This is an optimization exercise on Yosys and OpenROAD, whose aim is small area, not a production implementation.
Where RTL was checked, it was by simulation tests only, not by an equivalence proof against the original.
Some runs may be left out. An edit can pass the tests and still lose a function that they never use.
Only the layout flow was run in runs 2 to 7 and 12; the RTL was not checked for function there.

==> run_1/util_map.png <==
The die is cut into 23 by 23 equal tiles; dark purple is low, yellow is high, 0 to 100% covered.
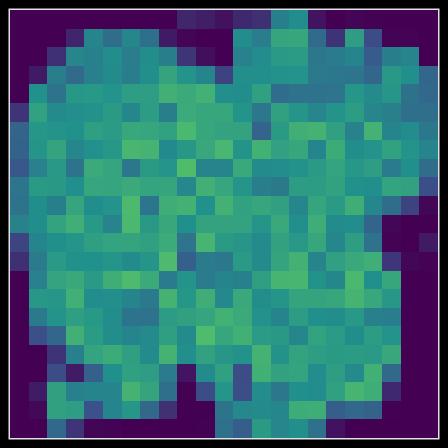
==> run_1/closeup.png <==
Region (201, 201) to (251, 251) um. Cells in gray, sequential cells in the stronger gray; small squares are vias.
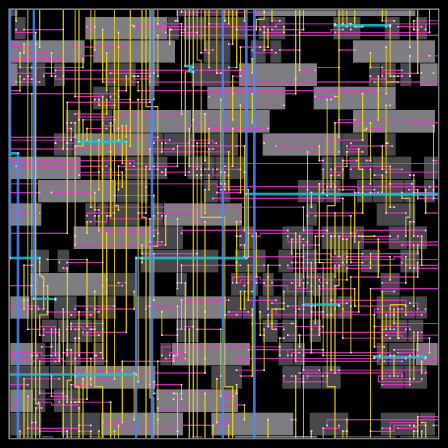
==> run_1/gates.png <==
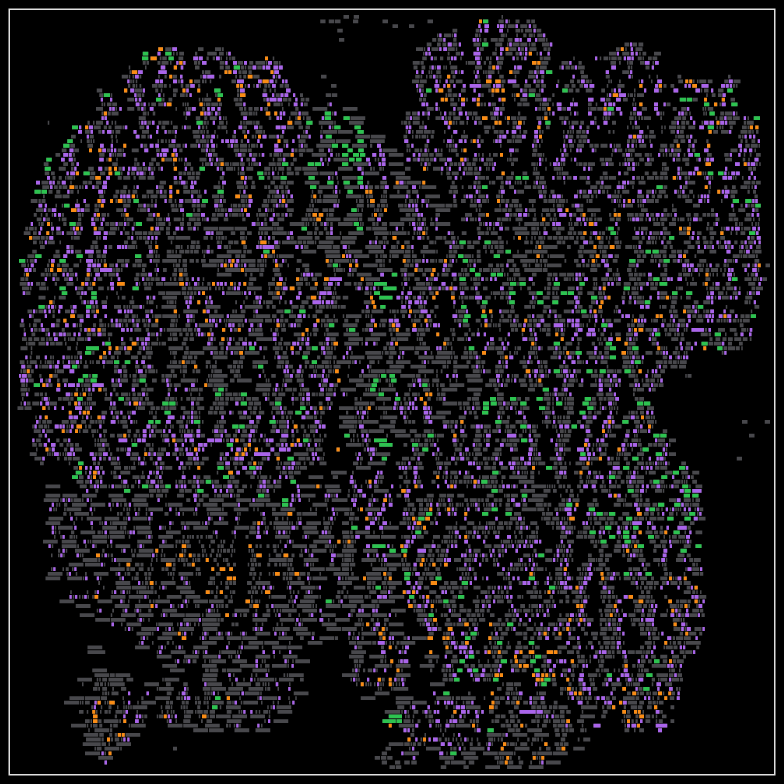
## design/flow/design.v

```verilog
`timescale 1ns / 1ps
module pulse_generator(
    input clk,
    input reset,
    input src,
    output pulse
);
parameter INIT = 2'b00,
            GEN = 2'b01,
            WAIT = 2'b11;
reg [1:0] current_state;
reg [1:0] next_state;
assign pulse = (current_state == GEN) ? 1'b1 : 1'b0;
always @ (*)
begin
    if (src == 1) begin
        case (current_state)
        INIT :
            next_state = GEN;
        GEN :
            next_state = WAIT;
        WAIT :
            next_state = WAIT;
        default :
            next_state = INIT;
        endcase
    end else begin
        next_state = INIT;
    end
end
always @ (posedge clk or posedge reset)
begin
    if (reset) begin
        current_state <= INIT;
    end else begin
        current_state <= next_state;
    end
end
endmodule
`timescale 1ns / 1ps
module uart_byte_tx (
    input clk,
    input reset,
    input [19:0] speed,
    input [7:0] tx_data,
    input pulse,
    output reg tx,
    output reg tx_busy
);
localparam DATA_BIT = 4'd8;
reg [3:0] i;
reg [19:0] counter;
reg [DATA_BIT + 1:0] frame;
wire [19:0] COUNT_VALUE = 1000_000_00 / speed;
always @ (*)
begin
    frame = {1'b1, tx_data, 1'b0};
end
always @ (posedge clk or posedge reset)
begin
    if (reset) begin
        counter <= 1'b0;
        tx <= 1'b1;
        i <= 0;
        tx_busy <= 0;        
    end else begin
        if (pulse) begin
            tx_busy <= 1'b1;
        end else if (i == DATA_BIT + 3) begin
           tx_busy <= 1'b0;
           tx <= 1'b1;
           counter <= 0;
        end    
        if (tx_busy) begin
            if (counter == 0) begin
                if (i <= DATA_BIT + 1) begin
                    tx <= frame[i];
                end
                i <= i + 1;
                counter <= counter + 1;
            end else if (counter == COUNT_VALUE) begin
                counter <= 0;
            end else begin
                counter <= counter + 1;
            end
        end else begin
            i <= 0;
        end
    end
end
endmodule
`timescale 1ns / 1ps
module uart_rx (
    input clk,
    input reset,
    input [19:0] speed,
    input rx,
    input clr_buffer,
    output [7:0] rx_data,
    output reg rx_busy
);
localparam DATA_BIT = 4'd8;
reg [DATA_BIT:0] frame;
reg [19:0] counter;
reg [4:0] i;
wire [19:0] COUNT_VALUE = 1000_000_00 / speed;
assign rx_data = frame[DATA_BIT:1];
always @ (posedge clk or posedge reset)
begin
    if (reset) begin
        frame <= 0;
        counter <= 0;
        i <= 0;
        rx_busy <= 1'b0;
    end else begin
        if (clr_buffer) begin
            frame <= 0;
            counter <= 0;
            i <= 0;
            rx_busy <= 0;
        end else begin        
            if (rx_busy == 1'b0 && rx == 0) begin
                rx_busy <= 1'b1;
            end else if (rx_busy == 1'b1) begin
                if (counter == COUNT_VALUE / 2) begin
                    if (i <= DATA_BIT) frame[i] <= rx;    
                    i <= i + 1;
                    counter <= counter + 1;
                end else if (counter == COUNT_VALUE) begin
                    counter <= 0;
                    if (i == DATA_BIT + 1) begin
                        rx_busy <= 1'b0;
                        i <= 0;
                    end
                end else begin
                    counter <= counter + 1;
                end
            end
        end
    end
end
endmodule
`timescale 1ns / 1ps
module uart_8bytes_tx(
    input clk,
    input reset,
    input [19:0] speed,
    input [63:0] bytes2send,
    input [3:0] bytes_num,
    input pulse,
    output tx,
    output reg tx_busy_8bytes
);
localparam IDLE = 3'd0;
localparam READY = 3'd1;
localparam TRIGGER = 3'd2;
localparam XMIT = 3'd3;
reg send_byte;
reg [2:0] state, next_state;
reg [63:0] fifo;
reg signed [7:0] ptr;
reg [7:0] byte2send;
wire tx_busy_1byte;
reg [1:0] tx_busy_r;
uart_byte_tx uart_byte_tx(.clk(clk), .reset(reset), .speed(speed), .tx_data(byte2send), .pulse(send_byte), .tx(tx), .tx_busy(tx_busy_1byte));
always @ (*)
begin
    if (state == IDLE) begin
        if (pulse) begin
            next_state = READY;
        end else begin
            next_state = state;
        end
    end else if (state == READY) begin
        next_state = TRIGGER;
    end else if (state == TRIGGER) begin
        next_state = XMIT;
    end else if (state == XMIT) begin                
        if (tx_busy_r == 2'b10 && ptr > 0) begin
            next_state = TRIGGER;
        end else if (ptr == -1) begin
            next_state = IDLE;
        end else begin
            next_state = state;
        end
    end else begin
        next_state = IDLE;
    end
end
always @ (posedge clk or posedge reset)
begin
    if (reset) begin
        state <= IDLE;
    end else begin
        state <= next_state;
    end
end
always @ (posedge clk)
begin
    tx_busy_r <= {tx_busy_r[0], tx_busy_1byte};
end
always @ (posedge clk or posedge reset)
begin
    if (reset) begin
        send_byte <= 0;
        fifo <= 0;
        ptr <= 63;
        tx_busy_8bytes <= 0;
        byte2send <= 0;
    end else begin
        if (state == IDLE) begin
            send_byte <= 0;
            fifo <= 0;
            ptr <= 8 * bytes_num - 1;
            if (pulse) 
                tx_busy_8bytes <= 1;
            else
                tx_busy_8bytes <= 0;
        end else if (state == READY) begin
            fifo <= bytes2send;
        end else if (state == TRIGGER) begin
            if (ptr >= 7) 
                byte2send <= fifo[ptr -: 8];
            send_byte <= 1;
            ptr <= ptr - 8;
        end else if (state == XMIT) begin
            send_byte <= 0;
        end
    end
end
endmodule
`timescale 1ns / 1ps
module uart(
    input clk,
    input reset,
    input send,
    input [19:0] speed,  
    input [7:0] tx_data,
    input rx,
    output tx,
    output [7:0] rx_data
);
wire pulse;
pulse_generator pulse_generator(.clk(clk), .reset(reset), .src(send), .pulse(pulse));
uart_rx uart_rx(.clk(clk), .reset(reset), .speed(speed), .rx(rx), .rx_data(rx_data), .rx_busy(), .clr_buffer(1'b0));
uart_byte_tx uart_byte_tx(.clk(clk), .reset(reset), .speed(speed), .tx_data(tx_data), .pulse(pulse), .tx(tx));
endmodule
`timescale 1ns / 1ps
module console(
    input clk,
    input reset,
    input rx,
    output tx,
    output reg [1:0] mode,
    output reg [19:0] uart_speed,
    output reg [27:0] spi_speed,
    output reg spi_mode,
    output reg spi_cpol,
    output reg spi_cpha,
    output reg i2c_mode,
    output reg [23:0] i2c_speed
);
parameter UART = 2'd0;
parameter SPI = 2'd1;
parameter I2C = 2'd2;
parameter [19:0] SERIAL_SPEED = 115200;
localparam STANDBY = 2'd0;
localparam RESPOND = 2'd1;
localparam WAIT = 2'd2;
localparam CR = 8'h0d;
localparam LF = 8'h0a;
localparam [31:0] OK_RESPONSE = {"ok", CR, LF};
localparam [55:0] ERROR_RESPONSE = {"error", CR, LF};
localparam MAX_CMD_BITS = 8*20;
localparam SLAVE = 1'b0;
localparam MASTER = 1'b1;
reg clear_buffer;
wire rx_busy;
reg [1:0] rx_busy_r; 
always @ (posedge clk or posedge reset) 
begin 
    if (reset) begin
        rx_busy_r <= 0; 
    end else begin 
        rx_busy_r <= {rx_busy_r[0], rx_busy}; 
    end
end
wire rx_busy_fedge = (rx_busy_r == 2'b10);
wire [7:0] received_byte;
reg send;
reg [63:0] response;
reg [3:0] response_chars_num;
wire tx_busy;
reg [1:0] tx_busy_r;
wire tx_busy_fedge = (tx_busy_r == 2'b10);
always @ (posedge clk or posedge reset)
begin
    if (reset) begin
        tx_busy_r <= 0;
    end else begin
        tx_busy_r <= {tx_busy_r[0], tx_busy};
    end
end
reg [MAX_CMD_BITS:1] command;
uart_rx console_rx(.clk(clk), .reset(reset), .speed(SERIAL_SPEED), .rx(rx), .rx_data(received_byte), .rx_busy(rx_busy), .clr_buffer(clear_buffer));
uart_8bytes_tx console_tx(.clk(clk), .reset(reset), .speed(SERIAL_SPEED), .bytes2send(response), .bytes_num(response_chars_num), .pulse(send), .tx(tx), .tx_busy_8bytes(tx_busy));
reg [3:0] state, next_state;
always @ (*)
begin
    if (state == STANDBY) begin
        if (rx_busy_fedge && (received_byte == "\n"))
            next_state = RESPOND;
        else
            next_state = state;
    end else if (state == RESPOND) begin
        next_state = WAIT;
    end else if (state == WAIT) begin
        if (tx_busy_fedge)
            next_state = STANDBY;
        else
            next_state = state;        
    end else begin
        next_state = STANDBY;
    end
end
always @ (posedge clk or posedge reset)
begin
    if (reset) begin
        state <= STANDBY;
    end else begin
        state <= next_state;
    end
end
always @ (posedge clk or posedge reset)
begin
    if (reset) begin
        response <= 0;
        command <= 0;
        send <= 0;
        mode <= SPI;
        uart_speed <= 9600;
        spi_speed <= 1_000_000;
        i2c_speed <= 100_000; 
        spi_mode <= SLAVE;
        spi_cpol <= 0;
        spi_cpha <= 0;
        i2c_mode <= SLAVE;        
        response_chars_num <= 0;
        clear_buffer <= 0;
    end else begin
        if (state == STANDBY) begin
            send <= 0;
            if (rx_busy_fedge) begin
                command <= {command, received_byte};    
                clear_buffer <= 1;
            end else begin
                clear_buffer <= 0;
            end
        end else if (state == RESPOND) begin
            send <= 1;
            command <= 0;
            clear_buffer <= 0;            
            if (command == {"AT", CR, LF}) begin
                response <= OK_RESPONSE;
                response_chars_num <= 4;
            end else if (command == {"AT+MODE=UART", CR, LF}) begin
                response <= OK_RESPONSE;
                response_chars_num <= 4;
                mode <= UART;
            end else if (command == {"AT+MODE=SPI", CR, LF}) begin
                response <= OK_RESPONSE;
                response_chars_num <= 4;
                mode <= SPI;                    
            end else if (command == {"AT+MODE=I2C", CR, LF}) begin
                response <= OK_RESPONSE;
                response_chars_num <= 4;
                mode <= I2C;                
            end else if (command == {"AT+SPI=MASTER", CR, LF}) begin
                spi_mode <= MASTER;
                response <= OK_RESPONSE;
                response_chars_num <= 4;                
            end else if (command == {"AT+SPI=SLAVE", CR, LF}) begin
                spi_mode <= SLAVE;
                response <= OK_RESPONSE;
                response_chars_num <= 4;                
            end else if (command == {"AT+CPOL=1", CR, LF}) begin
                spi_cpol <= 1;
                response <= OK_RESPONSE;
                response_chars_num <= 4;                
            end else if (command == {"AT+CPOL=0", CR, LF}) begin
                spi_cpol <= 0;
                response <= OK_RESPONSE;
                response_chars_num <= 4;                
            end else if (command == {"AT+CPHA=1", CR, LF}) begin
                spi_cpha <= 1;
                response <= OK_RESPONSE;
                response_chars_num <= 4;                
            end else if (command == {"AT+CPHA=0", CR, LF}) begin
                spi_cpha <= 0;
                response <= OK_RESPONSE;
                response_chars_num <= 4;                           
            end else if (command == {"AT+I2C=MASTER", CR, LF}) begin
                i2c_mode <= MASTER;
                response <= OK_RESPONSE;
                response_chars_num <= 4;                
            end else if (command == {"AT+I2C=SLAVE", CR, LF}) begin
                i2c_mode <= SLAVE;
                response <= OK_RESPONSE;
                response_chars_num <= 4;                
            end else if (command[128 : 25] == "AT+UARTSPEED=") begin
                case (command[24 : 1])  
                    {"1", CR, LF} : begin
                        response <= OK_RESPONSE;
                        response_chars_num <= 4;
                        uart_speed <= 1200;     
                    end               
                    {"2", CR, LF} : begin
                        response <= OK_RESPONSE;
                        response_chars_num <= 4;
                        uart_speed <= 4800;
                    end
                    {"3", CR, LF} : begin
                        response <= OK_RESPONSE;
                        response_chars_num <= 4;
                        uart_speed <= 9600;                    
                    end
                    {"4", CR, LF} : begin
                        response <= OK_RESPONSE;
                        response_chars_num <= 4;
                        uart_speed <= 115200;                    
                    end
                    {"5", CR, LF} : begin
                        response <= OK_RESPONSE;
                        response_chars_num <= 4;
                        uart_speed <= 921600;
                    end
                    default : begin
                        response <= ERROR_RESPONSE;
                        response_chars_num <= 7;
                    end
                endcase
            end else if (command[120 : 25] == "AT+SPISPEED=") begin     
                case (command[24 : 1])  
                    {"1", CR, LF} : begin
                        response <= OK_RESPONSE;
                        response_chars_num <= 4;
                        spi_speed <= 100_000;
                    end
                    {"2", CR, LF} : begin
                        response <= OK_RESPONSE;
                        response_chars_num <= 4;       
                        spi_speed <= 500_000;     
                    end               
                    {"3", CR, LF} : begin
                        response <= OK_RESPONSE;
                        response_chars_num <= 4;   
                        spi_speed <= 1_000_000;                    
                    end
                    {"4", CR, LF} : begin
                        response <= OK_RESPONSE;
                        response_chars_num <= 4;       
                        spi_speed <= 10_000_000;
                    end
                    {"5", CR, LF} : begin
                        response <= OK_RESPONSE;
                        response_chars_num <= 4;   
                        spi_speed <= 50_000_000;
                    end
                    default : begin
                        response <= ERROR_RESPONSE;
                        response_chars_num <= 7;
                    end
                endcase                
            end else if (command[120 : 25] == "AT+I2CSPEED=") begin           
                case (command[24 : 1])  
                    {"1", CR, LF} : begin
                        response <= OK_RESPONSE;
                        response_chars_num <= 4;
                        i2c_speed <= 100_000;
                    end
                    {"2", CR, LF} : begin
                        response <= OK_RESPONSE;
                        response_chars_num <= 4;
                        i2c_speed <= 100_000;                    
                    end
                    {"3", CR, LF} : begin
                        response <= OK_RESPONSE;
                        response_chars_num <= 4;
                        i2c_speed <= 100_000;                    
                    end
                    {"4", CR, LF}: begin
                        response <= OK_RESPONSE;
                        response_chars_num <= 4;
                        i2c_speed <= 400_000; 
                    end
                   {"5", CR, LF} : begin
                        response <= OK_RESPONSE;
                        response_chars_num <= 4;       
                        i2c_speed <= 3_400_000;
                    end
                    default : begin
                        response <= ERROR_RESPONSE;
                        response_chars_num <= 7;
                    end
                endcase  
            end else begin
                response <= ERROR_RESPONSE;
                response_chars_num <= 7;
            end
        end else if (state == WAIT) begin
            send <= 0;
        end
    end
end     
endmodule
`timescale 1ns / 1ps
module spi_master(
    input clk,
    input reset,
    input pulse1,
    input pulse2,
    input [27:0] speed,
    input [7:0] data2send,
    input cpol,
    input cpha,
    input miso,
    output reg sclk,
    output reg cs1,
    output reg cs2,
    output reg mosi,
    output reg [7:0] data_received
);
localparam IDLE = 3'd0;
localparam CHIP1SELECT = 3'd1;
localparam CHIP2SELECT = 3'd2;
localparam CPHA0DELAY = 3'd3;
localparam CPHA1DELAY = 3'd4;
localparam CPHA0_DATA_PHASE = 3'd5;
localparam CPHA1_DATA_PHASE = 3'd6;
reg [7:0] counter;
reg signed [4:0] bit4tx;
reg signed [4:0] bit4rx;
reg [3:0] state, next_state;
reg activate_counter;
wire [11:0] COUNT_VALUE = (100_000_000 / speed) - 1;
wire [10:0] HALF_COUNT_VALUE = (COUNT_VALUE + 1) / 2 - 1;
wire full_counted = (counter == COUNT_VALUE);
wire half_counted = (counter == HALF_COUNT_VALUE);
always @ (*)
begin
    case (state)
        IDLE : begin
            if (pulse1)
                next_state = CHIP1SELECT;
            else if (pulse2)                
                next_state = CHIP2SELECT;                                      
            else
                next_state = state;
        end
        CHIP1SELECT, CHIP2SELECT : begin
            if (cpha == 0)
                next_state = CPHA0_DATA_PHASE;
            else
                next_state = CPHA1DELAY;
        end
        CPHA1DELAY : begin
            if (half_counted)
                next_state = CPHA1_DATA_PHASE;
            else 
                next_state = state;
        end
        CPHA0_DATA_PHASE, CPHA1_DATA_PHASE: begin
            if (bit4tx == -1) begin
                if (cpha == 0)
                    next_state = CPHA0DELAY;
                else if (cpha == 1)
                    next_state = IDLE;
                else
                    next_state = IDLE;
            end else begin
                next_state = state;
            end
        end
        CPHA0DELAY : begin
            if (half_counted)
                next_state = IDLE;
            else
                next_state = state;
        end
        default : begin
            next_state = IDLE;
        end
    endcase
end
always @ (posedge clk or posedge reset)
begin : COUNTING_PROGRAM
    if (reset) begin
        counter <= 0;
    end else begin
        if (activate_counter) begin
            if (counter == COUNT_VALUE)
                counter <= 0;
            else
                counter <= counter + 1;
         end else begin
            counter <= 0;
         end
    end
end
always @ (posedge clk or posedge reset)
begin : STATE_FF
    if (reset) begin
        state <= IDLE;
    end else begin
        state <= next_state;
    end
end
always @ (posedge clk or posedge reset)
begin : SCLK_GENERATOR
    if (reset) begin
        sclk <= 1'b0;
    end else begin
        if (state == IDLE) begin
            sclk <= cpol;
        end else if (state == CPHA0_DATA_PHASE && bit4tx >=0) begin
            if(half_counted || full_counted) begin
                sclk <= ~sclk;
            end
        end else if (state == CPHA1_DATA_PHASE && bit4tx >= 0) begin
            if (counter == 0 || half_counted) begin
                sclk <= ~ sclk;
            end
        end else begin
            sclk <= 0;
        end
    end
end
always @ (posedge clk or posedge reset)
begin : CS_MOSI_GENERATOR
    if (reset) begin
        bit4tx <= 7;
        cs1 <= 1;
        cs2 <= 1;
        activate_counter <= 0;
        mosi <= 1'b0;
    end else begin
        if (state == IDLE) begin
            cs1 <= 1;
            cs2 <= 1;
            mosi <= 1'b0;
            bit4tx <= 7;           
            activate_counter <= 0;
        end else if (state == CHIP1SELECT) begin
            cs1 <= 0;        
        end else if (state == CHIP2SELECT) begin
            cs2 <= 0;           
        end else if (state == CPHA1DELAY) begin
            mosi <= 0;
            activate_counter <= 1;
            if (half_counted)
                activate_counter <= 0; 
        end else if (state == CPHA0_DATA_PHASE || state == CPHA1_DATA_PHASE) begin
            activate_counter <= 1;
            if (counter == 0) begin
                if (bit4tx >= 0) begin
                    mosi <= data2send[bit4tx];                    
                end 
            end else if (full_counted) begin
                bit4tx <= bit4tx - 1;
                if (bit4tx == -1)
                    activate_counter <= 0;
            end            
        end else if (state == CPHA0DELAY) begin
            mosi <= 1'b0;
            activate_counter <= 1;
        end
    end
end
always @ (posedge clk or posedge reset)
begin
    if (reset) begin
        data_received <= 0;
        bit4rx <= 7;
    end else begin
        if (bit4rx != -1) begin
            if (state == CPHA0_DATA_PHASE || state == CPHA1_DATA_PHASE) begin
                if (half_counted) begin
                    data_received[bit4rx] <= miso;
                    bit4rx <= bit4rx - 1;
                end 
            end
        end else begin
            bit4rx <= 7;
        end         
    end
end
endmodule
`timescale 1ns / 1ps
module spi_slave(
    input clk,
    input reset,
    input cpol,
    input cpha,
    input sclk,
    input cs,
    input mosi,
    input [7:0] data2send,
    output reg miso,
    output reg [7:0] data_received
);
reg [1:0] sclkr;
reg [1:0] csr;
reg signed [4:0] bit4tx;
wire cs_fedge = (csr == 2'b10);
wire cs_redge = (csr == 2'b01);
wire time2sample = (cpha == 0) ? (sclkr == {cpol, !cpol}) : (sclkr == {!cpol, cpol});
wire time2send = (bit4tx != -1) && (cpha == 0 ? ((sclkr == {!cpol, cpol}) || cs_fedge) : (sclkr == {cpol, !cpol}));
reg [3:0] state, next_state;
localparam IDLE = 2'd0;
localparam DATA_PHASE = 2'd1;
always @ (posedge clk or posedge reset)
begin : DETECT_CS
    if (reset) begin
        csr <= 2'b11;
    end else begin
        csr <= {csr[0], cs};
    end
end
always @ (posedge clk or posedge reset)
begin : DETECT_EDGE
    if (reset) begin
        sclkr <= 2'b00;
    end else begin
        sclkr <= {sclkr[0], sclk};
    end
end
always @ (*)
begin : NEXT_STATE_TABLE
    case (state)
        IDLE : begin
            if (cs_fedge) begin
                next_state = DATA_PHASE;
            end else begin
                next_state = state;
            end
        end
        DATA_PHASE : begin
            if (cs_redge) begin
                next_state = IDLE;
            end else begin
                next_state = state;
            end
        end
        default : begin
            next_state = IDLE;
        end
    endcase
end
always @ (posedge clk or posedge reset)
begin : STATE_FF
    if (reset) begin
        state <= IDLE;
    end else begin
        state <= next_state;        
    end
end
always @ (posedge clk or posedge reset)
begin : SLAVE_MOSI
    if (reset) begin
        data_received <= 0;
    end else begin
        if (state == DATA_PHASE) begin
            if (time2sample ) begin
                data_received <= {data_received[6:0], mosi};
            end
        end
    end
end
always @ (posedge clk or posedge reset)
begin : SLAVE_MISO
    if (reset) begin
        bit4tx <= 7;
    end else begin
        if (state == IDLE) begin
            if (time2send) begin
                miso <= data2send[bit4tx];
                bit4tx <= bit4tx - 1;
            end else begin
                miso <= 1'b0; 
                bit4tx <= 7;
            end       
        end else if (state == DATA_PHASE) begin
            if (time2send) begin
                miso <=  data2send[bit4tx];
                bit4tx <= bit4tx - 1;
            end
        end
    end
end
endmodule
`timescale 1ns / 1ps
module spi(
    input clk, 
    input reset, 
    input mode,  
    input [27:0] speed,
    input cpol,
    input cpha,
    input [7:0] data2send, 
    input send1, 
    input send2, 
    input master_miso, 
    input slave_mosi, 
    input slave_sclk, 
    input slave_cs, 
    output [7:0] data_received, 
    output master_sclk, 
    output master_mosi, 
    output slave_miso, 
    output master_cs1, 
    output master_cs2 
);
localparam SLAVE = 1'b0;
localparam MASTER = 1'b1;
wire [7:0] slave_data_received, master_data_received;
wire pulse1, pulse2;
assign data_received = (mode == SLAVE ? slave_data_received : master_data_received);
pulse_generator pulse_generator1(.clk(clk), .reset(reset), .src(send1), .pulse(pulse1));
pulse_generator pulse_generator2(.clk(clk), .reset(reset), .src(send2), .pulse(pulse2));
spi_master spi_master(.clk(clk), .reset(reset), .pulse1(pulse1), .pulse2(pulse2), .data2send(data2send), .speed(speed), .cpol(cpol), .cpha(cpha),
                      .sclk(master_sclk), .cs1(master_cs1), .cs2(master_cs2), .mosi(master_mosi), .miso(master_miso), .data_received(master_data_received));
spi_slave spi_slave(.clk(clk), .reset(reset), .cpol(cpol), .cpha(cpha), .sclk(slave_sclk), .cs(slave_cs), .mosi(slave_mosi),
                    .miso(slave_miso), .data2send(data2send), .data_received(slave_data_received));
endmodule
`timescale 1ns / 1ps
module i2c_master #(parameter NUM_OF_FRAMES = 2) (
    input clk,
    input reset,
    input [23:0] speed,
    input [6:0] addr2send,
    input [7:0] data2send,
    input pulse,
    output scl,
    input sda_i,
    output sda_o,
    output sda_oe
);
parameter [6:0] SLAVE_ADDRESS = 7'h33;
parameter [3:0] IDLE = 0;
parameter [3:0] START = 1;
parameter [3:0] ADDR = 2;
parameter [3:0] RW = 3;
parameter [3:0] ADDR_ACK = 4;
parameter [3:0] DATA1 = 5;
parameter [3:0] DATA1_ACK = 6;
parameter [3:0] DATA2 = 7;
parameter [3:0] DATA2_ACK = 8;
parameter [3:0] STOP = 9;
wire [9:0] COUNT_VALUE = (100_000_000 / speed) - 1; 
wire [9:0] PERIOD_4Q = COUNT_VALUE;
wire [9:0] PERIOD_3Q =  3 * COUNT_VALUE / 4;
wire [8:0] PERIOD_2Q =   COUNT_VALUE / 2;
wire [7:0] PERIOD_1Q =  COUNT_VALUE / 4;
reg reg_sda;
reg reg_scl;
wire sda_in;
reg sda_driving;
reg scl_driving;
reg [11:0] counter;
reg [3:0] state, next_state;
reg signed [4:0] bit_idx;
reg addr_acknowledged;
reg data_acknowledged;
assign sda_o = reg_sda;
assign sda_oe = sda_driving;
assign scl = scl_driving ? reg_scl : 1'b1;
assign sda_in = sda_i;
always @ (*)
begin
    if (state == IDLE) begin
        if (pulse) begin
            next_state = START;
        end else begin
            next_state = state;
        end
    end else if (state == START) begin
        if (counter == PERIOD_4Q) begin
            next_state = ADDR;
        end else begin
            next_state = state;
        end
    end else if (state == ADDR) begin
        if (bit_idx == -1 && counter == PERIOD_4Q) begin
            next_state = RW;
        end else begin
            next_state =  state;
        end
    end else if (state == RW) begin
        if (counter == PERIOD_4Q) begin
            next_state = ADDR_ACK;
        end else begin
            next_state = state;
        end    
    end else if (state == ADDR_ACK) begin
        if (counter == PERIOD_4Q) begin
            if (addr_acknowledged == 1 && (NUM_OF_FRAMES > 1)) begin
                next_state = DATA1;
            end else begin
                next_state = STOP;
            end
        end else begin
            next_state = state;
        end
    end else if (state == DATA1) begin
        if (bit_idx == -1 && counter == PERIOD_4Q) begin
            next_state = DATA1_ACK;
        end else begin
            next_state = state;
        end    
    end else if (state == DATA1_ACK) begin
        if (counter == PERIOD_4Q) begin
            next_state = STOP;            
        end else begin
            next_state = state;
        end
    end else if (state == STOP) begin
        if (counter == PERIOD_4Q) begin
            next_state = IDLE;
        end else begin
            next_state = state;
        end
    end else begin
        next_state = IDLE;
    end
end
always @ (posedge clk or posedge reset)
begin
    if (reset) begin
        state <= IDLE;
    end else begin
        state <= next_state;
    end
end
always @ (posedge clk or posedge reset)
begin : COUNTER
    if (reset) begin
        counter <= 0;    
    end else begin
        if (state != IDLE) begin
            if (counter == PERIOD_4Q) begin
                counter <= 0;
            end else begin
                counter <= counter + 1;
            end
        end
    end
end
always @ (posedge clk or posedge reset)
begin : SCL_GENERATOR
    if (reset) begin
        reg_scl <= 0;
        scl_driving <= 0;
    end else begin
            if (state == IDLE) begin
                scl_driving <= 0;
            end else begin             
                if (state == START) begin
                    scl_driving <= 1;               
                    if (counter == 0) begin
                        reg_scl <= 1;
                    end else if (counter == PERIOD_2Q) begin
                        reg_scl <= 0;
                    end
                end else if (state ==  STOP) begin
                    scl_driving <= 0;
                end else begin
                    if (counter == PERIOD_1Q) begin
                        reg_scl <= 1;
                    end else if (counter == PERIOD_3Q) begin
                        reg_scl <= 0;
                    end
                end
            end
    end
end
always @ (posedge clk or posedge reset)
begin : SDA_GENERATOR
    if (reset) begin
        bit_idx <= 6;
        addr_acknowledged <= 0;
        data_acknowledged <= 0;
        sda_driving <= 0;
        reg_sda <= 0;
    end else begin        
        if (state == IDLE) begin
            sda_driving <= 0;
            reg_sda <= 0;
            addr_acknowledged <= 0;
            data_acknowledged <= 0;            
            bit_idx <= 6;
        end else if (state == START) begin
            sda_driving <= 1;
            if (counter == 0) begin
                reg_sda <= 0;
            end else if (counter == PERIOD_4Q) begin
                reg_sda <= addr2send[bit_idx];
                bit_idx <= bit_idx - 1;
            end
        end else if (state == ADDR) begin
            if (counter == PERIOD_4Q) begin
                reg_sda <= (bit_idx >= 0 ? addr2send[bit_idx] : 1'b0);  
                bit_idx <= bit_idx - 1;    
            end
        end else if (state == RW) begin
            if (counter == PERIOD_4Q) begin
                sda_driving <= 0;            
            end
        end else if (state == ADDR_ACK) begin
            if (counter == PERIOD_1Q) begin
                bit_idx <= 7;            
                if (sda_in == 0) begin
                    addr_acknowledged <= 1;
                end else begin
                    addr_acknowledged <= 0;
                end
            end else if (counter == PERIOD_4Q) begin
                sda_driving <= 1;
                reg_sda <= 1;
                reg_sda <= data2send[bit_idx];
                bit_idx <= bit_idx - 1;                
            end
        end else if (state == DATA1) begin
            sda_driving <= 1;
            if (counter == PERIOD_4Q) begin
                if (bit_idx >= 0) begin
                    reg_sda <= data2send[bit_idx];
                    bit_idx <= bit_idx - 1;
                end else begin
                    sda_driving <= 0;
                end
            end
        end else if (state == DATA1_ACK) begin
            if (counter == PERIOD_1Q) begin
                if (sda_in == 0) begin
                    data_acknowledged <= 1;
                end else begin
                    data_acknowledged <= 0;
                end
            end else if (counter == PERIOD_3Q) begin
                sda_driving <= 1;
                reg_sda <= 0;
            end
        end else if (state == STOP) begin
            if (counter == 0) begin
                reg_sda <= 0;
            end else if (counter == PERIOD_4Q) begin
                sda_driving <= 0;
            end
        end
    end
end    
endmodule
`timescale 1ns / 1ps
module i2c_slave(
    input clk,
    input reset,
    input scl,
    input sda_i,
    output sda_o,
    output sda_oe,
    output reg [7:0] data_received
);
parameter [6:0] SLAVE_ADDRESS = 7'h33;
parameter [3:0] IDLE = 0;
parameter [3:0] START = 1;
parameter [3:0] ADDR = 2;
parameter [3:0] RW = 3;
parameter [3:0] ADDR_ACK = 4;
parameter [3:0] DATA1 = 5;
parameter [3:0] DATA1_ACK = 6;
parameter [3:0] DATA2 = 7;
parameter [3:0] DATA2_ACK = 8;
parameter [3:0] STOP = 9;
localparam [3:0] MAX_BIT = 8;
reg [6:0] received_address;
reg r_or_w;
reg [1:0] sclr, sdar;
reg [3:0] state, next_state;
reg signed [4:0] bit_count;
wire scl_redge = (sclr == 2'b01);
wire scl_fedge = (sclr == 2'b10);
wire sda_redge = (sdar == 2'b01);
wire sda_fedge = (sdar == 2'b10);
wire addr_match = (received_address == SLAVE_ADDRESS);
reg sda_driving;
wire sda_in;
reg sda_out;
wire sda = sda_i;
assign sda_o = sda_out;
assign sda_oe = sda_driving;
assign sda_in = sda_i;
task toIdleState;
begin
    bit_count <= 7;     
    sda_driving <= 0;
    sda_out <= 0;
    received_address <= 0;
    r_or_w <= 0;
end
endtask
always @ (*)
begin
    if (scl && sda_redge) begin
        next_state = IDLE;
    end else begin
        if (state == IDLE) begin
            if (scl && sda_fedge)
                next_state = START;
            else
                next_state = state;
        end else if (state == START) begin
            if (scl_redge)
                next_state = ADDR;
            else
                next_state = state;
        end else if (state == ADDR) begin
            if (scl_redge && bit_count == 0)
                next_state = RW;
            else 
                next_state = state;
        end else if (state == RW) begin
            if (scl_redge && bit_count == -1)
                next_state = ADDR_ACK;
            else 
                next_state = state;        
        end else if (state == ADDR_ACK) begin
            if (scl_redge)
                next_state = DATA1;
            else
                next_state = state;
        end else if (state == DATA1) begin
            if (scl_redge && bit_count == 0)
                next_state = DATA1_ACK;
            else
                next_state = state;
        end else if (state == DATA1_ACK) begin
            if (scl && sda_redge)
                next_state = IDLE;
            else
                next_state = state;
        end else begin
            next_state = IDLE;
        end
    end
end
always @ (posedge clk or posedge reset)
begin
    if (reset) begin
        sclr <= 2'b11;
        sdar <= 2'b11;
    end else begin
        sclr <= {sclr[0], scl};
        sdar <= {sdar[0], sda};
    end
end
always @ (posedge clk or posedge reset)
begin
    if (reset) begin
        state <= IDLE; 
    end else begin
        state <= next_state;
    end
end
always @ (posedge clk or posedge reset)
begin
    if (reset) begin
        toIdleState;
        data_received <= 0;    
    end else begin
        if (state == IDLE) begin
            toIdleState;
        end else if (state == ADDR) begin
            if (scl_fedge) begin
                if (bit_count >= 0) begin
                    if (bit_count > 0) begin
                        received_address <= {received_address[6:0], sda};
                    end
                    bit_count <= bit_count - 1;
                end
            end
        end else if (state == RW) begin
            if (scl_fedge) begin
                r_or_w <= sda_in;
                bit_count <= bit_count - 1;
                sda_driving <= 1;
                sda_out <= ~addr_match;
            end
        end else if (state == ADDR_ACK) begin
            bit_count <= 8;
            if (scl_fedge) begin
                sda_driving <= 0;        
            end
        end else if (state == DATA1) begin
            if (scl_fedge) begin
                if (bit_count > 0) begin
                    if (bit_count == 1) begin
                        sda_driving <= 1;
                        sda_out <= 0;
                    end
                    data_received <= {data_received[6:0], sda};                       
                    bit_count <= bit_count - 1;
                end
            end
        end else if (state == DATA1_ACK) begin
            if (scl_fedge) begin
                sda_driving <= 0;
            end
        end   
    end
end
endmodule
`timescale 1ns / 1ps
module i2c(
    input clk,
    input reset,
    input [23:0] speed,
    input mode,
    input [6:0] addr2send,
    input [7:0] data2send,
    input send,
    input slave_scl,
    input slave_sda_i,
    output slave_sda_o,
    output slave_sda_oe,
    output master_scl,
    input master_sda_i,
    output master_sda_o,
    output master_sda_oe,
    output [7:0] data_received
);
parameter [6:0] SLAVE_ADDRESS = 7'h33;
parameter [3:0] IDLE = 0;
parameter [3:0] START = 1;
parameter [3:0] ADDR = 2;
parameter [3:0] RW = 3;
parameter [3:0] ADDR_ACK = 4;
parameter [3:0] DATA1 = 5;
parameter [3:0] DATA1_ACK = 6;
parameter [3:0] DATA2 = 7;
parameter [3:0] DATA2_ACK = 8;
parameter [3:0] STOP = 9;
wire pulse;
pulse_generator pulse_generator1(.clk(clk), .reset(reset), .src(send), .pulse(pulse));
i2c_master i2c_master(.clk(clk), .reset(reset), .speed(speed), .addr2send(addr2send), .data2send(data2send), .pulse(pulse), .scl(master_scl), .sda_i(master_sda_i), .sda_o(master_sda_o), .sda_oe(master_sda_oe));
i2c_slave i2c_slave(.clk(clk), .reset(reset), .scl(slave_scl), .sda_i(slave_sda_i), .sda_o(slave_sda_o), .sda_oe(slave_sda_oe), .data_received(data_received));
endmodule
`timescale 1ns / 1ps
module comms(
    input clk,
    input BTNC,
    input BTNU,
    input BTND,
    input BTNR,
    input BTNL,
    input[7:0] D_SW,
    output [7:0] LED,    
    output JA1,
    input JA2,
    output JA3,
    input JA4,
    output JB1,
    input JB2,
    output JB3,
    output JB7,
    output JB8,
    input JA7,
    output JA8,
    input JA9,
    input JA10,
    output JB9,
    input JB10_I,
    output JB10_O,
    output JB10_OE,
    input JC1_N,
    input JC1_P_I,
    output JC1_P_O,
    output JC1_P_OE
);
parameter UART = 2'd0;
parameter SPI = 2'd1;
parameter I2C = 2'd2;
parameter [19:0] SERIAL_SPEED = 115200;
localparam STANDBY = 2'd0;
localparam RESPOND = 2'd1;
localparam WAIT = 2'd2;
localparam CR = 8'h0d;
localparam LF = 8'h0a;
localparam [31:0] OK_RESPONSE = {"ok", CR, LF};
localparam [55:0] ERROR_RESPONSE = {"error", CR, LF};
localparam MAX_CMD_BITS = 8*20;
parameter [6:0] SLAVE_ADDRESS = 7'h33;
parameter [3:0] IDLE = 0;
parameter [3:0] START = 1;
parameter [3:0] ADDR = 2;
parameter [3:0] RW = 3;
parameter [3:0] ADDR_ACK = 4;
parameter [3:0] DATA1 = 5;
parameter [3:0] DATA1_ACK = 6;
parameter [3:0] DATA2 = 7;
parameter [3:0] DATA2_ACK = 8;
parameter [3:0] STOP = 9;
wire [1:0] mode;
wire [7:0] uart_data_received;
wire [19:0] uart_speed;
wire [7:0] spi_data_received;
wire spi_mode, cpol, cpha;
wire [27:0] spi_speed;
wire [7:0] i2c_data_received;
wire i2c_mode;
wire [23:0] i2c_speed;
assign LED = (mode == UART ? uart_data_received : (mode == SPI ? spi_data_received : i2c_data_received));
console console(.clk(clk), .reset(BTNC), .tx(JA1), .rx(JA2), .mode(mode), .uart_speed(uart_speed), .spi_speed(spi_speed), 
                 .spi_mode(spi_mode), .spi_cpol(cpol), .spi_cpha(cpha),
                 .i2c_mode(i2c_mode), .i2c_speed(i2c_speed));   
uart uart(.clk(clk), .reset(BTNC), .speed(uart_speed), .send(BTND), .tx_data(D_SW), .rx(JA4), .tx(JA3), .rx_data(uart_data_received));
spi spi(.clk(clk), .reset(BTNC), .mode(spi_mode), .speed(spi_speed), .cpol(cpol), .cpha(cpha), .data2send(D_SW), .data_received(spi_data_received), 
        .send1(BTNR), .send2(BTNL), .master_sclk(JB1), .master_miso(JB2), .master_mosi(JB3), .master_cs1(JB7), .master_cs2(JB8),
         .slave_sclk(JA7), .slave_miso(JA8), .slave_mosi(JA9), .slave_cs(JA10));
i2c i2c(.clk(clk), .reset(BTNC), .speed(i2c_speed), .mode(i2c_mode), .addr2send(D_SW[6:0]), .data2send(D_SW), .send(BTNU),
        .master_scl(JB9), .master_sda_i(JB10_I), .master_sda_o(JB10_O), .master_sda_oe(JB10_OE),
        .slave_scl(JC1_N), .slave_sda_i(JC1_P_I), .slave_sda_o(JC1_P_O), .slave_sda_oe(JC1_P_OE), .data_received(i2c_data_received));
endmodule
```

## design/flow/run.sh

```bash
#!/bin/bash
# synth_recipe.tcl (not shown) runs the flow's synth.tcl, then flattens the netlist and writes it again
# the make line also repeats each setting of config.mk as NAME=value (left out here)
make -C /OpenROAD-flow-scripts/flow DESIGN_CONFIG=/design/flow/config.mk WORK_HOME=/design/flow/orfs CLKGATE_MAP_FILE= SYNTH_SCRIPT=/design/flow/synth_recipe.tcl finish
```

## design/flow/config.mk

```make
export PLATFORM = sky130hd
export DESIGN_NAME = comms
export DESIGN_NICKNAME = comms
export VERILOG_FILES = /design/flow/design.v
export SDC_FILE = /design/flow/constraint.sdc
export NUM_CORES = 4
export LEC_CHECK = 0
export CAP_MARGIN = 20
export CORE_MARGIN = 2
export CORE_UTILIZATION = 40
export SLEW_MARGIN = 20
```

## design/flow/constraint.sdc

```tcl
create_clock -name core_clock -period 80.0 [get_ports {clk}]
set_input_delay 16.0000 -clock core_clock [delete_from_list [all_inputs] [get_ports {clk}]]
set_output_delay 16.0000 -clock core_clock [all_outputs]
set_load 0.01 [all_outputs]
```

==> impl_metrics.json, run 1 <==
{
  "outcome": "timing/DRC/antenna clean",
  "cts-resized-gates": 19,
  "clock-root-buffer": "clkbuf_16",
  "top_layer": "met4",
  "post-cts-setup-buffers": 7,
  "cp_num_cells": 420,
  "nNonClkBuffers": 199,
  "dp_cells": 13400,
  "crit_buf_inv": 12,
  "largest_reg_flops": 160,
  "hp-class": "reg -> reg",
  "holdWs_ps": 361,
  "vias_per_cell": 5.93,
  "inverters": 444,
  "synth_xor_xnor_area_share_pct": 8.81,
  "top_register": "console.command",
  "reg2reg_to": "i2c.i2c_master.sda_driving$_DFFE_PP0P_",
  "min_period_ps": 73850,
  "yosysTopAreaCell": "ha_1",
  "vias": 80400,
  "wl_met1_mm": 115,
  "nets": 11800,
  "yosysTopAreaCellShare_pct": 14.2,
  "ff2ff_path_depth": 420,
  "wl_met2_mm": 115,
  "ys_seq_area_share_pct": 14.6,
  "grt_start_max_net_pins": 274,
  "multi_input_comb_area_sq_um": 65800,
  "cpMaxStageDelayCell": "dfstp_4",
  "cts.htree.levels": 2,
  "synthToLayoutAreaGrowth_pct": 7.35,
  "ys_ff_latch": 465,
  "dominant-cell-class": "multi-input gates",
  "drc": 0,
  "taps": 2656,
  "synth_area_leaders": "ha_1 (14%), dfrtp_1 (13%), nand2_1 (5.9%), o21ai_0 (5.6%), xnor2_1 (5.3%)",
  "slowest_delay_ps": 700,
  "seq_cell_count": 465,
  "hold_end": "console.console_tx.tx_busy_r[1]$_DFF_P_",
  "die_width_um": 452,
  "port_buffers": 42,
  "synth_edf_count": 1,
  "synth.distinct_cells": 133,
  "nClkBuffers": 72,
  "final_core_util_pct": 43.1,
  "cp-start-kind": "flip-flop",
  "seq_area_share_pct": 13.6,
  "min_period_over_period_pct": 92.3,
  "yosysMostFrequentCell": "nand2_1",
  "crit_fanout": 25,
  "cts_tree": "done",
  "holdCritStartpoint": "console.console_tx.tx_busy_r[0]$_DFF_P_",
  "ant_nets": 0,
  "clk_latency_ps": 660,
  "initial_utilization_pct": 40.2,
  "antenna_found_initial": 4,
  "track_usage_pct": 23.0,
  "drtPass1Iterations": 6,
  "drv_cap": 0,
  "multi_input_area_share_pct": 76.5,
  "max_freq_mhz": 13.5,
  "r2r_start": "console.i2c_speed[10]$_DFFE_PP1P_",
  "synthFlopType": "dfrtp_1",
  "grt_use_met1_pct": 31.2,
  "drtIter0Drc": 6006,
  "finalWirelength_mm": 246,
  "synth-simple-area-share_pct": 25.2,
  "cts_buffers": 53,
  "synth_compound_area_share_pct": 28.1,
  "yosys_warnings": 9,
  "grt_pass1_wl_mm": 398,
  "synth_commonest_cells": "nand2_1 (1267), nor2_1 (969), ha_1 (911), o21ai_0 (898), a21oi_1 (805)",
  "grt_use_met3_pct": 1.44,
  "fillers": 20300,
  "synth_cells": 11000,
  "fp.coreArea_sq_um": 199000,
  "drive_gt1_share_pct": 7.34,
  "hold_violations": 0,
  "cpLargestDelayFamily": "compound AO/OA/AOI/OAI gates"
}
-- util_map.png (at the start) --
- nearly empty tiles: 16%
- fullest tile: 69%
- mean over tiles: 41%

-- closeup.png (at the start) --
- blue: M4
- cyan: M3
- yellow: M2
- magenta: M1
- netlist names of flops here include: `i2c.i2c_slave.received_address` (7), `console.spi_speed` (4), `i2c.i2c_slave.bit_count` (3)
- most frequent: nor2_1 (27), dfrtp_1 (14)
- sequential cells in the window: 23
- cells with their middle in the window: 154

-- gates.png (at the start) --
- green: mux cells (cells 368; most used mux2_2)
- purple: aoi and oai cells (cells 2586; most used o21ai_0; where all over the die)
- orange: and/or cells (cells 551; most used and3_1; where all over the die)
commonest non-fill, non-tap cell in the layout: nand2_1
Final Non-Filler Cells: 13600

==> run_1/clock_nets.png <==
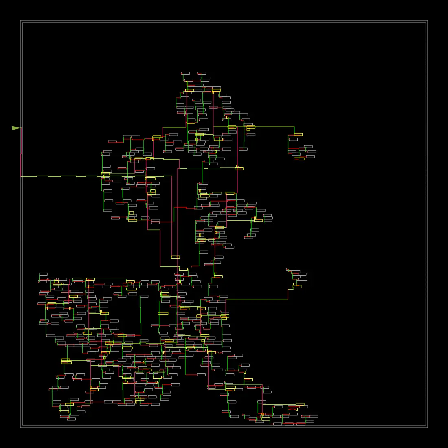

==> run 2: a larger rewrite; changed files in full <==
==> design/flow/design.v <==
module pulse_generator(
    input clk,
    input reset,
    input src,
    output pulse
);
reg q1, q2;
assign pulse = q1 & ~q2;
always @ (posedge clk or posedge reset)
begin
    if (reset) begin
        q1 <= 1'b0;
        q2 <= 1'b0;
    end else begin
        q1 <= src;
        q2 <= q1;
    end
end
endmodule
module uart_byte_tx (
    input clk,
    input reset,
    input [2:0] spd,
    input [7:0] tx_data,
    input pulse,
    output reg tx,
    output reg tx_busy
);
reg [3:0] i;
reg [19:0] counter;
wire [9:0] frame = {1'b1, tx_data, 1'b0};
reg [19:0] cv;
wire [19:0] counter_inc = {counter[18:0], counter[19] ^ counter[2] ^ (counter[18:0] == 19'd0)};
always @ (*)
begin
    case (spd)
        3'd1: cv = 20'h6acfe;    
        3'd2: cv = 20'hd923f;    
        3'd3: cv = 20'h2352e;    
        3'd4: cv = 20'hc9fd5;    
        default: cv = 20'hfc337;  
    endcase
end
always @ (posedge clk or posedge reset)
begin
    if (reset) begin
        counter <= 20'd0;
        tx <= 1'b1;
        i <= 0;
        tx_busy <= 0;
    end else begin
        if (pulse) begin
            tx_busy <= 1'b1;
        end else if (i == 4'd11) begin
           tx_busy <= 1'b0;
           tx <= 1'b1;
           counter <= 20'd0;
        end
        if (tx_busy) begin
            if (counter == 20'd0) begin
                if (i <= 4'd9) begin
                    tx <= frame[i];
                end
                i <= i + 1'b1;
                counter <= counter_inc;
            end else if (counter == cv) begin
                counter <= 20'd0;
            end else begin
                counter <= counter_inc;
            end
        end else begin
            i <= 0;
        end
    end
end
endmodule
module uart_byte_tx_con (
    input clk,
    input reset,
    input [7:0] tx_data,
    input pulse,
    output reg tx,
    output reg tx_busy
);
localparam [9:0] C0 = 10'h001;
localparam [9:0] C868 = 10'h280;
reg [3:0] i;
reg [9:0] counter;
wire [9:0] frame = {1'b1, tx_data, 1'b0};
wire [9:0] counter_inc = {counter[8:0], counter[9] ^ counter[2]};
always @ (posedge clk or posedge reset)
begin
    if (reset) begin
        counter <= C0;
        tx <= 1'b1;
        i <= 0;
        tx_busy <= 0;
    end else begin
        if (pulse) begin
            tx_busy <= 1'b1;
        end else if (i == 4'd11) begin
           tx_busy <= 1'b0;
           tx <= 1'b1;
           counter <= C0;
        end
        if (tx_busy) begin
            if (counter == C0) begin
                if (i <= 4'd9) begin
                    tx <= frame[i];
                end
                i <= i + 1'b1;
                counter <= counter_inc;
            end else if (counter == C868) begin
                counter <= C0;
            end else begin
                counter <= counter_inc;
            end
        end else begin
            i <= 0;
        end
    end
end
endmodule
module uart_rx (
    input clk,
    input reset,
    input [2:0] spd,
    input rx,
    output reg [7:0] rx_data
);
reg [19:0] counter;
reg [4:0] i;
reg rx_busy;
reg [19:0] cv, hv;
wire [19:0] counter_inc = {counter[18:0], counter[19] ^ counter[2] ^ (counter[18:0] == 19'd0)};
always @ (*)
begin
    case (spd)
        3'd1: begin cv = 20'h6acfe; hv = 20'h323df; end    
        3'd2: begin cv = 20'hd923f; hv = 20'h2352e; end    
        3'd3: begin cv = 20'h2352e; hv = 20'h688e5; end    
        3'd4: begin cv = 20'hc9fd5; hv = 20'h91cff; end    
        default: begin cv = 20'hfc337; hv = 20'h2ef2e; end  
    endcase
end
integer k;
always @ (posedge clk or posedge reset)
begin
    if (reset) begin
        rx_data <= 0;
        counter <= 20'd0;
        i <= 0;
        rx_busy <= 1'b0;
    end else begin
        if (rx_busy == 1'b0 && rx == 0) begin
            rx_busy <= 1'b1;
        end else if (rx_busy == 1'b1) begin
            if (counter == hv) begin
                for (k = 1; k <= 8; k = k + 1)
                    if (i == k) rx_data[k-1] <= rx;
                i <= i + 1'b1;
                counter <= counter_inc;
            end else if (counter == cv) begin
                counter <= 20'd0;
                if (i == 9) begin
                    rx_busy <= 1'b0;
                    i <= 0;
                end
            end else begin
                counter <= counter_inc;
            end
        end
    end
end
endmodule
module uart_rx_con (
    input clk,
    input reset,
    input rx,
    input clr_buffer,
    output reg [7:0] rx_data,
    output reg rx_busy
);
localparam [9:0] C0 = 10'h001;
localparam [9:0] C434 = 10'h063;
localparam [9:0] C868 = 10'h280;
reg [9:0] counter;
reg [3:0] i;
wire [9:0] counter_inc = {counter[8:0], counter[9] ^ counter[2]};
integer k;
always @ (posedge clk or posedge reset)
begin
    if (reset) begin
        rx_data <= 0;
        counter <= C0;
        i <= 0;
        rx_busy <= 1'b0;
    end else begin
        if (clr_buffer) begin
            rx_data <= 0;
            counter <= C0;
            i <= 0;
            rx_busy <= 0;
        end else begin
            if (rx_busy == 1'b0 && rx == 0) begin
                rx_busy <= 1'b1;
            end else if (rx_busy == 1'b1) begin
                if (counter == C434) begin
                    for (k = 1; k <= 8; k = k + 1)
                        if (i == k) rx_data[k-1] <= rx;
                    i <= i + 1'b1;
                    counter <= counter_inc;
                end else if (counter == C868) begin
                    counter <= C0;
                    if (i == 9) begin
                        rx_busy <= 1'b0;
                        i <= 0;
                    end
                end else begin
                    counter <= counter_inc;
                end
            end
        end
    end
end
endmodule
module uart_8bytes_tx(
    input clk,
    input reset,
    input err,
    input pulse,
    output tx,
    output reg tx_busy_8bytes
);
localparam IDLE = 2'd0;
localparam READY = 2'd1;
localparam TRIGGER = 2'd2;
localparam XMIT = 2'd3;
reg send_byte;
reg [1:0] state, next_state;
reg [2:0] k;
reg [2:0] code;
reg [7:0] byte2send;
reg [2:0] next_code;
wire tx_busy_1byte;
reg [1:0] tx_busy_r;
always @ (*)
begin
    case (code)
        3'd1: byte2send = 8'h0a;
        3'd2: byte2send = 8'h0d;
        3'd3: byte2send = "k";
        3'd4: byte2send = "o";
        3'd5: byte2send = "r";
        3'd6: byte2send = "e";
        default: byte2send = 8'h00;
    endcase
end
always @ (*)
begin
    case (k)
        3'd1: next_code = 3'd1;
        3'd2: next_code = 3'd2;
        3'd3: next_code = err ? 3'd5 : 3'd3;
        3'd4: next_code = 3'd4;
        3'd5, 3'd6: next_code = 3'd5;
        default: next_code = 3'd6;
    endcase
end
uart_byte_tx_con uart_byte_tx(.clk(clk), .reset(reset), .tx_data(byte2send), .pulse(send_byte), .tx(tx), .tx_busy(tx_busy_1byte));
always @ (*)
begin
    case (state)
        IDLE: next_state = pulse ? READY : IDLE;
        READY: next_state = TRIGGER;
        TRIGGER: next_state = XMIT;
        default: begin
            if (tx_busy_r == 2'b10 && k != 0)
                next_state = TRIGGER;
            else if (k == 0)
                next_state = IDLE;
            else
                next_state = XMIT;
        end
    endcase
end
always @ (posedge clk or posedge reset)
begin
    if (reset) begin
        state <= IDLE;
    end else begin
        state <= next_state;
    end
end
always @ (posedge clk)
begin
    tx_busy_r <= {tx_busy_r[0], tx_busy_1byte};
end
always @ (posedge clk or posedge reset)
begin
    if (reset) begin
        send_byte <= 0;
        k <= 0;
        tx_busy_8bytes <= 0;
        code <= 0;
    end else begin
        if (state == IDLE) begin
            send_byte <= 0;
            k <= err ? 3'd7 : 3'd4;
            tx_busy_8bytes <= pulse;
        end else if (state == READY) begin
        end else if (state == TRIGGER) begin
            if (k != 0)
                code <= next_code;
            send_byte <= 1;
            k <= k - 1'b1;
        end else begin
            send_byte <= 0;
        end
    end
end
endmodule
module uart(
    input clk,
    input reset,
    input send,
    input [2:0] spd,
    input [7:0] tx_data,
    input rx,
    output tx,
    output [7:0] rx_data
);
wire pulse;
pulse_generator pulse_generator(.clk(clk), .reset(reset), .src(send), .pulse(pulse));
uart_rx uart_rx(.clk(clk), .reset(reset), .spd(spd), .rx(rx), .rx_data(rx_data));
uart_byte_tx uart_byte_tx(.clk(clk), .reset(reset), .spd(spd), .tx_data(tx_data), .pulse(pulse), .tx(tx), .tx_busy());
endmodule
module console(
    input clk,
    input reset,
    input rx,
    output tx,
    output reg [1:0] mode,
    output reg [2:0] uart_spd,
    output reg [2:0] spi_spd,
    output reg spi_mode,
    output reg spi_cpol,
    output reg spi_cpha,
    output reg i2c_mode,
    output reg [1:0] i2c_spd
);
localparam UART = 2'd0;
localparam SPI = 2'd1;
localparam I2C = 2'd2;
localparam STANDBY = 2'd0;
localparam RESPOND = 2'd1;
localparam WAIT = 2'd2;
localparam SLAVE = 1'b0;
localparam MASTER = 1'b1;
reg clear_buffer;
wire rx_busy;
reg [1:0] rx_busy_r;
always @ (posedge clk or posedge reset)
begin
    if (reset) begin
        rx_busy_r <= 0;
    end else begin
        rx_busy_r <= {rx_busy_r[0], rx_busy};
    end
end
wire rx_busy_fedge = (rx_busy_r == 2'b10);
wire [7:0] received_byte;
reg send;
reg resp_err;
wire tx_busy;
reg [1:0] tx_busy_r;
wire tx_busy_fedge = (tx_busy_r == 2'b10);
always @ (posedge clk or posedge reset)
begin
    if (reset) begin
        tx_busy_r <= 0;
    end else begin
        tx_busy_r <= {tx_busy_r[0], tx_busy};
    end
end
uart_rx_con console_rx(.clk(clk), .reset(reset), .rx(rx), .rx_data(received_byte), .rx_busy(rx_busy), .clr_buffer(clear_buffer));
uart_8bytes_tx console_tx(.clk(clk), .reset(reset), .err(resp_err), .pulse(send), .tx(tx), .tx_busy_8bytes(tx_busy));
reg [1:0] state, next_state;
reg [3:0] act;
localparam CW = 4;
localparam PW = 4;
reg [CW-1:0] cand, ncand;
reg [PW-1:0] p, np;
reg [4:0] zl, nz;
reg [2:0] val, nv;
reg [7:0] e;       
reg wild01, wild15, ends_a;
wire [7:0] c = received_byte;
always @ (*)
begin
    e = 8'h0a; wild01 = 1'b0; wild15 = 1'b0; ends_a = 1'b0;
    case ({cand, p})
        {4'd0, 4'd0}: begin e = "A"; end
        {4'd0, 4'd1}: begin e = "T"; end
        {4'd0, 4'd2}: begin e = 8'h0d; end
        {4'd1, 4'd3}: begin e = "M"; end
        {4'd1, 4'd4}: begin e = "O"; end
        {4'd1, 4'd5}: begin e = "D"; end
        {4'd1, 4'd6}: begin e = "E"; end
        {4'd1, 4'd7}: begin e = "="; end
        {4'd1, 4'd8}: begin e = "U"; end
        {4'd1, 4'd9}: begin e = "A"; end
        {4'd1, 4'd10}: begin e = "R"; ends_a = 1'b1; end
        {4'd1, 4'd11}: begin e = "T"; end
        {4'd1, 4'd12}: begin e = 8'h0d; end
        {4'd2, 4'd9}: begin e = "P"; end
        {4'd2, 4'd10}: begin e = "I"; end
        {4'd2, 4'd11}: begin e = 8'h0d; end
        {4'd3, 4'd9}: begin e = "2"; end
        {4'd3, 4'd10}: begin e = "C"; end
        {4'd3, 4'd11}: begin e = 8'h0d; end
        {4'd4, 4'd4}: begin e = "P"; end
        {4'd4, 4'd5}: begin e = "I"; end
        {4'd4, 4'd6}: begin e = "="; end
        {4'd4, 4'd7}: begin e = "M"; end
        {4'd4, 4'd8}: begin e = "A"; end
        {4'd4, 4'd9}: begin e = "S"; ends_a = 1'b1; end
        {4'd4, 4'd10}: begin e = "T"; end
        {4'd4, 4'd11}: begin e = "E"; end
        {4'd4, 4'd12}: begin e = "R"; end
        {4'd4, 4'd13}: begin e = 8'h0d; end
        {4'd5, 4'd8}: begin e = "L"; end
        {4'd5, 4'd9}: begin e = "A"; end
        {4'd5, 4'd10}: begin e = "V"; ends_a = 1'b1; end
        {4'd5, 4'd11}: begin e = "E"; end
        {4'd5, 4'd12}: begin e = 8'h0d; end
        {4'd6, 4'd4}: begin e = "P"; end
        {4'd6, 4'd5}: begin e = "O"; end
        {4'd6, 4'd6}: begin e = "L"; end
        {4'd6, 4'd7}: begin e = "="; end
        {4'd6, 4'd8}: wild01 = 1'b1;
        {4'd6, 4'd9}: begin e = 8'h0d; end
        {4'd7, 4'd6}: begin e = "A"; end
        {4'd7, 4'd7}: begin e = "="; ends_a = 1'b1; end
        {4'd7, 4'd8}: wild01 = 1'b1;
        {4'd7, 4'd9}: begin e = 8'h0d; end
        {4'd8, 4'd4}: begin e = "2"; end
        {4'd8, 4'd5}: begin e = "C"; end
        {4'd8, 4'd6}: begin e = "="; end
        {4'd8, 4'd7}: begin e = "M"; end
        {4'd8, 4'd8}: begin e = "A"; end
        {4'd8, 4'd9}: begin e = "S"; ends_a = 1'b1; end
        {4'd8, 4'd10}: begin e = "T"; end
        {4'd8, 4'd11}: begin e = "E"; end
        {4'd8, 4'd12}: begin e = "R"; end
        {4'd8, 4'd13}: begin e = 8'h0d; end
        {4'd9, 4'd8}: begin e = "L"; end
        {4'd9, 4'd9}: begin e = "A"; end
        {4'd9, 4'd10}: begin e = "V"; ends_a = 1'b1; end
        {4'd9, 4'd11}: begin e = "E"; end
        {4'd9, 4'd12}: begin e = 8'h0d; end
        {4'd10, 4'd4}: begin e = "A"; end
        {4'd10, 4'd5}: begin e = "R"; ends_a = 1'b1; end
        {4'd10, 4'd6}: begin e = "T"; end
        {4'd10, 4'd7}: begin e = "S"; end
        {4'd10, 4'd8}: begin e = "P"; end
        {4'd10, 4'd9}: begin e = "E"; end
        {4'd10, 4'd10}: begin e = "E"; end
        {4'd10, 4'd11}: begin e = "D"; end
        {4'd10, 4'd12}: begin e = "="; end
        {4'd10, 4'd13}: wild15 = 1'b1;
        {4'd10, 4'd14}: begin e = 8'h0d; end
        {4'd11, 4'd7}: begin e = "P"; end
        {4'd11, 4'd8}: begin e = "E"; end
        {4'd11, 4'd9}: begin e = "E"; end
        {4'd11, 4'd10}: begin e = "D"; end
        {4'd11, 4'd11}: begin e = "="; end
        {4'd11, 4'd12}: wild15 = 1'b1;
        {4'd11, 4'd13}: begin e = 8'h0d; end
        {4'd12, 4'd7}: begin e = "P"; end
        {4'd12, 4'd8}: begin e = "E"; end
        {4'd12, 4'd9}: begin e = "E"; end
        {4'd12, 4'd10}: begin e = "D"; end
        {4'd12, 4'd11}: begin e = "="; end
        {4'd12, 4'd12}: wild15 = 1'b1;
        {4'd12, 4'd13}: begin e = 8'h0d; end
        default: ;
    endcase
end
reg brh; reg [CW-1:0] bcand;
always @ (*)
begin
    brh = 1'b0; bcand = cand;
    if (cand == 4'd0 && p == 4'd2 && c == "+") begin brh = 1'b1; bcand = 4'd1; end
    if (cand == 4'd1 && p == 4'd8 && c == "S") begin brh = 1'b1; bcand = 4'd2; end
    if (cand == 4'd1 && p == 4'd8 && c == "I") begin brh = 1'b1; bcand = 4'd3; end
    if (cand == 4'd1 && p == 4'd3 && c == "S") begin brh = 1'b1; bcand = 4'd4; end
    if (cand == 4'd4 && p == 4'd7 && c == "S") begin brh = 1'b1; bcand = 4'd5; end
    if (cand == 4'd1 && p == 4'd3 && c == "C") begin brh = 1'b1; bcand = 4'd6; end
    if (cand == 4'd6 && p == 4'd5 && c == "H") begin brh = 1'b1; bcand = 4'd7; end
    if (cand == 4'd1 && p == 4'd3 && c == "I") begin brh = 1'b1; bcand = 4'd8; end
    if (cand == 4'd8 && p == 4'd7 && c == "S") begin brh = 1'b1; bcand = 4'd9; end
    if (cand == 4'd1 && p == 4'd3 && c == "U") begin brh = 1'b1; bcand = 4'd10; end
    if (cand == 4'd4 && p == 4'd6 && c == "S") begin brh = 1'b1; bcand = 4'd11; end
    if (cand == 4'd8 && p == 4'd6 && c == "S") begin brh = 1'b1; bcand = 4'd12; end
end
wire m_ok = (c == e) || (wild01 && (c == "0" || c == "1")) || (wild15 && c >= "1" && c <= "5");
always @ (*)
begin
    ncand = cand; np = p + 1'b1; nz = zl; nv = val;
    if (c == 8'h00) begin
        ncand = 0; np = 0;
        nz = (p == 0) ? (zl[4] ? zl : zl + 1'b1) : 5'd1;
    end else if (m_ok || brh) begin
        ncand = brh ? bcand : cand;
        if (wild01 || wild15) nv = c[2:0];
    end else begin
        ncand = 0; nz = 5'd0;
        if (c == "A") np = 1;
        else if (c == "T" && ends_a) np = 2;
        else np = 0;
    end
end
always @ (*)
begin
    act = 4'd0;
    case ({cand, p})
        {4'd0, 4'd3}: if (zl[4]) act = 4'd1;  
        {4'd1, 4'd13}: if ((zl >= 5'd6)) act = 4'd2;  
        {4'd2, 4'd12}: if ((zl >= 5'd7)) act = 4'd3;  
        {4'd3, 4'd12}: if ((zl >= 5'd7)) act = 4'd4;  
        {4'd4, 4'd14}: if ((zl >= 5'd5)) act = 4'd5;  
        {4'd5, 4'd13}: if ((zl >= 5'd6)) act = 4'd6;  
        {4'd6, 4'd10}: if ((zl >= 5'd9)) act = 4'd7;  
        {4'd7, 4'd10}: if ((zl >= 5'd9)) act = 4'd8;  
        {4'd8, 4'd14}: if ((zl >= 5'd5)) act = 4'd9;  
        {4'd9, 4'd13}: if ((zl >= 5'd6)) act = 4'd10;  
        {4'd10, 4'd15}: if (1'b1) act = 4'd11;  
        {4'd11, 4'd14}: if (1'b1) act = 4'd12;  
        {4'd12, 4'd14}: if (1'b1) act = 4'd13;  
        default: ;
    endcase
end
localparam [3:0] A_AT = 4'd1;
localparam [3:0] A_MODE_UART = 4'd2;
localparam [3:0] A_MODE_SPI = 4'd3;
localparam [3:0] A_MODE_I2C = 4'd4;
localparam [3:0] A_SPI_MASTER = 4'd5;
localparam [3:0] A_SPI_SLAVE = 4'd6;
localparam [3:0] A_CPOL = 4'd7;
localparam [3:0] A_CPHA = 4'd8;
localparam [3:0] A_I2C_MASTER = 4'd9;
localparam [3:0] A_I2C_SLAVE = 4'd10;
localparam [3:0] A_UART_SPEED = 4'd11;
localparam [3:0] A_SPI_SPEED = 4'd12;
localparam [3:0] A_I2C_SPEED = 4'd13;
always @ (*)
begin
    case (state)
        STANDBY: next_state = (rx_busy_fedge && received_byte == 8'h0a) ? RESPOND : STANDBY;
        RESPOND: next_state = WAIT;
        WAIT: next_state = tx_busy_fedge ? STANDBY : WAIT;
        default: next_state = STANDBY;
    endcase
end
always @ (posedge clk or posedge reset)
begin
    if (reset) begin
        state <= STANDBY;
    end else begin
        state <= next_state;
    end
end
always @ (posedge clk or posedge reset)
begin
    if (reset) begin
        cand <= 0;
        p <= 0;
        zl <= 5'd16;
        val <= 3'd0;
    end else begin
        if (state == STANDBY) begin
            if (rx_busy_fedge && received_byte != 8'h0a) begin
                cand <= ncand;
                p <= np;
                zl <= nz;
                val <= nv;
            end
        end else if (state == RESPOND) begin
            cand <= 0;
            p <= 0;
            zl <= 5'd16;
        end
    end
end
always @ (posedge clk or posedge reset)
begin
    if (reset) begin
        resp_err <= 0;
        send <= 0;
        mode <= SPI;
        uart_spd <= 3'd3;
        spi_spd <= 3'd3;
        i2c_spd <= 2'd0;
        spi_mode <= SLAVE;
        spi_cpol <= 0;
        spi_cpha <= 0;
        i2c_mode <= SLAVE;
        clear_buffer <= 0;
    end else begin
        if (state == STANDBY) begin
            send <= 0;
            clear_buffer <= rx_busy_fedge;
        end else if (state == RESPOND) begin
            send <= 1;
            clear_buffer <= 0;
            resp_err <= (act == 4'd0);
            case (act)
                A_MODE_UART: mode <= UART;
                A_MODE_SPI: mode <= SPI;
                A_MODE_I2C: mode <= I2C;
                A_SPI_MASTER: spi_mode <= MASTER;
                A_SPI_SLAVE: spi_mode <= SLAVE;
                A_CPOL: spi_cpol <= val[0];
                A_CPHA: spi_cpha <= val[0];
                A_I2C_MASTER: i2c_mode <= MASTER;
                A_I2C_SLAVE: i2c_mode <= SLAVE;
                A_UART_SPEED: uart_spd <= val;
                A_SPI_SPEED: spi_spd <= val;
                A_I2C_SPEED: i2c_spd <= (val == 3'd5) ? 2'd2 : (val == 3'd4) ? 2'd1 : 2'd0;
                default: ;
            endcase
        end else if (state == WAIT) begin
            send <= 0;
        end
    end
end
endmodule
module spi_master(
    input clk,
    input reset,
    input pulse1,
    input pulse2,
    input [2:0] spd,
    input [7:0] data2send,
    input cpol,
    input cpha,
    input miso,
    output reg sclk,
    output reg cs1,
    output reg cs2,
    output reg mosi,
    output reg [7:0] data_received
);
localparam IDLE = 3'd0;
localparam CHIP1SELECT = 3'd1;
localparam CHIP2SELECT = 3'd2;
localparam CPHA0DELAY = 3'd3;
localparam CPHA1DELAY = 3'd4;
localparam CPHA0_DATA_PHASE = 3'd5;
localparam CPHA1_DATA_PHASE = 3'd6;
reg [7:0] counter;
wire [7:0] counter_inc = {counter[6:0], counter[7] ^ counter[6] ^ counter[1] ^ counter[0] ^ (counter[6:0] == 7'd0)};
reg signed [3:0] bit4tx;
reg signed [3:0] bit4rx;
reg [2:0] state, next_state;
reg activate_counter;
reg full_counted, half_counted;
always @ (*)
begin
    case (spd)
        3'd2: begin full_counted = (counter == 8'h54); half_counted = (counter == 8'hff); end  
        3'd3: begin full_counted = (counter == 8'hff); half_counted = (counter == 8'h38); end  
        3'd4: begin full_counted = (counter == 8'hb5); half_counted = (counter == 8'h0d); end  
        3'd5: begin full_counted = (counter == 8'h01); half_counted = (counter == 8'h00); end  
        default: begin full_counted = 1'b0; half_counted = 1'b0; end
    endcase
end
wire data_phase = (state == CPHA0_DATA_PHASE) || (state == CPHA1_DATA_PHASE);
always @ (*)
begin
    case (state)
        IDLE : begin
            if (pulse1)
                next_state = CHIP1SELECT;
            else if (pulse2)
                next_state = CHIP2SELECT;
            else
                next_state = state;
        end
        CHIP1SELECT, CHIP2SELECT : begin
            if (cpha == 0)
                next_state = CPHA0_DATA_PHASE;
            else
                next_state = CPHA1DELAY;
        end
        CPHA1DELAY : begin
            if (half_counted)
                next_state = CPHA1_DATA_PHASE;
            else
                next_state = state;
        end
        CPHA0_DATA_PHASE, CPHA1_DATA_PHASE: begin
            if (bit4tx == -1) begin
                if (cpha == 0)
                    next_state = CPHA0DELAY;
                else
                    next_state = IDLE;
            end else begin
                next_state = state;
            end
        end
        CPHA0DELAY : begin
            if (half_counted)
                next_state = IDLE;
            else
                next_state = state;
        end
        default : begin
            next_state = IDLE;
        end
    endcase
end
always @ (posedge clk or posedge reset)
begin
    if (reset) begin
        counter <= 0;
    end else begin
        if (activate_counter) begin
            if (full_counted)
                counter <= 0;
            else
                counter <= counter_inc;
         end else begin
            counter <= 0;
         end
    end
end
always @ (posedge clk or posedge reset)
begin
    if (reset) begin
        state <= IDLE;
    end else begin
        state <= next_state;
    end
end
always @ (posedge clk or posedge reset)
begin
    if (reset) begin
        sclk <= 1'b0;
    end else begin
        if (state == IDLE) begin
            sclk <= cpol;
        end else if (state == CPHA0_DATA_PHASE && bit4tx >= 0) begin
            if (half_counted || full_counted) begin
                sclk <= ~sclk;
            end
        end else if (state == CPHA1_DATA_PHASE && bit4tx >= 0) begin
            if (counter == 0 || half_counted) begin
                sclk <= ~sclk;
            end
        end else begin
            sclk <= 0;
        end
    end
end
always @ (posedge clk or posedge reset)
begin
    if (reset) begin
        bit4tx <= 7;
        cs1 <= 1;
        cs2 <= 1;
        activate_counter <= 0;
        mosi <= 1'b0;
    end else begin
        if (state == IDLE) begin
            cs1 <= 1;
            cs2 <= 1;
            mosi <= 1'b0;
            bit4tx <= 7;
            activate_counter <= 0;
        end else if (state == CHIP1SELECT) begin
            cs1 <= 0;
        end else if (state == CHIP2SELECT) begin
            cs2 <= 0;
        end else if (state == CPHA1DELAY) begin
            mosi <= 0;
            activate_counter <= !half_counted;
        end else if (data_phase) begin
            activate_counter <= 1;
            if (counter == 0) begin
                if (bit4tx >= 0) begin
                    mosi <= data2send[bit4tx[2:0]];
                end
            end else if (full_counted) begin
                bit4tx <= bit4tx - 1'b1;
                if (bit4tx == -1)
                    activate_counter <= 0;
            end
        end else if (state == CPHA0DELAY) begin
            mosi <= 1'b0;
            activate_counter <= 1;
        end
    end
end
always @ (posedge clk or posedge reset)
begin
    if (reset) begin
        data_received <= 0;
        bit4rx <= 7;
    end else begin
        if (bit4rx != -1) begin
            if (data_phase) begin
                if (half_counted) begin
                    data_received[bit4rx[2:0]] <= miso;
                    bit4rx <= bit4rx - 1'b1;
                end
            end
        end else begin
            bit4rx <= 7;
        end
    end
end
endmodule
module spi_slave(
    input clk,
    input reset,
    input cpol,
    input cpha,
    input sclk,
    input cs,
    input mosi,
    input [7:0] data2send,
    output reg miso,
    output reg [7:0] data_received
);
reg [1:0] sclkr;
reg [1:0] csr;
reg signed [3:0] bit4tx;
wire cs_fedge = (csr == 2'b10);
wire cs_redge = (csr == 2'b01);
wire time2sample = (cpha == 0) ? (sclkr == {cpol, !cpol}) : (sclkr == {!cpol, cpol});
wire time2send = (bit4tx != -1) && (cpha == 0 ? ((sclkr == {!cpol, cpol}) || cs_fedge) : (sclkr == {cpol, !cpol}));
reg state;
always @ (posedge clk or posedge reset)
begin
    if (reset) begin
        csr <= 2'b11;
        sclkr <= 2'b00;
        state <= 1'b0;
    end else begin
        csr <= {csr[0], cs};
        sclkr <= {sclkr[0], sclk};
        if (state == 1'b0)
            state <= cs_fedge;
        else
            state <= !cs_redge;
    end
end
always @ (posedge clk or posedge reset)
begin
    if (reset) begin
        data_received <= 0;
    end else begin
        if (state && time2sample)
            data_received <= {data_received[6:0], mosi};
    end
end
always @ (posedge clk)
begin
    if (time2send)
        miso <= data2send[bit4tx[2:0]];
    else if (!state)
        miso <= 1'b0;
end
always @ (posedge clk or posedge reset)
begin
    if (reset) begin
        bit4tx <= 7;
    end else begin
        if (time2send)
            bit4tx <= bit4tx - 1'b1;
        else if (!state)
            bit4tx <= 7;
    end
end
endmodule
module spi(
    input clk,
    input reset,
    input mode,  
    input [2:0] spd,
    input cpol,
    input cpha,
    input [7:0] data2send,
    input send1,
    input send2,
    input master_miso,
    input slave_mosi,
    input slave_sclk,
    input slave_cs,
    output [7:0] data_received,
    output master_sclk,
    output master_mosi,
    output slave_miso,
    output master_cs1,
    output master_cs2
);
localparam SLAVE = 1'b0;
wire [7:0] slave_data_received, master_data_received;
wire pulse1, pulse2;
assign data_received = (mode == SLAVE ? slave_data_received : master_data_received);
pulse_generator pulse_generator1(.clk(clk), .reset(reset), .src(send1), .pulse(pulse1));
pulse_generator pulse_generator2(.clk(clk), .reset(reset), .src(send2), .pulse(pulse2));
spi_master spi_master(.clk(clk), .reset(reset), .pulse1(pulse1), .pulse2(pulse2), .data2send(data2send), .spd(spd), .cpol(cpol), .cpha(cpha),
                      .sclk(master_sclk), .cs1(master_cs1), .cs2(master_cs2), .mosi(master_mosi), .miso(master_miso), .data_received(master_data_received));
spi_slave spi_slave(.clk(clk), .reset(reset), .cpol(cpol), .cpha(cpha), .sclk(slave_sclk), .cs(slave_cs), .mosi(slave_mosi),
                    .miso(slave_miso), .data2send(data2send), .data_received(slave_data_received));
endmodule
module i2c_master(
    input clk,
    input reset,
    input [1:0] spd,
    input [6:0] addr2send,
    input [7:0] data2send,
    input pulse,
    output scl,
    input sda_i,
    output sda_o,
    output sda_oe
);
localparam [2:0] IDLE = 0;
localparam [2:0] START = 1;
localparam [2:0] ADDR = 2;
localparam [2:0] RW = 3;
localparam [2:0] ADDR_ACK = 4;
localparam [2:0] DATA1 = 5;
localparam [2:0] DATA1_ACK = 6;
localparam [2:0] STOP = 7;
reg reg_sda;
reg reg_scl;
reg sda_driving;
reg scl_driving;
reg [11:0] counter;
wire [11:0] counter_inc = {counter[10:0], counter[11] ^ counter[7] ^ counter[1] ^ counter[0] ^ (counter[10:0] == 11'd0)};
reg [2:0] state, next_state;
reg signed [4:0] bit_idx;
reg addr_acknowledged;
reg is4q, is3q, is2q, is1q;
always @ (*)
begin
    case (spd)
        2'd0: begin is4q = counter == 12'h468; is3q = counter == 12'h085; is2q = counter == 12'h946; is1q = counter == 12'h1a1; end
        2'd1: begin is4q = counter == 12'h1a1; is3q = counter == 12'h8c4; is2q = counter == 12'ha8c; is1q = counter == 12'hb42; end
        default: begin is4q = counter == 12'hfa3; is3q = counter == 12'h8bf; is2q = counter == 12'h6f1; is1q = counter == 12'h06d; end
    endcase
end
assign sda_o = reg_sda;
assign sda_oe = sda_driving;
assign scl = scl_driving ? reg_scl : 1'b1;
always @ (*)
begin
    next_state = state;
    case (state)
        IDLE: if (pulse) next_state = START;
        START: if (is4q) next_state = ADDR;
        ADDR: if (bit_idx == -1 && is4q) next_state = RW;
        RW: if (is4q) next_state = ADDR_ACK;
        ADDR_ACK: if (is4q) next_state = addr_acknowledged ? DATA1 : STOP;
        DATA1: if (bit_idx == -1 && is4q) next_state = DATA1_ACK;
        DATA1_ACK: if (is4q) next_state = STOP;
        default: if (is4q) next_state = IDLE;
    endcase
end
always @ (posedge clk or posedge reset)
begin
    if (reset) begin
        state <= IDLE;
    end else begin
        state <= next_state;
    end
end
always @ (posedge clk or posedge reset)
begin
    if (reset) begin
        counter <= 0;
    end else begin
        if (state != IDLE) begin
            if (is4q) begin
                counter <= 0;
            end else begin
                counter <= counter_inc;
            end
        end
    end
end
always @ (posedge clk or posedge reset)
begin
    if (reset) begin
        reg_scl <= 0;
        scl_driving <= 0;
    end else begin
        if (state == IDLE) begin
            scl_driving <= 0;
        end else if (state == START) begin
            scl_driving <= 1;
            if (counter == 0) begin
                reg_scl <= 1;
            end else if (is2q) begin
                reg_scl <= 0;
            end
        end else if (state == STOP) begin
            scl_driving <= 0;
        end else begin
            if (is1q) begin
                reg_scl <= 1;
            end else if (is3q) begin
                reg_scl <= 0;
            end
        end
    end
end
always @ (posedge clk or posedge reset)
begin
    if (reset) begin
        bit_idx <= 6;
        addr_acknowledged <= 0;
        sda_driving <= 0;
        reg_sda <= 0;
    end else begin
        case (state)
        IDLE: begin
            sda_driving <= 0;
            reg_sda <= 0;
            addr_acknowledged <= 0;
            bit_idx <= 6;
        end
        START: begin
            sda_driving <= 1;
            if (counter == 0) begin
                reg_sda <= 0;
            end else if (is4q) begin
                reg_sda <= addr2send[bit_idx];
                bit_idx <= bit_idx - 1'b1;
            end
        end
        ADDR: begin
            if (is4q) begin
                reg_sda <= (bit_idx >= 0 ? addr2send[bit_idx] : 1'b0);
                bit_idx <= bit_idx - 1'b1;
            end
        end
        RW: begin
            if (is4q) begin
                sda_driving <= 0;
            end
        end
        ADDR_ACK: begin
            if (is1q) begin
                bit_idx <= 7;
                addr_acknowledged <= (sda_i == 0);
            end else if (is4q) begin
                sda_driving <= 1;
                reg_sda <= data2send[bit_idx];
                bit_idx <= bit_idx - 1'b1;
            end
        end
        DATA1: begin
            sda_driving <= 1;
            if (is4q) begin
                if (bit_idx >= 0) begin
                    reg_sda <= data2send[bit_idx];
                    bit_idx <= bit_idx - 1'b1;
                end else begin
                    sda_driving <= 0;
                end
            end
        end
        DATA1_ACK: begin
            if (is1q) begin
            end else if (is3q) begin
                sda_driving <= 1;
                reg_sda <= 0;
            end
        end
        default: begin  
            if (counter == 0) begin
                reg_sda <= 0;
            end else if (is4q) begin
                sda_driving <= 0;
            end
        end
        endcase
    end
end
endmodule
module i2c_slave(
    input clk,
    input reset,
    input scl,
    input sda_i,
    output sda_o,
    output sda_oe,
    output reg [7:0] data_received
);
localparam [6:0] SLAVE_ADDRESS = 7'h33;
localparam [2:0] IDLE = 0;
localparam [2:0] START = 1;
localparam [2:0] ADDR = 2;
localparam [2:0] RW = 3;
localparam [2:0] ADDR_ACK = 4;
localparam [2:0] DATA1 = 5;
localparam [2:0] DATA1_ACK = 6;
reg [6:0] received_address;
reg [1:0] sclr, sdar;
reg [2:0] state, next_state;
reg signed [4:0] bit_count;
wire scl_redge = (sclr == 2'b01);
wire scl_fedge = (sclr == 2'b10);
wire sda_redge = (sdar == 2'b01);
wire sda_fedge = (sdar == 2'b10);
wire addr_match = (received_address == SLAVE_ADDRESS);
reg sda_driving;
reg sda_out;
assign sda_o = sda_out;
assign sda_oe = sda_driving;
always @ (*)
begin
    next_state = state;
    if (scl && sda_redge) begin
        next_state = IDLE;
    end else begin
        case (state)
            IDLE: if (scl && sda_fedge) next_state = START;
            START: if (scl_redge) next_state = ADDR;
            ADDR: if (scl_redge && bit_count == 0) next_state = RW;
            RW: if (scl_redge && bit_count == -1) next_state = ADDR_ACK;
            ADDR_ACK: if (scl_redge) next_state = DATA1;
            DATA1: if (scl_redge && bit_count == 0) next_state = DATA1_ACK;
            DATA1_ACK: ;
            default: next_state = IDLE;
        endcase
    end
end
always @ (posedge clk or posedge reset)
begin
    if (reset) begin
        sclr <= 2'b11;
        sdar <= 2'b11;
        state <= IDLE;
    end else begin
        sclr <= {sclr[0], scl};
        sdar <= {sdar[0], sda_i};
        state <= next_state;
    end
end
always @ (posedge clk or posedge reset)
begin
    if (reset) begin
        bit_count <= 7;
        sda_driving <= 0;
        sda_out <= 0;
        received_address <= 0;
        data_received <= 0;
    end else begin
        case (state)
        IDLE: begin
            bit_count <= 7;
            sda_driving <= 0;
            sda_out <= 0;
            received_address <= 0;
        end
        ADDR: begin
            if (scl_fedge) begin
                if (bit_count >= 0) begin
                    if (bit_count > 0) begin
                        received_address <= {received_address[5:0], sda_i};
                    end
                    bit_count <= bit_count - 1'b1;
                end
            end
        end
        RW: begin
            if (scl_fedge) begin
                bit_count <= bit_count - 1'b1;
                sda_driving <= 1;
                sda_out <= ~addr_match;
            end
        end
        ADDR_ACK: begin
            bit_count <= 8;
            if (scl_fedge) begin
                sda_driving <= 0;
            end
        end
        DATA1: begin
            if (scl_fedge) begin
                if (bit_count > 0) begin
                    if (bit_count == 1) begin
                        sda_driving <= 1;
                        sda_out <= 0;
                    end
                    data_received <= {data_received[6:0], sda_i};
                    bit_count <= bit_count - 1'b1;
                end
            end
        end
        DATA1_ACK: begin
            if (scl_fedge) begin
                sda_driving <= 0;
            end
        end
        default: ;
        endcase
    end
end
endmodule
module i2c(
    input clk,
    input reset,
    input [1:0] spd,
    input mode,
    input [6:0] addr2send,
    input [7:0] data2send,
    input send,
    input slave_scl,
    input slave_sda_i,
    output slave_sda_o,
    output slave_sda_oe,
    output master_scl,
    input master_sda_i,
    output master_sda_o,
    output master_sda_oe,
    output [7:0] data_received
);
wire pulse;
pulse_generator pulse_generator1(.clk(clk), .reset(reset), .src(send), .pulse(pulse));
i2c_master i2c_master(.clk(clk), .reset(reset), .spd(spd), .addr2send(addr2send), .data2send(data2send), .pulse(pulse), .scl(master_scl), .sda_i(master_sda_i), .sda_o(master_sda_o), .sda_oe(master_sda_oe));
i2c_slave i2c_slave(.clk(clk), .reset(reset), .scl(slave_scl), .sda_i(slave_sda_i), .sda_o(slave_sda_o), .sda_oe(slave_sda_oe), .data_received(data_received));
endmodule
module comms(
    input clk,
    input BTNC,
    input BTNU,
    input BTND,
    input BTNR,
    input BTNL,
    input[7:0] D_SW,
    output [7:0] LED,
    output JA1,
    input JA2,
    output JA3,
    input JA4,
    output JB1,
    input JB2,
    output JB3,
    output JB7,
    output JB8,
    input JA7,
    output JA8,
    input JA9,
    input JA10,
    output JB9,
    input JB10_I,
    output JB10_O,
    output JB10_OE,
    input JC1_N,
    input JC1_P_I,
    output JC1_P_O,
    output JC1_P_OE
);
localparam UART = 2'd0;
localparam SPI = 2'd1;
wire [1:0] mode;
wire [7:0] uart_data_received;
wire [2:0] uart_spd;
wire [7:0] spi_data_received;
wire spi_mode, cpol, cpha;
wire [2:0] spi_spd;
wire [7:0] i2c_data_received;
wire i2c_mode;
wire [1:0] i2c_spd;
assign LED = (mode == UART ? uart_data_received : (mode == SPI ? spi_data_received : i2c_data_received));
console console(.clk(clk), .reset(BTNC), .tx(JA1), .rx(JA2), .mode(mode), .uart_spd(uart_spd), .spi_spd(spi_spd),
                .spi_mode(spi_mode), .spi_cpol(cpol), .spi_cpha(cpha),
                .i2c_mode(i2c_mode), .i2c_spd(i2c_spd));
uart uart(.clk(clk), .reset(BTNC), .spd(uart_spd), .send(BTND), .tx_data(D_SW), .rx(JA4), .tx(JA3), .rx_data(uart_data_received));
spi spi(.clk(clk), .reset(BTNC), .mode(spi_mode), .spd(spi_spd), .cpol(cpol), .cpha(cpha), .data2send(D_SW), .data_received(spi_data_received),
        .send1(BTNR), .send2(BTNL), .master_sclk(JB1), .master_miso(JB2), .master_mosi(JB3), .master_cs1(JB7), .master_cs2(JB8),
        .slave_sclk(JA7), .slave_miso(JA8), .slave_mosi(JA9), .slave_cs(JA10));
i2c i2c(.clk(clk), .reset(BTNC), .spd(i2c_spd), .mode(i2c_mode), .addr2send(D_SW[6:0]), .data2send(D_SW), .send(BTNU),
        .master_scl(JB9), .master_sda_i(JB10_I), .master_sda_o(JB10_O), .master_sda_oe(JB10_OE),
        .slave_scl(JC1_N), .slave_sda_i(JC1_P_I), .slave_sda_o(JC1_P_O), .slave_sda_oe(JC1_P_OE), .data_received(i2c_data_received));
endmodule
==> design/flow/config.mk <==
export PLATFORM = sky130hd
export DESIGN_NAME = comms
export DESIGN_NICKNAME = comms
export VERILOG_FILES = /design/flow/design.v
export SDC_FILE = /design/flow/constraint.sdc
export NUM_CORES = 4
export LEC_CHECK = 0
export CAP_MARGIN = 20
export CORE_MARGIN = 2
export CORE_UTILIZATION = 40
export CTS_BUF_LIST = sky130_fd_sc_hd__clkbuf_4
export SLEW_MARGIN = 20
==> run_2/clock_nets.png <==
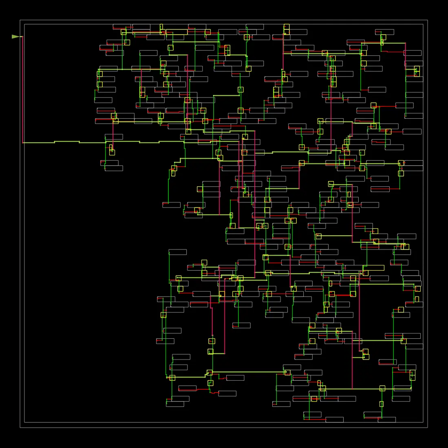
clk latency of the worst-skew pair: 830 ps
Seq cells: 261
clock skew: 77.1 ps
clock buffers: 114

==> impl_metrics.json, run 2 <==
{
  "layoutNonFillerInstCount": 2592,
  "yosysTopAreaCellShare_pct": 32.8,
  "cts.htree.levels": 3,
  "reg2reg_to": "console.val[1]$_DFFE_PP0P_",
  "holdWs_ps": 351,
  "drive_gt1_share_pct": 12.8,
  "ff2ff_path_depth": 12,
  "outcome": "timing/DRC/antenna clean",
  "final_core_util_pct": 44.2,
  "grt_use_met3_pct": 4.32,
  "seq_area_share_pct": 34.7,
  "slowest_delay_ps": 670,
  "synth_compound_area_share_pct": 20.5,
  "synth_area_leaders": "dfrtp_1 (33%), nand2_1 (5.2%), dfstp_2 (4.9%), ha_1 (4.2%), o21ai_0 (4.1%)",
  "cpMaxStageDelayCell": "dfrtp_1",
  "drtPass1Iterations": 6,
  "synth_edf_count": 1,
  "clock-root-buffer": "clkbuf_4",
  "ant_nets": 0,
  "dominant-cell-class": "multi-input gates",
  "vias": 15000,
  "r2r_start": "console.p[1]$_DFFE_PP0P_",
  "taps": 546,
  "yosysTopAreaCell": "dfrtp_1",
  "ys_ff_latch": 261,
  "synth.distinct_cells": 106,
  "post-cts-setup-buffers": 0,
  "hold_end": "console.console_tx.tx_busy_r[1]$_DFF_P_",
  "nNonClkBuffers": 56,
  "min_period_ps": 18670,
  "synthToLayoutAreaGrowth_pct": 9.76,
  "cts_tree": "done",
  "fp.coreArea_sq_um": 42800,
  "fillers": 4212,
  "cp-start-kind": "flip-flop",
  "crit_buf_inv": 1,
  "cp_num_cells": 5,
  "nets": 2065,
  "hp-class": "reg -> reg",
  "yosys_warnings": 11,
  "track_usage_pct": 19.8,
  "grt_use_met1_pct": 26.6,
  "initial_utilization_pct": 40.3,
  "yosysMostFrequentCell": "nand2_1",
  "wl_met1_mm": 20.1,
  "multi_input_comb_area_sq_um": 9730
}
==> run_2/closeup.png <==
Region (81, 81) to (131, 131) um. Cells in gray, sequential cells in the stronger gray; small squares are vias.
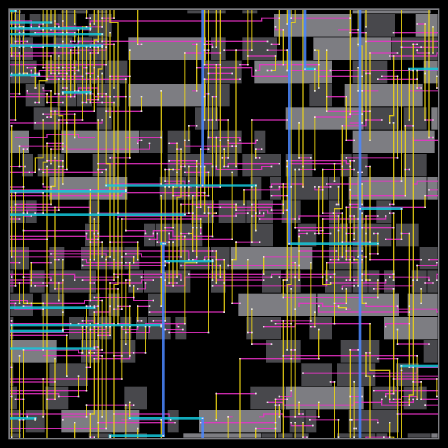
- blue: M4
- cyan: M3
- magenta: M1
- yellow: M2
- most frequent: dfrtp_1 (15), nand2_1 (13), a21oi_1 (11)
- cells with their middle in the window: 150
- netlist names of flops here include: `console.cand` (3), `console.uart_spd` (3), `console.val` (2)
- sequential cells in the window: 19

==> run_2/pinout.png <==
Scale bar: 50 um. Pins as bars across the die edge, other pins in gray.
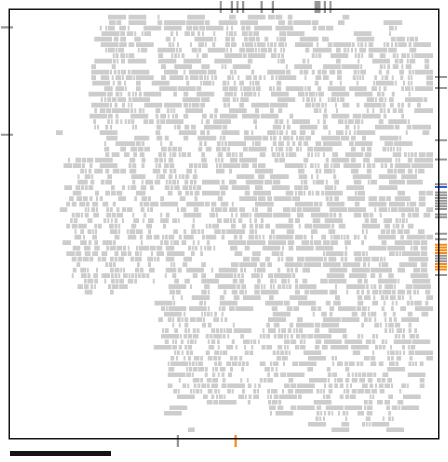

==> run 2 -> run 3 <==
--- a/design/flow/config.mk
+++ b/design/flow/config.mk
@@ -8,5 +8,5 @@
 export CAP_MARGIN = 20
 export CORE_MARGIN = 2
 export CORE_UTILIZATION = 40
-export CTS_BUF_LIST = sky130_fd_sc_hd__clkbuf_4
+export CTS_BUF_LIST = sky130_fd_sc_hd__clkbuf_2
 export SLEW_MARGIN = 20
==> run_3/pinout.png <==
Scale bar: 50 um. Pins as bars across the die edge, other pins in gray.
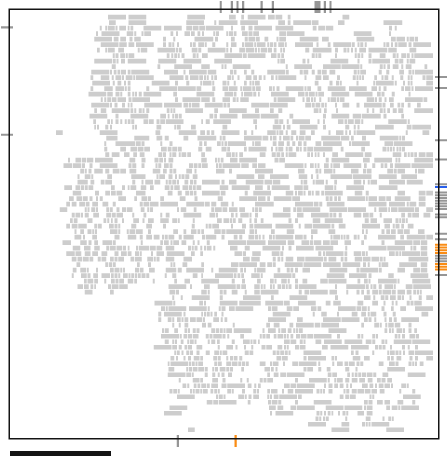
- orange: `LED` (pins 8; direction output; edge 7 right, 1 bottom)
- blue: `BTNU` (pins 1; direction input; edge right)
- all pins by edge: 28 right, 11 top, 2 left, 2 bottom

==> run_3/util_map.png <==
The die is cut into 21 by 21 equal tiles; dark purple is low, yellow is high, 0 to 100% covered.
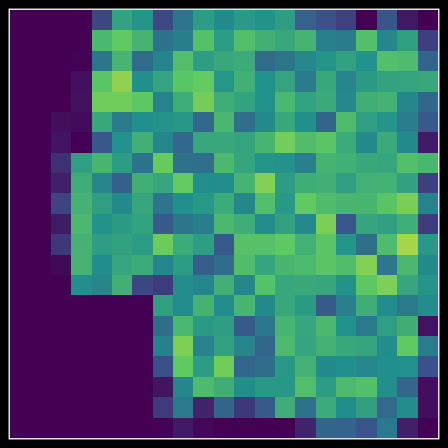
- nearly empty tiles: 22%
- fullest tile: 86%
- tiles over 75% full: 4.8%
- mean over tiles: 40%
- densest ninth of the die: right middle

==> impl_metrics.json, run 3 <==
{
  "synth_area_leaders": "dfrtp_1 (33%), nand2_1 (5.2%), dfstp_2 (4.9%), ha_1 (4.2%), o21ai_0 (4.1%)",
  "ant_nets": 0,
  "die_width_um": 212,
  "cp_num_cells": 5,
  "synth_cells": 1982,
  "wl_met1_mm": 19.9,
  "cts.htree.levels": 3,
  "taps": 546,
  "grt_use_met3_pct": 4.32,
  "grt_start_max_net_pins": 110,
  "hold_violations": 0,
  "ys_ff_latch": 261,
  "hp-class": "reg -> reg",
  "cts-resized-gates": 0,
  "crit_fanout": 10,
  "min_period_ps": 18830,
  "cts_tree": "done",
  "antenna_found_initial": 1,
  "clk_latency_ps": 1010,
  "reg2reg_to": "console.val[1]$_DFFE_PP0P_",
  "cp-start-kind": "flip-flop",
  "dominant-cell-class": "multi-input gates",
  "grt_use_met1_pct": 26.5,
  "ys_seq_area_share_pct": 38.1,
  "post-cts-setup-buffers": 0,
  "track_usage_pct": 19.8,
  "synth-simple-area-share_pct": 22.6,
  "multi_input_area_share_pct": 52.4,
  "fp.coreArea_sq_um": 42800,
  "seq_area_share_pct": 35.3,
  "r2r_start": "console.p[1]$_DFFE_PP0P_",
  "synth_compound_area_share_pct": 20.5,
  "vias": 15000,
  "synthFlopType": "dfrtp_1",
  "initial_utilization_pct": 40.3,
  "synth.distinct_cells": 106,
  "cpMaxStageDelayCell": "dfrtp_1",
  "dp_cells": 2452,
  "min_period_over_period_pct": 23.5,
  "hold_end": "console.rx_busy_r[1]$_DFF_PP0_",
  "drtIter0Drc": 1689,
  "vias_per_cell": 5.82,
  "yosysMostFrequentCell": "nand2_1",
  "outcome": "timing/DRC/antenna clean",
  "final_core_util_pct": 43.4,
  "drtPass1Iterations": 5,
  "layoutNonFillerInstCount": 2585,
  "drive_gt1_share_pct": 12.4,
  "seq_cell_count": 261,
  "wl_met2_mm": 20.3,
  "drc": 0,
  "ff2ff_path_depth": 12,
  "grt_pass1_wl_mm": 72.9,
  "yosysTopAreaCellShare_pct": 32.8
}
==> run_3/gates.png <==
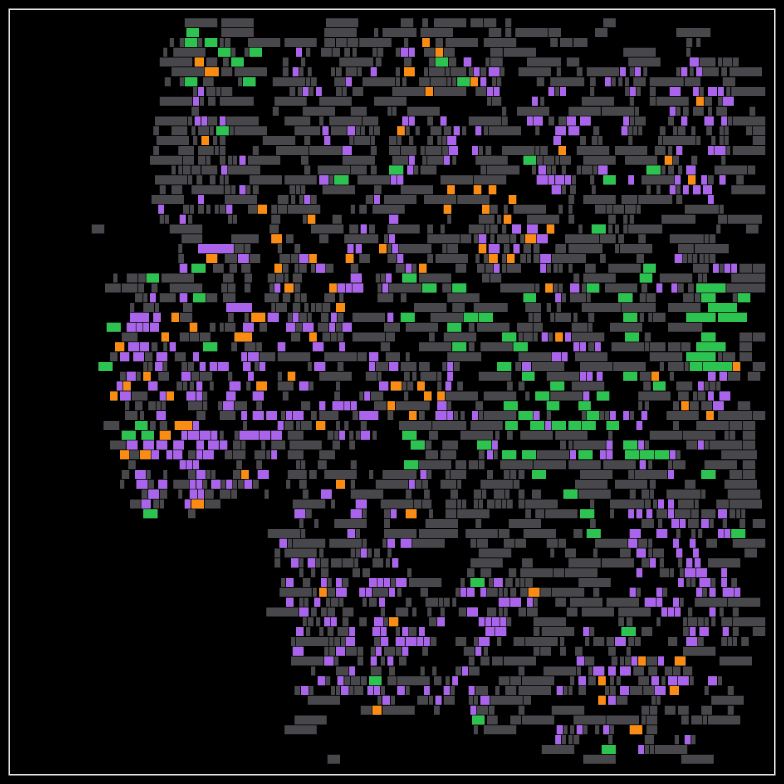

==> run 3 -> run 4 <==
--- a/design/flow/design.v
+++ b/design/flow/design.v
@@ -239,32 +239,18 @@
 reg send_byte;
 reg [1:0] state, next_state;
 reg [2:0] k;
-reg [2:0] code;
 reg [7:0] byte2send;
-reg [2:0] next_code;
 wire tx_busy_1byte;
 reg [1:0] tx_busy_r;
 always @ (*)
 begin
-    case (code)
-        3'd1: byte2send = 8'h0a;
-        3'd2: byte2send = 8'h0d;
-        3'd3: byte2send = "k";
-        3'd4: byte2send = "o";
-        3'd5: byte2send = "r";
-        3'd6: byte2send = "e";
-        default: byte2send = 8'h00;
-    endcase
-end
-always @ (*)
-begin
     case (k)
-        3'd1: next_code = 3'd1;
-        3'd2: next_code = 3'd2;
-        3'd3: next_code = err ? 3'd5 : 3'd3;
-        3'd4: next_code = 3'd4;
-        3'd5, 3'd6: next_code = 3'd5;
-        default: next_code = 3'd6;
+        3'd0: byte2send = 8'h0a;
+        3'd1: byte2send = 8'h0d;
+        3'd2: byte2send = err ? "r" : "k";
+        3'd3: byte2send = "o";
+        3'd4, 3'd5: byte2send = "r";
+        default: byte2send = "e";
     endcase
 end
 uart_byte_tx_con uart_byte_tx(.clk(clk), .reset(reset), .tx_data(byte2send), .pulse(send_byte), .tx(tx), .tx_busy(tx_busy_1byte));
@@ -298,23 +284,23 @@
 end
 always @ (posedge clk or posedge reset)
 begin
+    if (reset)
+        k <= 3'd0;
+    else if (state == TRIGGER)
+        k <= (k == 3'd0) ? (err ? 3'd6 : 3'd3) : k - 1'b1;
+end
+always @ (posedge clk or posedge reset)
+begin
     if (reset) begin
         send_byte <= 0;
-        k <= 0;
         tx_busy_8bytes <= 0;
-        code <= 0;
     end else begin
         if (state == IDLE) begin
             send_byte <= 0;
-            k <= err ? 3'd7 : 3'd4;
             tx_busy_8bytes <= pulse;
-        end else if (state == READY) begin
         end else if (state == TRIGGER) begin
-            if (k != 0)
-                code <= next_code;
             send_byte <= 1;
-            k <= k - 1'b1;
-        end else begin
+        end else if (state == XMIT) begin
             send_byte <= 0;
         end
     end
@@ -355,6 +341,7 @@
 localparam STANDBY = 2'd0;
 localparam RESPOND = 2'd1;
 localparam WAIT = 2'd2;
+localparam WAIT1 = 2'd3;    
 localparam SLAVE = 1'b0;
 localparam MASTER = 1'b1;
 reg clear_buffer;
@@ -370,7 +357,7 @@
 end
 wire rx_busy_fedge = (rx_busy_r == 2'b10);
 wire [7:0] received_byte;
-reg send;
+wire send;
 reg resp_err;
 wire tx_busy;
 reg [1:0] tx_busy_r;
@@ -393,97 +380,97 @@
 reg [PW-1:0] p, np;
 reg [4:0] zl, nz;
 reg [2:0] val, nv;
-reg [7:0] e;       
+reg m_e;           
 reg wild01, wild15, ends_a;
 wire [7:0] c = received_byte;
 always @ (*)
 begin
-    e = 8'h0a; wild01 = 1'b0; wild15 = 1'b0; ends_a = 1'b0;
+    m_e = 1'b0; wild01 = 1'b0; wild15 = 1'b0; ends_a = 1'b0;
     case ({cand, p})
-        {4'd0, 4'd0}: begin e = "A"; end
-        {4'd0, 4'd1}: begin e = "T"; end
-        {4'd0, 4'd2}: begin e = 8'h0d; end
-        {4'd1, 4'd3}: begin e = "M"; end
-        {4'd1, 4'd4}: begin e = "O"; end
-        {4'd1, 4'd5}: begin e = "D"; end
-        {4'd1, 4'd6}: begin e = "E"; end
-        {4'd1, 4'd7}: begin e = "="; end
-        {4'd1, 4'd8}: begin e = "U"; end
-        {4'd1, 4'd9}: begin e = "A"; end
-        {4'd1, 4'd10}: begin e = "R"; ends_a = 1'b1; end
-        {4'd1, 4'd11}: begin e = "T"; end
-        {4'd1, 4'd12}: begin e = 8'h0d; end
-        {4'd2, 4'd9}: begin e = "P"; end
-        {4'd2, 4'd10}: begin e = "I"; end
-        {4'd2, 4'd11}: begin e = 8'h0d; end
-        {4'd3, 4'd9}: begin e = "2"; end
-        {4'd3, 4'd10}: begin e = "C"; end
-        {4'd3, 4'd11}: begin e = 8'h0d; end
-        {4'd4, 4'd4}: begin e = "P"; end
-        {4'd4, 4'd5}: begin e = "I"; end
-        {4'd4, 4'd6}: begin e = "="; end
-        {4'd4, 4'd7}: begin e = "M"; end
-        {4'd4, 4'd8}: begin e = "A"; end
-        {4'd4, 4'd9}: begin e = "S"; ends_a = 1'b1; end
-        {4'd4, 4'd10}: begin e = "T"; end
-        {4'd4, 4'd11}: begin e = "E"; end
-        {4'd4, 4'd12}: begin e = "R"; end
-        {4'd4, 4'd13}: begin e = 8'h0d; end
-        {4'd5, 4'd8}: begin e = "L"; end
-        {4'd5, 4'd9}: begin e = "A"; end
-        {4'd5, 4'd10}: begin e = "V"; ends_a = 1'b1; end
-        {4'd5, 4'd11}: begin e = "E"; end
-        {4'd5, 4'd12}: begin e = 8'h0d; end
-        {4'd6, 4'd4}: begin e = "P"; end
-        {4'd6, 4'd5}: begin e = "O"; end
-        {4'd6, 4'd6}: begin e = "L"; end
-        {4'd6, 4'd7}: begin e = "="; end
+        {4'd0, 4'd0}: begin m_e = (c == "A"); end
+        {4'd0, 4'd1}: begin m_e = (c == "T"); end
+        {4'd0, 4'd2}: begin m_e = (c == 8'h0d); end
+        {4'd1, 4'd3}: begin m_e = (c == "M"); end
+        {4'd1, 4'd4}: begin m_e = (c == "O"); end
+        {4'd1, 4'd5}: begin m_e = (c == "D"); end
+        {4'd1, 4'd6}: begin m_e = (c == "E"); end
+        {4'd1, 4'd7}: begin m_e = (c == "="); end
+        {4'd1, 4'd8}: begin m_e = (c == "U"); end
+        {4'd1, 4'd9}: begin m_e = (c == "A"); end
+        {4'd1, 4'd10}: begin m_e = (c == "R"); ends_a = 1'b1; end
+        {4'd1, 4'd11}: begin m_e = (c == "T"); end
+        {4'd1, 4'd12}: begin m_e = (c == 8'h0d); end
+        {4'd2, 4'd9}: begin m_e = (c == "P"); end
+        {4'd2, 4'd10}: begin m_e = (c == "I"); end
+        {4'd2, 4'd11}: begin m_e = (c == 8'h0d); end
+        {4'd3, 4'd9}: begin m_e = (c == "2"); end
+        {4'd3, 4'd10}: begin m_e = (c == "C"); end
+        {4'd3, 4'd11}: begin m_e = (c == 8'h0d); end
+        {4'd4, 4'd4}: begin m_e = (c == "P"); end
+        {4'd4, 4'd5}: begin m_e = (c == "I"); end
+        {4'd4, 4'd6}: begin m_e = (c == "="); end
+        {4'd4, 4'd7}: begin m_e = (c == "M"); end
+        {4'd4, 4'd8}: begin m_e = (c == "A"); end
+        {4'd4, 4'd9}: begin m_e = (c == "S"); ends_a = 1'b1; end
+        {4'd4, 4'd10}: begin m_e = (c == "T"); end
+        {4'd4, 4'd11}: begin m_e = (c == "E"); end
+        {4'd4, 4'd12}: begin m_e = (c == "R"); end
+        {4'd4, 4'd13}: begin m_e = (c == 8'h0d); end
+        {4'd5, 4'd8}: begin m_e = (c == "L"); end
+        {4'd5, 4'd9}: begin m_e = (c == "A"); end
+        {4'd5, 4'd10}: begin m_e = (c == "V"); ends_a = 1'b1; end
+        {4'd5, 4'd11}: begin m_e = (c == "E"); end
+        {4'd5, 4'd12}: begin m_e = (c == 8'h0d); end
+        {4'd6, 4'd4}: begin m_e = (c == "P"); end
+        {4'd6, 4'd5}: begin m_e = (c == "O"); end
+        {4'd6, 4'd6}: begin m_e = (c == "L"); end
+        {4'd6, 4'd7}: begin m_e = (c == "="); end
         {4'd6, 4'd8}: wild01 = 1'b1;
-        {4'd6, 4'd9}: begin e = 8'h0d; end
-        {4'd7, 4'd6}: begin e = "A"; end
-        {4'd7, 4'd7}: begin e = "="; ends_a = 1'b1; end
+        {4'd6, 4'd9}: begin m_e = (c == 8'h0d); end
+        {4'd7, 4'd6}: begin m_e = (c == "A"); end
+        {4'd7, 4'd7}: begin m_e = (c == "="); ends_a = 1'b1; end
         {4'd7, 4'd8}: wild01 = 1'b1;
-        {4'd7, 4'd9}: begin e = 8'h0d; end
-        {4'd8, 4'd4}: begin e = "2"; end
-        {4'd8, 4'd5}: begin e = "C"; end
-        {4'd8, 4'd6}: begin e = "="; end
-        {4'd8, 4'd7}: begin e = "M"; end
-        {4'd8, 4'd8}: begin e = "A"; end
-        {4'd8, 4'd9}: begin e = "S"; ends_a = 1'b1; end
-        {4'd8, 4'd10}: begin e = "T"; end
-        {4'd8, 4'd11}: begin e = "E"; end
-        {4'd8, 4'd12}: begin e = "R"; end
-        {4'd8, 4'd13}: begin e = 8'h0d; end
-        {4'd9, 4'd8}: begin e = "L"; end
-        {4'd9, 4'd9}: begin e = "A"; end
-        {4'd9, 4'd10}: begin e = "V"; ends_a = 1'b1; end
-        {4'd9, 4'd11}: begin e = "E"; end
-        {4'd9, 4'd12}: begin e = 8'h0d; end
-        {4'd10, 4'd4}: begin e = "A"; end
-        {4'd10, 4'd5}: begin e = "R"; ends_a = 1'b1; end
-        {4'd10, 4'd6}: begin e = "T"; end
-        {4'd10, 4'd7}: begin e = "S"; end
-        {4'd10, 4'd8}: begin e = "P"; end
-        {4'd10, 4'd9}: begin e = "E"; end
-        {4'd10, 4'd10}: begin e = "E"; end
-        {4'd10, 4'd11}: begin e = "D"; end
-        {4'd10, 4'd12}: begin e = "="; end
+        {4'd7, 4'd9}: begin m_e = (c == 8'h0d); end
+        {4'd8, 4'd4}: begin m_e = (c == "2"); end
+        {4'd8, 4'd5}: begin m_e = (c == "C"); end
+        {4'd8, 4'd6}: begin m_e = (c == "="); end
+        {4'd8, 4'd7}: begin m_e = (c == "M"); end
+        {4'd8, 4'd8}: begin m_e = (c == "A"); end
+        {4'd8, 4'd9}: begin m_e = (c == "S"); ends_a = 1'b1; end
+        {4'd8, 4'd10}: begin m_e = (c == "T"); end
+        {4'd8, 4'd11}: begin m_e = (c == "E"); end
+        {4'd8, 4'd12}: begin m_e = (c == "R"); end
+        {4'd8, 4'd13}: begin m_e = (c == 8'h0d); end
+        {4'd9, 4'd8}: begin m_e = (c == "L"); end
+        {4'd9, 4'd9}: begin m_e = (c == "A"); end
+        {4'd9, 4'd10}: begin m_e = (c == "V"); ends_a = 1'b1; end
+        {4'd9, 4'd11}: begin m_e = (c == "E"); end
+        {4'd9, 4'd12}: begin m_e = (c == 8'h0d); end
+        {4'd10, 4'd4}: begin m_e = (c == "A"); end
+        {4'd10, 4'd5}: begin m_e = (c == "R"); ends_a = 1'b1; end
+        {4'd10, 4'd6}: begin m_e = (c == "T"); end
+        {4'd10, 4'd7}: begin m_e = (c == "S"); end
+        {4'd10, 4'd8}: begin m_e = (c == "P"); end
+        {4'd10, 4'd9}: begin m_e = (c == "E"); end
+        {4'd10, 4'd10}: begin m_e = (c == "E"); end
+        {4'd10, 4'd11}: begin m_e = (c == "D"); end
+        {4'd10, 4'd12}: begin m_e = (c == "="); end
         {4'd10, 4'd13}: wild15 = 1'b1;
-        {4'd10, 4'd14}: begin e = 8'h0d; end
-        {4'd11, 4'd7}: begin e = "P"; end
-        {4'd11, 4'd8}: begin e = "E"; end
-        {4'd11, 4'd9}: begin e = "E"; end
-        {4'd11, 4'd10}: begin e = "D"; end
-        {4'd11, 4'd11}: begin e = "="; end
+        {4'd10, 4'd14}: begin m_e = (c == 8'h0d); end
+        {4'd11, 4'd7}: begin m_e = (c == "P"); end
+        {4'd11, 4'd8}: begin m_e = (c == "E"); end
+        {4'd11, 4'd9}: begin m_e = (c == "E"); end
+        {4'd11, 4'd10}: begin m_e = (c == "D"); end
+        {4'd11, 4'd11}: begin m_e = (c == "="); end
         {4'd11, 4'd12}: wild15 = 1'b1;
-        {4'd11, 4'd13}: begin e = 8'h0d; end
-        {4'd12, 4'd7}: begin e = "P"; end
-        {4'd12, 4'd8}: begin e = "E"; end
-        {4'd12, 4'd9}: begin e = "E"; end
-        {4'd12, 4'd10}: begin e = "D"; end
-        {4'd12, 4'd11}: begin e = "="; end
+        {4'd11, 4'd13}: begin m_e = (c == 8'h0d); end
+        {4'd12, 4'd7}: begin m_e = (c == "P"); end
+        {4'd12, 4'd8}: begin m_e = (c == "E"); end
+        {4'd12, 4'd9}: begin m_e = (c == "E"); end
+        {4'd12, 4'd10}: begin m_e = (c == "D"); end
+        {4'd12, 4'd11}: begin m_e = (c == "="); end
         {4'd12, 4'd12}: wild15 = 1'b1;
-        {4'd12, 4'd13}: begin e = 8'h0d; end
+        {4'd12, 4'd13}: begin m_e = (c == 8'h0d); end
         default: ;
     endcase
 end
@@ -504,7 +491,7 @@
     if (cand == 4'd4 && p == 4'd6 && c == "S") begin brh = 1'b1; bcand = 4'd11; end
     if (cand == 4'd8 && p == 4'd6 && c == "S") begin brh = 1'b1; bcand = 4'd12; end
 end
-wire m_ok = (c == e) || (wild01 && (c == "0" || c == "1")) || (wild15 && c >= "1" && c <= "5");
+wire m_ok = m_e || (wild01 && (c == "0" || c == "1")) || (wild15 && c >= "1" && c <= "5");
 always @ (*)
 begin
     ncand = cand; np = p + 1'b1; nz = zl; nv = val;
@@ -558,9 +545,8 @@
 begin
     case (state)
         STANDBY: next_state = (rx_busy_fedge && received_byte == 8'h0a) ? RESPOND : STANDBY;
-        RESPOND: next_state = WAIT;
-        WAIT: next_state = tx_busy_fedge ? STANDBY : WAIT;
-        default: next_state = STANDBY;
+        RESPOND: next_state = WAIT1;
+        default: next_state = tx_busy_fedge ? STANDBY : WAIT;
     endcase
 end
 always @ (posedge clk or posedge reset)
@@ -571,20 +557,24 @@
         state <= next_state;
     end
 end
+assign send = (state == WAIT1);
+always @ (posedge clk)
+begin
+    if (state == STANDBY && rx_busy_fedge && received_byte != 8'h0a)
+        val <= nv;
+end
 always @ (posedge clk or posedge reset)
 begin
     if (reset) begin
         cand <= 0;
         p <= 0;
         zl <= 5'd16;
-        val <= 3'd0;
     end else begin
         if (state == STANDBY) begin
             if (rx_busy_fedge && received_byte != 8'h0a) begin
                 cand <= ncand;
                 p <= np;
                 zl <= nz;
-                val <= nv;
             end
         end else if (state == RESPOND) begin
             cand <= 0;
@@ -597,7 +587,6 @@
 begin
     if (reset) begin
         resp_err <= 0;
-        send <= 0;
         mode <= SPI;
         uart_spd <= 3'd3;
         spi_spd <= 3'd3;
@@ -609,10 +598,8 @@
         clear_buffer <= 0;
     end else begin
         if (state == STANDBY) begin
-            send <= 0;
             clear_buffer <= rx_busy_fedge;
         end else if (state == RESPOND) begin
-            send <= 1;
             clear_buffer <= 0;
             resp_err <= (act == 4'd0);
             case (act)
@@ -630,8 +617,6 @@
                 A_I2C_SPEED: i2c_spd <= (val == 3'd5) ? 2'd2 : (val == 3'd4) ? 2'd1 : 2'd0;
                 default: ;
             endcase
-        end else if (state == WAIT) begin
-            send <= 0;
         end
     end
 end
@@ -721,19 +706,15 @@
         end
     endcase
 end
-always @ (posedge clk or posedge reset)
+always @ (posedge clk)
 begin
-    if (reset) begin
-        counter <= 0;
-    end else begin
-        if (activate_counter) begin
-            if (full_counted)
-                counter <= 0;
-            else
-                counter <= counter_inc;
-         end else begin
+    if (activate_counter) begin
+        if (full_counted)
             counter <= 0;
-         end
+        else
+            counter <= counter_inc;
+    end else begin
+        counter <= 0;
     end
 end
 always @ (posedge clk or posedge reset)
@@ -841,20 +822,15 @@
 wire cs_redge = (csr == 2'b01);
 wire time2sample = (cpha == 0) ? (sclkr == {cpol, !cpol}) : (sclkr == {!cpol, cpol});
 wire time2send = (bit4tx != -1) && (cpha == 0 ? ((sclkr == {!cpol, cpol}) || cs_fedge) : (sclkr == {cpol, !cpol}));
-reg state;
+wire state = !csr[1];
 always @ (posedge clk or posedge reset)
 begin
     if (reset) begin
         csr <= 2'b11;
         sclkr <= 2'b00;
-        state <= 1'b0;
     end else begin
         csr <= {csr[0], cs};
         sclkr <= {sclkr[0], sclk};
-        if (state == 1'b0)
-            state <= cs_fedge;
-        else
-            state <= !cs_redge;
     end
 end
 always @ (posedge clk or posedge reset)
@@ -944,7 +920,7 @@
 reg [11:0] counter;
 wire [11:0] counter_inc = {counter[10:0], counter[11] ^ counter[7] ^ counter[1] ^ counter[0] ^ (counter[10:0] == 11'd0)};
 reg [2:0] state, next_state;
-reg signed [4:0] bit_idx;
+reg signed [3:0] bit_idx;    
 reg addr_acknowledged;
 reg is4q, is3q, is2q, is1q;
 always @ (*)
@@ -1111,15 +1087,16 @@
 localparam [2:0] ADDR_ACK = 4;
 localparam [2:0] DATA1 = 5;
 localparam [2:0] DATA1_ACK = 6;
-reg [6:0] received_address;
+reg addr_ok;
 reg [1:0] sclr, sdar;
 reg [2:0] state, next_state;
-reg signed [4:0] bit_count;
+reg [3:0] b;
 wire scl_redge = (sclr == 2'b01);
 wire scl_fedge = (sclr == 2'b10);
 wire sda_redge = (sdar == 2'b01);
 wire sda_fedge = (sdar == 2'b10);
-wire addr_match = (received_address == SLAVE_ADDRESS);
+wire addr_match = addr_ok;
+wire [2:0] abit = b[2:0] - 2'd2;
 reg sda_driving;
 reg sda_out;
 assign sda_o = sda_out;
@@ -1133,10 +1110,10 @@
         case (state)
             IDLE: if (scl && sda_fedge) next_state = START;
             START: if (scl_redge) next_state = ADDR;
-            ADDR: if (scl_redge && bit_count == 0) next_state = RW;
-            RW: if (scl_redge && bit_count == -1) next_state = ADDR_ACK;
+            ADDR: if (scl_redge && b == 4'd1) next_state = RW;
+            RW: if (scl_redge && b == 4'd0) next_state = ADDR_ACK;
             ADDR_ACK: if (scl_redge) next_state = DATA1;
-            DATA1: if (scl_redge && bit_count == 0) next_state = DATA1_ACK;
+            DATA1: if (scl_redge && b == 4'd1) next_state = DATA1_ACK;
             DATA1_ACK: ;
             default: next_state = IDLE;
         endcase
@@ -1157,51 +1134,51 @@
 always @ (posedge clk or posedge reset)
 begin
     if (reset) begin
-        bit_count <= 7;
+        b <= 4'd8;
         sda_driving <= 0;
         sda_out <= 0;
-        received_address <= 0;
+        addr_ok <= 1'b1;
         data_received <= 0;
     end else begin
         case (state)
         IDLE: begin
-            bit_count <= 7;
+            b <= 4'd8;
             sda_driving <= 0;
             sda_out <= 0;
-            received_address <= 0;
+            addr_ok <= 1'b1;
         end
         ADDR: begin
             if (scl_fedge) begin
-                if (bit_count >= 0) begin
-                    if (bit_count > 0) begin
-                        received_address <= {received_address[5:0], sda_i};
+                if (b != 4'd0) begin
+                    if (b >= 4'd2) begin
+                        addr_ok <= addr_ok & (sda_i == SLAVE_ADDRESS[abit]);
                     end
-                    bit_count <= bit_count - 1'b1;
+                    b <= b - 1'b1;
                 end
             end
         end
         RW: begin
             if (scl_fedge) begin
-                bit_count <= bit_count - 1'b1;
+                b <= b - 1'b1;
                 sda_driving <= 1;
                 sda_out <= ~addr_match;
             end
         end
         ADDR_ACK: begin
-            bit_count <= 8;
+            b <= 4'd9;
             if (scl_fedge) begin
                 sda_driving <= 0;
             end
         end
         DATA1: begin
             if (scl_fedge) begin
-                if (bit_count > 0) begin
-                    if (bit_count == 1) begin
+                if (b >= 4'd2) begin
+                    if (b == 4'd2) begin
                         sda_driving <= 1;
                         sda_out <= 0;
                     end
                     data_received <= {data_received[6:0], sda_i};
-                    bit_count <= bit_count - 1'b1;
+                    b <= b - 1'b1;
                 end
             end
         end
--- a/design/flow/config.mk
+++ b/design/flow/config.mk
@@ -8,5 +8,7 @@
 export CAP_MARGIN = 20
 export CORE_MARGIN = 2
 export CORE_UTILIZATION = 40
-export CTS_BUF_LIST = sky130_fd_sc_hd__clkbuf_2
+export CTS_BUF_LIST = sky130_fd_sc_hd__clkbuf_4
+export CTS_CLUSTER_DIAMETER = 50
+export CTS_CLUSTER_SIZE = 10
 export SLEW_MARGIN = 20
==> run_4/gates.png <==
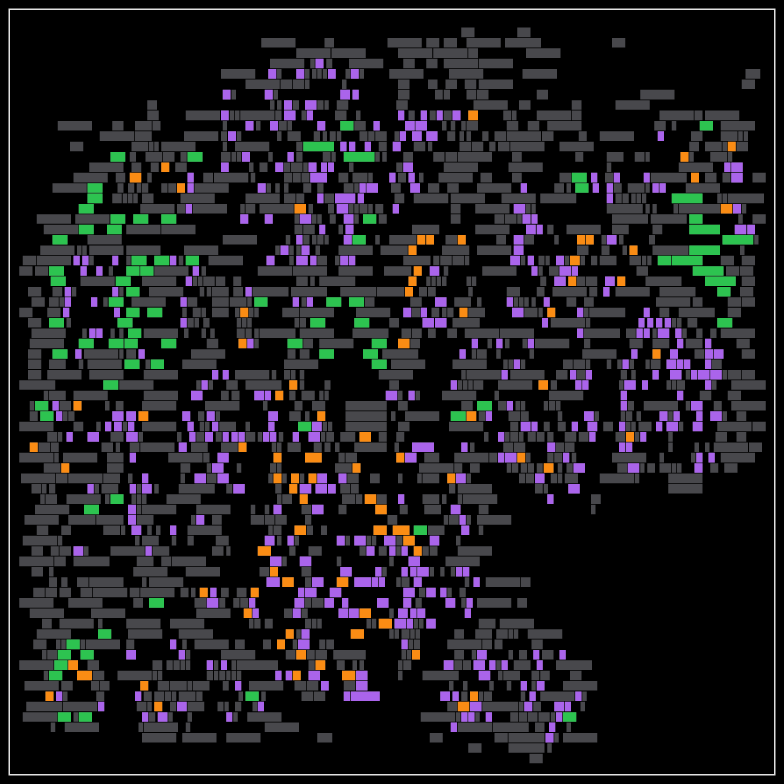
- green: mux cells (cells 82; most used mux2_2)
- purple: aoi and oai cells (cells 385; most used o21ai_0; where all over the die)
- orange: and/or cells (cells 83; most used and3_1)

==> impl_metrics.json, run 4 <==
{
  "r2r_start": "console.cand[1]$_DFFE_PP0P_",
  "drtPass1Iterations": 5,
  "cp_num_cells": 5,
  "finalWirelength_mm": 38.3,
  "seq_cell_count": 248,
  "multi_input_area_share_pct": 50.5,
  "seq_area_share_pct": 37.3,
  "mostFrequentLayoutCell": "dfrtp_1",
  "yosysMostFrequentCell": "dfrtp_1",
  "min_period_ps": 18480,
  "dominant-cell-class": "multi-input gates",
  "skew_ps": 47.2,
  "cts-resized-gates": 0,
  "die_width_um": 200,
  "synthFlopType": "dfrtp_1",
  "max_freq_mhz": 54.1,
  "nNonClkBuffers": 54,
  "layoutNonFillerInstCount": 2262,
  "antenna_found_initial": 2,
  "multi_input_comb_area_sq_um": 8410,
  "grt_use_met3_pct": 3.81,
  "wl_met1_mm": 18.2,
  "synth_edf_count": 4,
  "ys_seq_area_share_pct": 40.3,
  "outcome": "timing/DRC/antenna clean",
  "vias": 13100,
  "nets": 1789,
  "taps": 511,
  "min_period_over_period_pct": 23.1,
  "fillers": 3780,
  "fp.coreArea_sq_um": 37800,
  "clock-root-buffer": "clkbuf_4",
  "hold_end": "spi.spi_slave.csr[1]$_DFF_PP1_",
  "synth.distinct_cells": 93,
  "dp_cells": 2190,
  "inverters": 90,
  "ff2ff_path_depth": 9,
  "ant_nets": 0,
  "yosysTopAreaCell": "dfrtp_1",
  "slowest_delay_ps": 650,
  "cpLargestDelayFamily": "flip-flops",
  "yosys_warnings": 11,
  "grt_pass1_wl_mm": 63.8,
  "synth_area_leaders": "dfrtp_1 (33%), dfstp_2 (5.3%), nand2_1 (4.5%), ha_1 (3.8%), o21ai_0 (3.6%)",
  "cp-start-kind": "flip-flop",
  "track_usage_pct": 18.9,
  "synth-simple-area-share_pct": 21.8,
  "cts.htree.levels": 2,
  "drc": 0,
  "synth_cells": 1734,
  "ys_ff_latch": 248,
  "wl_met2_mm": 16.9,
  "yosysTopAreaCellShare_pct": 32.9,
  "holdCritStartpoint": "spi.spi_slave.csr[0]$_DFF_PP1_",
  "crit_fanout": 10,
  "port_buffers": 42,
  "synth_commonest_cells": "dfrtp_1 (203), nand2_1 (183), nor2_1 (134), o21ai_0 (111), a21oi_1 (93)"
}
==> run_4/closeup.png <==
Region (75, 75) to (125, 125) um. Cells in gray, sequential cells in the stronger gray; small squares are vias.
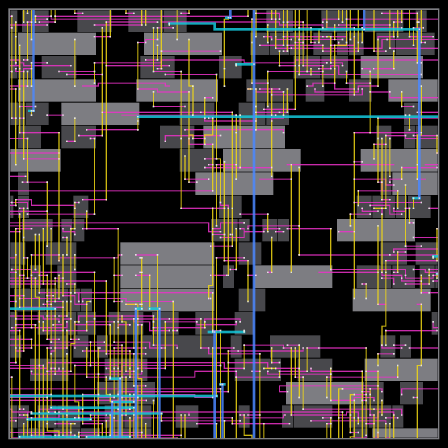
- cyan: M3
- yellow: M2
- magenta: M1
- blue: M4
- cells with their middle in the window: 132
- netlist names of flops here include: `i2c.i2c_master.counter` (6), `console.spi_spd` (3), `console.val` (3)
- sequential cells in the window: 21
- most frequent: nand2_1 (15), dfrtp_1 (15), mux2_2 (10)

==> run_4/pinout.png <==
Scale bar: 50 um. Pins as bars across the die edge, other pins in gray.
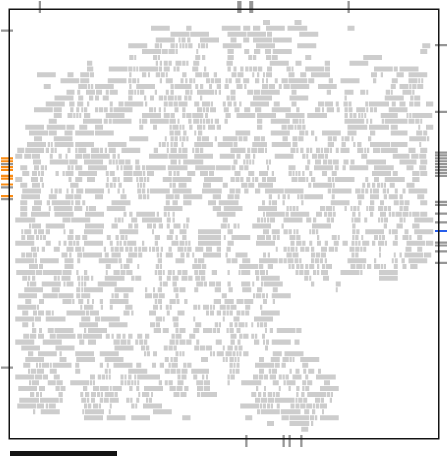

==> run 4 -> run 5 <==
--- a/design/flow/config.mk
+++ b/design/flow/config.mk
@@ -8,7 +8,7 @@
 export CAP_MARGIN = 20
 export CORE_MARGIN = 2
 export CORE_UTILIZATION = 40
-export CTS_BUF_LIST = sky130_fd_sc_hd__clkbuf_4
-export CTS_CLUSTER_DIAMETER = 50
-export CTS_CLUSTER_SIZE = 10
+export CTS_BUF_LIST = sky130_fd_sc_hd__clkbuf_8
+export CTS_CLUSTER_DIAMETER = 60
+export CTS_CLUSTER_SIZE = 20
 export SLEW_MARGIN = 20
==> run_5/pinout.png <==
Scale bar: 50 um. Pins as bars across the die edge, other pins in gray.
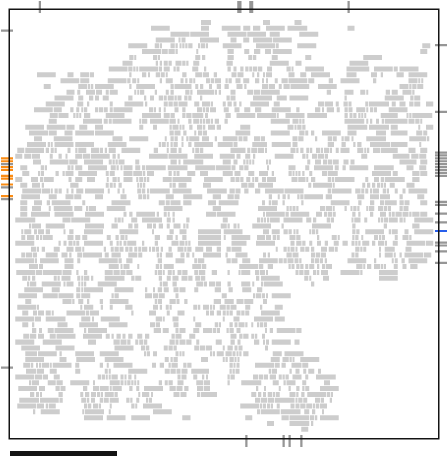
- orange: `LED` (pins 8; direction output; edge left)
- blue: `BTNU` (pins 1; direction input; edge right)
- all pins by edge: 20 right, 13 left, 6 top, 4 bottom
Die Width: 200 um
IO buf count: 42
Die H: 200 um

==> impl_metrics.json, run 5 <==
{
  "dp_cells": 2190,
  "cp_num_cells": 5,
  "track_usage_pct": 18.5,
  "yosysMostFrequentCell": "dfrtp_1",
  "holdWs_ps": 357,
  "drc": 0,
  "synth_commonest_cells": "dfrtp_1 (203), nand2_1 (183), nor2_1 (134), o21ai_0 (111), a21oi_1 (93)",
  "cts-resized-gates": 0,
  "nNonClkBuffers": 54,
  "ant_nets": 0,
  "ys_ff_latch": 248,
  "synth_area_leaders": "dfrtp_1 (33%), dfstp_2 (5.3%), nand2_1 (4.5%), ha_1 (3.8%), o21ai_0 (3.6%)",
  "initial_utilization_pct": 40.7,
  "holdCritStartpoint": "console.console_tx.tx_busy_r[0]$_DFF_P_",
  "clock-root-buffer": "clkbuf_8",
  "min_period_over_period_pct": 23.0,
  "reg2reg_to": "console.val[0]$_DFFE_PP_",
  "synth_compound_area_share_pct": 19.6,
  "wl_met1_mm": 18.2,
  "cts_tree": "done",
  "grt_start_max_net_pins": 87,
  "grt_use_met1_pct": 27.1,
  "finalWirelength_mm": 37.9,
  "dominant-cell-class": "multi-input gates",
  "min_period_ps": 18370,
  "synthToLayoutAreaGrowth_pct": 8.59,
  "nets": 1778,
  "wl_met2_mm": 16.8,
  "drtIter0Drc": 1068,
  "synth_cells": 1734,
  "yosysTopAreaCellShare_pct": 32.9,
  "skew_ps": 35.9,
  "seq_cell_count": 248,
  "synth.distinct_cells": 93,
  "cpLargestDelayFamily": "flip-flops",
  "synthFlopType": "dfrtp_1",
  "hold_violations": 0,
  "post-cts-setup-buffers": 0,
  "top_layer": "met4",
  "cp-start-kind": "flip-flop",
  "outcome": "timing/DRC/antenna clean",
  "cpMaxStageDelayCell": "dfrtp_1",
  "fillers": 3750,
  "max_freq_mhz": 54.4,
  "drv_cap": 0,
  "final_core_util_pct": 44.3,
  "vias": 13000,
  "cts_buffers": 27,
  "taps": 511,
  "crit_fanout": 10,
  "fp.coreArea_sq_um": 37800,
  "ff2ff_path_depth": 9
}
==> run_5/gates.png <==
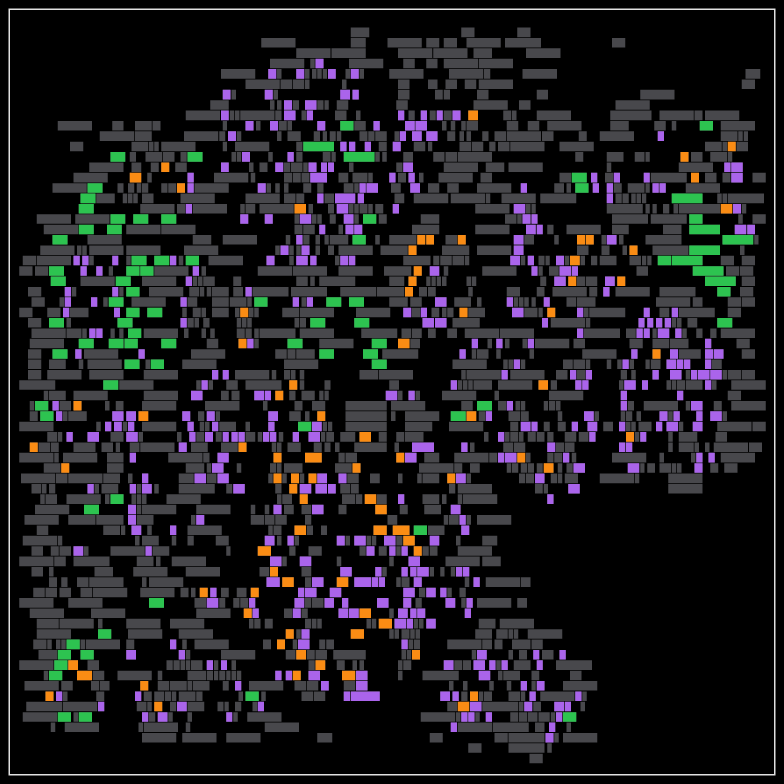
- purple: aoi and oai cells (cells 385; most used o21ai_0; where all over the die)
- green: mux cells (cells 82; most used mux2_2)
- orange: and/or cells (cells 83; most used and3_1)
fraction of area in multi-input gates: 50.2%
commonest non-fill, non-tap cell in the layout: dfrtp_1
Final Non-Filler Cells: 2240

==> run_5/closeup.png <==
Region (75, 75) to (125, 125) um. Cells in gray, sequential cells in the stronger gray; small squares are vias.
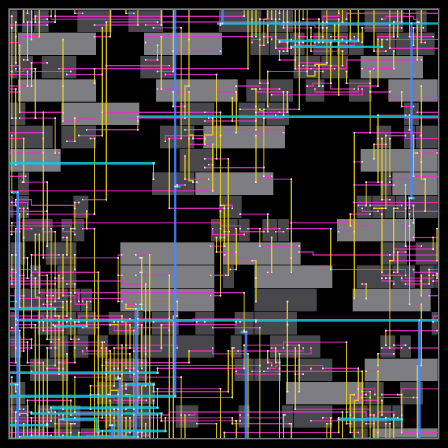

==> run 5 -> run 6 <==
==> design/flow/flow/run.sh (new file) <==
#!/bin/bash
# Layout flow: the standard ORFS flow (standard synthesis unchanged) with
# two changes to how the layout is made:
#  - ports are buffered with sky130_fd_sc_hd__buf_1 instead of the default
#    buffer_ports choice (every input and output port still gets a buffer);
#  - clock tree synthesis uses clkbuf_4 leaf clusters of at most 10 sinks
#    and inserts no dummy loads.
# ORFS writes each step's full log under orfs/logs/; make's own output goes
# to standard.log in this folder.
set -euo pipefail
export BUFFER_PORTS_ARGS="-buffer_cell sky130_fd_sc_hd__buf_1"
export CTS_ARGS="-sink_clustering_enable -repair_clock_nets -buf_list sky130_fd_sc_hd__clkbuf_4 -sink_clustering_size 10 -sink_clustering_max_diameter 50 -dont_use_dummy_load"
bash standard.sh finish > standard.log 2>&1
==> design/flow/standard.sh (new file) <==
#!/bin/bash
# synth_recipe.tcl (not shown) runs the flow's synth.tcl, then flattens the netlist and writes it again
# the make line also repeats each setting of config.mk as NAME=value (left out here)
make -C /OpenROAD-flow-scripts/flow DESIGN_CONFIG=/design/flow/config.mk WORK_HOME=/design/flow/orfs CLKGATE_MAP_FILE= SYNTH_SCRIPT=/design/flow/synth_recipe.tcl "${@:-finish}"
--- a/design/flow/config.mk
+++ b/design/flow/config.mk
@@ -8,7 +8,7 @@
 export CAP_MARGIN = 20
 export CORE_MARGIN = 2
 export CORE_UTILIZATION = 40
-export CTS_BUF_LIST = sky130_fd_sc_hd__clkbuf_8
-export CTS_CLUSTER_DIAMETER = 60
-export CTS_CLUSTER_SIZE = 20
+export CTS_BUF_LIST = sky130_fd_sc_hd__clkbuf_4
+export CTS_CLUSTER_DIAMETER = 50
+export CTS_CLUSTER_SIZE = 10
 export SLEW_MARGIN = 20
removed: design/flow/run.sh
==> run_6/closeup.png <==
Region (75, 75) to (125, 125) um. Cells in gray, sequential cells in the stronger gray; small squares are vias.
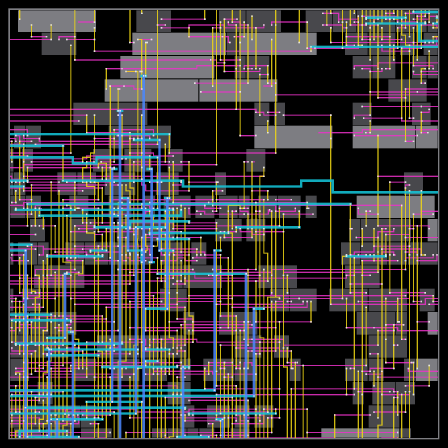
- magenta: M1
- cyan: M3
- yellow: M2
- blue: M4
- netlist names of flops here include: `console.val` (3), `console.i2c_spd` (2)
- sequential cells in the window: 9
- cells with their middle in the window: 142
- most frequent: nand2_1 (11), nor2_1 (10), nand3b_1 (10)

==> impl_metrics.json, run 6 <==
{
  "outcome": "timing/DRC/antenna clean",
  "synth-simple-area-share_pct": 21.8,
  "synth_compound_area_share_pct": 19.6,
  "cpMaxStageDelayCell": "dfrtp_1",
  "skew_ps": 54.5,
  "yosysMostFrequentCell": "dfrtp_1",
  "hold_end": "i2c.i2c_slave.sdar[1]$_DFF_PP1_",
  "grt_use_met3_pct": 3.17,
  "vias": 13100,
  "cts_buffers": 36,
  "cts.htree.levels": 2,
  "fillers": 3750,
  "ff2ff_path_depth": 9,
  "fp.coreArea_sq_um": 37800,
  "hp-class": "reg -> reg",
  "synth_area_leaders": "dfrtp_1 (33%), dfstp_2 (5.3%), nand2_1 (4.5%), ha_1 (3.8%), o21ai_0 (3.6%)",
  "synthFlopType": "dfrtp_1",
  "track_usage_pct": 18.6,
  "ant_nets": 0,
  "clk_latency_ps": 680,
  "yosys_warnings": 11,
  "nNonClkBuffers": 54,
  "synth.distinct_cells": 93,
  "min_period_over_period_pct": 22.5,
  "synthToLayoutAreaGrowth_pct": 4.61,
  "grt_start_max_net_pins": 97,
  "holdWs_ps": 364,
  "seq_cell_count": 248,
  "mostFrequentLayoutCell": "dfrtp_1",
  "nets": 1787,
  "grt_use_met1_pct": 27.1,
  "max_freq_mhz": 55.6,
  "wl_met1_mm": 18.1,
  "grt_pass1_wl_mm": 63.5,
  "crit_fanout": 10,
  "initial_utilization_pct": 40.7,
  "drtPass1Iterations": 6,
  "layoutNonFillerInstCount": 2228,
  "multi_input_area_share_pct": 52.1,
  "antenna_found_initial": 1,
  "dp_cells": 2190
}
==> run_6/gates.png <==
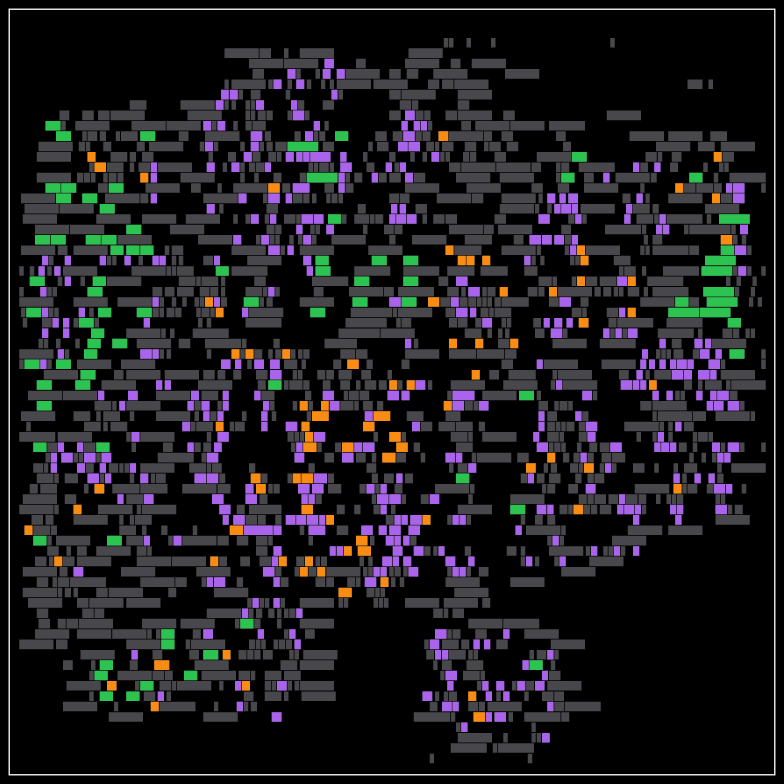
- purple: aoi and oai cells (cells 385; most used o21ai_0)
- green: mux cells (cells 82; most used mux2_2; where all over the die)
- orange: and/or cells (cells 83; most used and3_1)

==> run_6/util_map.png <==
The die is cut into 20 by 20 equal tiles; dark purple is low, yellow is high, 0 to 100% covered.
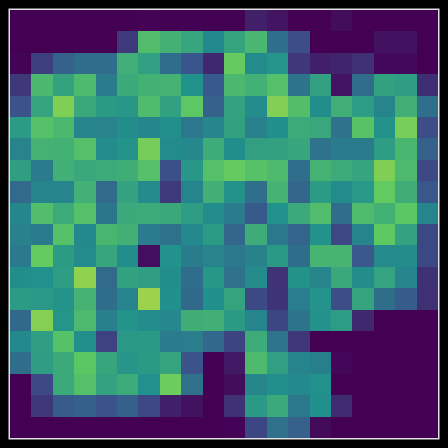

==> run 6 -> run 7 <==
--- a/design/flow/flow/run.sh
+++ b/design/flow/flow/run.sh
@@ -9,5 +9,5 @@
 # to standard.log in this folder.
 set -euo pipefail
 export BUFFER_PORTS_ARGS="-buffer_cell sky130_fd_sc_hd__buf_1"
-export CTS_ARGS="-sink_clustering_enable -repair_clock_nets -buf_list sky130_fd_sc_hd__clkbuf_4 -sink_clustering_size 10 -sink_clustering_max_diameter 50 -dont_use_dummy_load"
+export CTS_ARGS="-sink_clustering_enable -repair_clock_nets -buf_list sky130_fd_sc_hd__clkbuf_2 -dont_use_dummy_load"
 bash standard.sh finish > standard.log 2>&1
==> run_7/util_map.png <==
The die is cut into 20 by 20 equal tiles; dark purple is low, yellow is high, 0 to 100% covered.
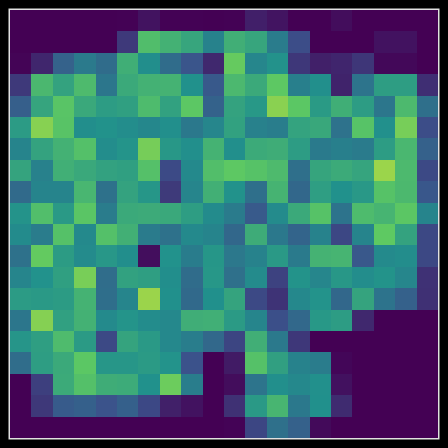
- emptiest ninth of the die: bottom right
- tiles over 75% full: 3.0%
- nearly empty tiles: 18%

==> run_7/clock_nets.png <==
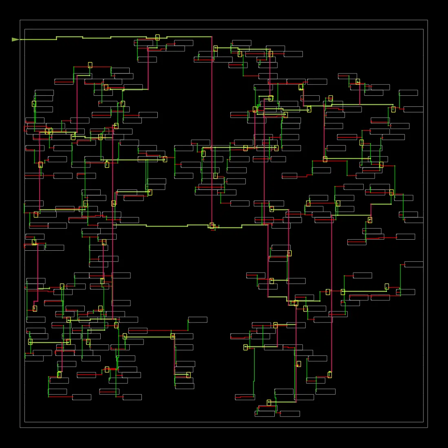
clock skew: 88.7 ps
CTS Sinks: 248
Seq cells: 248
clk latency of the worst-skew pair: 890 ps

==> impl_metrics.json, run 7 <==
{
  "crit_fanout": 10,
  "drtIter0Drc": 1146,
  "inverters": 90,
  "synth_commonest_cells": "dfrtp_1 (203), nand2_1 (183), nor2_1 (134), o21ai_0 (111), a21oi_1 (93)",
  "wl_met2_mm": 16.5,
  "layoutNonFillerInstCount": 2260,
  "cpMaxStageDelayCell": "dfrtp_1",
  "nNonClkBuffers": 54,
  "synth_xor_xnor_area_share_pct": 2.73,
  "final-nonclk-buf-share_pct": 1.53,
  "nClkBuffers": 69,
  "track_usage_pct": 19.0,
  "multi_input_area_share_pct": 51.9,
  "yosysTopAreaCell": "dfrtp_1",
  "num_antenna_cells": 1,
  "cp-start-kind": "flip-flop",
  "dp_cells": 2190,
  "dp_slack_ps": 62340,
  "hp-class": "reg -> reg",
  "cp_num_cells": 5,
  "seq_area_share_pct": 38.4,
  "dominant-cell-class": "multi-input gates",
  "min_period_ps": 18170,
  "synth.distinct_cells": 93,
  "wl_met1_mm": 18.2,
  "rsz0062_at_grt": "no",
  "reg2reg_to": "console.val[2]$_DFFE_PP_",
  "die_area_sq_um": 40100,
  "cts-resized-gates": 0,
  "fillers": 3763,
  "nets": 1820,
  "clock-root-buffer": "clkbuf_2",
  "ys_ff_latch": 248,
  "multi_input_gates": 1287,
  "holdWs_ps": 321,
  "vias": 13100,
  "max_freq_mhz": 55.0,
  "taps": 511,
  "top_layer": "met4",
  "crit_end": "LED[7]",
  "criticalPathCategory": "reg -> out",
  "drtPass1Iterations": 5,
  "synth_cells": 1734,
  "slowest_delay_ps": 630,
  "die_y_um": 200,
  "port_buffers": 42,
  "synth-simple-area-share_pct": 21.8,
  "synth_edf_count": 4,
  "yosysTopAreaCellShare_pct": 32.9,
  "die_width_um": 200,
  "synthToLayoutAreaGrowth_pct": 5.08,
  "grt_start_max_net_pins": 97,
  "placed_area_sq_um": 15900,
  "reg_top3": "uart.uart_byte_tx.counter (20), uart.uart_rx.counter (20), i2c.i2c_master.counter (12)",
  "grt_pass1_vias": 12700,
  "min_period_over_period_pct": 22.7,
  "grt_pass1_wl_mm": 64.4,
  "seqCellArea_sq_um": 6210,
  "crit_path_end_kind": "output port",
  "fp.coreArea_sq_um": 37800,
  "cpLargestDelayFamily": "flip-flops",
  "ys_seq_area_share_pct": 40.3,
  "antenna_found_initial": 1,
  "ant_nets": 0,
  "synthFlopType": "dfrtp_1",
  "cts.htree.levels": 3,
  "drv_cap": 0,
  "finalWirelength_mm": 38.2,
  "hold_end": "console.console_tx.tx_busy_r[1]$_DFF_P_",
  "initial_utilization_pct": 40.7,
  "ff2ff_path_depth": 9,
  "final_core_util_pct": 42.8,
  "grt_use_met2_pct": 28.4,
  "cts_tree": "done",
  "fin_area_sq_um": 16200,
  "post-cts-setup-buffers": 0,
  "synth_area_leaders": "dfrtp_1 (33%), dfstp_2 (5.3%), nand2_1 (4.5%), ha_1 (3.8%), o21ai_0 (3.6%)",
  "drc": 0,
  "core.rowCount": 71,
  "synth_compound_area_share_pct": 19.6,
  "cts_buffers": 69,
  "mostFrequentLayoutCell": "dfrtp_1",
  "multi_input_comb_area_sq_um": 8410,
  "grt_use_met1_pct": 26.9,
  "crit_buf_inv": 1,
  "yosysMostFrequentCell": "dfrtp_1",
  "yosys_warnings": 11,
  "vias_per_cell": 5.79,
  "r2r_start": "console.cand[3]$_DFFE_PP0P_",
  "outcome": "timing/DRC/antenna clean",
  "grt_use_met3_pct": 3.81,
  "drive_gt1_share_pct": 10.8,
  "hold_violations": 0,
  "holdCritStartpoint": "console.console_tx.tx_busy_r[0]$_DFF_P_"
}
==> run_7/pinout.png <==
Scale bar: 50 um. Pins as bars across the die edge, other pins in gray.
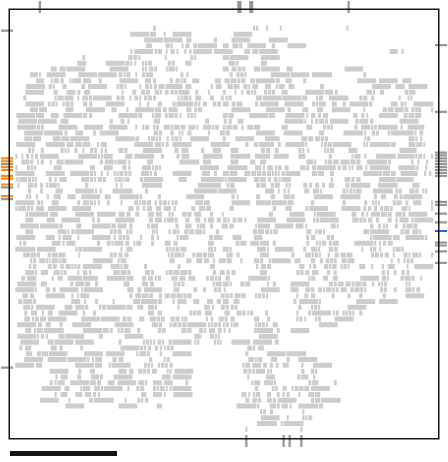

==> run 7 -> run 8 <==
--- a/design/flow/design.v
+++ b/design/flow/design.v
@@ -152,9 +152,11 @@
         i <= 0;
         rx_busy <= 1'b0;
     end else begin
-        if (rx_busy == 1'b0 && rx == 0) begin
-            rx_busy <= 1'b1;
-        end else if (rx_busy == 1'b1) begin
+        if (rx_busy == 1'b0) begin
+            counter <= 20'd0;
+            if (rx == 0)
+                rx_busy <= 1'b1;
+        end else begin
             if (counter == hv) begin
                 for (k = 1; k <= 8; k = k + 1)
                     if (i == k) rx_data[k-1] <= rx;
@@ -202,9 +204,11 @@
             i <= 0;
             rx_busy <= 0;
         end else begin
-            if (rx_busy == 1'b0 && rx == 0) begin
-                rx_busy <= 1'b1;
-            end else if (rx_busy == 1'b1) begin
+            if (rx_busy == 1'b0) begin
+                counter <= C0;
+                if (rx == 0)
+                    rx_busy <= 1'b1;
+            end else begin
                 if (counter == C434) begin
                     for (k = 1; k <= 8; k = k + 1)
                         if (i == k) rx_data[k-1] <= rx;
@@ -961,12 +965,10 @@
     if (reset) begin
         counter <= 0;
     end else begin
-        if (state != IDLE) begin
-            if (is4q) begin
-                counter <= 0;
-            end else begin
-                counter <= counter_inc;
-            end
+        if (state == IDLE || is4q) begin
+            counter <= 0;
+        end else begin
+            counter <= counter_inc;
         end
     end
 end
--- a/design/flow/flow/run.sh
+++ b/design/flow/flow/run.sh
@@ -9,5 +9,5 @@
 # to standard.log in this folder.
 set -euo pipefail
 export BUFFER_PORTS_ARGS="-buffer_cell sky130_fd_sc_hd__buf_1"
-export CTS_ARGS="-sink_clustering_enable -repair_clock_nets -buf_list sky130_fd_sc_hd__clkbuf_2 -dont_use_dummy_load"
+export CTS_ARGS="-sink_clustering_enable -repair_clock_nets -buf_list sky130_fd_sc_hd__clkbuf_8 -sink_clustering_size 20 -sink_clustering_max_diameter 60 -dont_use_dummy_load"
 bash standard.sh finish > standard.log 2>&1
==> run_8/pinout.png <==
Scale bar: 50 um. Pins as bars across the die edge, other pins in gray.
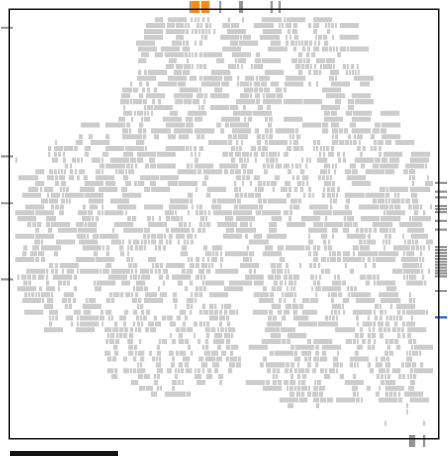
- orange: `LED` (pins 8; direction output; edge top)
- blue: `BTNU` (pins 1; direction input; edge right)
- all pins by edge: 21 right, 14 top, 4 left, 4 bottom
Die H: 199 um
Die Width: 199 um

==> run_8/util_map.png <==
The die is cut into 20 by 20 equal tiles; dark purple is low, yellow is high, 0 to 100% covered.
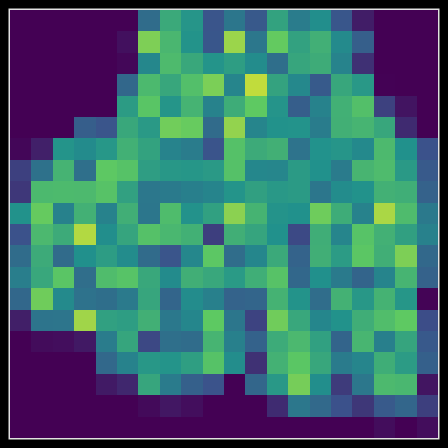
- fullest tile: 91%
- emptiest ninth of the die: top left
- tiles over 75% full: 4.5%
core area: 37600 sq um
final core utilization: 42.6%
Initial Util: 40.5%

==> impl_metrics.json, run 8 <==
{
  "reg_top3": "uart.uart_byte_tx.counter (20), uart.uart_rx.counter (20), i2c.i2c_master.counter (12)",
  "yosysMostFrequentCell": "dfrtp_1",
  "hold_violations": 0,
  "wl_met2_mm": 16.1,
  "synthFlopType": "dfrtp_1",
  "finalWirelength_mm": 36.0,
  "min_period_ps": 17890,
  "holdWs_ps": 358,
  "die_area_sq_um": 39600,
  "reg2reg_to": "console.cand[2]$_DFFE_PP0P_",
  "hold_end": "console.console_tx.tx_busy_r[1]$_DFF_P_",
  "crit_end": "LED[0]",
  "synth_commonest_cells": "dfrtp_1 (203), nand2_1 (148), nor2_1 (136), o21ai_0 (120)",
  "ff2ff_path_depth": 10,
  "cp-start-kind": "flip-flop",
  "drv_cap": 0,
  "yosysTopAreaCell": "dfrtp_1",
  "synth_cells": 1701,
  "grt_pass1_wl_mm": 60.7,
  "yosysTopAreaCellShare_pct": 33.4,
  "port_buffers": 42,
  "core.rowCount": 71,
  "r2r_start": "console.p[2]$_DFFE_PP0P_",
  "fillers": 3664,
  "synth.distinct_cells": 98,
  "clk_latency_ps": 600,
  "num_antenna_cells": 0,
  "seq_area_share_pct": 38.8,
  "placed_area_sq_um": 15600,
  "drc": 0,
  "crit_buf_inv": 1,
  "dp_slack_ps": 62300,
  "ys_ff_latch": 248,
  "skew_ps": 81.9,
  "ant_nets": 0,
  "slowest_delay_ps": 640,
  "fin_area_sq_um": 16000,
  "ys_seq_area_share_pct": 40.9,
  "synth_area_leaders": "dfrtp_1 (33%), dfstp_2 (5.4%), o21ai_0 (3.9%), ha_1 (3.8%), nand2_1 (3.7%)",
  "final-nonclk-buf-share_pct": 1.24,
  "grt_start_max_net_pins": 118,
  "min_period_over_period_pct": 22.4,
  "nClkBuffers": 27,
  "nets": 1747,
  "crit_fanout": 10,
  "drtIter0Drc": 968,
  "seqCellArea_sq_um": 6210,
  "synth_edf_count": 4,
  "layoutNonFillerInstCount": 2187,
  "holdCritStartpoint": "console.console_tx.tx_busy_r[0]$_DFF_P_",
  "cp_num_cells": 5,
  "seq_cell_count": 248,
  "vias": 12700,
  "synth-simple-area-share_pct": 23.7,
  "grt_use_met2_pct": 28.5,
  "dominant-cell-class": "multi-input gates",
  "outcome": "timing/DRC/antenna clean",
  "track_usage_pct": 18.4,
  "grt_use_met3_pct": 2.66,
  "synth_compound_area_share_pct": 18.3,
  "cpMaxStageDelayCell": "dfrtp_1",
  "inverters": 84,
  "mostFrequentLayoutCell": "dfrtp_1",
  "clock-root-buffer": "clkbuf_8",
  "cpLargestDelayFamily": "flip-flops",
  "nNonClkBuffers": 48,
  "dp_cells": 2159,
  "cts_sinks": 248,
  "vias_per_cell": 5.80,
  "crit_path_end_kind": "output port",
  "multi_input_gates": 1269
}
==> run_8/closeup.png <==
Region (74, 74) to (124, 124) um. Cells in gray, sequential cells in the stronger gray; small squares are vias.
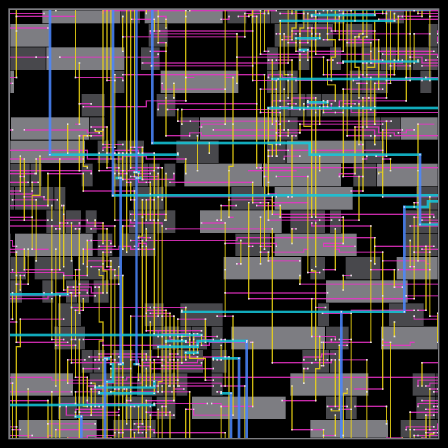

==> run 8 -> run 9 <==
--- a/design/flow/flow/run.sh
+++ b/design/flow/flow/run.sh
@@ -9,5 +9,5 @@
 # to standard.log in this folder.
 set -euo pipefail
 export BUFFER_PORTS_ARGS="-buffer_cell sky130_fd_sc_hd__buf_1"
-export CTS_ARGS="-sink_clustering_enable -repair_clock_nets -buf_list sky130_fd_sc_hd__clkbuf_8 -sink_clustering_size 20 -sink_clustering_max_diameter 60 -dont_use_dummy_load"
+export CTS_ARGS="-sink_clustering_enable -repair_clock_nets -buf_list sky130_fd_sc_hd__clkbuf_4 -sink_clustering_size 10 -sink_clustering_max_diameter 50 -dont_use_dummy_load"
 bash standard.sh finish > standard.log 2>&1
==> run_9/closeup.png <==
Region (74, 74) to (124, 124) um. Cells in gray, sequential cells in the stronger gray; small squares are vias.
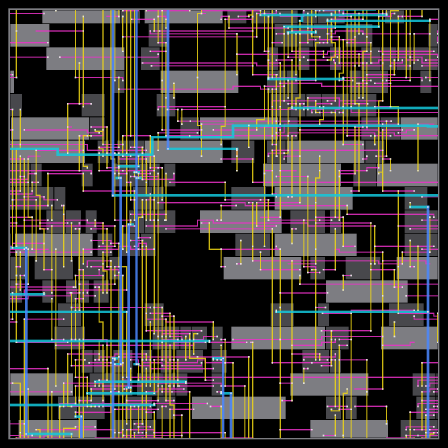
- blue: M4
- cyan: M3
- yellow: M2
- magenta: M1
- most frequent: nand2_1 (20), dfrtp_1 (20), and3_1 (13)
- cells with their middle in the window: 148
- sequential cells in the window: 26
- netlist names of flops here include: `uart.uart_rx.counter` (8), `console.spi_spd` (3), `console.uart_spd` (3)

==> impl_metrics.json, run 9 <==
{
  "outcome": "timing/DRC/antenna clean",
  "dp_cells": 2159,
  "ys_seq_area_share_pct": 40.9,
  "ant_nets": 0,
  "synth.distinct_cells": 98,
  "post-cts-setup-buffers": 0,
  "mostFrequentLayoutCell": "dfrtp_1",
  "r2r_start": "console.cand[1]$_DFFE_PP0P_",
  "grt_pass1_wl_mm": 60.8,
  "multi_input_gates": 1269,
  "placed_area_sq_um": 15600,
  "seq_cell_count": 248,
  "holdCritStartpoint": "spi.pulse_generator1.q1$_DFF_PP0_",
  "synth_xor_xnor_area_share_pct": 2.48,
  "synth_compound_area_share_pct": 18.3,
  "fin_area_sq_um": 15900,
  "wl_met2_mm": 16.1,
  "seq_area_share_pct": 39.1,
  "crit_path_end_kind": "output port",
  "multi_input_area_share_pct": 51.9,
  "synth_edf_count": 4,
  "drv_cap": 0,
  "cts.htree.levels": 2,
  "synthToLayoutAreaGrowth_pct": 4.60,
  "grt_use_met1_pct": 26.6,
  "synth_commonest_cells": "dfrtp_1 (203), nand2_1 (148), nor2_1 (136), o21ai_0 (120)",
  "die_area_sq_um": 39600,
  "yosysTopAreaCellShare_pct": 33.4,
  "synth_cells": 1701,
  "dp_slack_ps": 62300,
  "max_freq_mhz": 55.7,
  "fillers": 3697,
  "crit_fanout": 10,
  "reg2reg_to": "console.cand[2]$_DFFE_PP0P_",
  "drtIter0Drc": 1010,
  "taps": 511,
  "nets": 1757,
  "reg_top3": "uart.uart_byte_tx.counter (20), uart.uart_rx.counter (20), i2c.i2c_master.counter (12)",
  "yosys_warnings": 11,
  "nNonClkBuffers": 48,
  "cts_buffers": 37,
  "antenna_found_initial": 1,
  "ys_ff_latch": 248,
  "cp-start-kind": "flip-flop",
  "cts_sinks": 248,
  "hp-class": "reg -> reg",
  "cts-resized-gates": 0,
  "yosysTopAreaCell": "dfrtp_1",
  "wl_met1_mm": 17.1,
  "clock-root-buffer": "clkbuf_4",
  "crit_buf_inv": 1,
  "port_buffers": 42,
  "clk_latency_ps": 720,
  "seqCellArea_sq_um": 6210,
  "initial_utilization_pct": 40.5,
  "ff2ff_path_depth": 10,
  "slowest_delay_ps": 640,
  "criticalPathCategory": "reg -> out"
}
==> run_9/util_map.png <==
The die is cut into 20 by 20 equal tiles; dark purple is low, yellow is high, 0 to 100% covered.
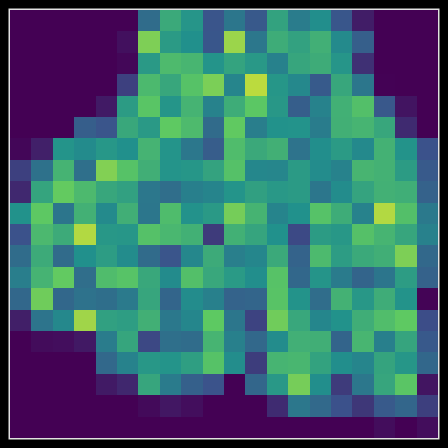
- mean over tiles: 39%
- tiles over 75% full: 4.0%
- emptiest ninth of the die: top left
final core utilization: 42.3%

==> run_9/pinout.png <==
Scale bar: 50 um. Pins as bars across the die edge, other pins in gray.
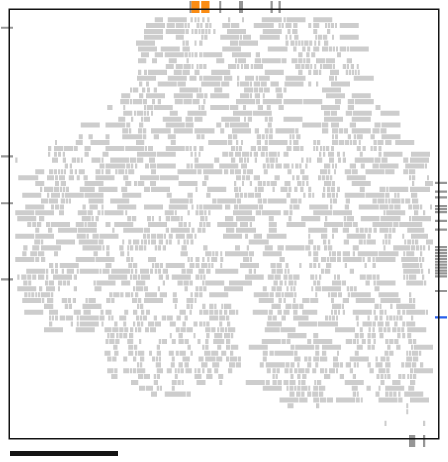

==> run 9 -> run 10 <==
--- a/design/flow/design.v
+++ b/design/flow/design.v
@@ -41,36 +41,37 @@
         default: cv = 20'hfc337;  
     endcase
 end
+wire eq0 = (counter == 20'd0);
+wire eqcv = (counter == cv);
+always @ (posedge clk)
+begin
+    if (tx_busy) begin
+        if (!eq0 && eqcv)
+            counter <= 20'd0;
+        else
+            counter <= counter_inc;
+        if (eq0)
+            i <= i + 1'b1;
+    end else begin
+        if (!pulse)
+            counter <= 20'd0;
+        i <= 4'd0;
+    end
+end
 always @ (posedge clk or posedge reset)
 begin
     if (reset) begin
-        counter <= 20'd0;
         tx <= 1'b1;
-        i <= 0;
         tx_busy <= 0;
     end else begin
-        if (pulse) begin
+        if (pulse)
             tx_busy <= 1'b1;
-        end else if (i == 4'd11) begin
-           tx_busy <= 1'b0;
-           tx <= 1'b1;
-           counter <= 20'd0;
-        end
-        if (tx_busy) begin
-            if (counter == 20'd0) begin
-                if (i <= 4'd9) begin
-                    tx <= frame[i];
-                end
-                i <= i + 1'b1;
-                counter <= counter_inc;
-            end else if (counter == cv) begin
-                counter <= 20'd0;
-            end else begin
-                counter <= counter_inc;
-            end
-        end else begin
-            i <= 0;
-        end
+        else if (i == 4'd11)
+            tx_busy <= 1'b0;
+        if (!pulse && i == 4'd11)
+            tx <= 1'b1;
+        else if (tx_busy && eq0 && i <= 4'd9)
+            tx <= frame[i];
     end
 end
 endmodule
@@ -88,36 +89,37 @@
 reg [9:0] counter;
 wire [9:0] frame = {1'b1, tx_data, 1'b0};
 wire [9:0] counter_inc = {counter[8:0], counter[9] ^ counter[2]};
+wire eq0 = (counter == C0);
+wire eqcv = (counter == C868);
+always @ (posedge clk)
+begin
+    if (tx_busy) begin
+        if (!eq0 && eqcv)
+            counter <= C0;
+        else
+            counter <= counter_inc;
+        if (eq0)
+            i <= i + 1'b1;
+    end else begin
+        if (!pulse)
+            counter <= C0;
+        i <= 4'd0;
+    end
+end
 always @ (posedge clk or posedge reset)
 begin
     if (reset) begin
-        counter <= C0;
         tx <= 1'b1;
-        i <= 0;
         tx_busy <= 0;
     end else begin
-        if (pulse) begin
+        if (pulse)
             tx_busy <= 1'b1;
-        end else if (i == 4'd11) begin
-           tx_busy <= 1'b0;
-           tx <= 1'b1;
-           counter <= C0;
-        end
-        if (tx_busy) begin
-            if (counter == C0) begin
-                if (i <= 4'd9) begin
-                    tx <= frame[i];
-                end
-                i <= i + 1'b1;
-                counter <= counter_inc;
-            end else if (counter == C868) begin
-                counter <= C0;
-            end else begin
-                counter <= counter_inc;
-            end
-        end else begin
-            i <= 0;
-        end
+        else if (i == 4'd11)
+            tx_busy <= 1'b0;
+        if (!pulse && i == 4'd11)
+            tx <= 1'b1;
+        else if (tx_busy && eq0 && i <= 4'd9)
+            tx <= frame[i];
     end
 end
 endmodule
@@ -143,33 +145,36 @@
         default: begin cv = 20'hfc337; hv = 20'h2ef2e; end  
     endcase
 end
+wire hit_h = rx_busy && (counter == hv);
+wire hit_c = rx_busy && !hit_h && (counter == cv);
+wire done = hit_c && (i == 5'd9);
+always @ (posedge clk)
+begin
+    if (!rx_busy || hit_c)
+        counter <= 20'd0;
+    else
+        counter <= counter_inc;
+    if (!rx_busy || done)
+        i <= 5'd0;
+    else if (hit_h)
+        i <= i + 1'b1;
+end
 integer k;
 always @ (posedge clk or posedge reset)
 begin
     if (reset) begin
         rx_data <= 0;
-        counter <= 20'd0;
-        i <= 0;
         rx_busy <= 1'b0;
     end else begin
         if (rx_busy == 1'b0) begin
-            counter <= 20'd0;
             if (rx == 0)
                 rx_busy <= 1'b1;
         end else begin
-            if (counter == hv) begin
+            if (hit_h) begin
                 for (k = 1; k <= 8; k = k + 1)
                     if (i == k) rx_data[k-1] <= rx;
-                i <= i + 1'b1;
-                counter <= counter_inc;
-            end else if (counter == cv) begin
-                counter <= 20'd0;
-                if (i == 9) begin
-                    rx_busy <= 1'b0;
-                    i <= 0;
-                end
-            end else begin
-                counter <= counter_inc;
+            end else if (done) begin
+                rx_busy <= 1'b0;
             end
         end
     end
@@ -189,42 +194,36 @@
 reg [9:0] counter;
 reg [3:0] i;
 wire [9:0] counter_inc = {counter[8:0], counter[9] ^ counter[2]};
+wire hit_h = rx_busy && (counter == C434);
+wire hit_c = rx_busy && !hit_h && (counter == C868);
+wire done = hit_c && (i == 4'd9);
 integer k;
+always @ (posedge clk)
+begin
+    if (clr_buffer || !rx_busy || hit_c)
+        counter <= C0;
+    else
+        counter <= counter_inc;
+    if (clr_buffer || !rx_busy || done)
+        i <= 4'd0;
+    else if (hit_h)
+        i <= i + 1'b1;
+    if (clr_buffer)
+        rx_data <= 8'd0;
+    else if (hit_h) begin
+        for (k = 1; k <= 8; k = k + 1)
+            if (i == k) rx_data[k-1] <= rx;
+    end
+end
 always @ (posedge clk or posedge reset)
 begin
     if (reset) begin
-        rx_data <= 0;
-        counter <= C0;
-        i <= 0;
         rx_busy <= 1'b0;
     end else begin
-        if (clr_buffer) begin
-            rx_data <= 0;
-            counter <= C0;
-            i <= 0;
-            rx_busy <= 0;
-        end else begin
-            if (rx_busy == 1'b0) begin
-                counter <= C0;
-                if (rx == 0)
-                    rx_busy <= 1'b1;
-            end else begin
-                if (counter == C434) begin
-                    for (k = 1; k <= 8; k = k + 1)
-                        if (i == k) rx_data[k-1] <= rx;
-                    i <= i + 1'b1;
-                    counter <= counter_inc;
-                end else if (counter == C868) begin
-                    counter <= C0;
-                    if (i == 9) begin
-                        rx_busy <= 1'b0;
-                        i <= 0;
-                    end
-                end else begin
-                    counter <= counter_inc;
-                end
-            end
-        end
+        if (clr_buffer || done)
+            rx_busy <= 1'b0;
+        else if (rx_busy == 1'b0 && rx == 0)
+            rx_busy <= 1'b1;
     end
 end
 endmodule
@@ -286,9 +285,9 @@
 begin
     tx_busy_r <= {tx_busy_r[0], tx_busy_1byte};
 end
-always @ (posedge clk or posedge reset)
+always @ (posedge clk)
 begin
-    if (reset)
+    if (state == IDLE)
         k <= 3'd0;
     else if (state == TRIGGER)
         k <= (k == 3'd0) ? (err ? 3'd6 : 3'd3) : k - 1'b1;
@@ -749,10 +748,16 @@
         end
     end
 end
+always @ (posedge clk)
+begin
+    if (state == IDLE)
+        bit4tx <= 7;
+    else if (data_phase && counter != 0 && full_counted)
+        bit4tx <= bit4tx - 1'b1;
+end
 always @ (posedge clk or posedge reset)
 begin
     if (reset) begin
-        bit4tx <= 7;
         cs1 <= 1;
         cs2 <= 1;
         activate_counter <= 0;
@@ -762,7 +767,6 @@
             cs1 <= 1;
             cs2 <= 1;
             mosi <= 1'b0;
-            bit4tx <= 7;
             activate_counter <= 0;
         end else if (state == CHIP1SELECT) begin
             cs1 <= 0;
@@ -778,7 +782,6 @@
                     mosi <= data2send[bit4tx[2:0]];
                 end
             end else if (full_counted) begin
-                bit4tx <= bit4tx - 1'b1;
                 if (bit4tx == -1)
                     activate_counter <= 0;
             end
@@ -960,17 +963,39 @@
         state <= next_state;
     end
 end
-always @ (posedge clk or posedge reset)
+always @ (posedge clk)
 begin
-    if (reset) begin
+    if (state == IDLE || is4q) begin
         counter <= 0;
     end else begin
-        if (state == IDLE || is4q) begin
-            counter <= 0;
-        end else begin
-            counter <= counter_inc;
-        end
+        counter <= counter_inc;
+    end
+end
+always @ (posedge clk)
+begin
+    case (state)
+    IDLE: begin
+        addr_acknowledged <= 0;
+        bit_idx <= 6;
     end
+    START, ADDR: begin
+        if (is4q)
+            bit_idx <= bit_idx - 1'b1;
+    end
+    ADDR_ACK: begin
+        if (is1q) begin
+            bit_idx <= 7;
+            addr_acknowledged <= (sda_i == 0);
+        end else if (is4q) begin
+            bit_idx <= bit_idx - 1'b1;
+        end
+    end
+    DATA1: begin
+        if (is4q && bit_idx >= 0)
+            bit_idx <= bit_idx - 1'b1;
+    end
+    default: ;
+    endcase
 end
 always @ (posedge clk or posedge reset)
 begin
@@ -1001,8 +1026,6 @@
 always @ (posedge clk or posedge reset)
 begin
     if (reset) begin
-        bit_idx <= 6;
-        addr_acknowledged <= 0;
         sda_driving <= 0;
         reg_sda <= 0;
     end else begin
@@ -1010,8 +1033,6 @@
         IDLE: begin
             sda_driving <= 0;
             reg_sda <= 0;
-            addr_acknowledged <= 0;
-            bit_idx <= 6;
         end
         START: begin
             sda_driving <= 1;
@@ -1019,13 +1040,11 @@
                 reg_sda <= 0;
             end else if (is4q) begin
                 reg_sda <= addr2send[bit_idx];
-                bit_idx <= bit_idx - 1'b1;
             end
         end
         ADDR: begin
             if (is4q) begin
                 reg_sda <= (bit_idx >= 0 ? addr2send[bit_idx] : 1'b0);
-                bit_idx <= bit_idx - 1'b1;
             end
         end
         RW: begin
@@ -1035,12 +1054,9 @@
         end
         ADDR_ACK: begin
             if (is1q) begin
-                bit_idx <= 7;
-                addr_acknowledged <= (sda_i == 0);
             end else if (is4q) begin
                 sda_driving <= 1;
                 reg_sda <= data2send[bit_idx];
-                bit_idx <= bit_idx - 1'b1;
             end
         end
         DATA1: begin
@@ -1048,7 +1064,6 @@
             if (is4q) begin
                 if (bit_idx >= 0) begin
                     reg_sda <= data2send[bit_idx];
-                    bit_idx <= bit_idx - 1'b1;
                 end else begin
                     sda_driving <= 0;
                 end
@@ -1133,41 +1148,53 @@
         state <= next_state;
     end
 end
+always @ (posedge clk)
+begin
+    case (state)
+    IDLE: begin
+        b <= 4'd8;
+        addr_ok <= 1'b1;
+    end
+    ADDR: begin
+        if (scl_fedge && b != 4'd0) begin
+            if (b >= 4'd2)
+                addr_ok <= addr_ok & (sda_i == SLAVE_ADDRESS[abit]);
+            b <= b - 1'b1;
+        end
+    end
+    RW: begin
+        if (scl_fedge)
+            b <= b - 1'b1;
+    end
+    ADDR_ACK: begin
+        b <= 4'd9;
+    end
+    DATA1: begin
+        if (scl_fedge && b >= 4'd2)
+            b <= b - 1'b1;
+    end
+    default: ;
+    endcase
+end
 always @ (posedge clk or posedge reset)
 begin
     if (reset) begin
-        b <= 4'd8;
         sda_driving <= 0;
         sda_out <= 0;
-        addr_ok <= 1'b1;
         data_received <= 0;
     end else begin
         case (state)
         IDLE: begin
-            b <= 4'd8;
             sda_driving <= 0;
             sda_out <= 0;
-            addr_ok <= 1'b1;
-        end
-        ADDR: begin
-            if (scl_fedge) begin
-                if (b != 4'd0) begin
-                    if (b >= 4'd2) begin
-                        addr_ok <= addr_ok & (sda_i == SLAVE_ADDRESS[abit]);
-                    end
-                    b <= b - 1'b1;
-                end
-            end
         end
         RW: begin
             if (scl_fedge) begin
-                b <= b - 1'b1;
                 sda_driving <= 1;
                 sda_out <= ~addr_match;
             end
         end
         ADDR_ACK: begin
-            b <= 4'd9;
             if (scl_fedge) begin
                 sda_driving <= 0;
             end
@@ -1180,7 +1207,6 @@
                         sda_out <= 0;
                     end
                     data_received <= {data_received[6:0], sda_i};
-                    b <= b - 1'b1;
                 end
             end
         end
==> run_10/pinout.png <==
Scale bar: 50 um. Pins as bars across the die edge, other pins in gray.
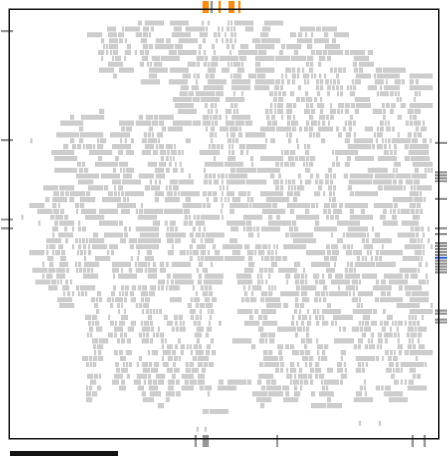
- blue: `BTNU` (pins 1; direction input; edge right)
- orange: `LED` (pins 8; direction output; edge top)
- all pins by edge: 23 right, 9 top, 7 bottom, 4 left

==> run_10/clock_nets.png <==
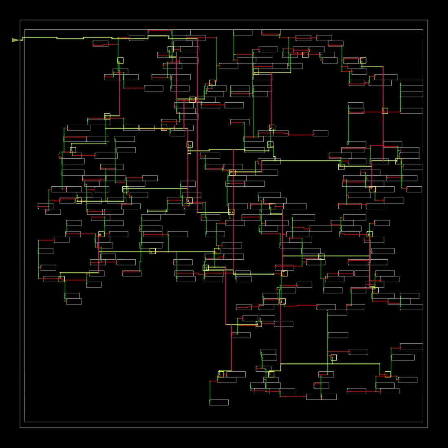
clock buffers: 38
cts bufs inserted: 38
clk latency of the worst-skew pair: 640 ps
clock skew: 88.0 ps

==> impl_metrics.json, run 10 <==
{
  "drv_cap": 0,
  "inverters": 76,
  "track_usage_pct": 18.6,
  "ys_ff_latch": 248,
  "synth_commonest_cells": "nand2_1 (178), nor2_1 (126), o21ai_0 (107), dfrtp_1 (98), dfxtp_1 (84)",
  "hp-class": "reg -> reg",
  "ant_nets": 0,
  "grt_use_met3_pct": 2.84,
  "wl_met1_mm": 16.9,
  "cp-start-kind": "flip-flop",
  "drtIter0Drc": 790,
  "crit_buf_inv": 1,
  "yosysTopAreaCellShare_pct": 16.3,
  "cpMaxStageDelayCell": "dfrtp_1",
  "synth_area_leaders": "dfrtp_1 (16%), dfxtp_1 (11%), edfxtp_1 (8.8%), nand2_1 (4.4%), dfstp_2 (3.8%)",
  "drive_gt1_share_pct": 8.85,
  "final-nonclk-buf-share_pct": 1.32,
  "layoutNonFillerInstCount": 2164,
  "slowest_delay_ps": 670,
  "criticalPathCategory": "reg -> out",
  "placed_area_sq_um": 15400,
  "vias": 12500,
  "holdWs_ps": 357,
  "synth_edf_count": 44,
  "hold_end": "console.console_tx.tx_busy_r[1]$_DFF_P_",
  "outcome": "timing/DRC/antenna clean",
  "initial_utilization_pct": 40.8,
  "holdCritStartpoint": "console.console_tx.tx_busy_r[0]$_DFF_P_",
  "synthFlopType": "dfrtp_1",
  "mostFrequentLayoutCell": "nand2_1",
  "dp_cells": 2124,
  "drtPass1Iterations": 5,
  "crit_path_end_kind": "output port",
  "hold_violations": 0,
  "min_period_ps": 17970,
  "dominant-cell-class": "multi-input gates",
  "core.rowCount": 70,
  "synth.distinct_cells": 100,
  "multi_input_comb_area_sq_um": 8320,
  "wl_met2_mm": 16.4,
  "die_y_um": 198,
  "vias_per_cell": 5.78,
  "cp_num_cells": 5,
  "rsz0062_at_grt": "no",
  "crit_end": "LED[0]"
}
==> run_10/gates.png <==
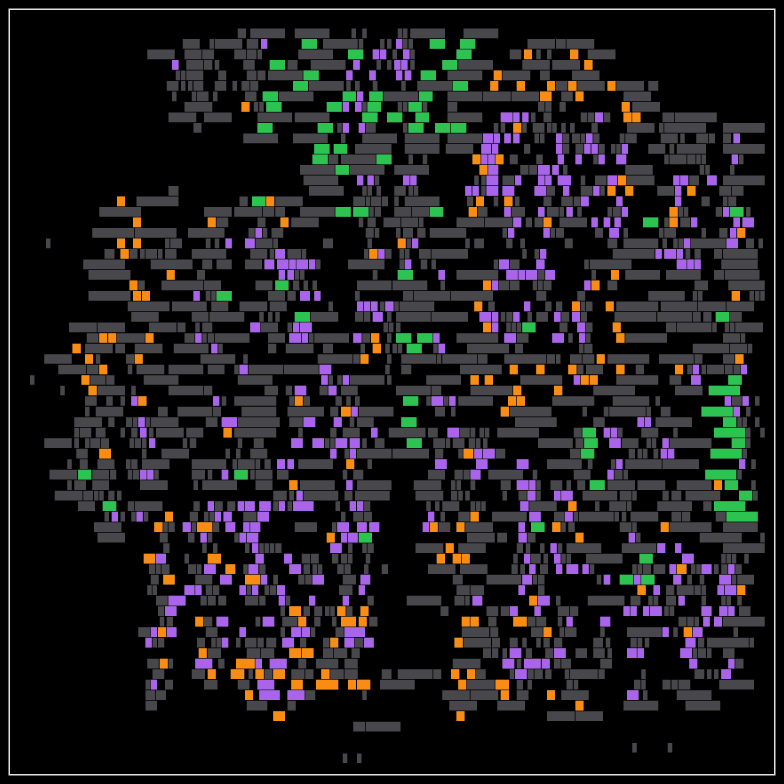

==> run 10 -> run 11 <==
--- a/design/flow/design.v
+++ b/design/flow/design.v
@@ -728,24 +728,20 @@
         state <= next_state;
     end
 end
-always @ (posedge clk or posedge reset)
+always @ (posedge clk)
 begin
-    if (reset) begin
-        sclk <= 1'b0;
-    end else begin
-        if (state == IDLE) begin
-            sclk <= cpol;
-        end else if (state == CPHA0_DATA_PHASE && bit4tx >= 0) begin
-            if (half_counted || full_counted) begin
-                sclk <= ~sclk;
-            end
-        end else if (state == CPHA1_DATA_PHASE && bit4tx >= 0) begin
-            if (counter == 0 || half_counted) begin
-                sclk <= ~sclk;
-            end
-        end else begin
-            sclk <= 0;
+    if (state == IDLE) begin
+        sclk <= cpol;
+    end else if (state == CPHA0_DATA_PHASE && bit4tx >= 0) begin
+        if (half_counted || full_counted) begin
+            sclk <= ~sclk;
+        end
+    end else if (state == CPHA1_DATA_PHASE && bit4tx >= 0) begin
+        if (counter == 0 || half_counted) begin
+            sclk <= ~sclk;
         end
+    end else begin
+        sclk <= 0;
     end
 end
 always @ (posedge clk)
@@ -755,14 +751,9 @@
     else if (data_phase && counter != 0 && full_counted)
         bit4tx <= bit4tx - 1'b1;
 end
-always @ (posedge clk or posedge reset)
+always @ (posedge clk)
 begin
-    if (reset) begin
-        cs1 <= 1;
-        cs2 <= 1;
-        activate_counter <= 0;
-        mosi <= 1'b0;
-    end else begin
+    begin
         if (state == IDLE) begin
             cs1 <= 1;
             cs2 <= 1;
==> run_11/gates.png <==
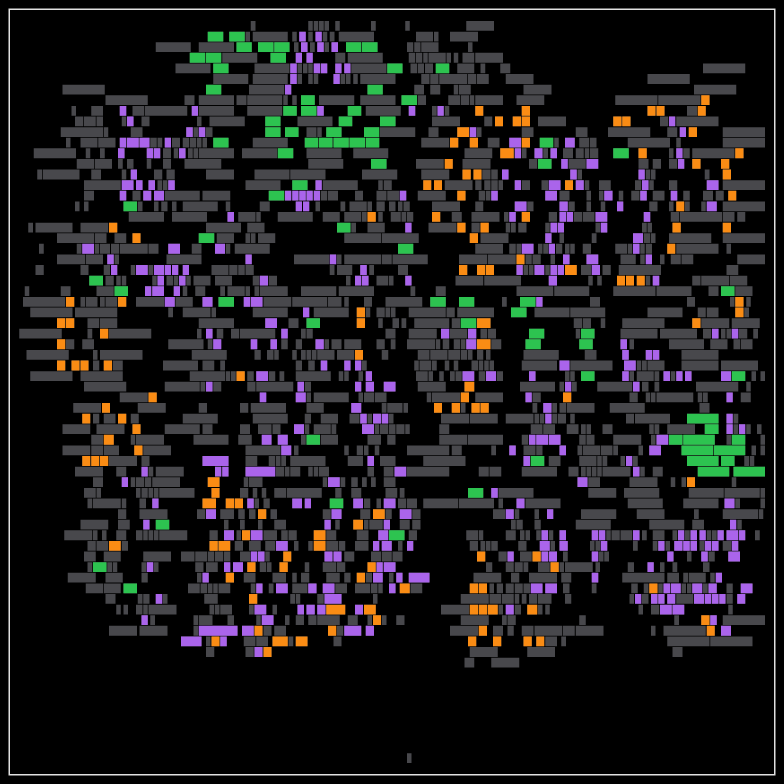
- purple: aoi and oai cells (cells 317; most used o21ai_0)
- orange: and/or cells (cells 135; most used and2_1; where all over the die)
- green: mux cells (cells 79; most used mux2_2)
Final Non-Filler Cells: 2125
fraction of area in multi-input gates: 52.6%
commonest non-fill, non-tap cell in the layout: nand2_1

==> impl_metrics.json, run 11 <==
{
  "outcome": "timing/DRC/antenna clean",
  "seqCellArea_sq_um": 6020,
  "yosysTopAreaCell": "dfrtp_1",
  "top_layer": "met4",
  "vias_per_cell": 5.75,
  "inverters": 67,
  "drtIter0Drc": 896,
  "yosysTopAreaCellShare_pct": 16.1,
  "fp.coreArea_sq_um": 36400,
  "nets": 1726,
  "synth_area_leaders": "dfrtp_1 (16%), dfxtp_1 (12%), edfxtp_1 (9.2%), nand2_1 (4.3%), ha_1 (3.9%)",
  "multi_input_gates": 1259,
  "dp_slack_ps": 62480,
  "cts-resized-gates": 0,
  "cts_buffers": 35,
  "rsz0062_at_grt": "no",
  "grt_pass1_vias": 11400,
  "track_usage_pct": 17.7,
  "crit_path_end_kind": "output port",
  "synthFlopType": "dfrtp_1",
  "r2r_start": "console.uart_spd[0]$_DFFE_PP1P_",
  "cp-start-kind": "flip-flop",
  "wl_met2_mm": 14.7,
  "synth_cells": 1658,
  "final-nonclk-buf-share_pct": 1.22,
  "cts_sinks": 248,
  "clock-root-buffer": "clkbuf_4",
  "grt_use_met3_pct": 3.16,
  "yosysMostFrequentCell": "nand2_1",
  "criticalPathCategory": "reg -> out",
  "nNonClkBuffers": 46,
  "crit_buf_inv": 1,
  "synth_compound_area_share_pct": 16.1,
  "holdWs_ps": 374,
  "grt_pass1_wl_mm": 57.1,
  "synth_xor_xnor_area_share_pct": 2.79,
  "dominant-cell-class": "multi-input gates",
  "drc": 0,
  "reg2reg_to": "uart.uart_rx.rx_busy$_DFF_PP0_",
  "reg_top3": "uart.uart_byte_tx.counter (20), uart.uart_rx.counter (20), i2c.i2c_master.counter (12)",
  "drive_gt1_share_pct": 8.16
}
==> run_11/closeup.png <==
Region (73, 73) to (123, 123) um. Cells in gray, sequential cells in the stronger gray; small squares are vias.
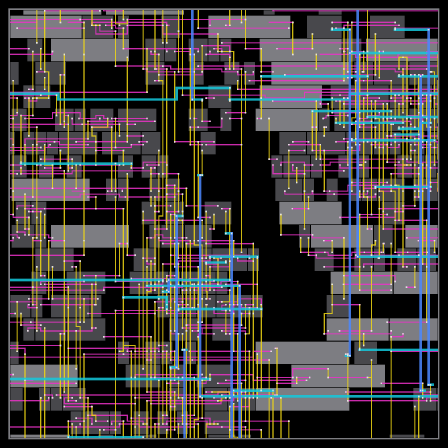
- yellow: M2
- cyan: M3
- blue: M4
- magenta: M1
- cells with their middle in the window: 171
- sequential cells in the window: 21
- most frequent: nand2_1 (25), nor2_1 (16), inv_1 (11)
- netlist names of flops here include: `spi.spi_master.counter` (8), `console.p` (3), `console.spi_spd` (3)

==> run_11/clock_nets.png <==
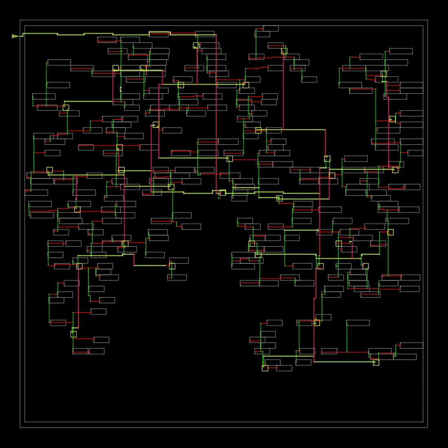

==> run 11 -> run 12 <==
--- a/design/flow/design.v
+++ b/design/flow/design.v
@@ -292,15 +292,18 @@
     else if (state == TRIGGER)
         k <= (k == 3'd0) ? (err ? 3'd6 : 3'd3) : k - 1'b1;
 end
+always @ (posedge clk)
+begin
+    if (state == IDLE)
+        tx_busy_8bytes <= pulse;
+end
 always @ (posedge clk or posedge reset)
 begin
     if (reset) begin
         send_byte <= 0;
-        tx_busy_8bytes <= 0;
     end else begin
         if (state == IDLE) begin
             send_byte <= 0;
-            tx_busy_8bytes <= pulse;
         end else if (state == TRIGGER) begin
             send_byte <= 1;
         end else if (state == XMIT) begin
@@ -565,6 +568,8 @@
 begin
     if (state == STANDBY && rx_busy_fedge && received_byte != 8'h0a)
         val <= nv;
+    if (state == RESPOND)
+        resp_err <= (act == 4'd0);
 end
 always @ (posedge clk or posedge reset)
 begin
@@ -589,7 +594,6 @@
 always @ (posedge clk or posedge reset)
 begin
     if (reset) begin
-        resp_err <= 0;
         mode <= SPI;
         uart_spd <= 3'd3;
         spi_spd <= 3'd3;
@@ -604,7 +608,6 @@
             clear_buffer <= rx_busy_fedge;
         end else if (state == RESPOND) begin
             clear_buffer <= 0;
-            resp_err <= (act == 4'd0);
             case (act)
                 A_MODE_UART: mode <= UART;
                 A_MODE_SPI: mode <= SPI;
@@ -988,12 +991,9 @@
     default: ;
     endcase
 end
-always @ (posedge clk or posedge reset)
+always @ (posedge clk)
 begin
-    if (reset) begin
-        reg_scl <= 0;
-        scl_driving <= 0;
-    end else begin
+    begin
         if (state == IDLE) begin
             scl_driving <= 0;
         end else if (state == START) begin
@@ -1014,12 +1014,9 @@
         end
     end
 end
-always @ (posedge clk or posedge reset)
+always @ (posedge clk)
 begin
-    if (reset) begin
-        sda_driving <= 0;
-        reg_sda <= 0;
-    end else begin
+    begin
         case (state)
         IDLE: begin
             sda_driving <= 0;
==> run_12/clock_nets.png <==
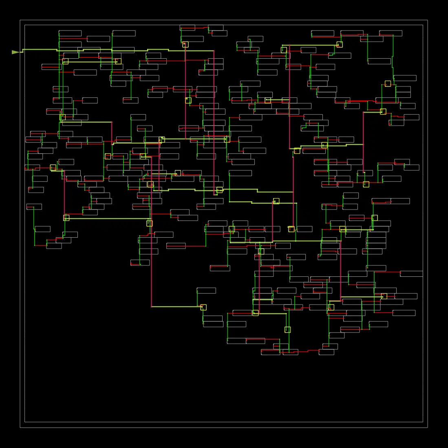
cts bufs inserted: 34
clock skew: 90.0 ps
clock buffers: 34
clk latency of the worst-skew pair: 650 ps

==> impl_metrics.json, run 12 <==
{
  "fillers": 3718,
  "multi_input_comb_area_sq_um": 8380,
  "outcome": "timing/DRC/antenna clean",
  "holdCritStartpoint": "console.console_tx.tx_busy_8bytes$_DFFE_PN_",
  "fin_area_sq_um": 15800,
  "cts-resized-gates": 0,
  "yosysTopAreaCell": "dfrtp_1",
  "finalWirelength_mm": 37.0,
  "drv_cap": 0,
  "hp-class": "reg -> reg",
  "cpLargestDelayFamily": "flip-flops",
  "seq_area_share_pct": 38.3,
  "nets": 1749,
  "seqCellArea_sq_um": 6040,
  "vias": 12700,
  "clock-root-buffer": "clkbuf_4",
  "criticalPathCategory": "reg -> out",
  "synth_compound_area_share_pct": 16.9,
  "grt_use_met3_pct": 3.19,
  "synth-simple-area-share_pct": 25.9,
  "reg_top3": "uart.uart_byte_tx.counter (20), uart.uart_rx.counter (20), i2c.i2c_master.counter (12)",
  "mostFrequentLayoutCell": "nand2_1",
  "synth.distinct_cells": 88,
  "die_area_sq_um": 39300,
  "fp.coreArea_sq_um": 37400,
  "synth_edf_count": 50,
  "ys_seq_area_share_pct": 40.0,
  "grt_pass1_wl_mm": 62.2,
  "antenna_found_initial": 2,
  "multi_input_gates": 1278,
  "dp_slack_ps": 62550,
  "taps": 511,
  "placed_area_sq_um": 15500,
  "cts_tree": "done",
  "crit_fanout": 10,
  "post-cts-setup-buffers": 0,
  "cp_num_cells": 5,
  "synth_xor_xnor_area_share_pct": 2.32,
  "track_usage_pct": 19.0,
  "synthToLayoutAreaGrowth_pct": 4.50,
  "dominant-cell-class": "multi-input gates",
  "cts.htree.levels": 2,
  "yosys_warnings": 11,
  "crit_buf_inv": 1,
  "synth_cells": 1699,
  "drc": 0,
  "cp-start-kind": "flip-flop",
  "rsz0062_at_grt": "no",
  "max_freq_mhz": 55.5,
  "reg2reg_to": "console.val[2]$_DFFE_PP_",
  "hold_end": "console.tx_busy_r[0]$_DFF_PP0_",
  "yosysTopAreaCellShare_pct": 14.8,
  "multi_input_area_share_pct": 53.1,
  "vias_per_cell": 5.80,
  "core.rowCount": 71,
  "final-nonclk-buf-share_pct": 1.33,
  "wl_met1_mm": 17.4,
  "yosysMostFrequentCell": "nand2_1",
  "cts_sinks": 248,
  "ff2ff_path_depth": 8,
  "min_period_ps": 18030,
  "ant_nets": 0,
  "top_layer": "met4",
  "initial_utilization_pct": 40.4,
  "wl_met2_mm": 16.7,
  "grt_use_met2_pct": 29.9,
  "port_buffers": 42,
  "dp_cells": 2151
}
==> run_12/util_map.png <==
The die is cut into 20 by 20 equal tiles; dark purple is low, yellow is high, 0 to 100% covered.
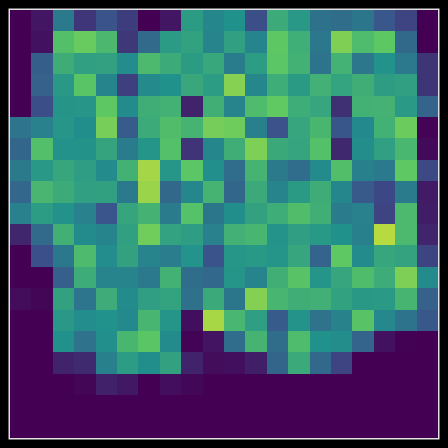
- tiles over 75% full: 4.0%
- nearly empty tiles: 21%
- fullest tile: 89%

==> run_12/pinout.png <==
Scale bar: 50 um. Pins as bars across the die edge, other pins in gray.
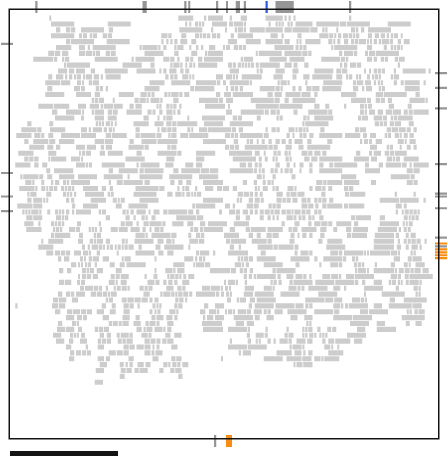

==> run 12 -> run 13 <==
--- a/design/flow/design.v
+++ b/design/flow/design.v
@@ -292,18 +292,15 @@
     else if (state == TRIGGER)
         k <= (k == 3'd0) ? (err ? 3'd6 : 3'd3) : k - 1'b1;
 end
-always @ (posedge clk)
-begin
-    if (state == IDLE)
-        tx_busy_8bytes <= pulse;
-end
 always @ (posedge clk or posedge reset)
 begin
     if (reset) begin
         send_byte <= 0;
+        tx_busy_8bytes <= 0;
     end else begin
         if (state == IDLE) begin
             send_byte <= 0;
+            tx_busy_8bytes <= pulse;
         end else if (state == TRIGGER) begin
             send_byte <= 1;
         end else if (state == XMIT) begin
@@ -568,8 +565,6 @@
 begin
     if (state == STANDBY && rx_busy_fedge && received_byte != 8'h0a)
         val <= nv;
-    if (state == RESPOND)
-        resp_err <= (act == 4'd0);
 end
 always @ (posedge clk or posedge reset)
 begin
@@ -594,6 +589,7 @@
 always @ (posedge clk or posedge reset)
 begin
     if (reset) begin
+        resp_err <= 0;
         mode <= SPI;
         uart_spd <= 3'd3;
         spi_spd <= 3'd3;
@@ -608,6 +604,7 @@
             clear_buffer <= rx_busy_fedge;
         end else if (state == RESPOND) begin
             clear_buffer <= 0;
+            resp_err <= (act == 4'd0);
             case (act)
                 A_MODE_UART: mode <= UART;
                 A_MODE_SPI: mode <= SPI;
@@ -991,9 +988,12 @@
     default: ;
     endcase
 end
-always @ (posedge clk)
+always @ (posedge clk or posedge reset)
 begin
-    begin
+    if (reset) begin
+        reg_scl <= 0;
+        scl_driving <= 0;
+    end else begin
         if (state == IDLE) begin
             scl_driving <= 0;
         end else if (state == START) begin
@@ -1014,9 +1014,12 @@
         end
     end
 end
-always @ (posedge clk)
+always @ (posedge clk or posedge reset)
 begin
-    begin
+    if (reset) begin
+        sda_driving <= 0;
+        reg_sda <= 0;
+    end else begin
         case (state)
         IDLE: begin
             sda_driving <= 0;
--- a/design/flow/flow/run.sh
+++ b/design/flow/flow/run.sh
@@ -9,5 +9,5 @@
 # to standard.log in this folder.
 set -euo pipefail
 export BUFFER_PORTS_ARGS="-buffer_cell sky130_fd_sc_hd__buf_1"
-export CTS_ARGS="-sink_clustering_enable -repair_clock_nets -buf_list sky130_fd_sc_hd__clkbuf_4 -sink_clustering_size 10 -sink_clustering_max_diameter 50 -dont_use_dummy_load"
+export CTS_ARGS="-sink_clustering_enable -repair_clock_nets -buf_list {sky130_fd_sc_hd__clkbuf_2 sky130_fd_sc_hd__clkbuf_4} -sink_clustering_size 10 -sink_clustering_max_diameter 50 -dont_use_dummy_load"
 bash standard.sh finish > standard.log 2>&1
==> run_13/pinout.png <==
Scale bar: 50 um. Pins as bars across the die edge, other pins in gray.
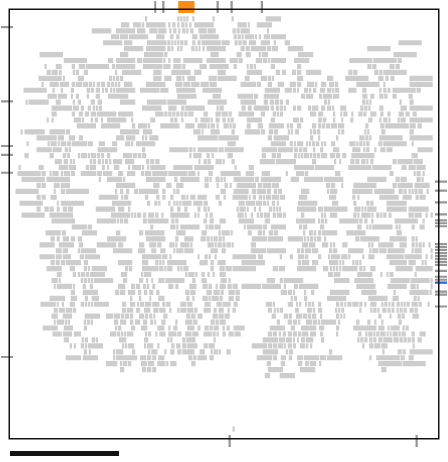
- orange: `LED` (pins 8; direction output; edge top)
- blue: `BTNU` (pins 1; direction input; edge right)
Die H: 196 um
Die Width: 196 um

==> impl_metrics.json, run 13 <==
{
  "finalWirelength_mm": 34.0,
  "port_buffers": 42,
  "multi_input_area_share_pct": 52.6,
  "fp.coreArea_sq_um": 36400,
  "nClkBuffers": 35,
  "cp-start-kind": "flip-flop",
  "clk_latency_ps": 670,
  "grt_pass1_vias": 11400,
  "cpLargestDelayFamily": "flip-flops",
  "synth.distinct_cells": 95,
  "fillers": 3581,
  "reg2reg_to": "uart.uart_rx.rx_busy$_DFF_PP0_",
  "nNonClkBuffers": 46,
  "wl_met2_mm": 14.7,
  "yosys_warnings": 11,
  "reg_top3": "uart.uart_byte_tx.counter (20), uart.uart_rx.counter (20), i2c.i2c_master.counter (12)",
  "layoutNonFillerInstCount": 2125,
  "cts_tree": "done",
  "r2r_start": "console.uart_spd[0]$_DFFE_PP1P_",
  "grt_use_met2_pct": 27.4,
  "min_period_ps": 18000,
  "drv_cap": 0,
  "wl_met1_mm": 16.3,
  "post-cts-setup-buffers": 0,
  "dp_slack_ps": 62480,
  "yosysTopAreaCellShare_pct": 16.1,
  "holdWs_ps": 374,
  "seq_area_share_pct": 39.0,
  "mostFrequentLayoutCell": "nand2_1",
  "skew_ps": 66.3,
  "num_antenna_cells": 2,
  "nets": 1726,
  "holdCritStartpoint": "i2c.i2c_slave.sdar[0]$_DFF_PP1_",
  "placed_area_sq_um": 15100,
  "crit_path_end_kind": "output port",
  "rsz0062_at_grt": "no",
  "hold_violations": 0,
  "grt_start_max_net_pins": 73,
  "multi_input_gates": 1259,
  "ff2ff_path_depth": 7,
  "yosysMostFrequentCell": "nand2_1",
  "drtIter0Drc": 896,
  "cts-resized-gates": 0,
  "cts_sinks": 248,
  "ys_seq_area_share_pct": 40.9,
  "die_area_sq_um": 38400,
  "fin_area_sq_um": 15400,
  "synthToLayoutAreaGrowth_pct": 4.71,
  "outcome": "timing/DRC/antenna clean",
  "slowest_delay_ps": 670,
  "hold_end": "i2c.i2c_slave.sdar[1]$_DFF_PP1_",
  "seqCellArea_sq_um": 6020,
  "top_layer": "met4",
  "antenna_found_initial": 1,
  "drive_gt1_share_pct": 8.16,
  "grt_pass1_wl_mm": 57.1,
  "dp_cells": 2088,
  "grt_use_met3_pct": 3.16,
  "cpMaxStageDelayCell": "dfrtp_1",
  "dominant-cell-class": "multi-input gates",
  "min_period_over_period_pct": 22.5,
  "multi_input_comb_area_sq_um": 8100,
  "taps": 468,
  "criticalPathCategory": "reg -> out",
  "vias_per_cell": 5.75,
  "vias": 12200,
  "hp-class": "reg -> reg",
  "crit_fanout": 10,
  "ant_nets": 0,
  "drc": 0,
  "synth_compound_area_share_pct": 16.1,
  "yosysTopAreaCell": "dfrtp_1",
  "max_freq_mhz": 55.6,
  "synth_commonest_cells": "nand2_1 (170), nor2_1 (135), o21ai_0 (104), dfrtp_1 (95)",
  "crit_end": "LED[0]",
  "crit_buf_inv": 1
}
==> run_13/util_map.png <==
The die is cut into 20 by 20 equal tiles; dark purple is low, yellow is high, 0 to 100% covered.
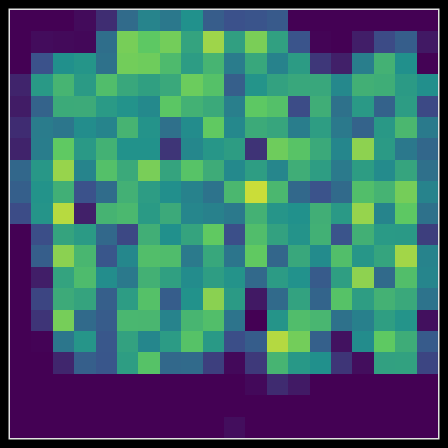
- emptiest ninth of the die: bottom left
- tiles over 75% full: 6.8%
- nearly empty tiles: 20%
- fullest tile: 92%
- mean over tiles: 39%
final core utilization: 42.3%
Initial Util: 40.4%

--- run 14: outline of the changes from run 13 ---
design/flow/design.v: 1290 -> 1456 lines; modules unchanged: 4
  uart_byte_tx: edited, 58 -> 57 lines
  uart_rx: edited, 57 -> 61 lines
  uart_8bytes_tx: edited, 82 -> 96 lines
  uart: edited, 15 -> 15 lines
  console: edited, 300 -> 554 lines
  spi_master: edited, 177 -> 185 lines
  spi_slave: edited, 58 -> 63 lines
  i2c_master: edited, 187 -> 176 lines
  i2c_slave: edited, 133 -> 121 lines
  removed: uart_byte_tx_con, uart_rx_con
==> module uart_byte_tx as of run 14 <==
module uart_byte_tx #(parameter FIXED = 0, parameter CW = 20) (
    input clk,
    input reset,
    input [2:0] spd,
    input [7:0] tx_data,
    input pulse,
    output reg tx,
    output reg tx_busy
);
reg [3:0] i;
reg [CW-1:0] counter;
wire [9:0] frame = {1'b1, tx_data, 1'b0};
reg [16:0] cv;
always @ (*)
begin
    if (FIXED) cv = 17'd868;
    else case (spd)
        3'd1: cv = 17'd83333;
        3'd2: cv = 17'd20833;
        3'd3: cv = 17'd10416;
        3'd4: cv = 17'd868;
        default: cv = 17'd108;
    endcase
end
always @ (posedge clk or posedge reset)
begin
    if (reset) begin
        counter <= 0;
        tx <= 1'b1;
        i <= 0;
        tx_busy <= 0;
    end else begin
        if (pulse) begin
            tx_busy <= 1'b1;
        end else if (i == 4'd11) begin
           tx_busy <= 1'b0;
           tx <= 1'b1;
           counter <= 0;
        end
        if (tx_busy) begin
            if (counter == 0) begin
                if (i <= 4'd9) begin
                    tx <= frame[i];
                end
                i <= i + 1'b1;
                counter <= counter + 1'b1;
            end else if (counter == cv) begin
                counter <= 0;
            end else begin
                counter <= counter + 1'b1;
            end
        end else begin
            i <= 0;
        end
    end
end
endmodule
==> module uart_8bytes_tx as of run 14 <==
module uart_8bytes_tx(
    input clk,
    input reset,
    input err,
    input pulse,
    output tx,
    output reg tx_busy_8bytes
);
localparam IDLE = 2'd0;
localparam READY = 2'd1;
localparam TRIGGER = 2'd2;
localparam XMIT = 2'd3;
reg send_byte;
reg [1:0] state, next_state;
reg [2:0] k;
reg [2:0] code;
reg [7:0] byte2send;
reg [2:0] next_code;
wire tx_busy_1byte;
reg [1:0] tx_busy_r;
always @ (*)
begin
    case (code)
        3'd1: byte2send = 8'h0a;
        3'd2: byte2send = 8'h0d;
        3'd3: byte2send = "k";
        3'd4: byte2send = "o";
        3'd5: byte2send = "r";
        3'd6: byte2send = "e";
        default: byte2send = 8'h00;
    endcase
end
always @ (*)
begin
    case (k)
        3'd1: next_code = 3'd1;
        3'd2: next_code = 3'd2;
        3'd3: next_code = err ? 3'd5 : 3'd3;
        3'd4: next_code = 3'd4;
        3'd5, 3'd6: next_code = 3'd5;
        default: next_code = 3'd6;
    endcase
end
uart_byte_tx #(.FIXED(1), .CW(10)) uart_byte_tx(.clk(clk), .reset(reset), .spd(3'd0), .tx_data(byte2send), .pulse(send_byte), .tx(tx), .tx_busy(tx_busy_1byte));
always @ (*)
begin
    case (state)
        IDLE: next_state = pulse ? READY : IDLE;
        READY: next_state = TRIGGER;
        TRIGGER: next_state = XMIT;
        default: begin
            if (tx_busy_r == 2'b10 && k != 0)
                next_state = TRIGGER;
            else if (k == 0)
                next_state = IDLE;
            else
                next_state = XMIT;
        end
    endcase
end
always @ (posedge clk or posedge reset)
begin
    if (reset) begin
        state <= IDLE;
    end else begin
        state <= next_state;
    end
end
always @ (posedge clk)
begin
    tx_busy_r <= {tx_busy_r[0], tx_busy_1byte};
end
always @ (posedge clk or posedge reset)
begin
    if (reset) begin
        send_byte <= 0;
        k <= 0;
        tx_busy_8bytes <= 0;
        code <= 0;
    end else begin
        if (state == IDLE) begin
            send_byte <= 0;
            k <= err ? 3'd7 : 3'd4;
            tx_busy_8bytes <= pulse;
        end else if (state == READY) begin
        end else if (state == TRIGGER) begin
            if (k != 0)
                code <= next_code;
            send_byte <= 1;
            k <= k - 1'b1;
        end else begin
            send_byte <= 0;
        end
    end
end
endmodule
==> module uart as of run 14 <==
module uart(
    input clk,
    input reset,
    input send,
    input [2:0] spd,
    input [7:0] tx_data,
    input rx,
    output tx,
    output [7:0] rx_data
);
wire pulse;
pulse_generator pulse_generator(.clk(clk), .reset(reset), .src(send), .pulse(pulse));
uart_rx #(.FIXED(0), .CW(20), .IW(5)) uart_rx(.clk(clk), .reset(reset), .spd(spd), .rx(rx), .rx_data(rx_data), .rx_busy(), .clr_buffer(1'b0));
uart_byte_tx #(.FIXED(0), .CW(20)) uart_byte_tx(.clk(clk), .reset(reset), .spd(spd), .tx_data(tx_data), .pulse(pulse), .tx(tx), .tx_busy());
endmodule
==> module i2c_slave as of run 14 <==
module i2c_slave(
    input clk,
    input reset,
    input scl,
    input sda_i,
    output sda_o,
    output sda_oe,
    output reg [7:0] data_received
);
localparam [6:0] SLAVE_ADDRESS = 7'h33;
localparam [2:0] IDLE = 0;
localparam [2:0] START = 1;
localparam [2:0] ADDR = 2;
localparam [2:0] RW = 3;
localparam [2:0] ADDR_ACK = 4;
localparam [2:0] DATA1 = 5;
localparam [2:0] DATA1_ACK = 6;
reg [6:0] received_address;
reg [1:0] sclr, sdar;
reg [2:0] state, next_state;
reg signed [4:0] bit_count;
wire scl_redge = (sclr == 2'b01);
wire scl_fedge = (sclr == 2'b10);
wire sda_redge = (sdar == 2'b01);
wire sda_fedge = (sdar == 2'b10);
wire addr_match = (received_address == SLAVE_ADDRESS);
reg sda_driving;
reg sda_out;
assign sda_o = sda_out;
assign sda_oe = sda_driving;
always @ (*)
begin
    next_state = state;
    if (scl && sda_redge) begin
        next_state = IDLE;
    end else begin
        case (state)
            IDLE: if (scl && sda_fedge) next_state = START;
            START: if (scl_redge) next_state = ADDR;
            ADDR: if (scl_redge && bit_count == 0) next_state = RW;
            RW: if (scl_redge && bit_count == -1) next_state = ADDR_ACK;
            ADDR_ACK: if (scl_redge) next_state = DATA1;
            DATA1: if (scl_redge && bit_count == 0) next_state = DATA1_ACK;
            DATA1_ACK: ;
            default: next_state = IDLE;
        endcase
    end
end
always @ (posedge clk or posedge reset)
begin
    if (reset) begin
        sclr <= 2'b11;
        sdar <= 2'b11;
        state <= IDLE;
    end else begin
        sclr <= {sclr[0], scl};
        sdar <= {sdar[0], sda_i};
        state <= next_state;
    end
end
always @ (posedge clk or posedge reset)
begin
    if (reset) begin
        bit_count <= 7;
        sda_driving <= 0;
        sda_out <= 0;
        received_address <= 0;
        data_received <= 0;
    end else begin
        case (state)
        IDLE: begin
            bit_count <= 7;
            sda_driving <= 0;
            sda_out <= 0;
            received_address <= 0;
        end
        ADDR: begin
            if (scl_fedge) begin
                if (bit_count >= 0) begin
                    if (bit_count > 0) begin
                        received_address <= {received_address[5:0], sda_i};
                    end
                    bit_count <= bit_count - 1'b1;
                end
            end
        end
        RW: begin
            if (scl_fedge) begin
                bit_count <= bit_count - 1'b1;
                sda_driving <= 1;
                sda_out <= ~addr_match;
            end
        end
        ADDR_ACK: begin
            bit_count <= 8;
            if (scl_fedge) begin
                sda_driving <= 0;
            end
        end
        DATA1: begin
            if (scl_fedge) begin
                if (bit_count > 0) begin
                    if (bit_count == 1) begin
                        sda_driving <= 1;
                        sda_out <= 0;
                    end
                    data_received <= {data_received[6:0], sda_i};
                    bit_count <= bit_count - 1'b1;
                end
            end
        end
        DATA1_ACK: begin
            if (scl_fedge) begin
                sda_driving <= 0;
            end
        end
        default: ;
        endcase
    end
end
endmodule
==> module uart_rx as of run 14 <==
module uart_rx #(parameter FIXED = 0, parameter CW = 20, parameter IW = 5) (
    input clk,
    input reset,
    input [2:0] spd,
    input rx,
    input clr_buffer,
    output reg [7:0] rx_data,
    output reg rx_busy
);
reg [CW-1:0] counter;
reg [IW-1:0] i;
reg [16:0] cv, hv;
always @ (*)
begin
    if (FIXED) begin
        cv = 17'd868; hv = 17'd434;
    end else case (spd)
        3'd1: begin cv = 17'd83333; hv = 17'd41666; end
        3'd2: begin cv = 17'd20833; hv = 17'd10416; end
        3'd3: begin cv = 17'd10416; hv = 17'd5208; end
        3'd4: begin cv = 17'd868; hv = 17'd434; end
        default: begin cv = 17'd108; hv = 17'd54; end
    endcase
end
integer k;
always @ (posedge clk or posedge reset)
begin
    if (reset) begin
        rx_data <= 0;
        counter <= 0;
        i <= 0;
        rx_busy <= 1'b0;
    end else begin
        if (clr_buffer) begin
            rx_data <= 0;
            counter <= 0;
            i <= 0;
            rx_busy <= 0;
        end else begin
            if (rx_busy == 1'b0 && rx == 0) begin
                rx_busy <= 1'b1;
            end else if (rx_busy == 1'b1) begin
                if (counter == hv) begin
                    for (k = 1; k <= 8; k = k + 1)
                        if (i == k) rx_data[k-1] <= rx;
                    i <= i + 1'b1;
                    counter <= counter + 1'b1;
                end else if (counter == cv) begin
                    counter <= 0;
                    if (i == 9) begin
                        rx_busy <= 1'b0;
                        i <= 0;
                    end
                end else begin
                    counter <= counter + 1'b1;
                end
            end
        end
    end
end
endmodule
==> module i2c_master as of run 14 <==
module i2c_master(
    input clk,
    input reset,
    input [1:0] spd,
    input [6:0] addr2send,
    input [7:0] data2send,
    input pulse,
    output scl,
    input sda_i,
    output sda_o,
    output sda_oe
);
localparam [2:0] IDLE = 0;
localparam [2:0] START = 1;
localparam [2:0] ADDR = 2;
localparam [2:0] RW = 3;
localparam [2:0] ADDR_ACK = 4;
localparam [2:0] DATA1 = 5;
localparam [2:0] DATA1_ACK = 6;
localparam [2:0] STOP = 7;
reg reg_sda;
reg reg_scl;
reg sda_driving;
reg scl_driving;
reg [11:0] counter;
reg [2:0] state, next_state;
reg signed [4:0] bit_idx;
reg addr_acknowledged;
reg is4q, is3q, is2q, is1q;
always @ (*)
begin
    case (spd)
        2'd0: begin is4q = counter == 12'd999; is3q = counter == 12'd749; is2q = counter == 12'd499; is1q = counter == 12'd249; end
        2'd1: begin is4q = counter == 12'd249; is3q = counter == 12'd186; is2q = counter == 12'd124; is1q = counter == 12'd62; end
        default: begin is4q = counter == 12'd28; is3q = counter == 12'd21; is2q = counter == 12'd14; is1q = counter == 12'd7; end
    endcase
end
assign sda_o = reg_sda;
assign sda_oe = sda_driving;
assign scl = scl_driving ? reg_scl : 1'b1;
always @ (*)
begin
    next_state = state;
    case (state)
        IDLE: if (pulse) next_state = START;
        START: if (is4q) next_state = ADDR;
        ADDR: if (bit_idx == -1 && is4q) next_state = RW;
        RW: if (is4q) next_state = ADDR_ACK;
        ADDR_ACK: if (is4q) next_state = addr_acknowledged ? DATA1 : STOP;
        DATA1: if (bit_idx == -1 && is4q) next_state = DATA1_ACK;
        DATA1_ACK: if (is4q) next_state = STOP;
        default: if (is4q) next_state = IDLE;
    endcase
end
always @ (posedge clk or posedge reset)
begin
    if (reset) begin
        state <= IDLE;
    end else begin
        state <= next_state;
    end
end
always @ (posedge clk or posedge reset)
begin
    if (reset) begin
        counter <= 0;
    end else begin
        if (state != IDLE) begin
            if (is4q) begin
                counter <= 0;
            end else begin
                counter <= counter + 1'b1;
            end
        end
    end
end
always @ (posedge clk or posedge reset)
begin
    if (reset) begin
        reg_scl <= 0;
        scl_driving <= 0;
    end else begin
        if (state == IDLE) begin
            scl_driving <= 0;
        end else if (state == START) begin
            scl_driving <= 1;
            if (counter == 0) begin
                reg_scl <= 1;
            end else if (is2q) begin
                reg_scl <= 0;
            end
        end else if (state == STOP) begin
            scl_driving <= 0;
        end else begin
            if (is1q) begin
                reg_scl <= 1;
            end else if (is3q) begin
                reg_scl <= 0;
            end
        end
    end
end
always @ (posedge clk or posedge reset)
begin
    if (reset) begin
        bit_idx <= 6;
        addr_acknowledged <= 0;
        sda_driving <= 0;
        reg_sda <= 0;
    end else begin
        case (state)
        IDLE: begin
            sda_driving <= 0;
            reg_sda <= 0;
            addr_acknowledged <= 0;
            bit_idx <= 6;
        end
        START: begin
            sda_driving <= 1;
            if (counter == 0) begin
                reg_sda <= 0;
            end else if (is4q) begin
                reg_sda <= addr2send[bit_idx];
                bit_idx <= bit_idx - 1'b1;
            end
        end
        ADDR: begin
            if (is4q) begin
                reg_sda <= (bit_idx >= 0 ? addr2send[bit_idx] : 1'b0);
                bit_idx <= bit_idx - 1'b1;
            end
        end
        RW: begin
            if (is4q) begin
                sda_driving <= 0;
            end
        end
        ADDR_ACK: begin
            if (is1q) begin
                bit_idx <= 7;
                addr_acknowledged <= (sda_i == 0);
            end else if (is4q) begin
                sda_driving <= 1;
                reg_sda <= data2send[bit_idx];
                bit_idx <= bit_idx - 1'b1;
            end
        end
        DATA1: begin
            sda_driving <= 1;
            if (is4q) begin
                if (bit_idx >= 0) begin
                    reg_sda <= data2send[bit_idx];
                    bit_idx <= bit_idx - 1'b1;
                end else begin
                    sda_driving <= 0;
                end
            end
        end
        DATA1_ACK: begin
            if (is1q) begin
            end else if (is3q) begin
                sda_driving <= 1;
                reg_sda <= 0;
            end
        end
        default: begin  
            if (counter == 0) begin
                reg_sda <= 0;
            end else if (is4q) begin
                sda_driving <= 0;
            end
        end
        endcase
    end
end
endmodule
==> module spi_slave as of run 14 <==
module spi_slave(
    input clk,
    input reset,
    input cpol,
    input cpha,
    input sclk,
    input cs,
    input mosi,
    input [7:0] data2send,
    output reg miso,
    output reg [7:0] data_received
);
reg [1:0] sclkr;
reg [1:0] csr;
reg signed [3:0] bit4tx;
wire cs_fedge = (csr == 2'b10);
wire cs_redge = (csr == 2'b01);
wire time2sample = (cpha == 0) ? (sclkr == {cpol, !cpol}) : (sclkr == {!cpol, cpol});
wire time2send = (bit4tx != -1) && (cpha == 0 ? ((sclkr == {!cpol, cpol}) || cs_fedge) : (sclkr == {cpol, !cpol}));
reg state;
always @ (posedge clk or posedge reset)
begin
    if (reset) begin
        csr <= 2'b11;
        sclkr <= 2'b00;
        state <= 1'b0;
    end else begin
        csr <= {csr[0], cs};
        sclkr <= {sclkr[0], sclk};
        if (state == 1'b0)
            state <= cs_fedge;
        else
            state <= !cs_redge;
    end
end
always @ (posedge clk or posedge reset)
begin
    if (reset) begin
        data_received <= 0;
    end else begin
        if (state && time2sample)
            data_received <= {data_received[6:0], mosi};
    end
end
always @ (posedge clk)
begin
    if (time2send)
        miso <= data2send[bit4tx[2:0]];
    else if (!state)
        miso <= 1'b0;
end
always @ (posedge clk or posedge reset)
begin
    if (reset) begin
        bit4tx <= 7;
    end else begin
        if (time2send)
            bit4tx <= bit4tx - 1'b1;
        else if (!state)
            bit4tx <= 7;
    end
end
endmodule
==> design/flow/run.sh (new file) <==
#!/bin/bash
# synth_recipe.tcl (not shown) runs the flow's synth.tcl, then flattens the netlist and writes it again
# the make line also repeats each setting of config.mk as NAME=value (left out here)
make -C /OpenROAD-flow-scripts/flow DESIGN_CONFIG=/design/flow/config.mk WORK_HOME=/design/flow/orfs CLKGATE_MAP_FILE= SYNTH_SCRIPT=/design/flow/synth_recipe.tcl finish
--- a/design/flow/config.mk
+++ b/design/flow/config.mk
@@ -9,6 +9,3 @@
 export CORE_MARGIN = 2
 export CORE_UTILIZATION = 40
-export CTS_BUF_LIST = sky130_fd_sc_hd__clkbuf_4
-export CTS_CLUSTER_DIAMETER = 50
-export CTS_CLUSTER_SIZE = 10
 export SLEW_MARGIN = 20
removed: design/flow/flow/run.sh
removed: design/flow/standard.sh
==> run_14/util_map.png <==
The die is cut into 22 by 22 equal tiles; dark purple is low, yellow is high, 0 to 100% covered.
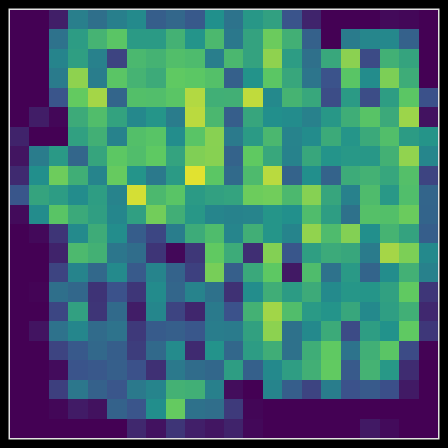
- tiles over 75% full: 8.5%
- fullest tile: 96%
- emptiest ninth of the die: bottom left
- mean over tiles: 41%
- nearly empty tiles: 14%
final core utilization: 44.9%
core area: 44300 sq um
Initial Util: 40.6%

==> impl_metrics.json, run 14 <==
{
  "cts.htree.levels": 1,
  "antenna_found_initial": 0,
  "crit_path_end_kind": "async pin",
  "clock-root-buffer": "clkbuf_16",
  "grt_use_met3_pct": 3.00,
  "synth_cells": 2147,
  "drive_gt1_share_pct": 9.47,
  "die_width_um": 216,
  "yosys_warnings": 11,
  "synthAdderAreaFrac_pct": 3.81,
  "nNonClkBuffers": 63,
  "required_ps": 80540,
  "nets": 2187,
  "synthFlopType": "dfrtp_1",
  "cpLargestDelayFamily": "buffers and inverters",
  "criticalPathCategory": "in -> async",
  "yosysMostFrequentCell": "dfrtp_1",
  "crit_fanout": 112,
  "placed_area_sq_um": 18800,
  "min_period_ps": 18350,
  "crit_end": "console.console_tx.tx_busy_8bytes$_DFFE_PP0P_",
  "wl_met3_mm": 2.99,
  "track_usage_pct": 22.1,
  "vias": 16500,
  "dp_slack_ps": 60870,
  "synth_commonest_cells": "dfrtp_1 (227), nor2_1 (220), nand2_1 (208), o21ai_0 (167), a21oi_1 (103)",
  "reg2reg_to": "console.node[0]$_DFFE_PP0P_",
  "synth_compound_area_share_pct": 19.0,
  "grt_pass1_vias": 15400,
  "multi_input_area_share_pct": 53.2,
  "hold_end": "console.console_tx.tx_busy_r[1]$_DFF_P_",
  "ys_seq_area_share_pct": 36.3,
  "r2r_start": "console.node[2]$_DFFE_PP0P_",
  "mostFrequentLayoutCell": "dfrtp_1",
  "drc": 0,
  "cts_tree": "done",
  "layoutNonFillerInstCount": 2726,
  "slowest_delay_ps": 890,
  "port_buffers": 42,
  "ys_ff_latch": 260,
  "ff2ff_path_depth": 9,
  "drtIter0Drc": 1665,
  "multi_input_gates": 1668,
  "grt_start_max_net_pins": 113,
  "taps": 592,
  "holdWs_ps": 359,
  "wl_met1_mm": 23.7,
  "crit_buf_inv": 4,
  "synth_area_leaders": "dfrtp_1 (32%), o21ai_0 (4.6%), nor2_1 (4.6%), dfstp_2 (4.4%), nand2_1 (4.3%)",
  "core.rowCount": 77,
  "cpMaxStageDelayCell": "buf_4",
  "num_antenna_cells": 0,
  "ant_nets": 0,
  "synth.distinct_cells": 90,
  "die_area_sq_um": 46700,
  "max_freq_mhz": 54.5,
  "final-nonclk-buf-share_pct": 2.91,
  "inverters": 87,
  "dp_cells": 2670,
  "finalWirelength_mm": 52.3,
  "cts-resized-gates": 0,
  "cp_num_cells": 4,
  "min_period_over_period_pct": 22.9,
  "hold_violations": 0,
  "post-cts-setup-buffers": 0,
  "top_layer": "met4",
  "grt_use_met1_pct": 30.4,
  "yosysTopAreaCellShare_pct": 31.6,
  "grt_use_met2_pct": 35.5,
  "grt_pass1_wl_mm": 84.6,
  "wl_met2_mm": 23.9,
  "cp-start-kind": "input port",
  "holdCritStartpoint": "console.console_tx.tx_busy_r[0]$_DFF_P_",
  "drtPass1Iterations": 6,
  "reg_top3": "uart.uart_byte_tx.counter (20), uart.uart_rx.counter (20), i2c.i2c_master.counter (12)",
  "seqCellArea_sq_um": 6540,
  "rsz0062_at_grt": "no",
  "hp-class": "reg -> reg",
  "synth_xor_xnor_area_share_pct": 3.02,
  "fin_area_sq_um": 19900,
  "dominant-cell-class": "multi-input gates",
  "multi_input_comb_area_sq_um": 10600,
  "outcome": "timing/DRC/antenna clean",
  "drv_cap": 0,
  "synth_edf_count": 1
}
==> run_14/clock_nets.png <==
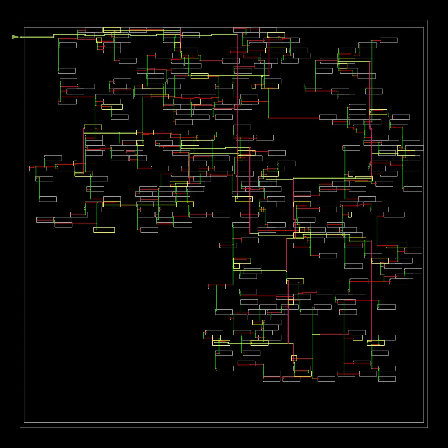
CTS Sinks: 260
clock buffers: 37
Seq cells: 260
clk latency of the worst-skew pair: 560 ps

[static timing again, ports no longer ideal]
No port has a modelled driver above. Below, the same layouts with a new extraction and two added sets of constraints.
Step 1 sets driving cells, clkbuf_16 on the clock port and buf_2 on the other inputs (assumed; they add their load-dependent delay and slew).
Step 2 times the ports against the registers' clock, not the clock port: input delays grow and output delays shrink by t, the midpoint of the rising clock arrivals with the driver on.
Slacks: no drivers / after step 1 / after step 2; pairs: no drivers / after step 1.
run	t (ns)	setup WS [ns]	worst hold slack (ns)	worst data-port slew with drivers (ns)
run 1	0.718	6.153 / 6.153 / 6.153	0.361 / 0.361 / 0.361	0.27
run 2	0.839	61.332 / 61.280 / 61.973	0.351 / 0.351 / 0.351	0.07
run 3	1.008	61.174 / 61.118 / 61.943	0.339 / 0.339 / 0.339	0.08
run 4	0.777	61.516 / 61.473 / 61.525	0.359 / 0.359 / 0.359	0.04
run 5	0.653	61.631 / 61.587 / 61.499	0.357 / 0.357 / 0.357	0.04
run 6	0.696	62.020 / 61.971 / 62.462	0.364 / 0.364 / 0.364	0.07
run 7	0.894	61.835 / 61.789 / 62.462	0.321 / 0.321 / 0.321	0.06
run 8	0.610	62.115 / 62.069 / 62.356	0.358 / 0.358 / 0.358	0.09
run 9	0.687	62.053 / 62.007 / 62.324	0.309 / 0.309 / 0.309	0.07
run 10	0.645	62.028 / 61.979 / 62.624	0.357 / 0.357 / 0.357	0.13
run 11	0.681	62.003 / 61.956 / 62.588	0.374 / 0.374 / 0.374	0.06
run 12	0.650	61.966 / 61.921 / 62.571	0.356 / 0.356 / 0.356	0.10
run 13	0.681	62.003 / 61.956 / 62.588	0.374 / 0.374 / 0.374	0.06
run 14	0.611	61.651 / 61.656 / 61.077	0.359 / 0.359 / 0.359	0.06
After both steps every run listed still meets setup and hold. The setup slack of run 14, which loses most, moves by +0.005 ns with the drivers and by -0.574 ns with both steps. Setup slack includes reset recovery checks.
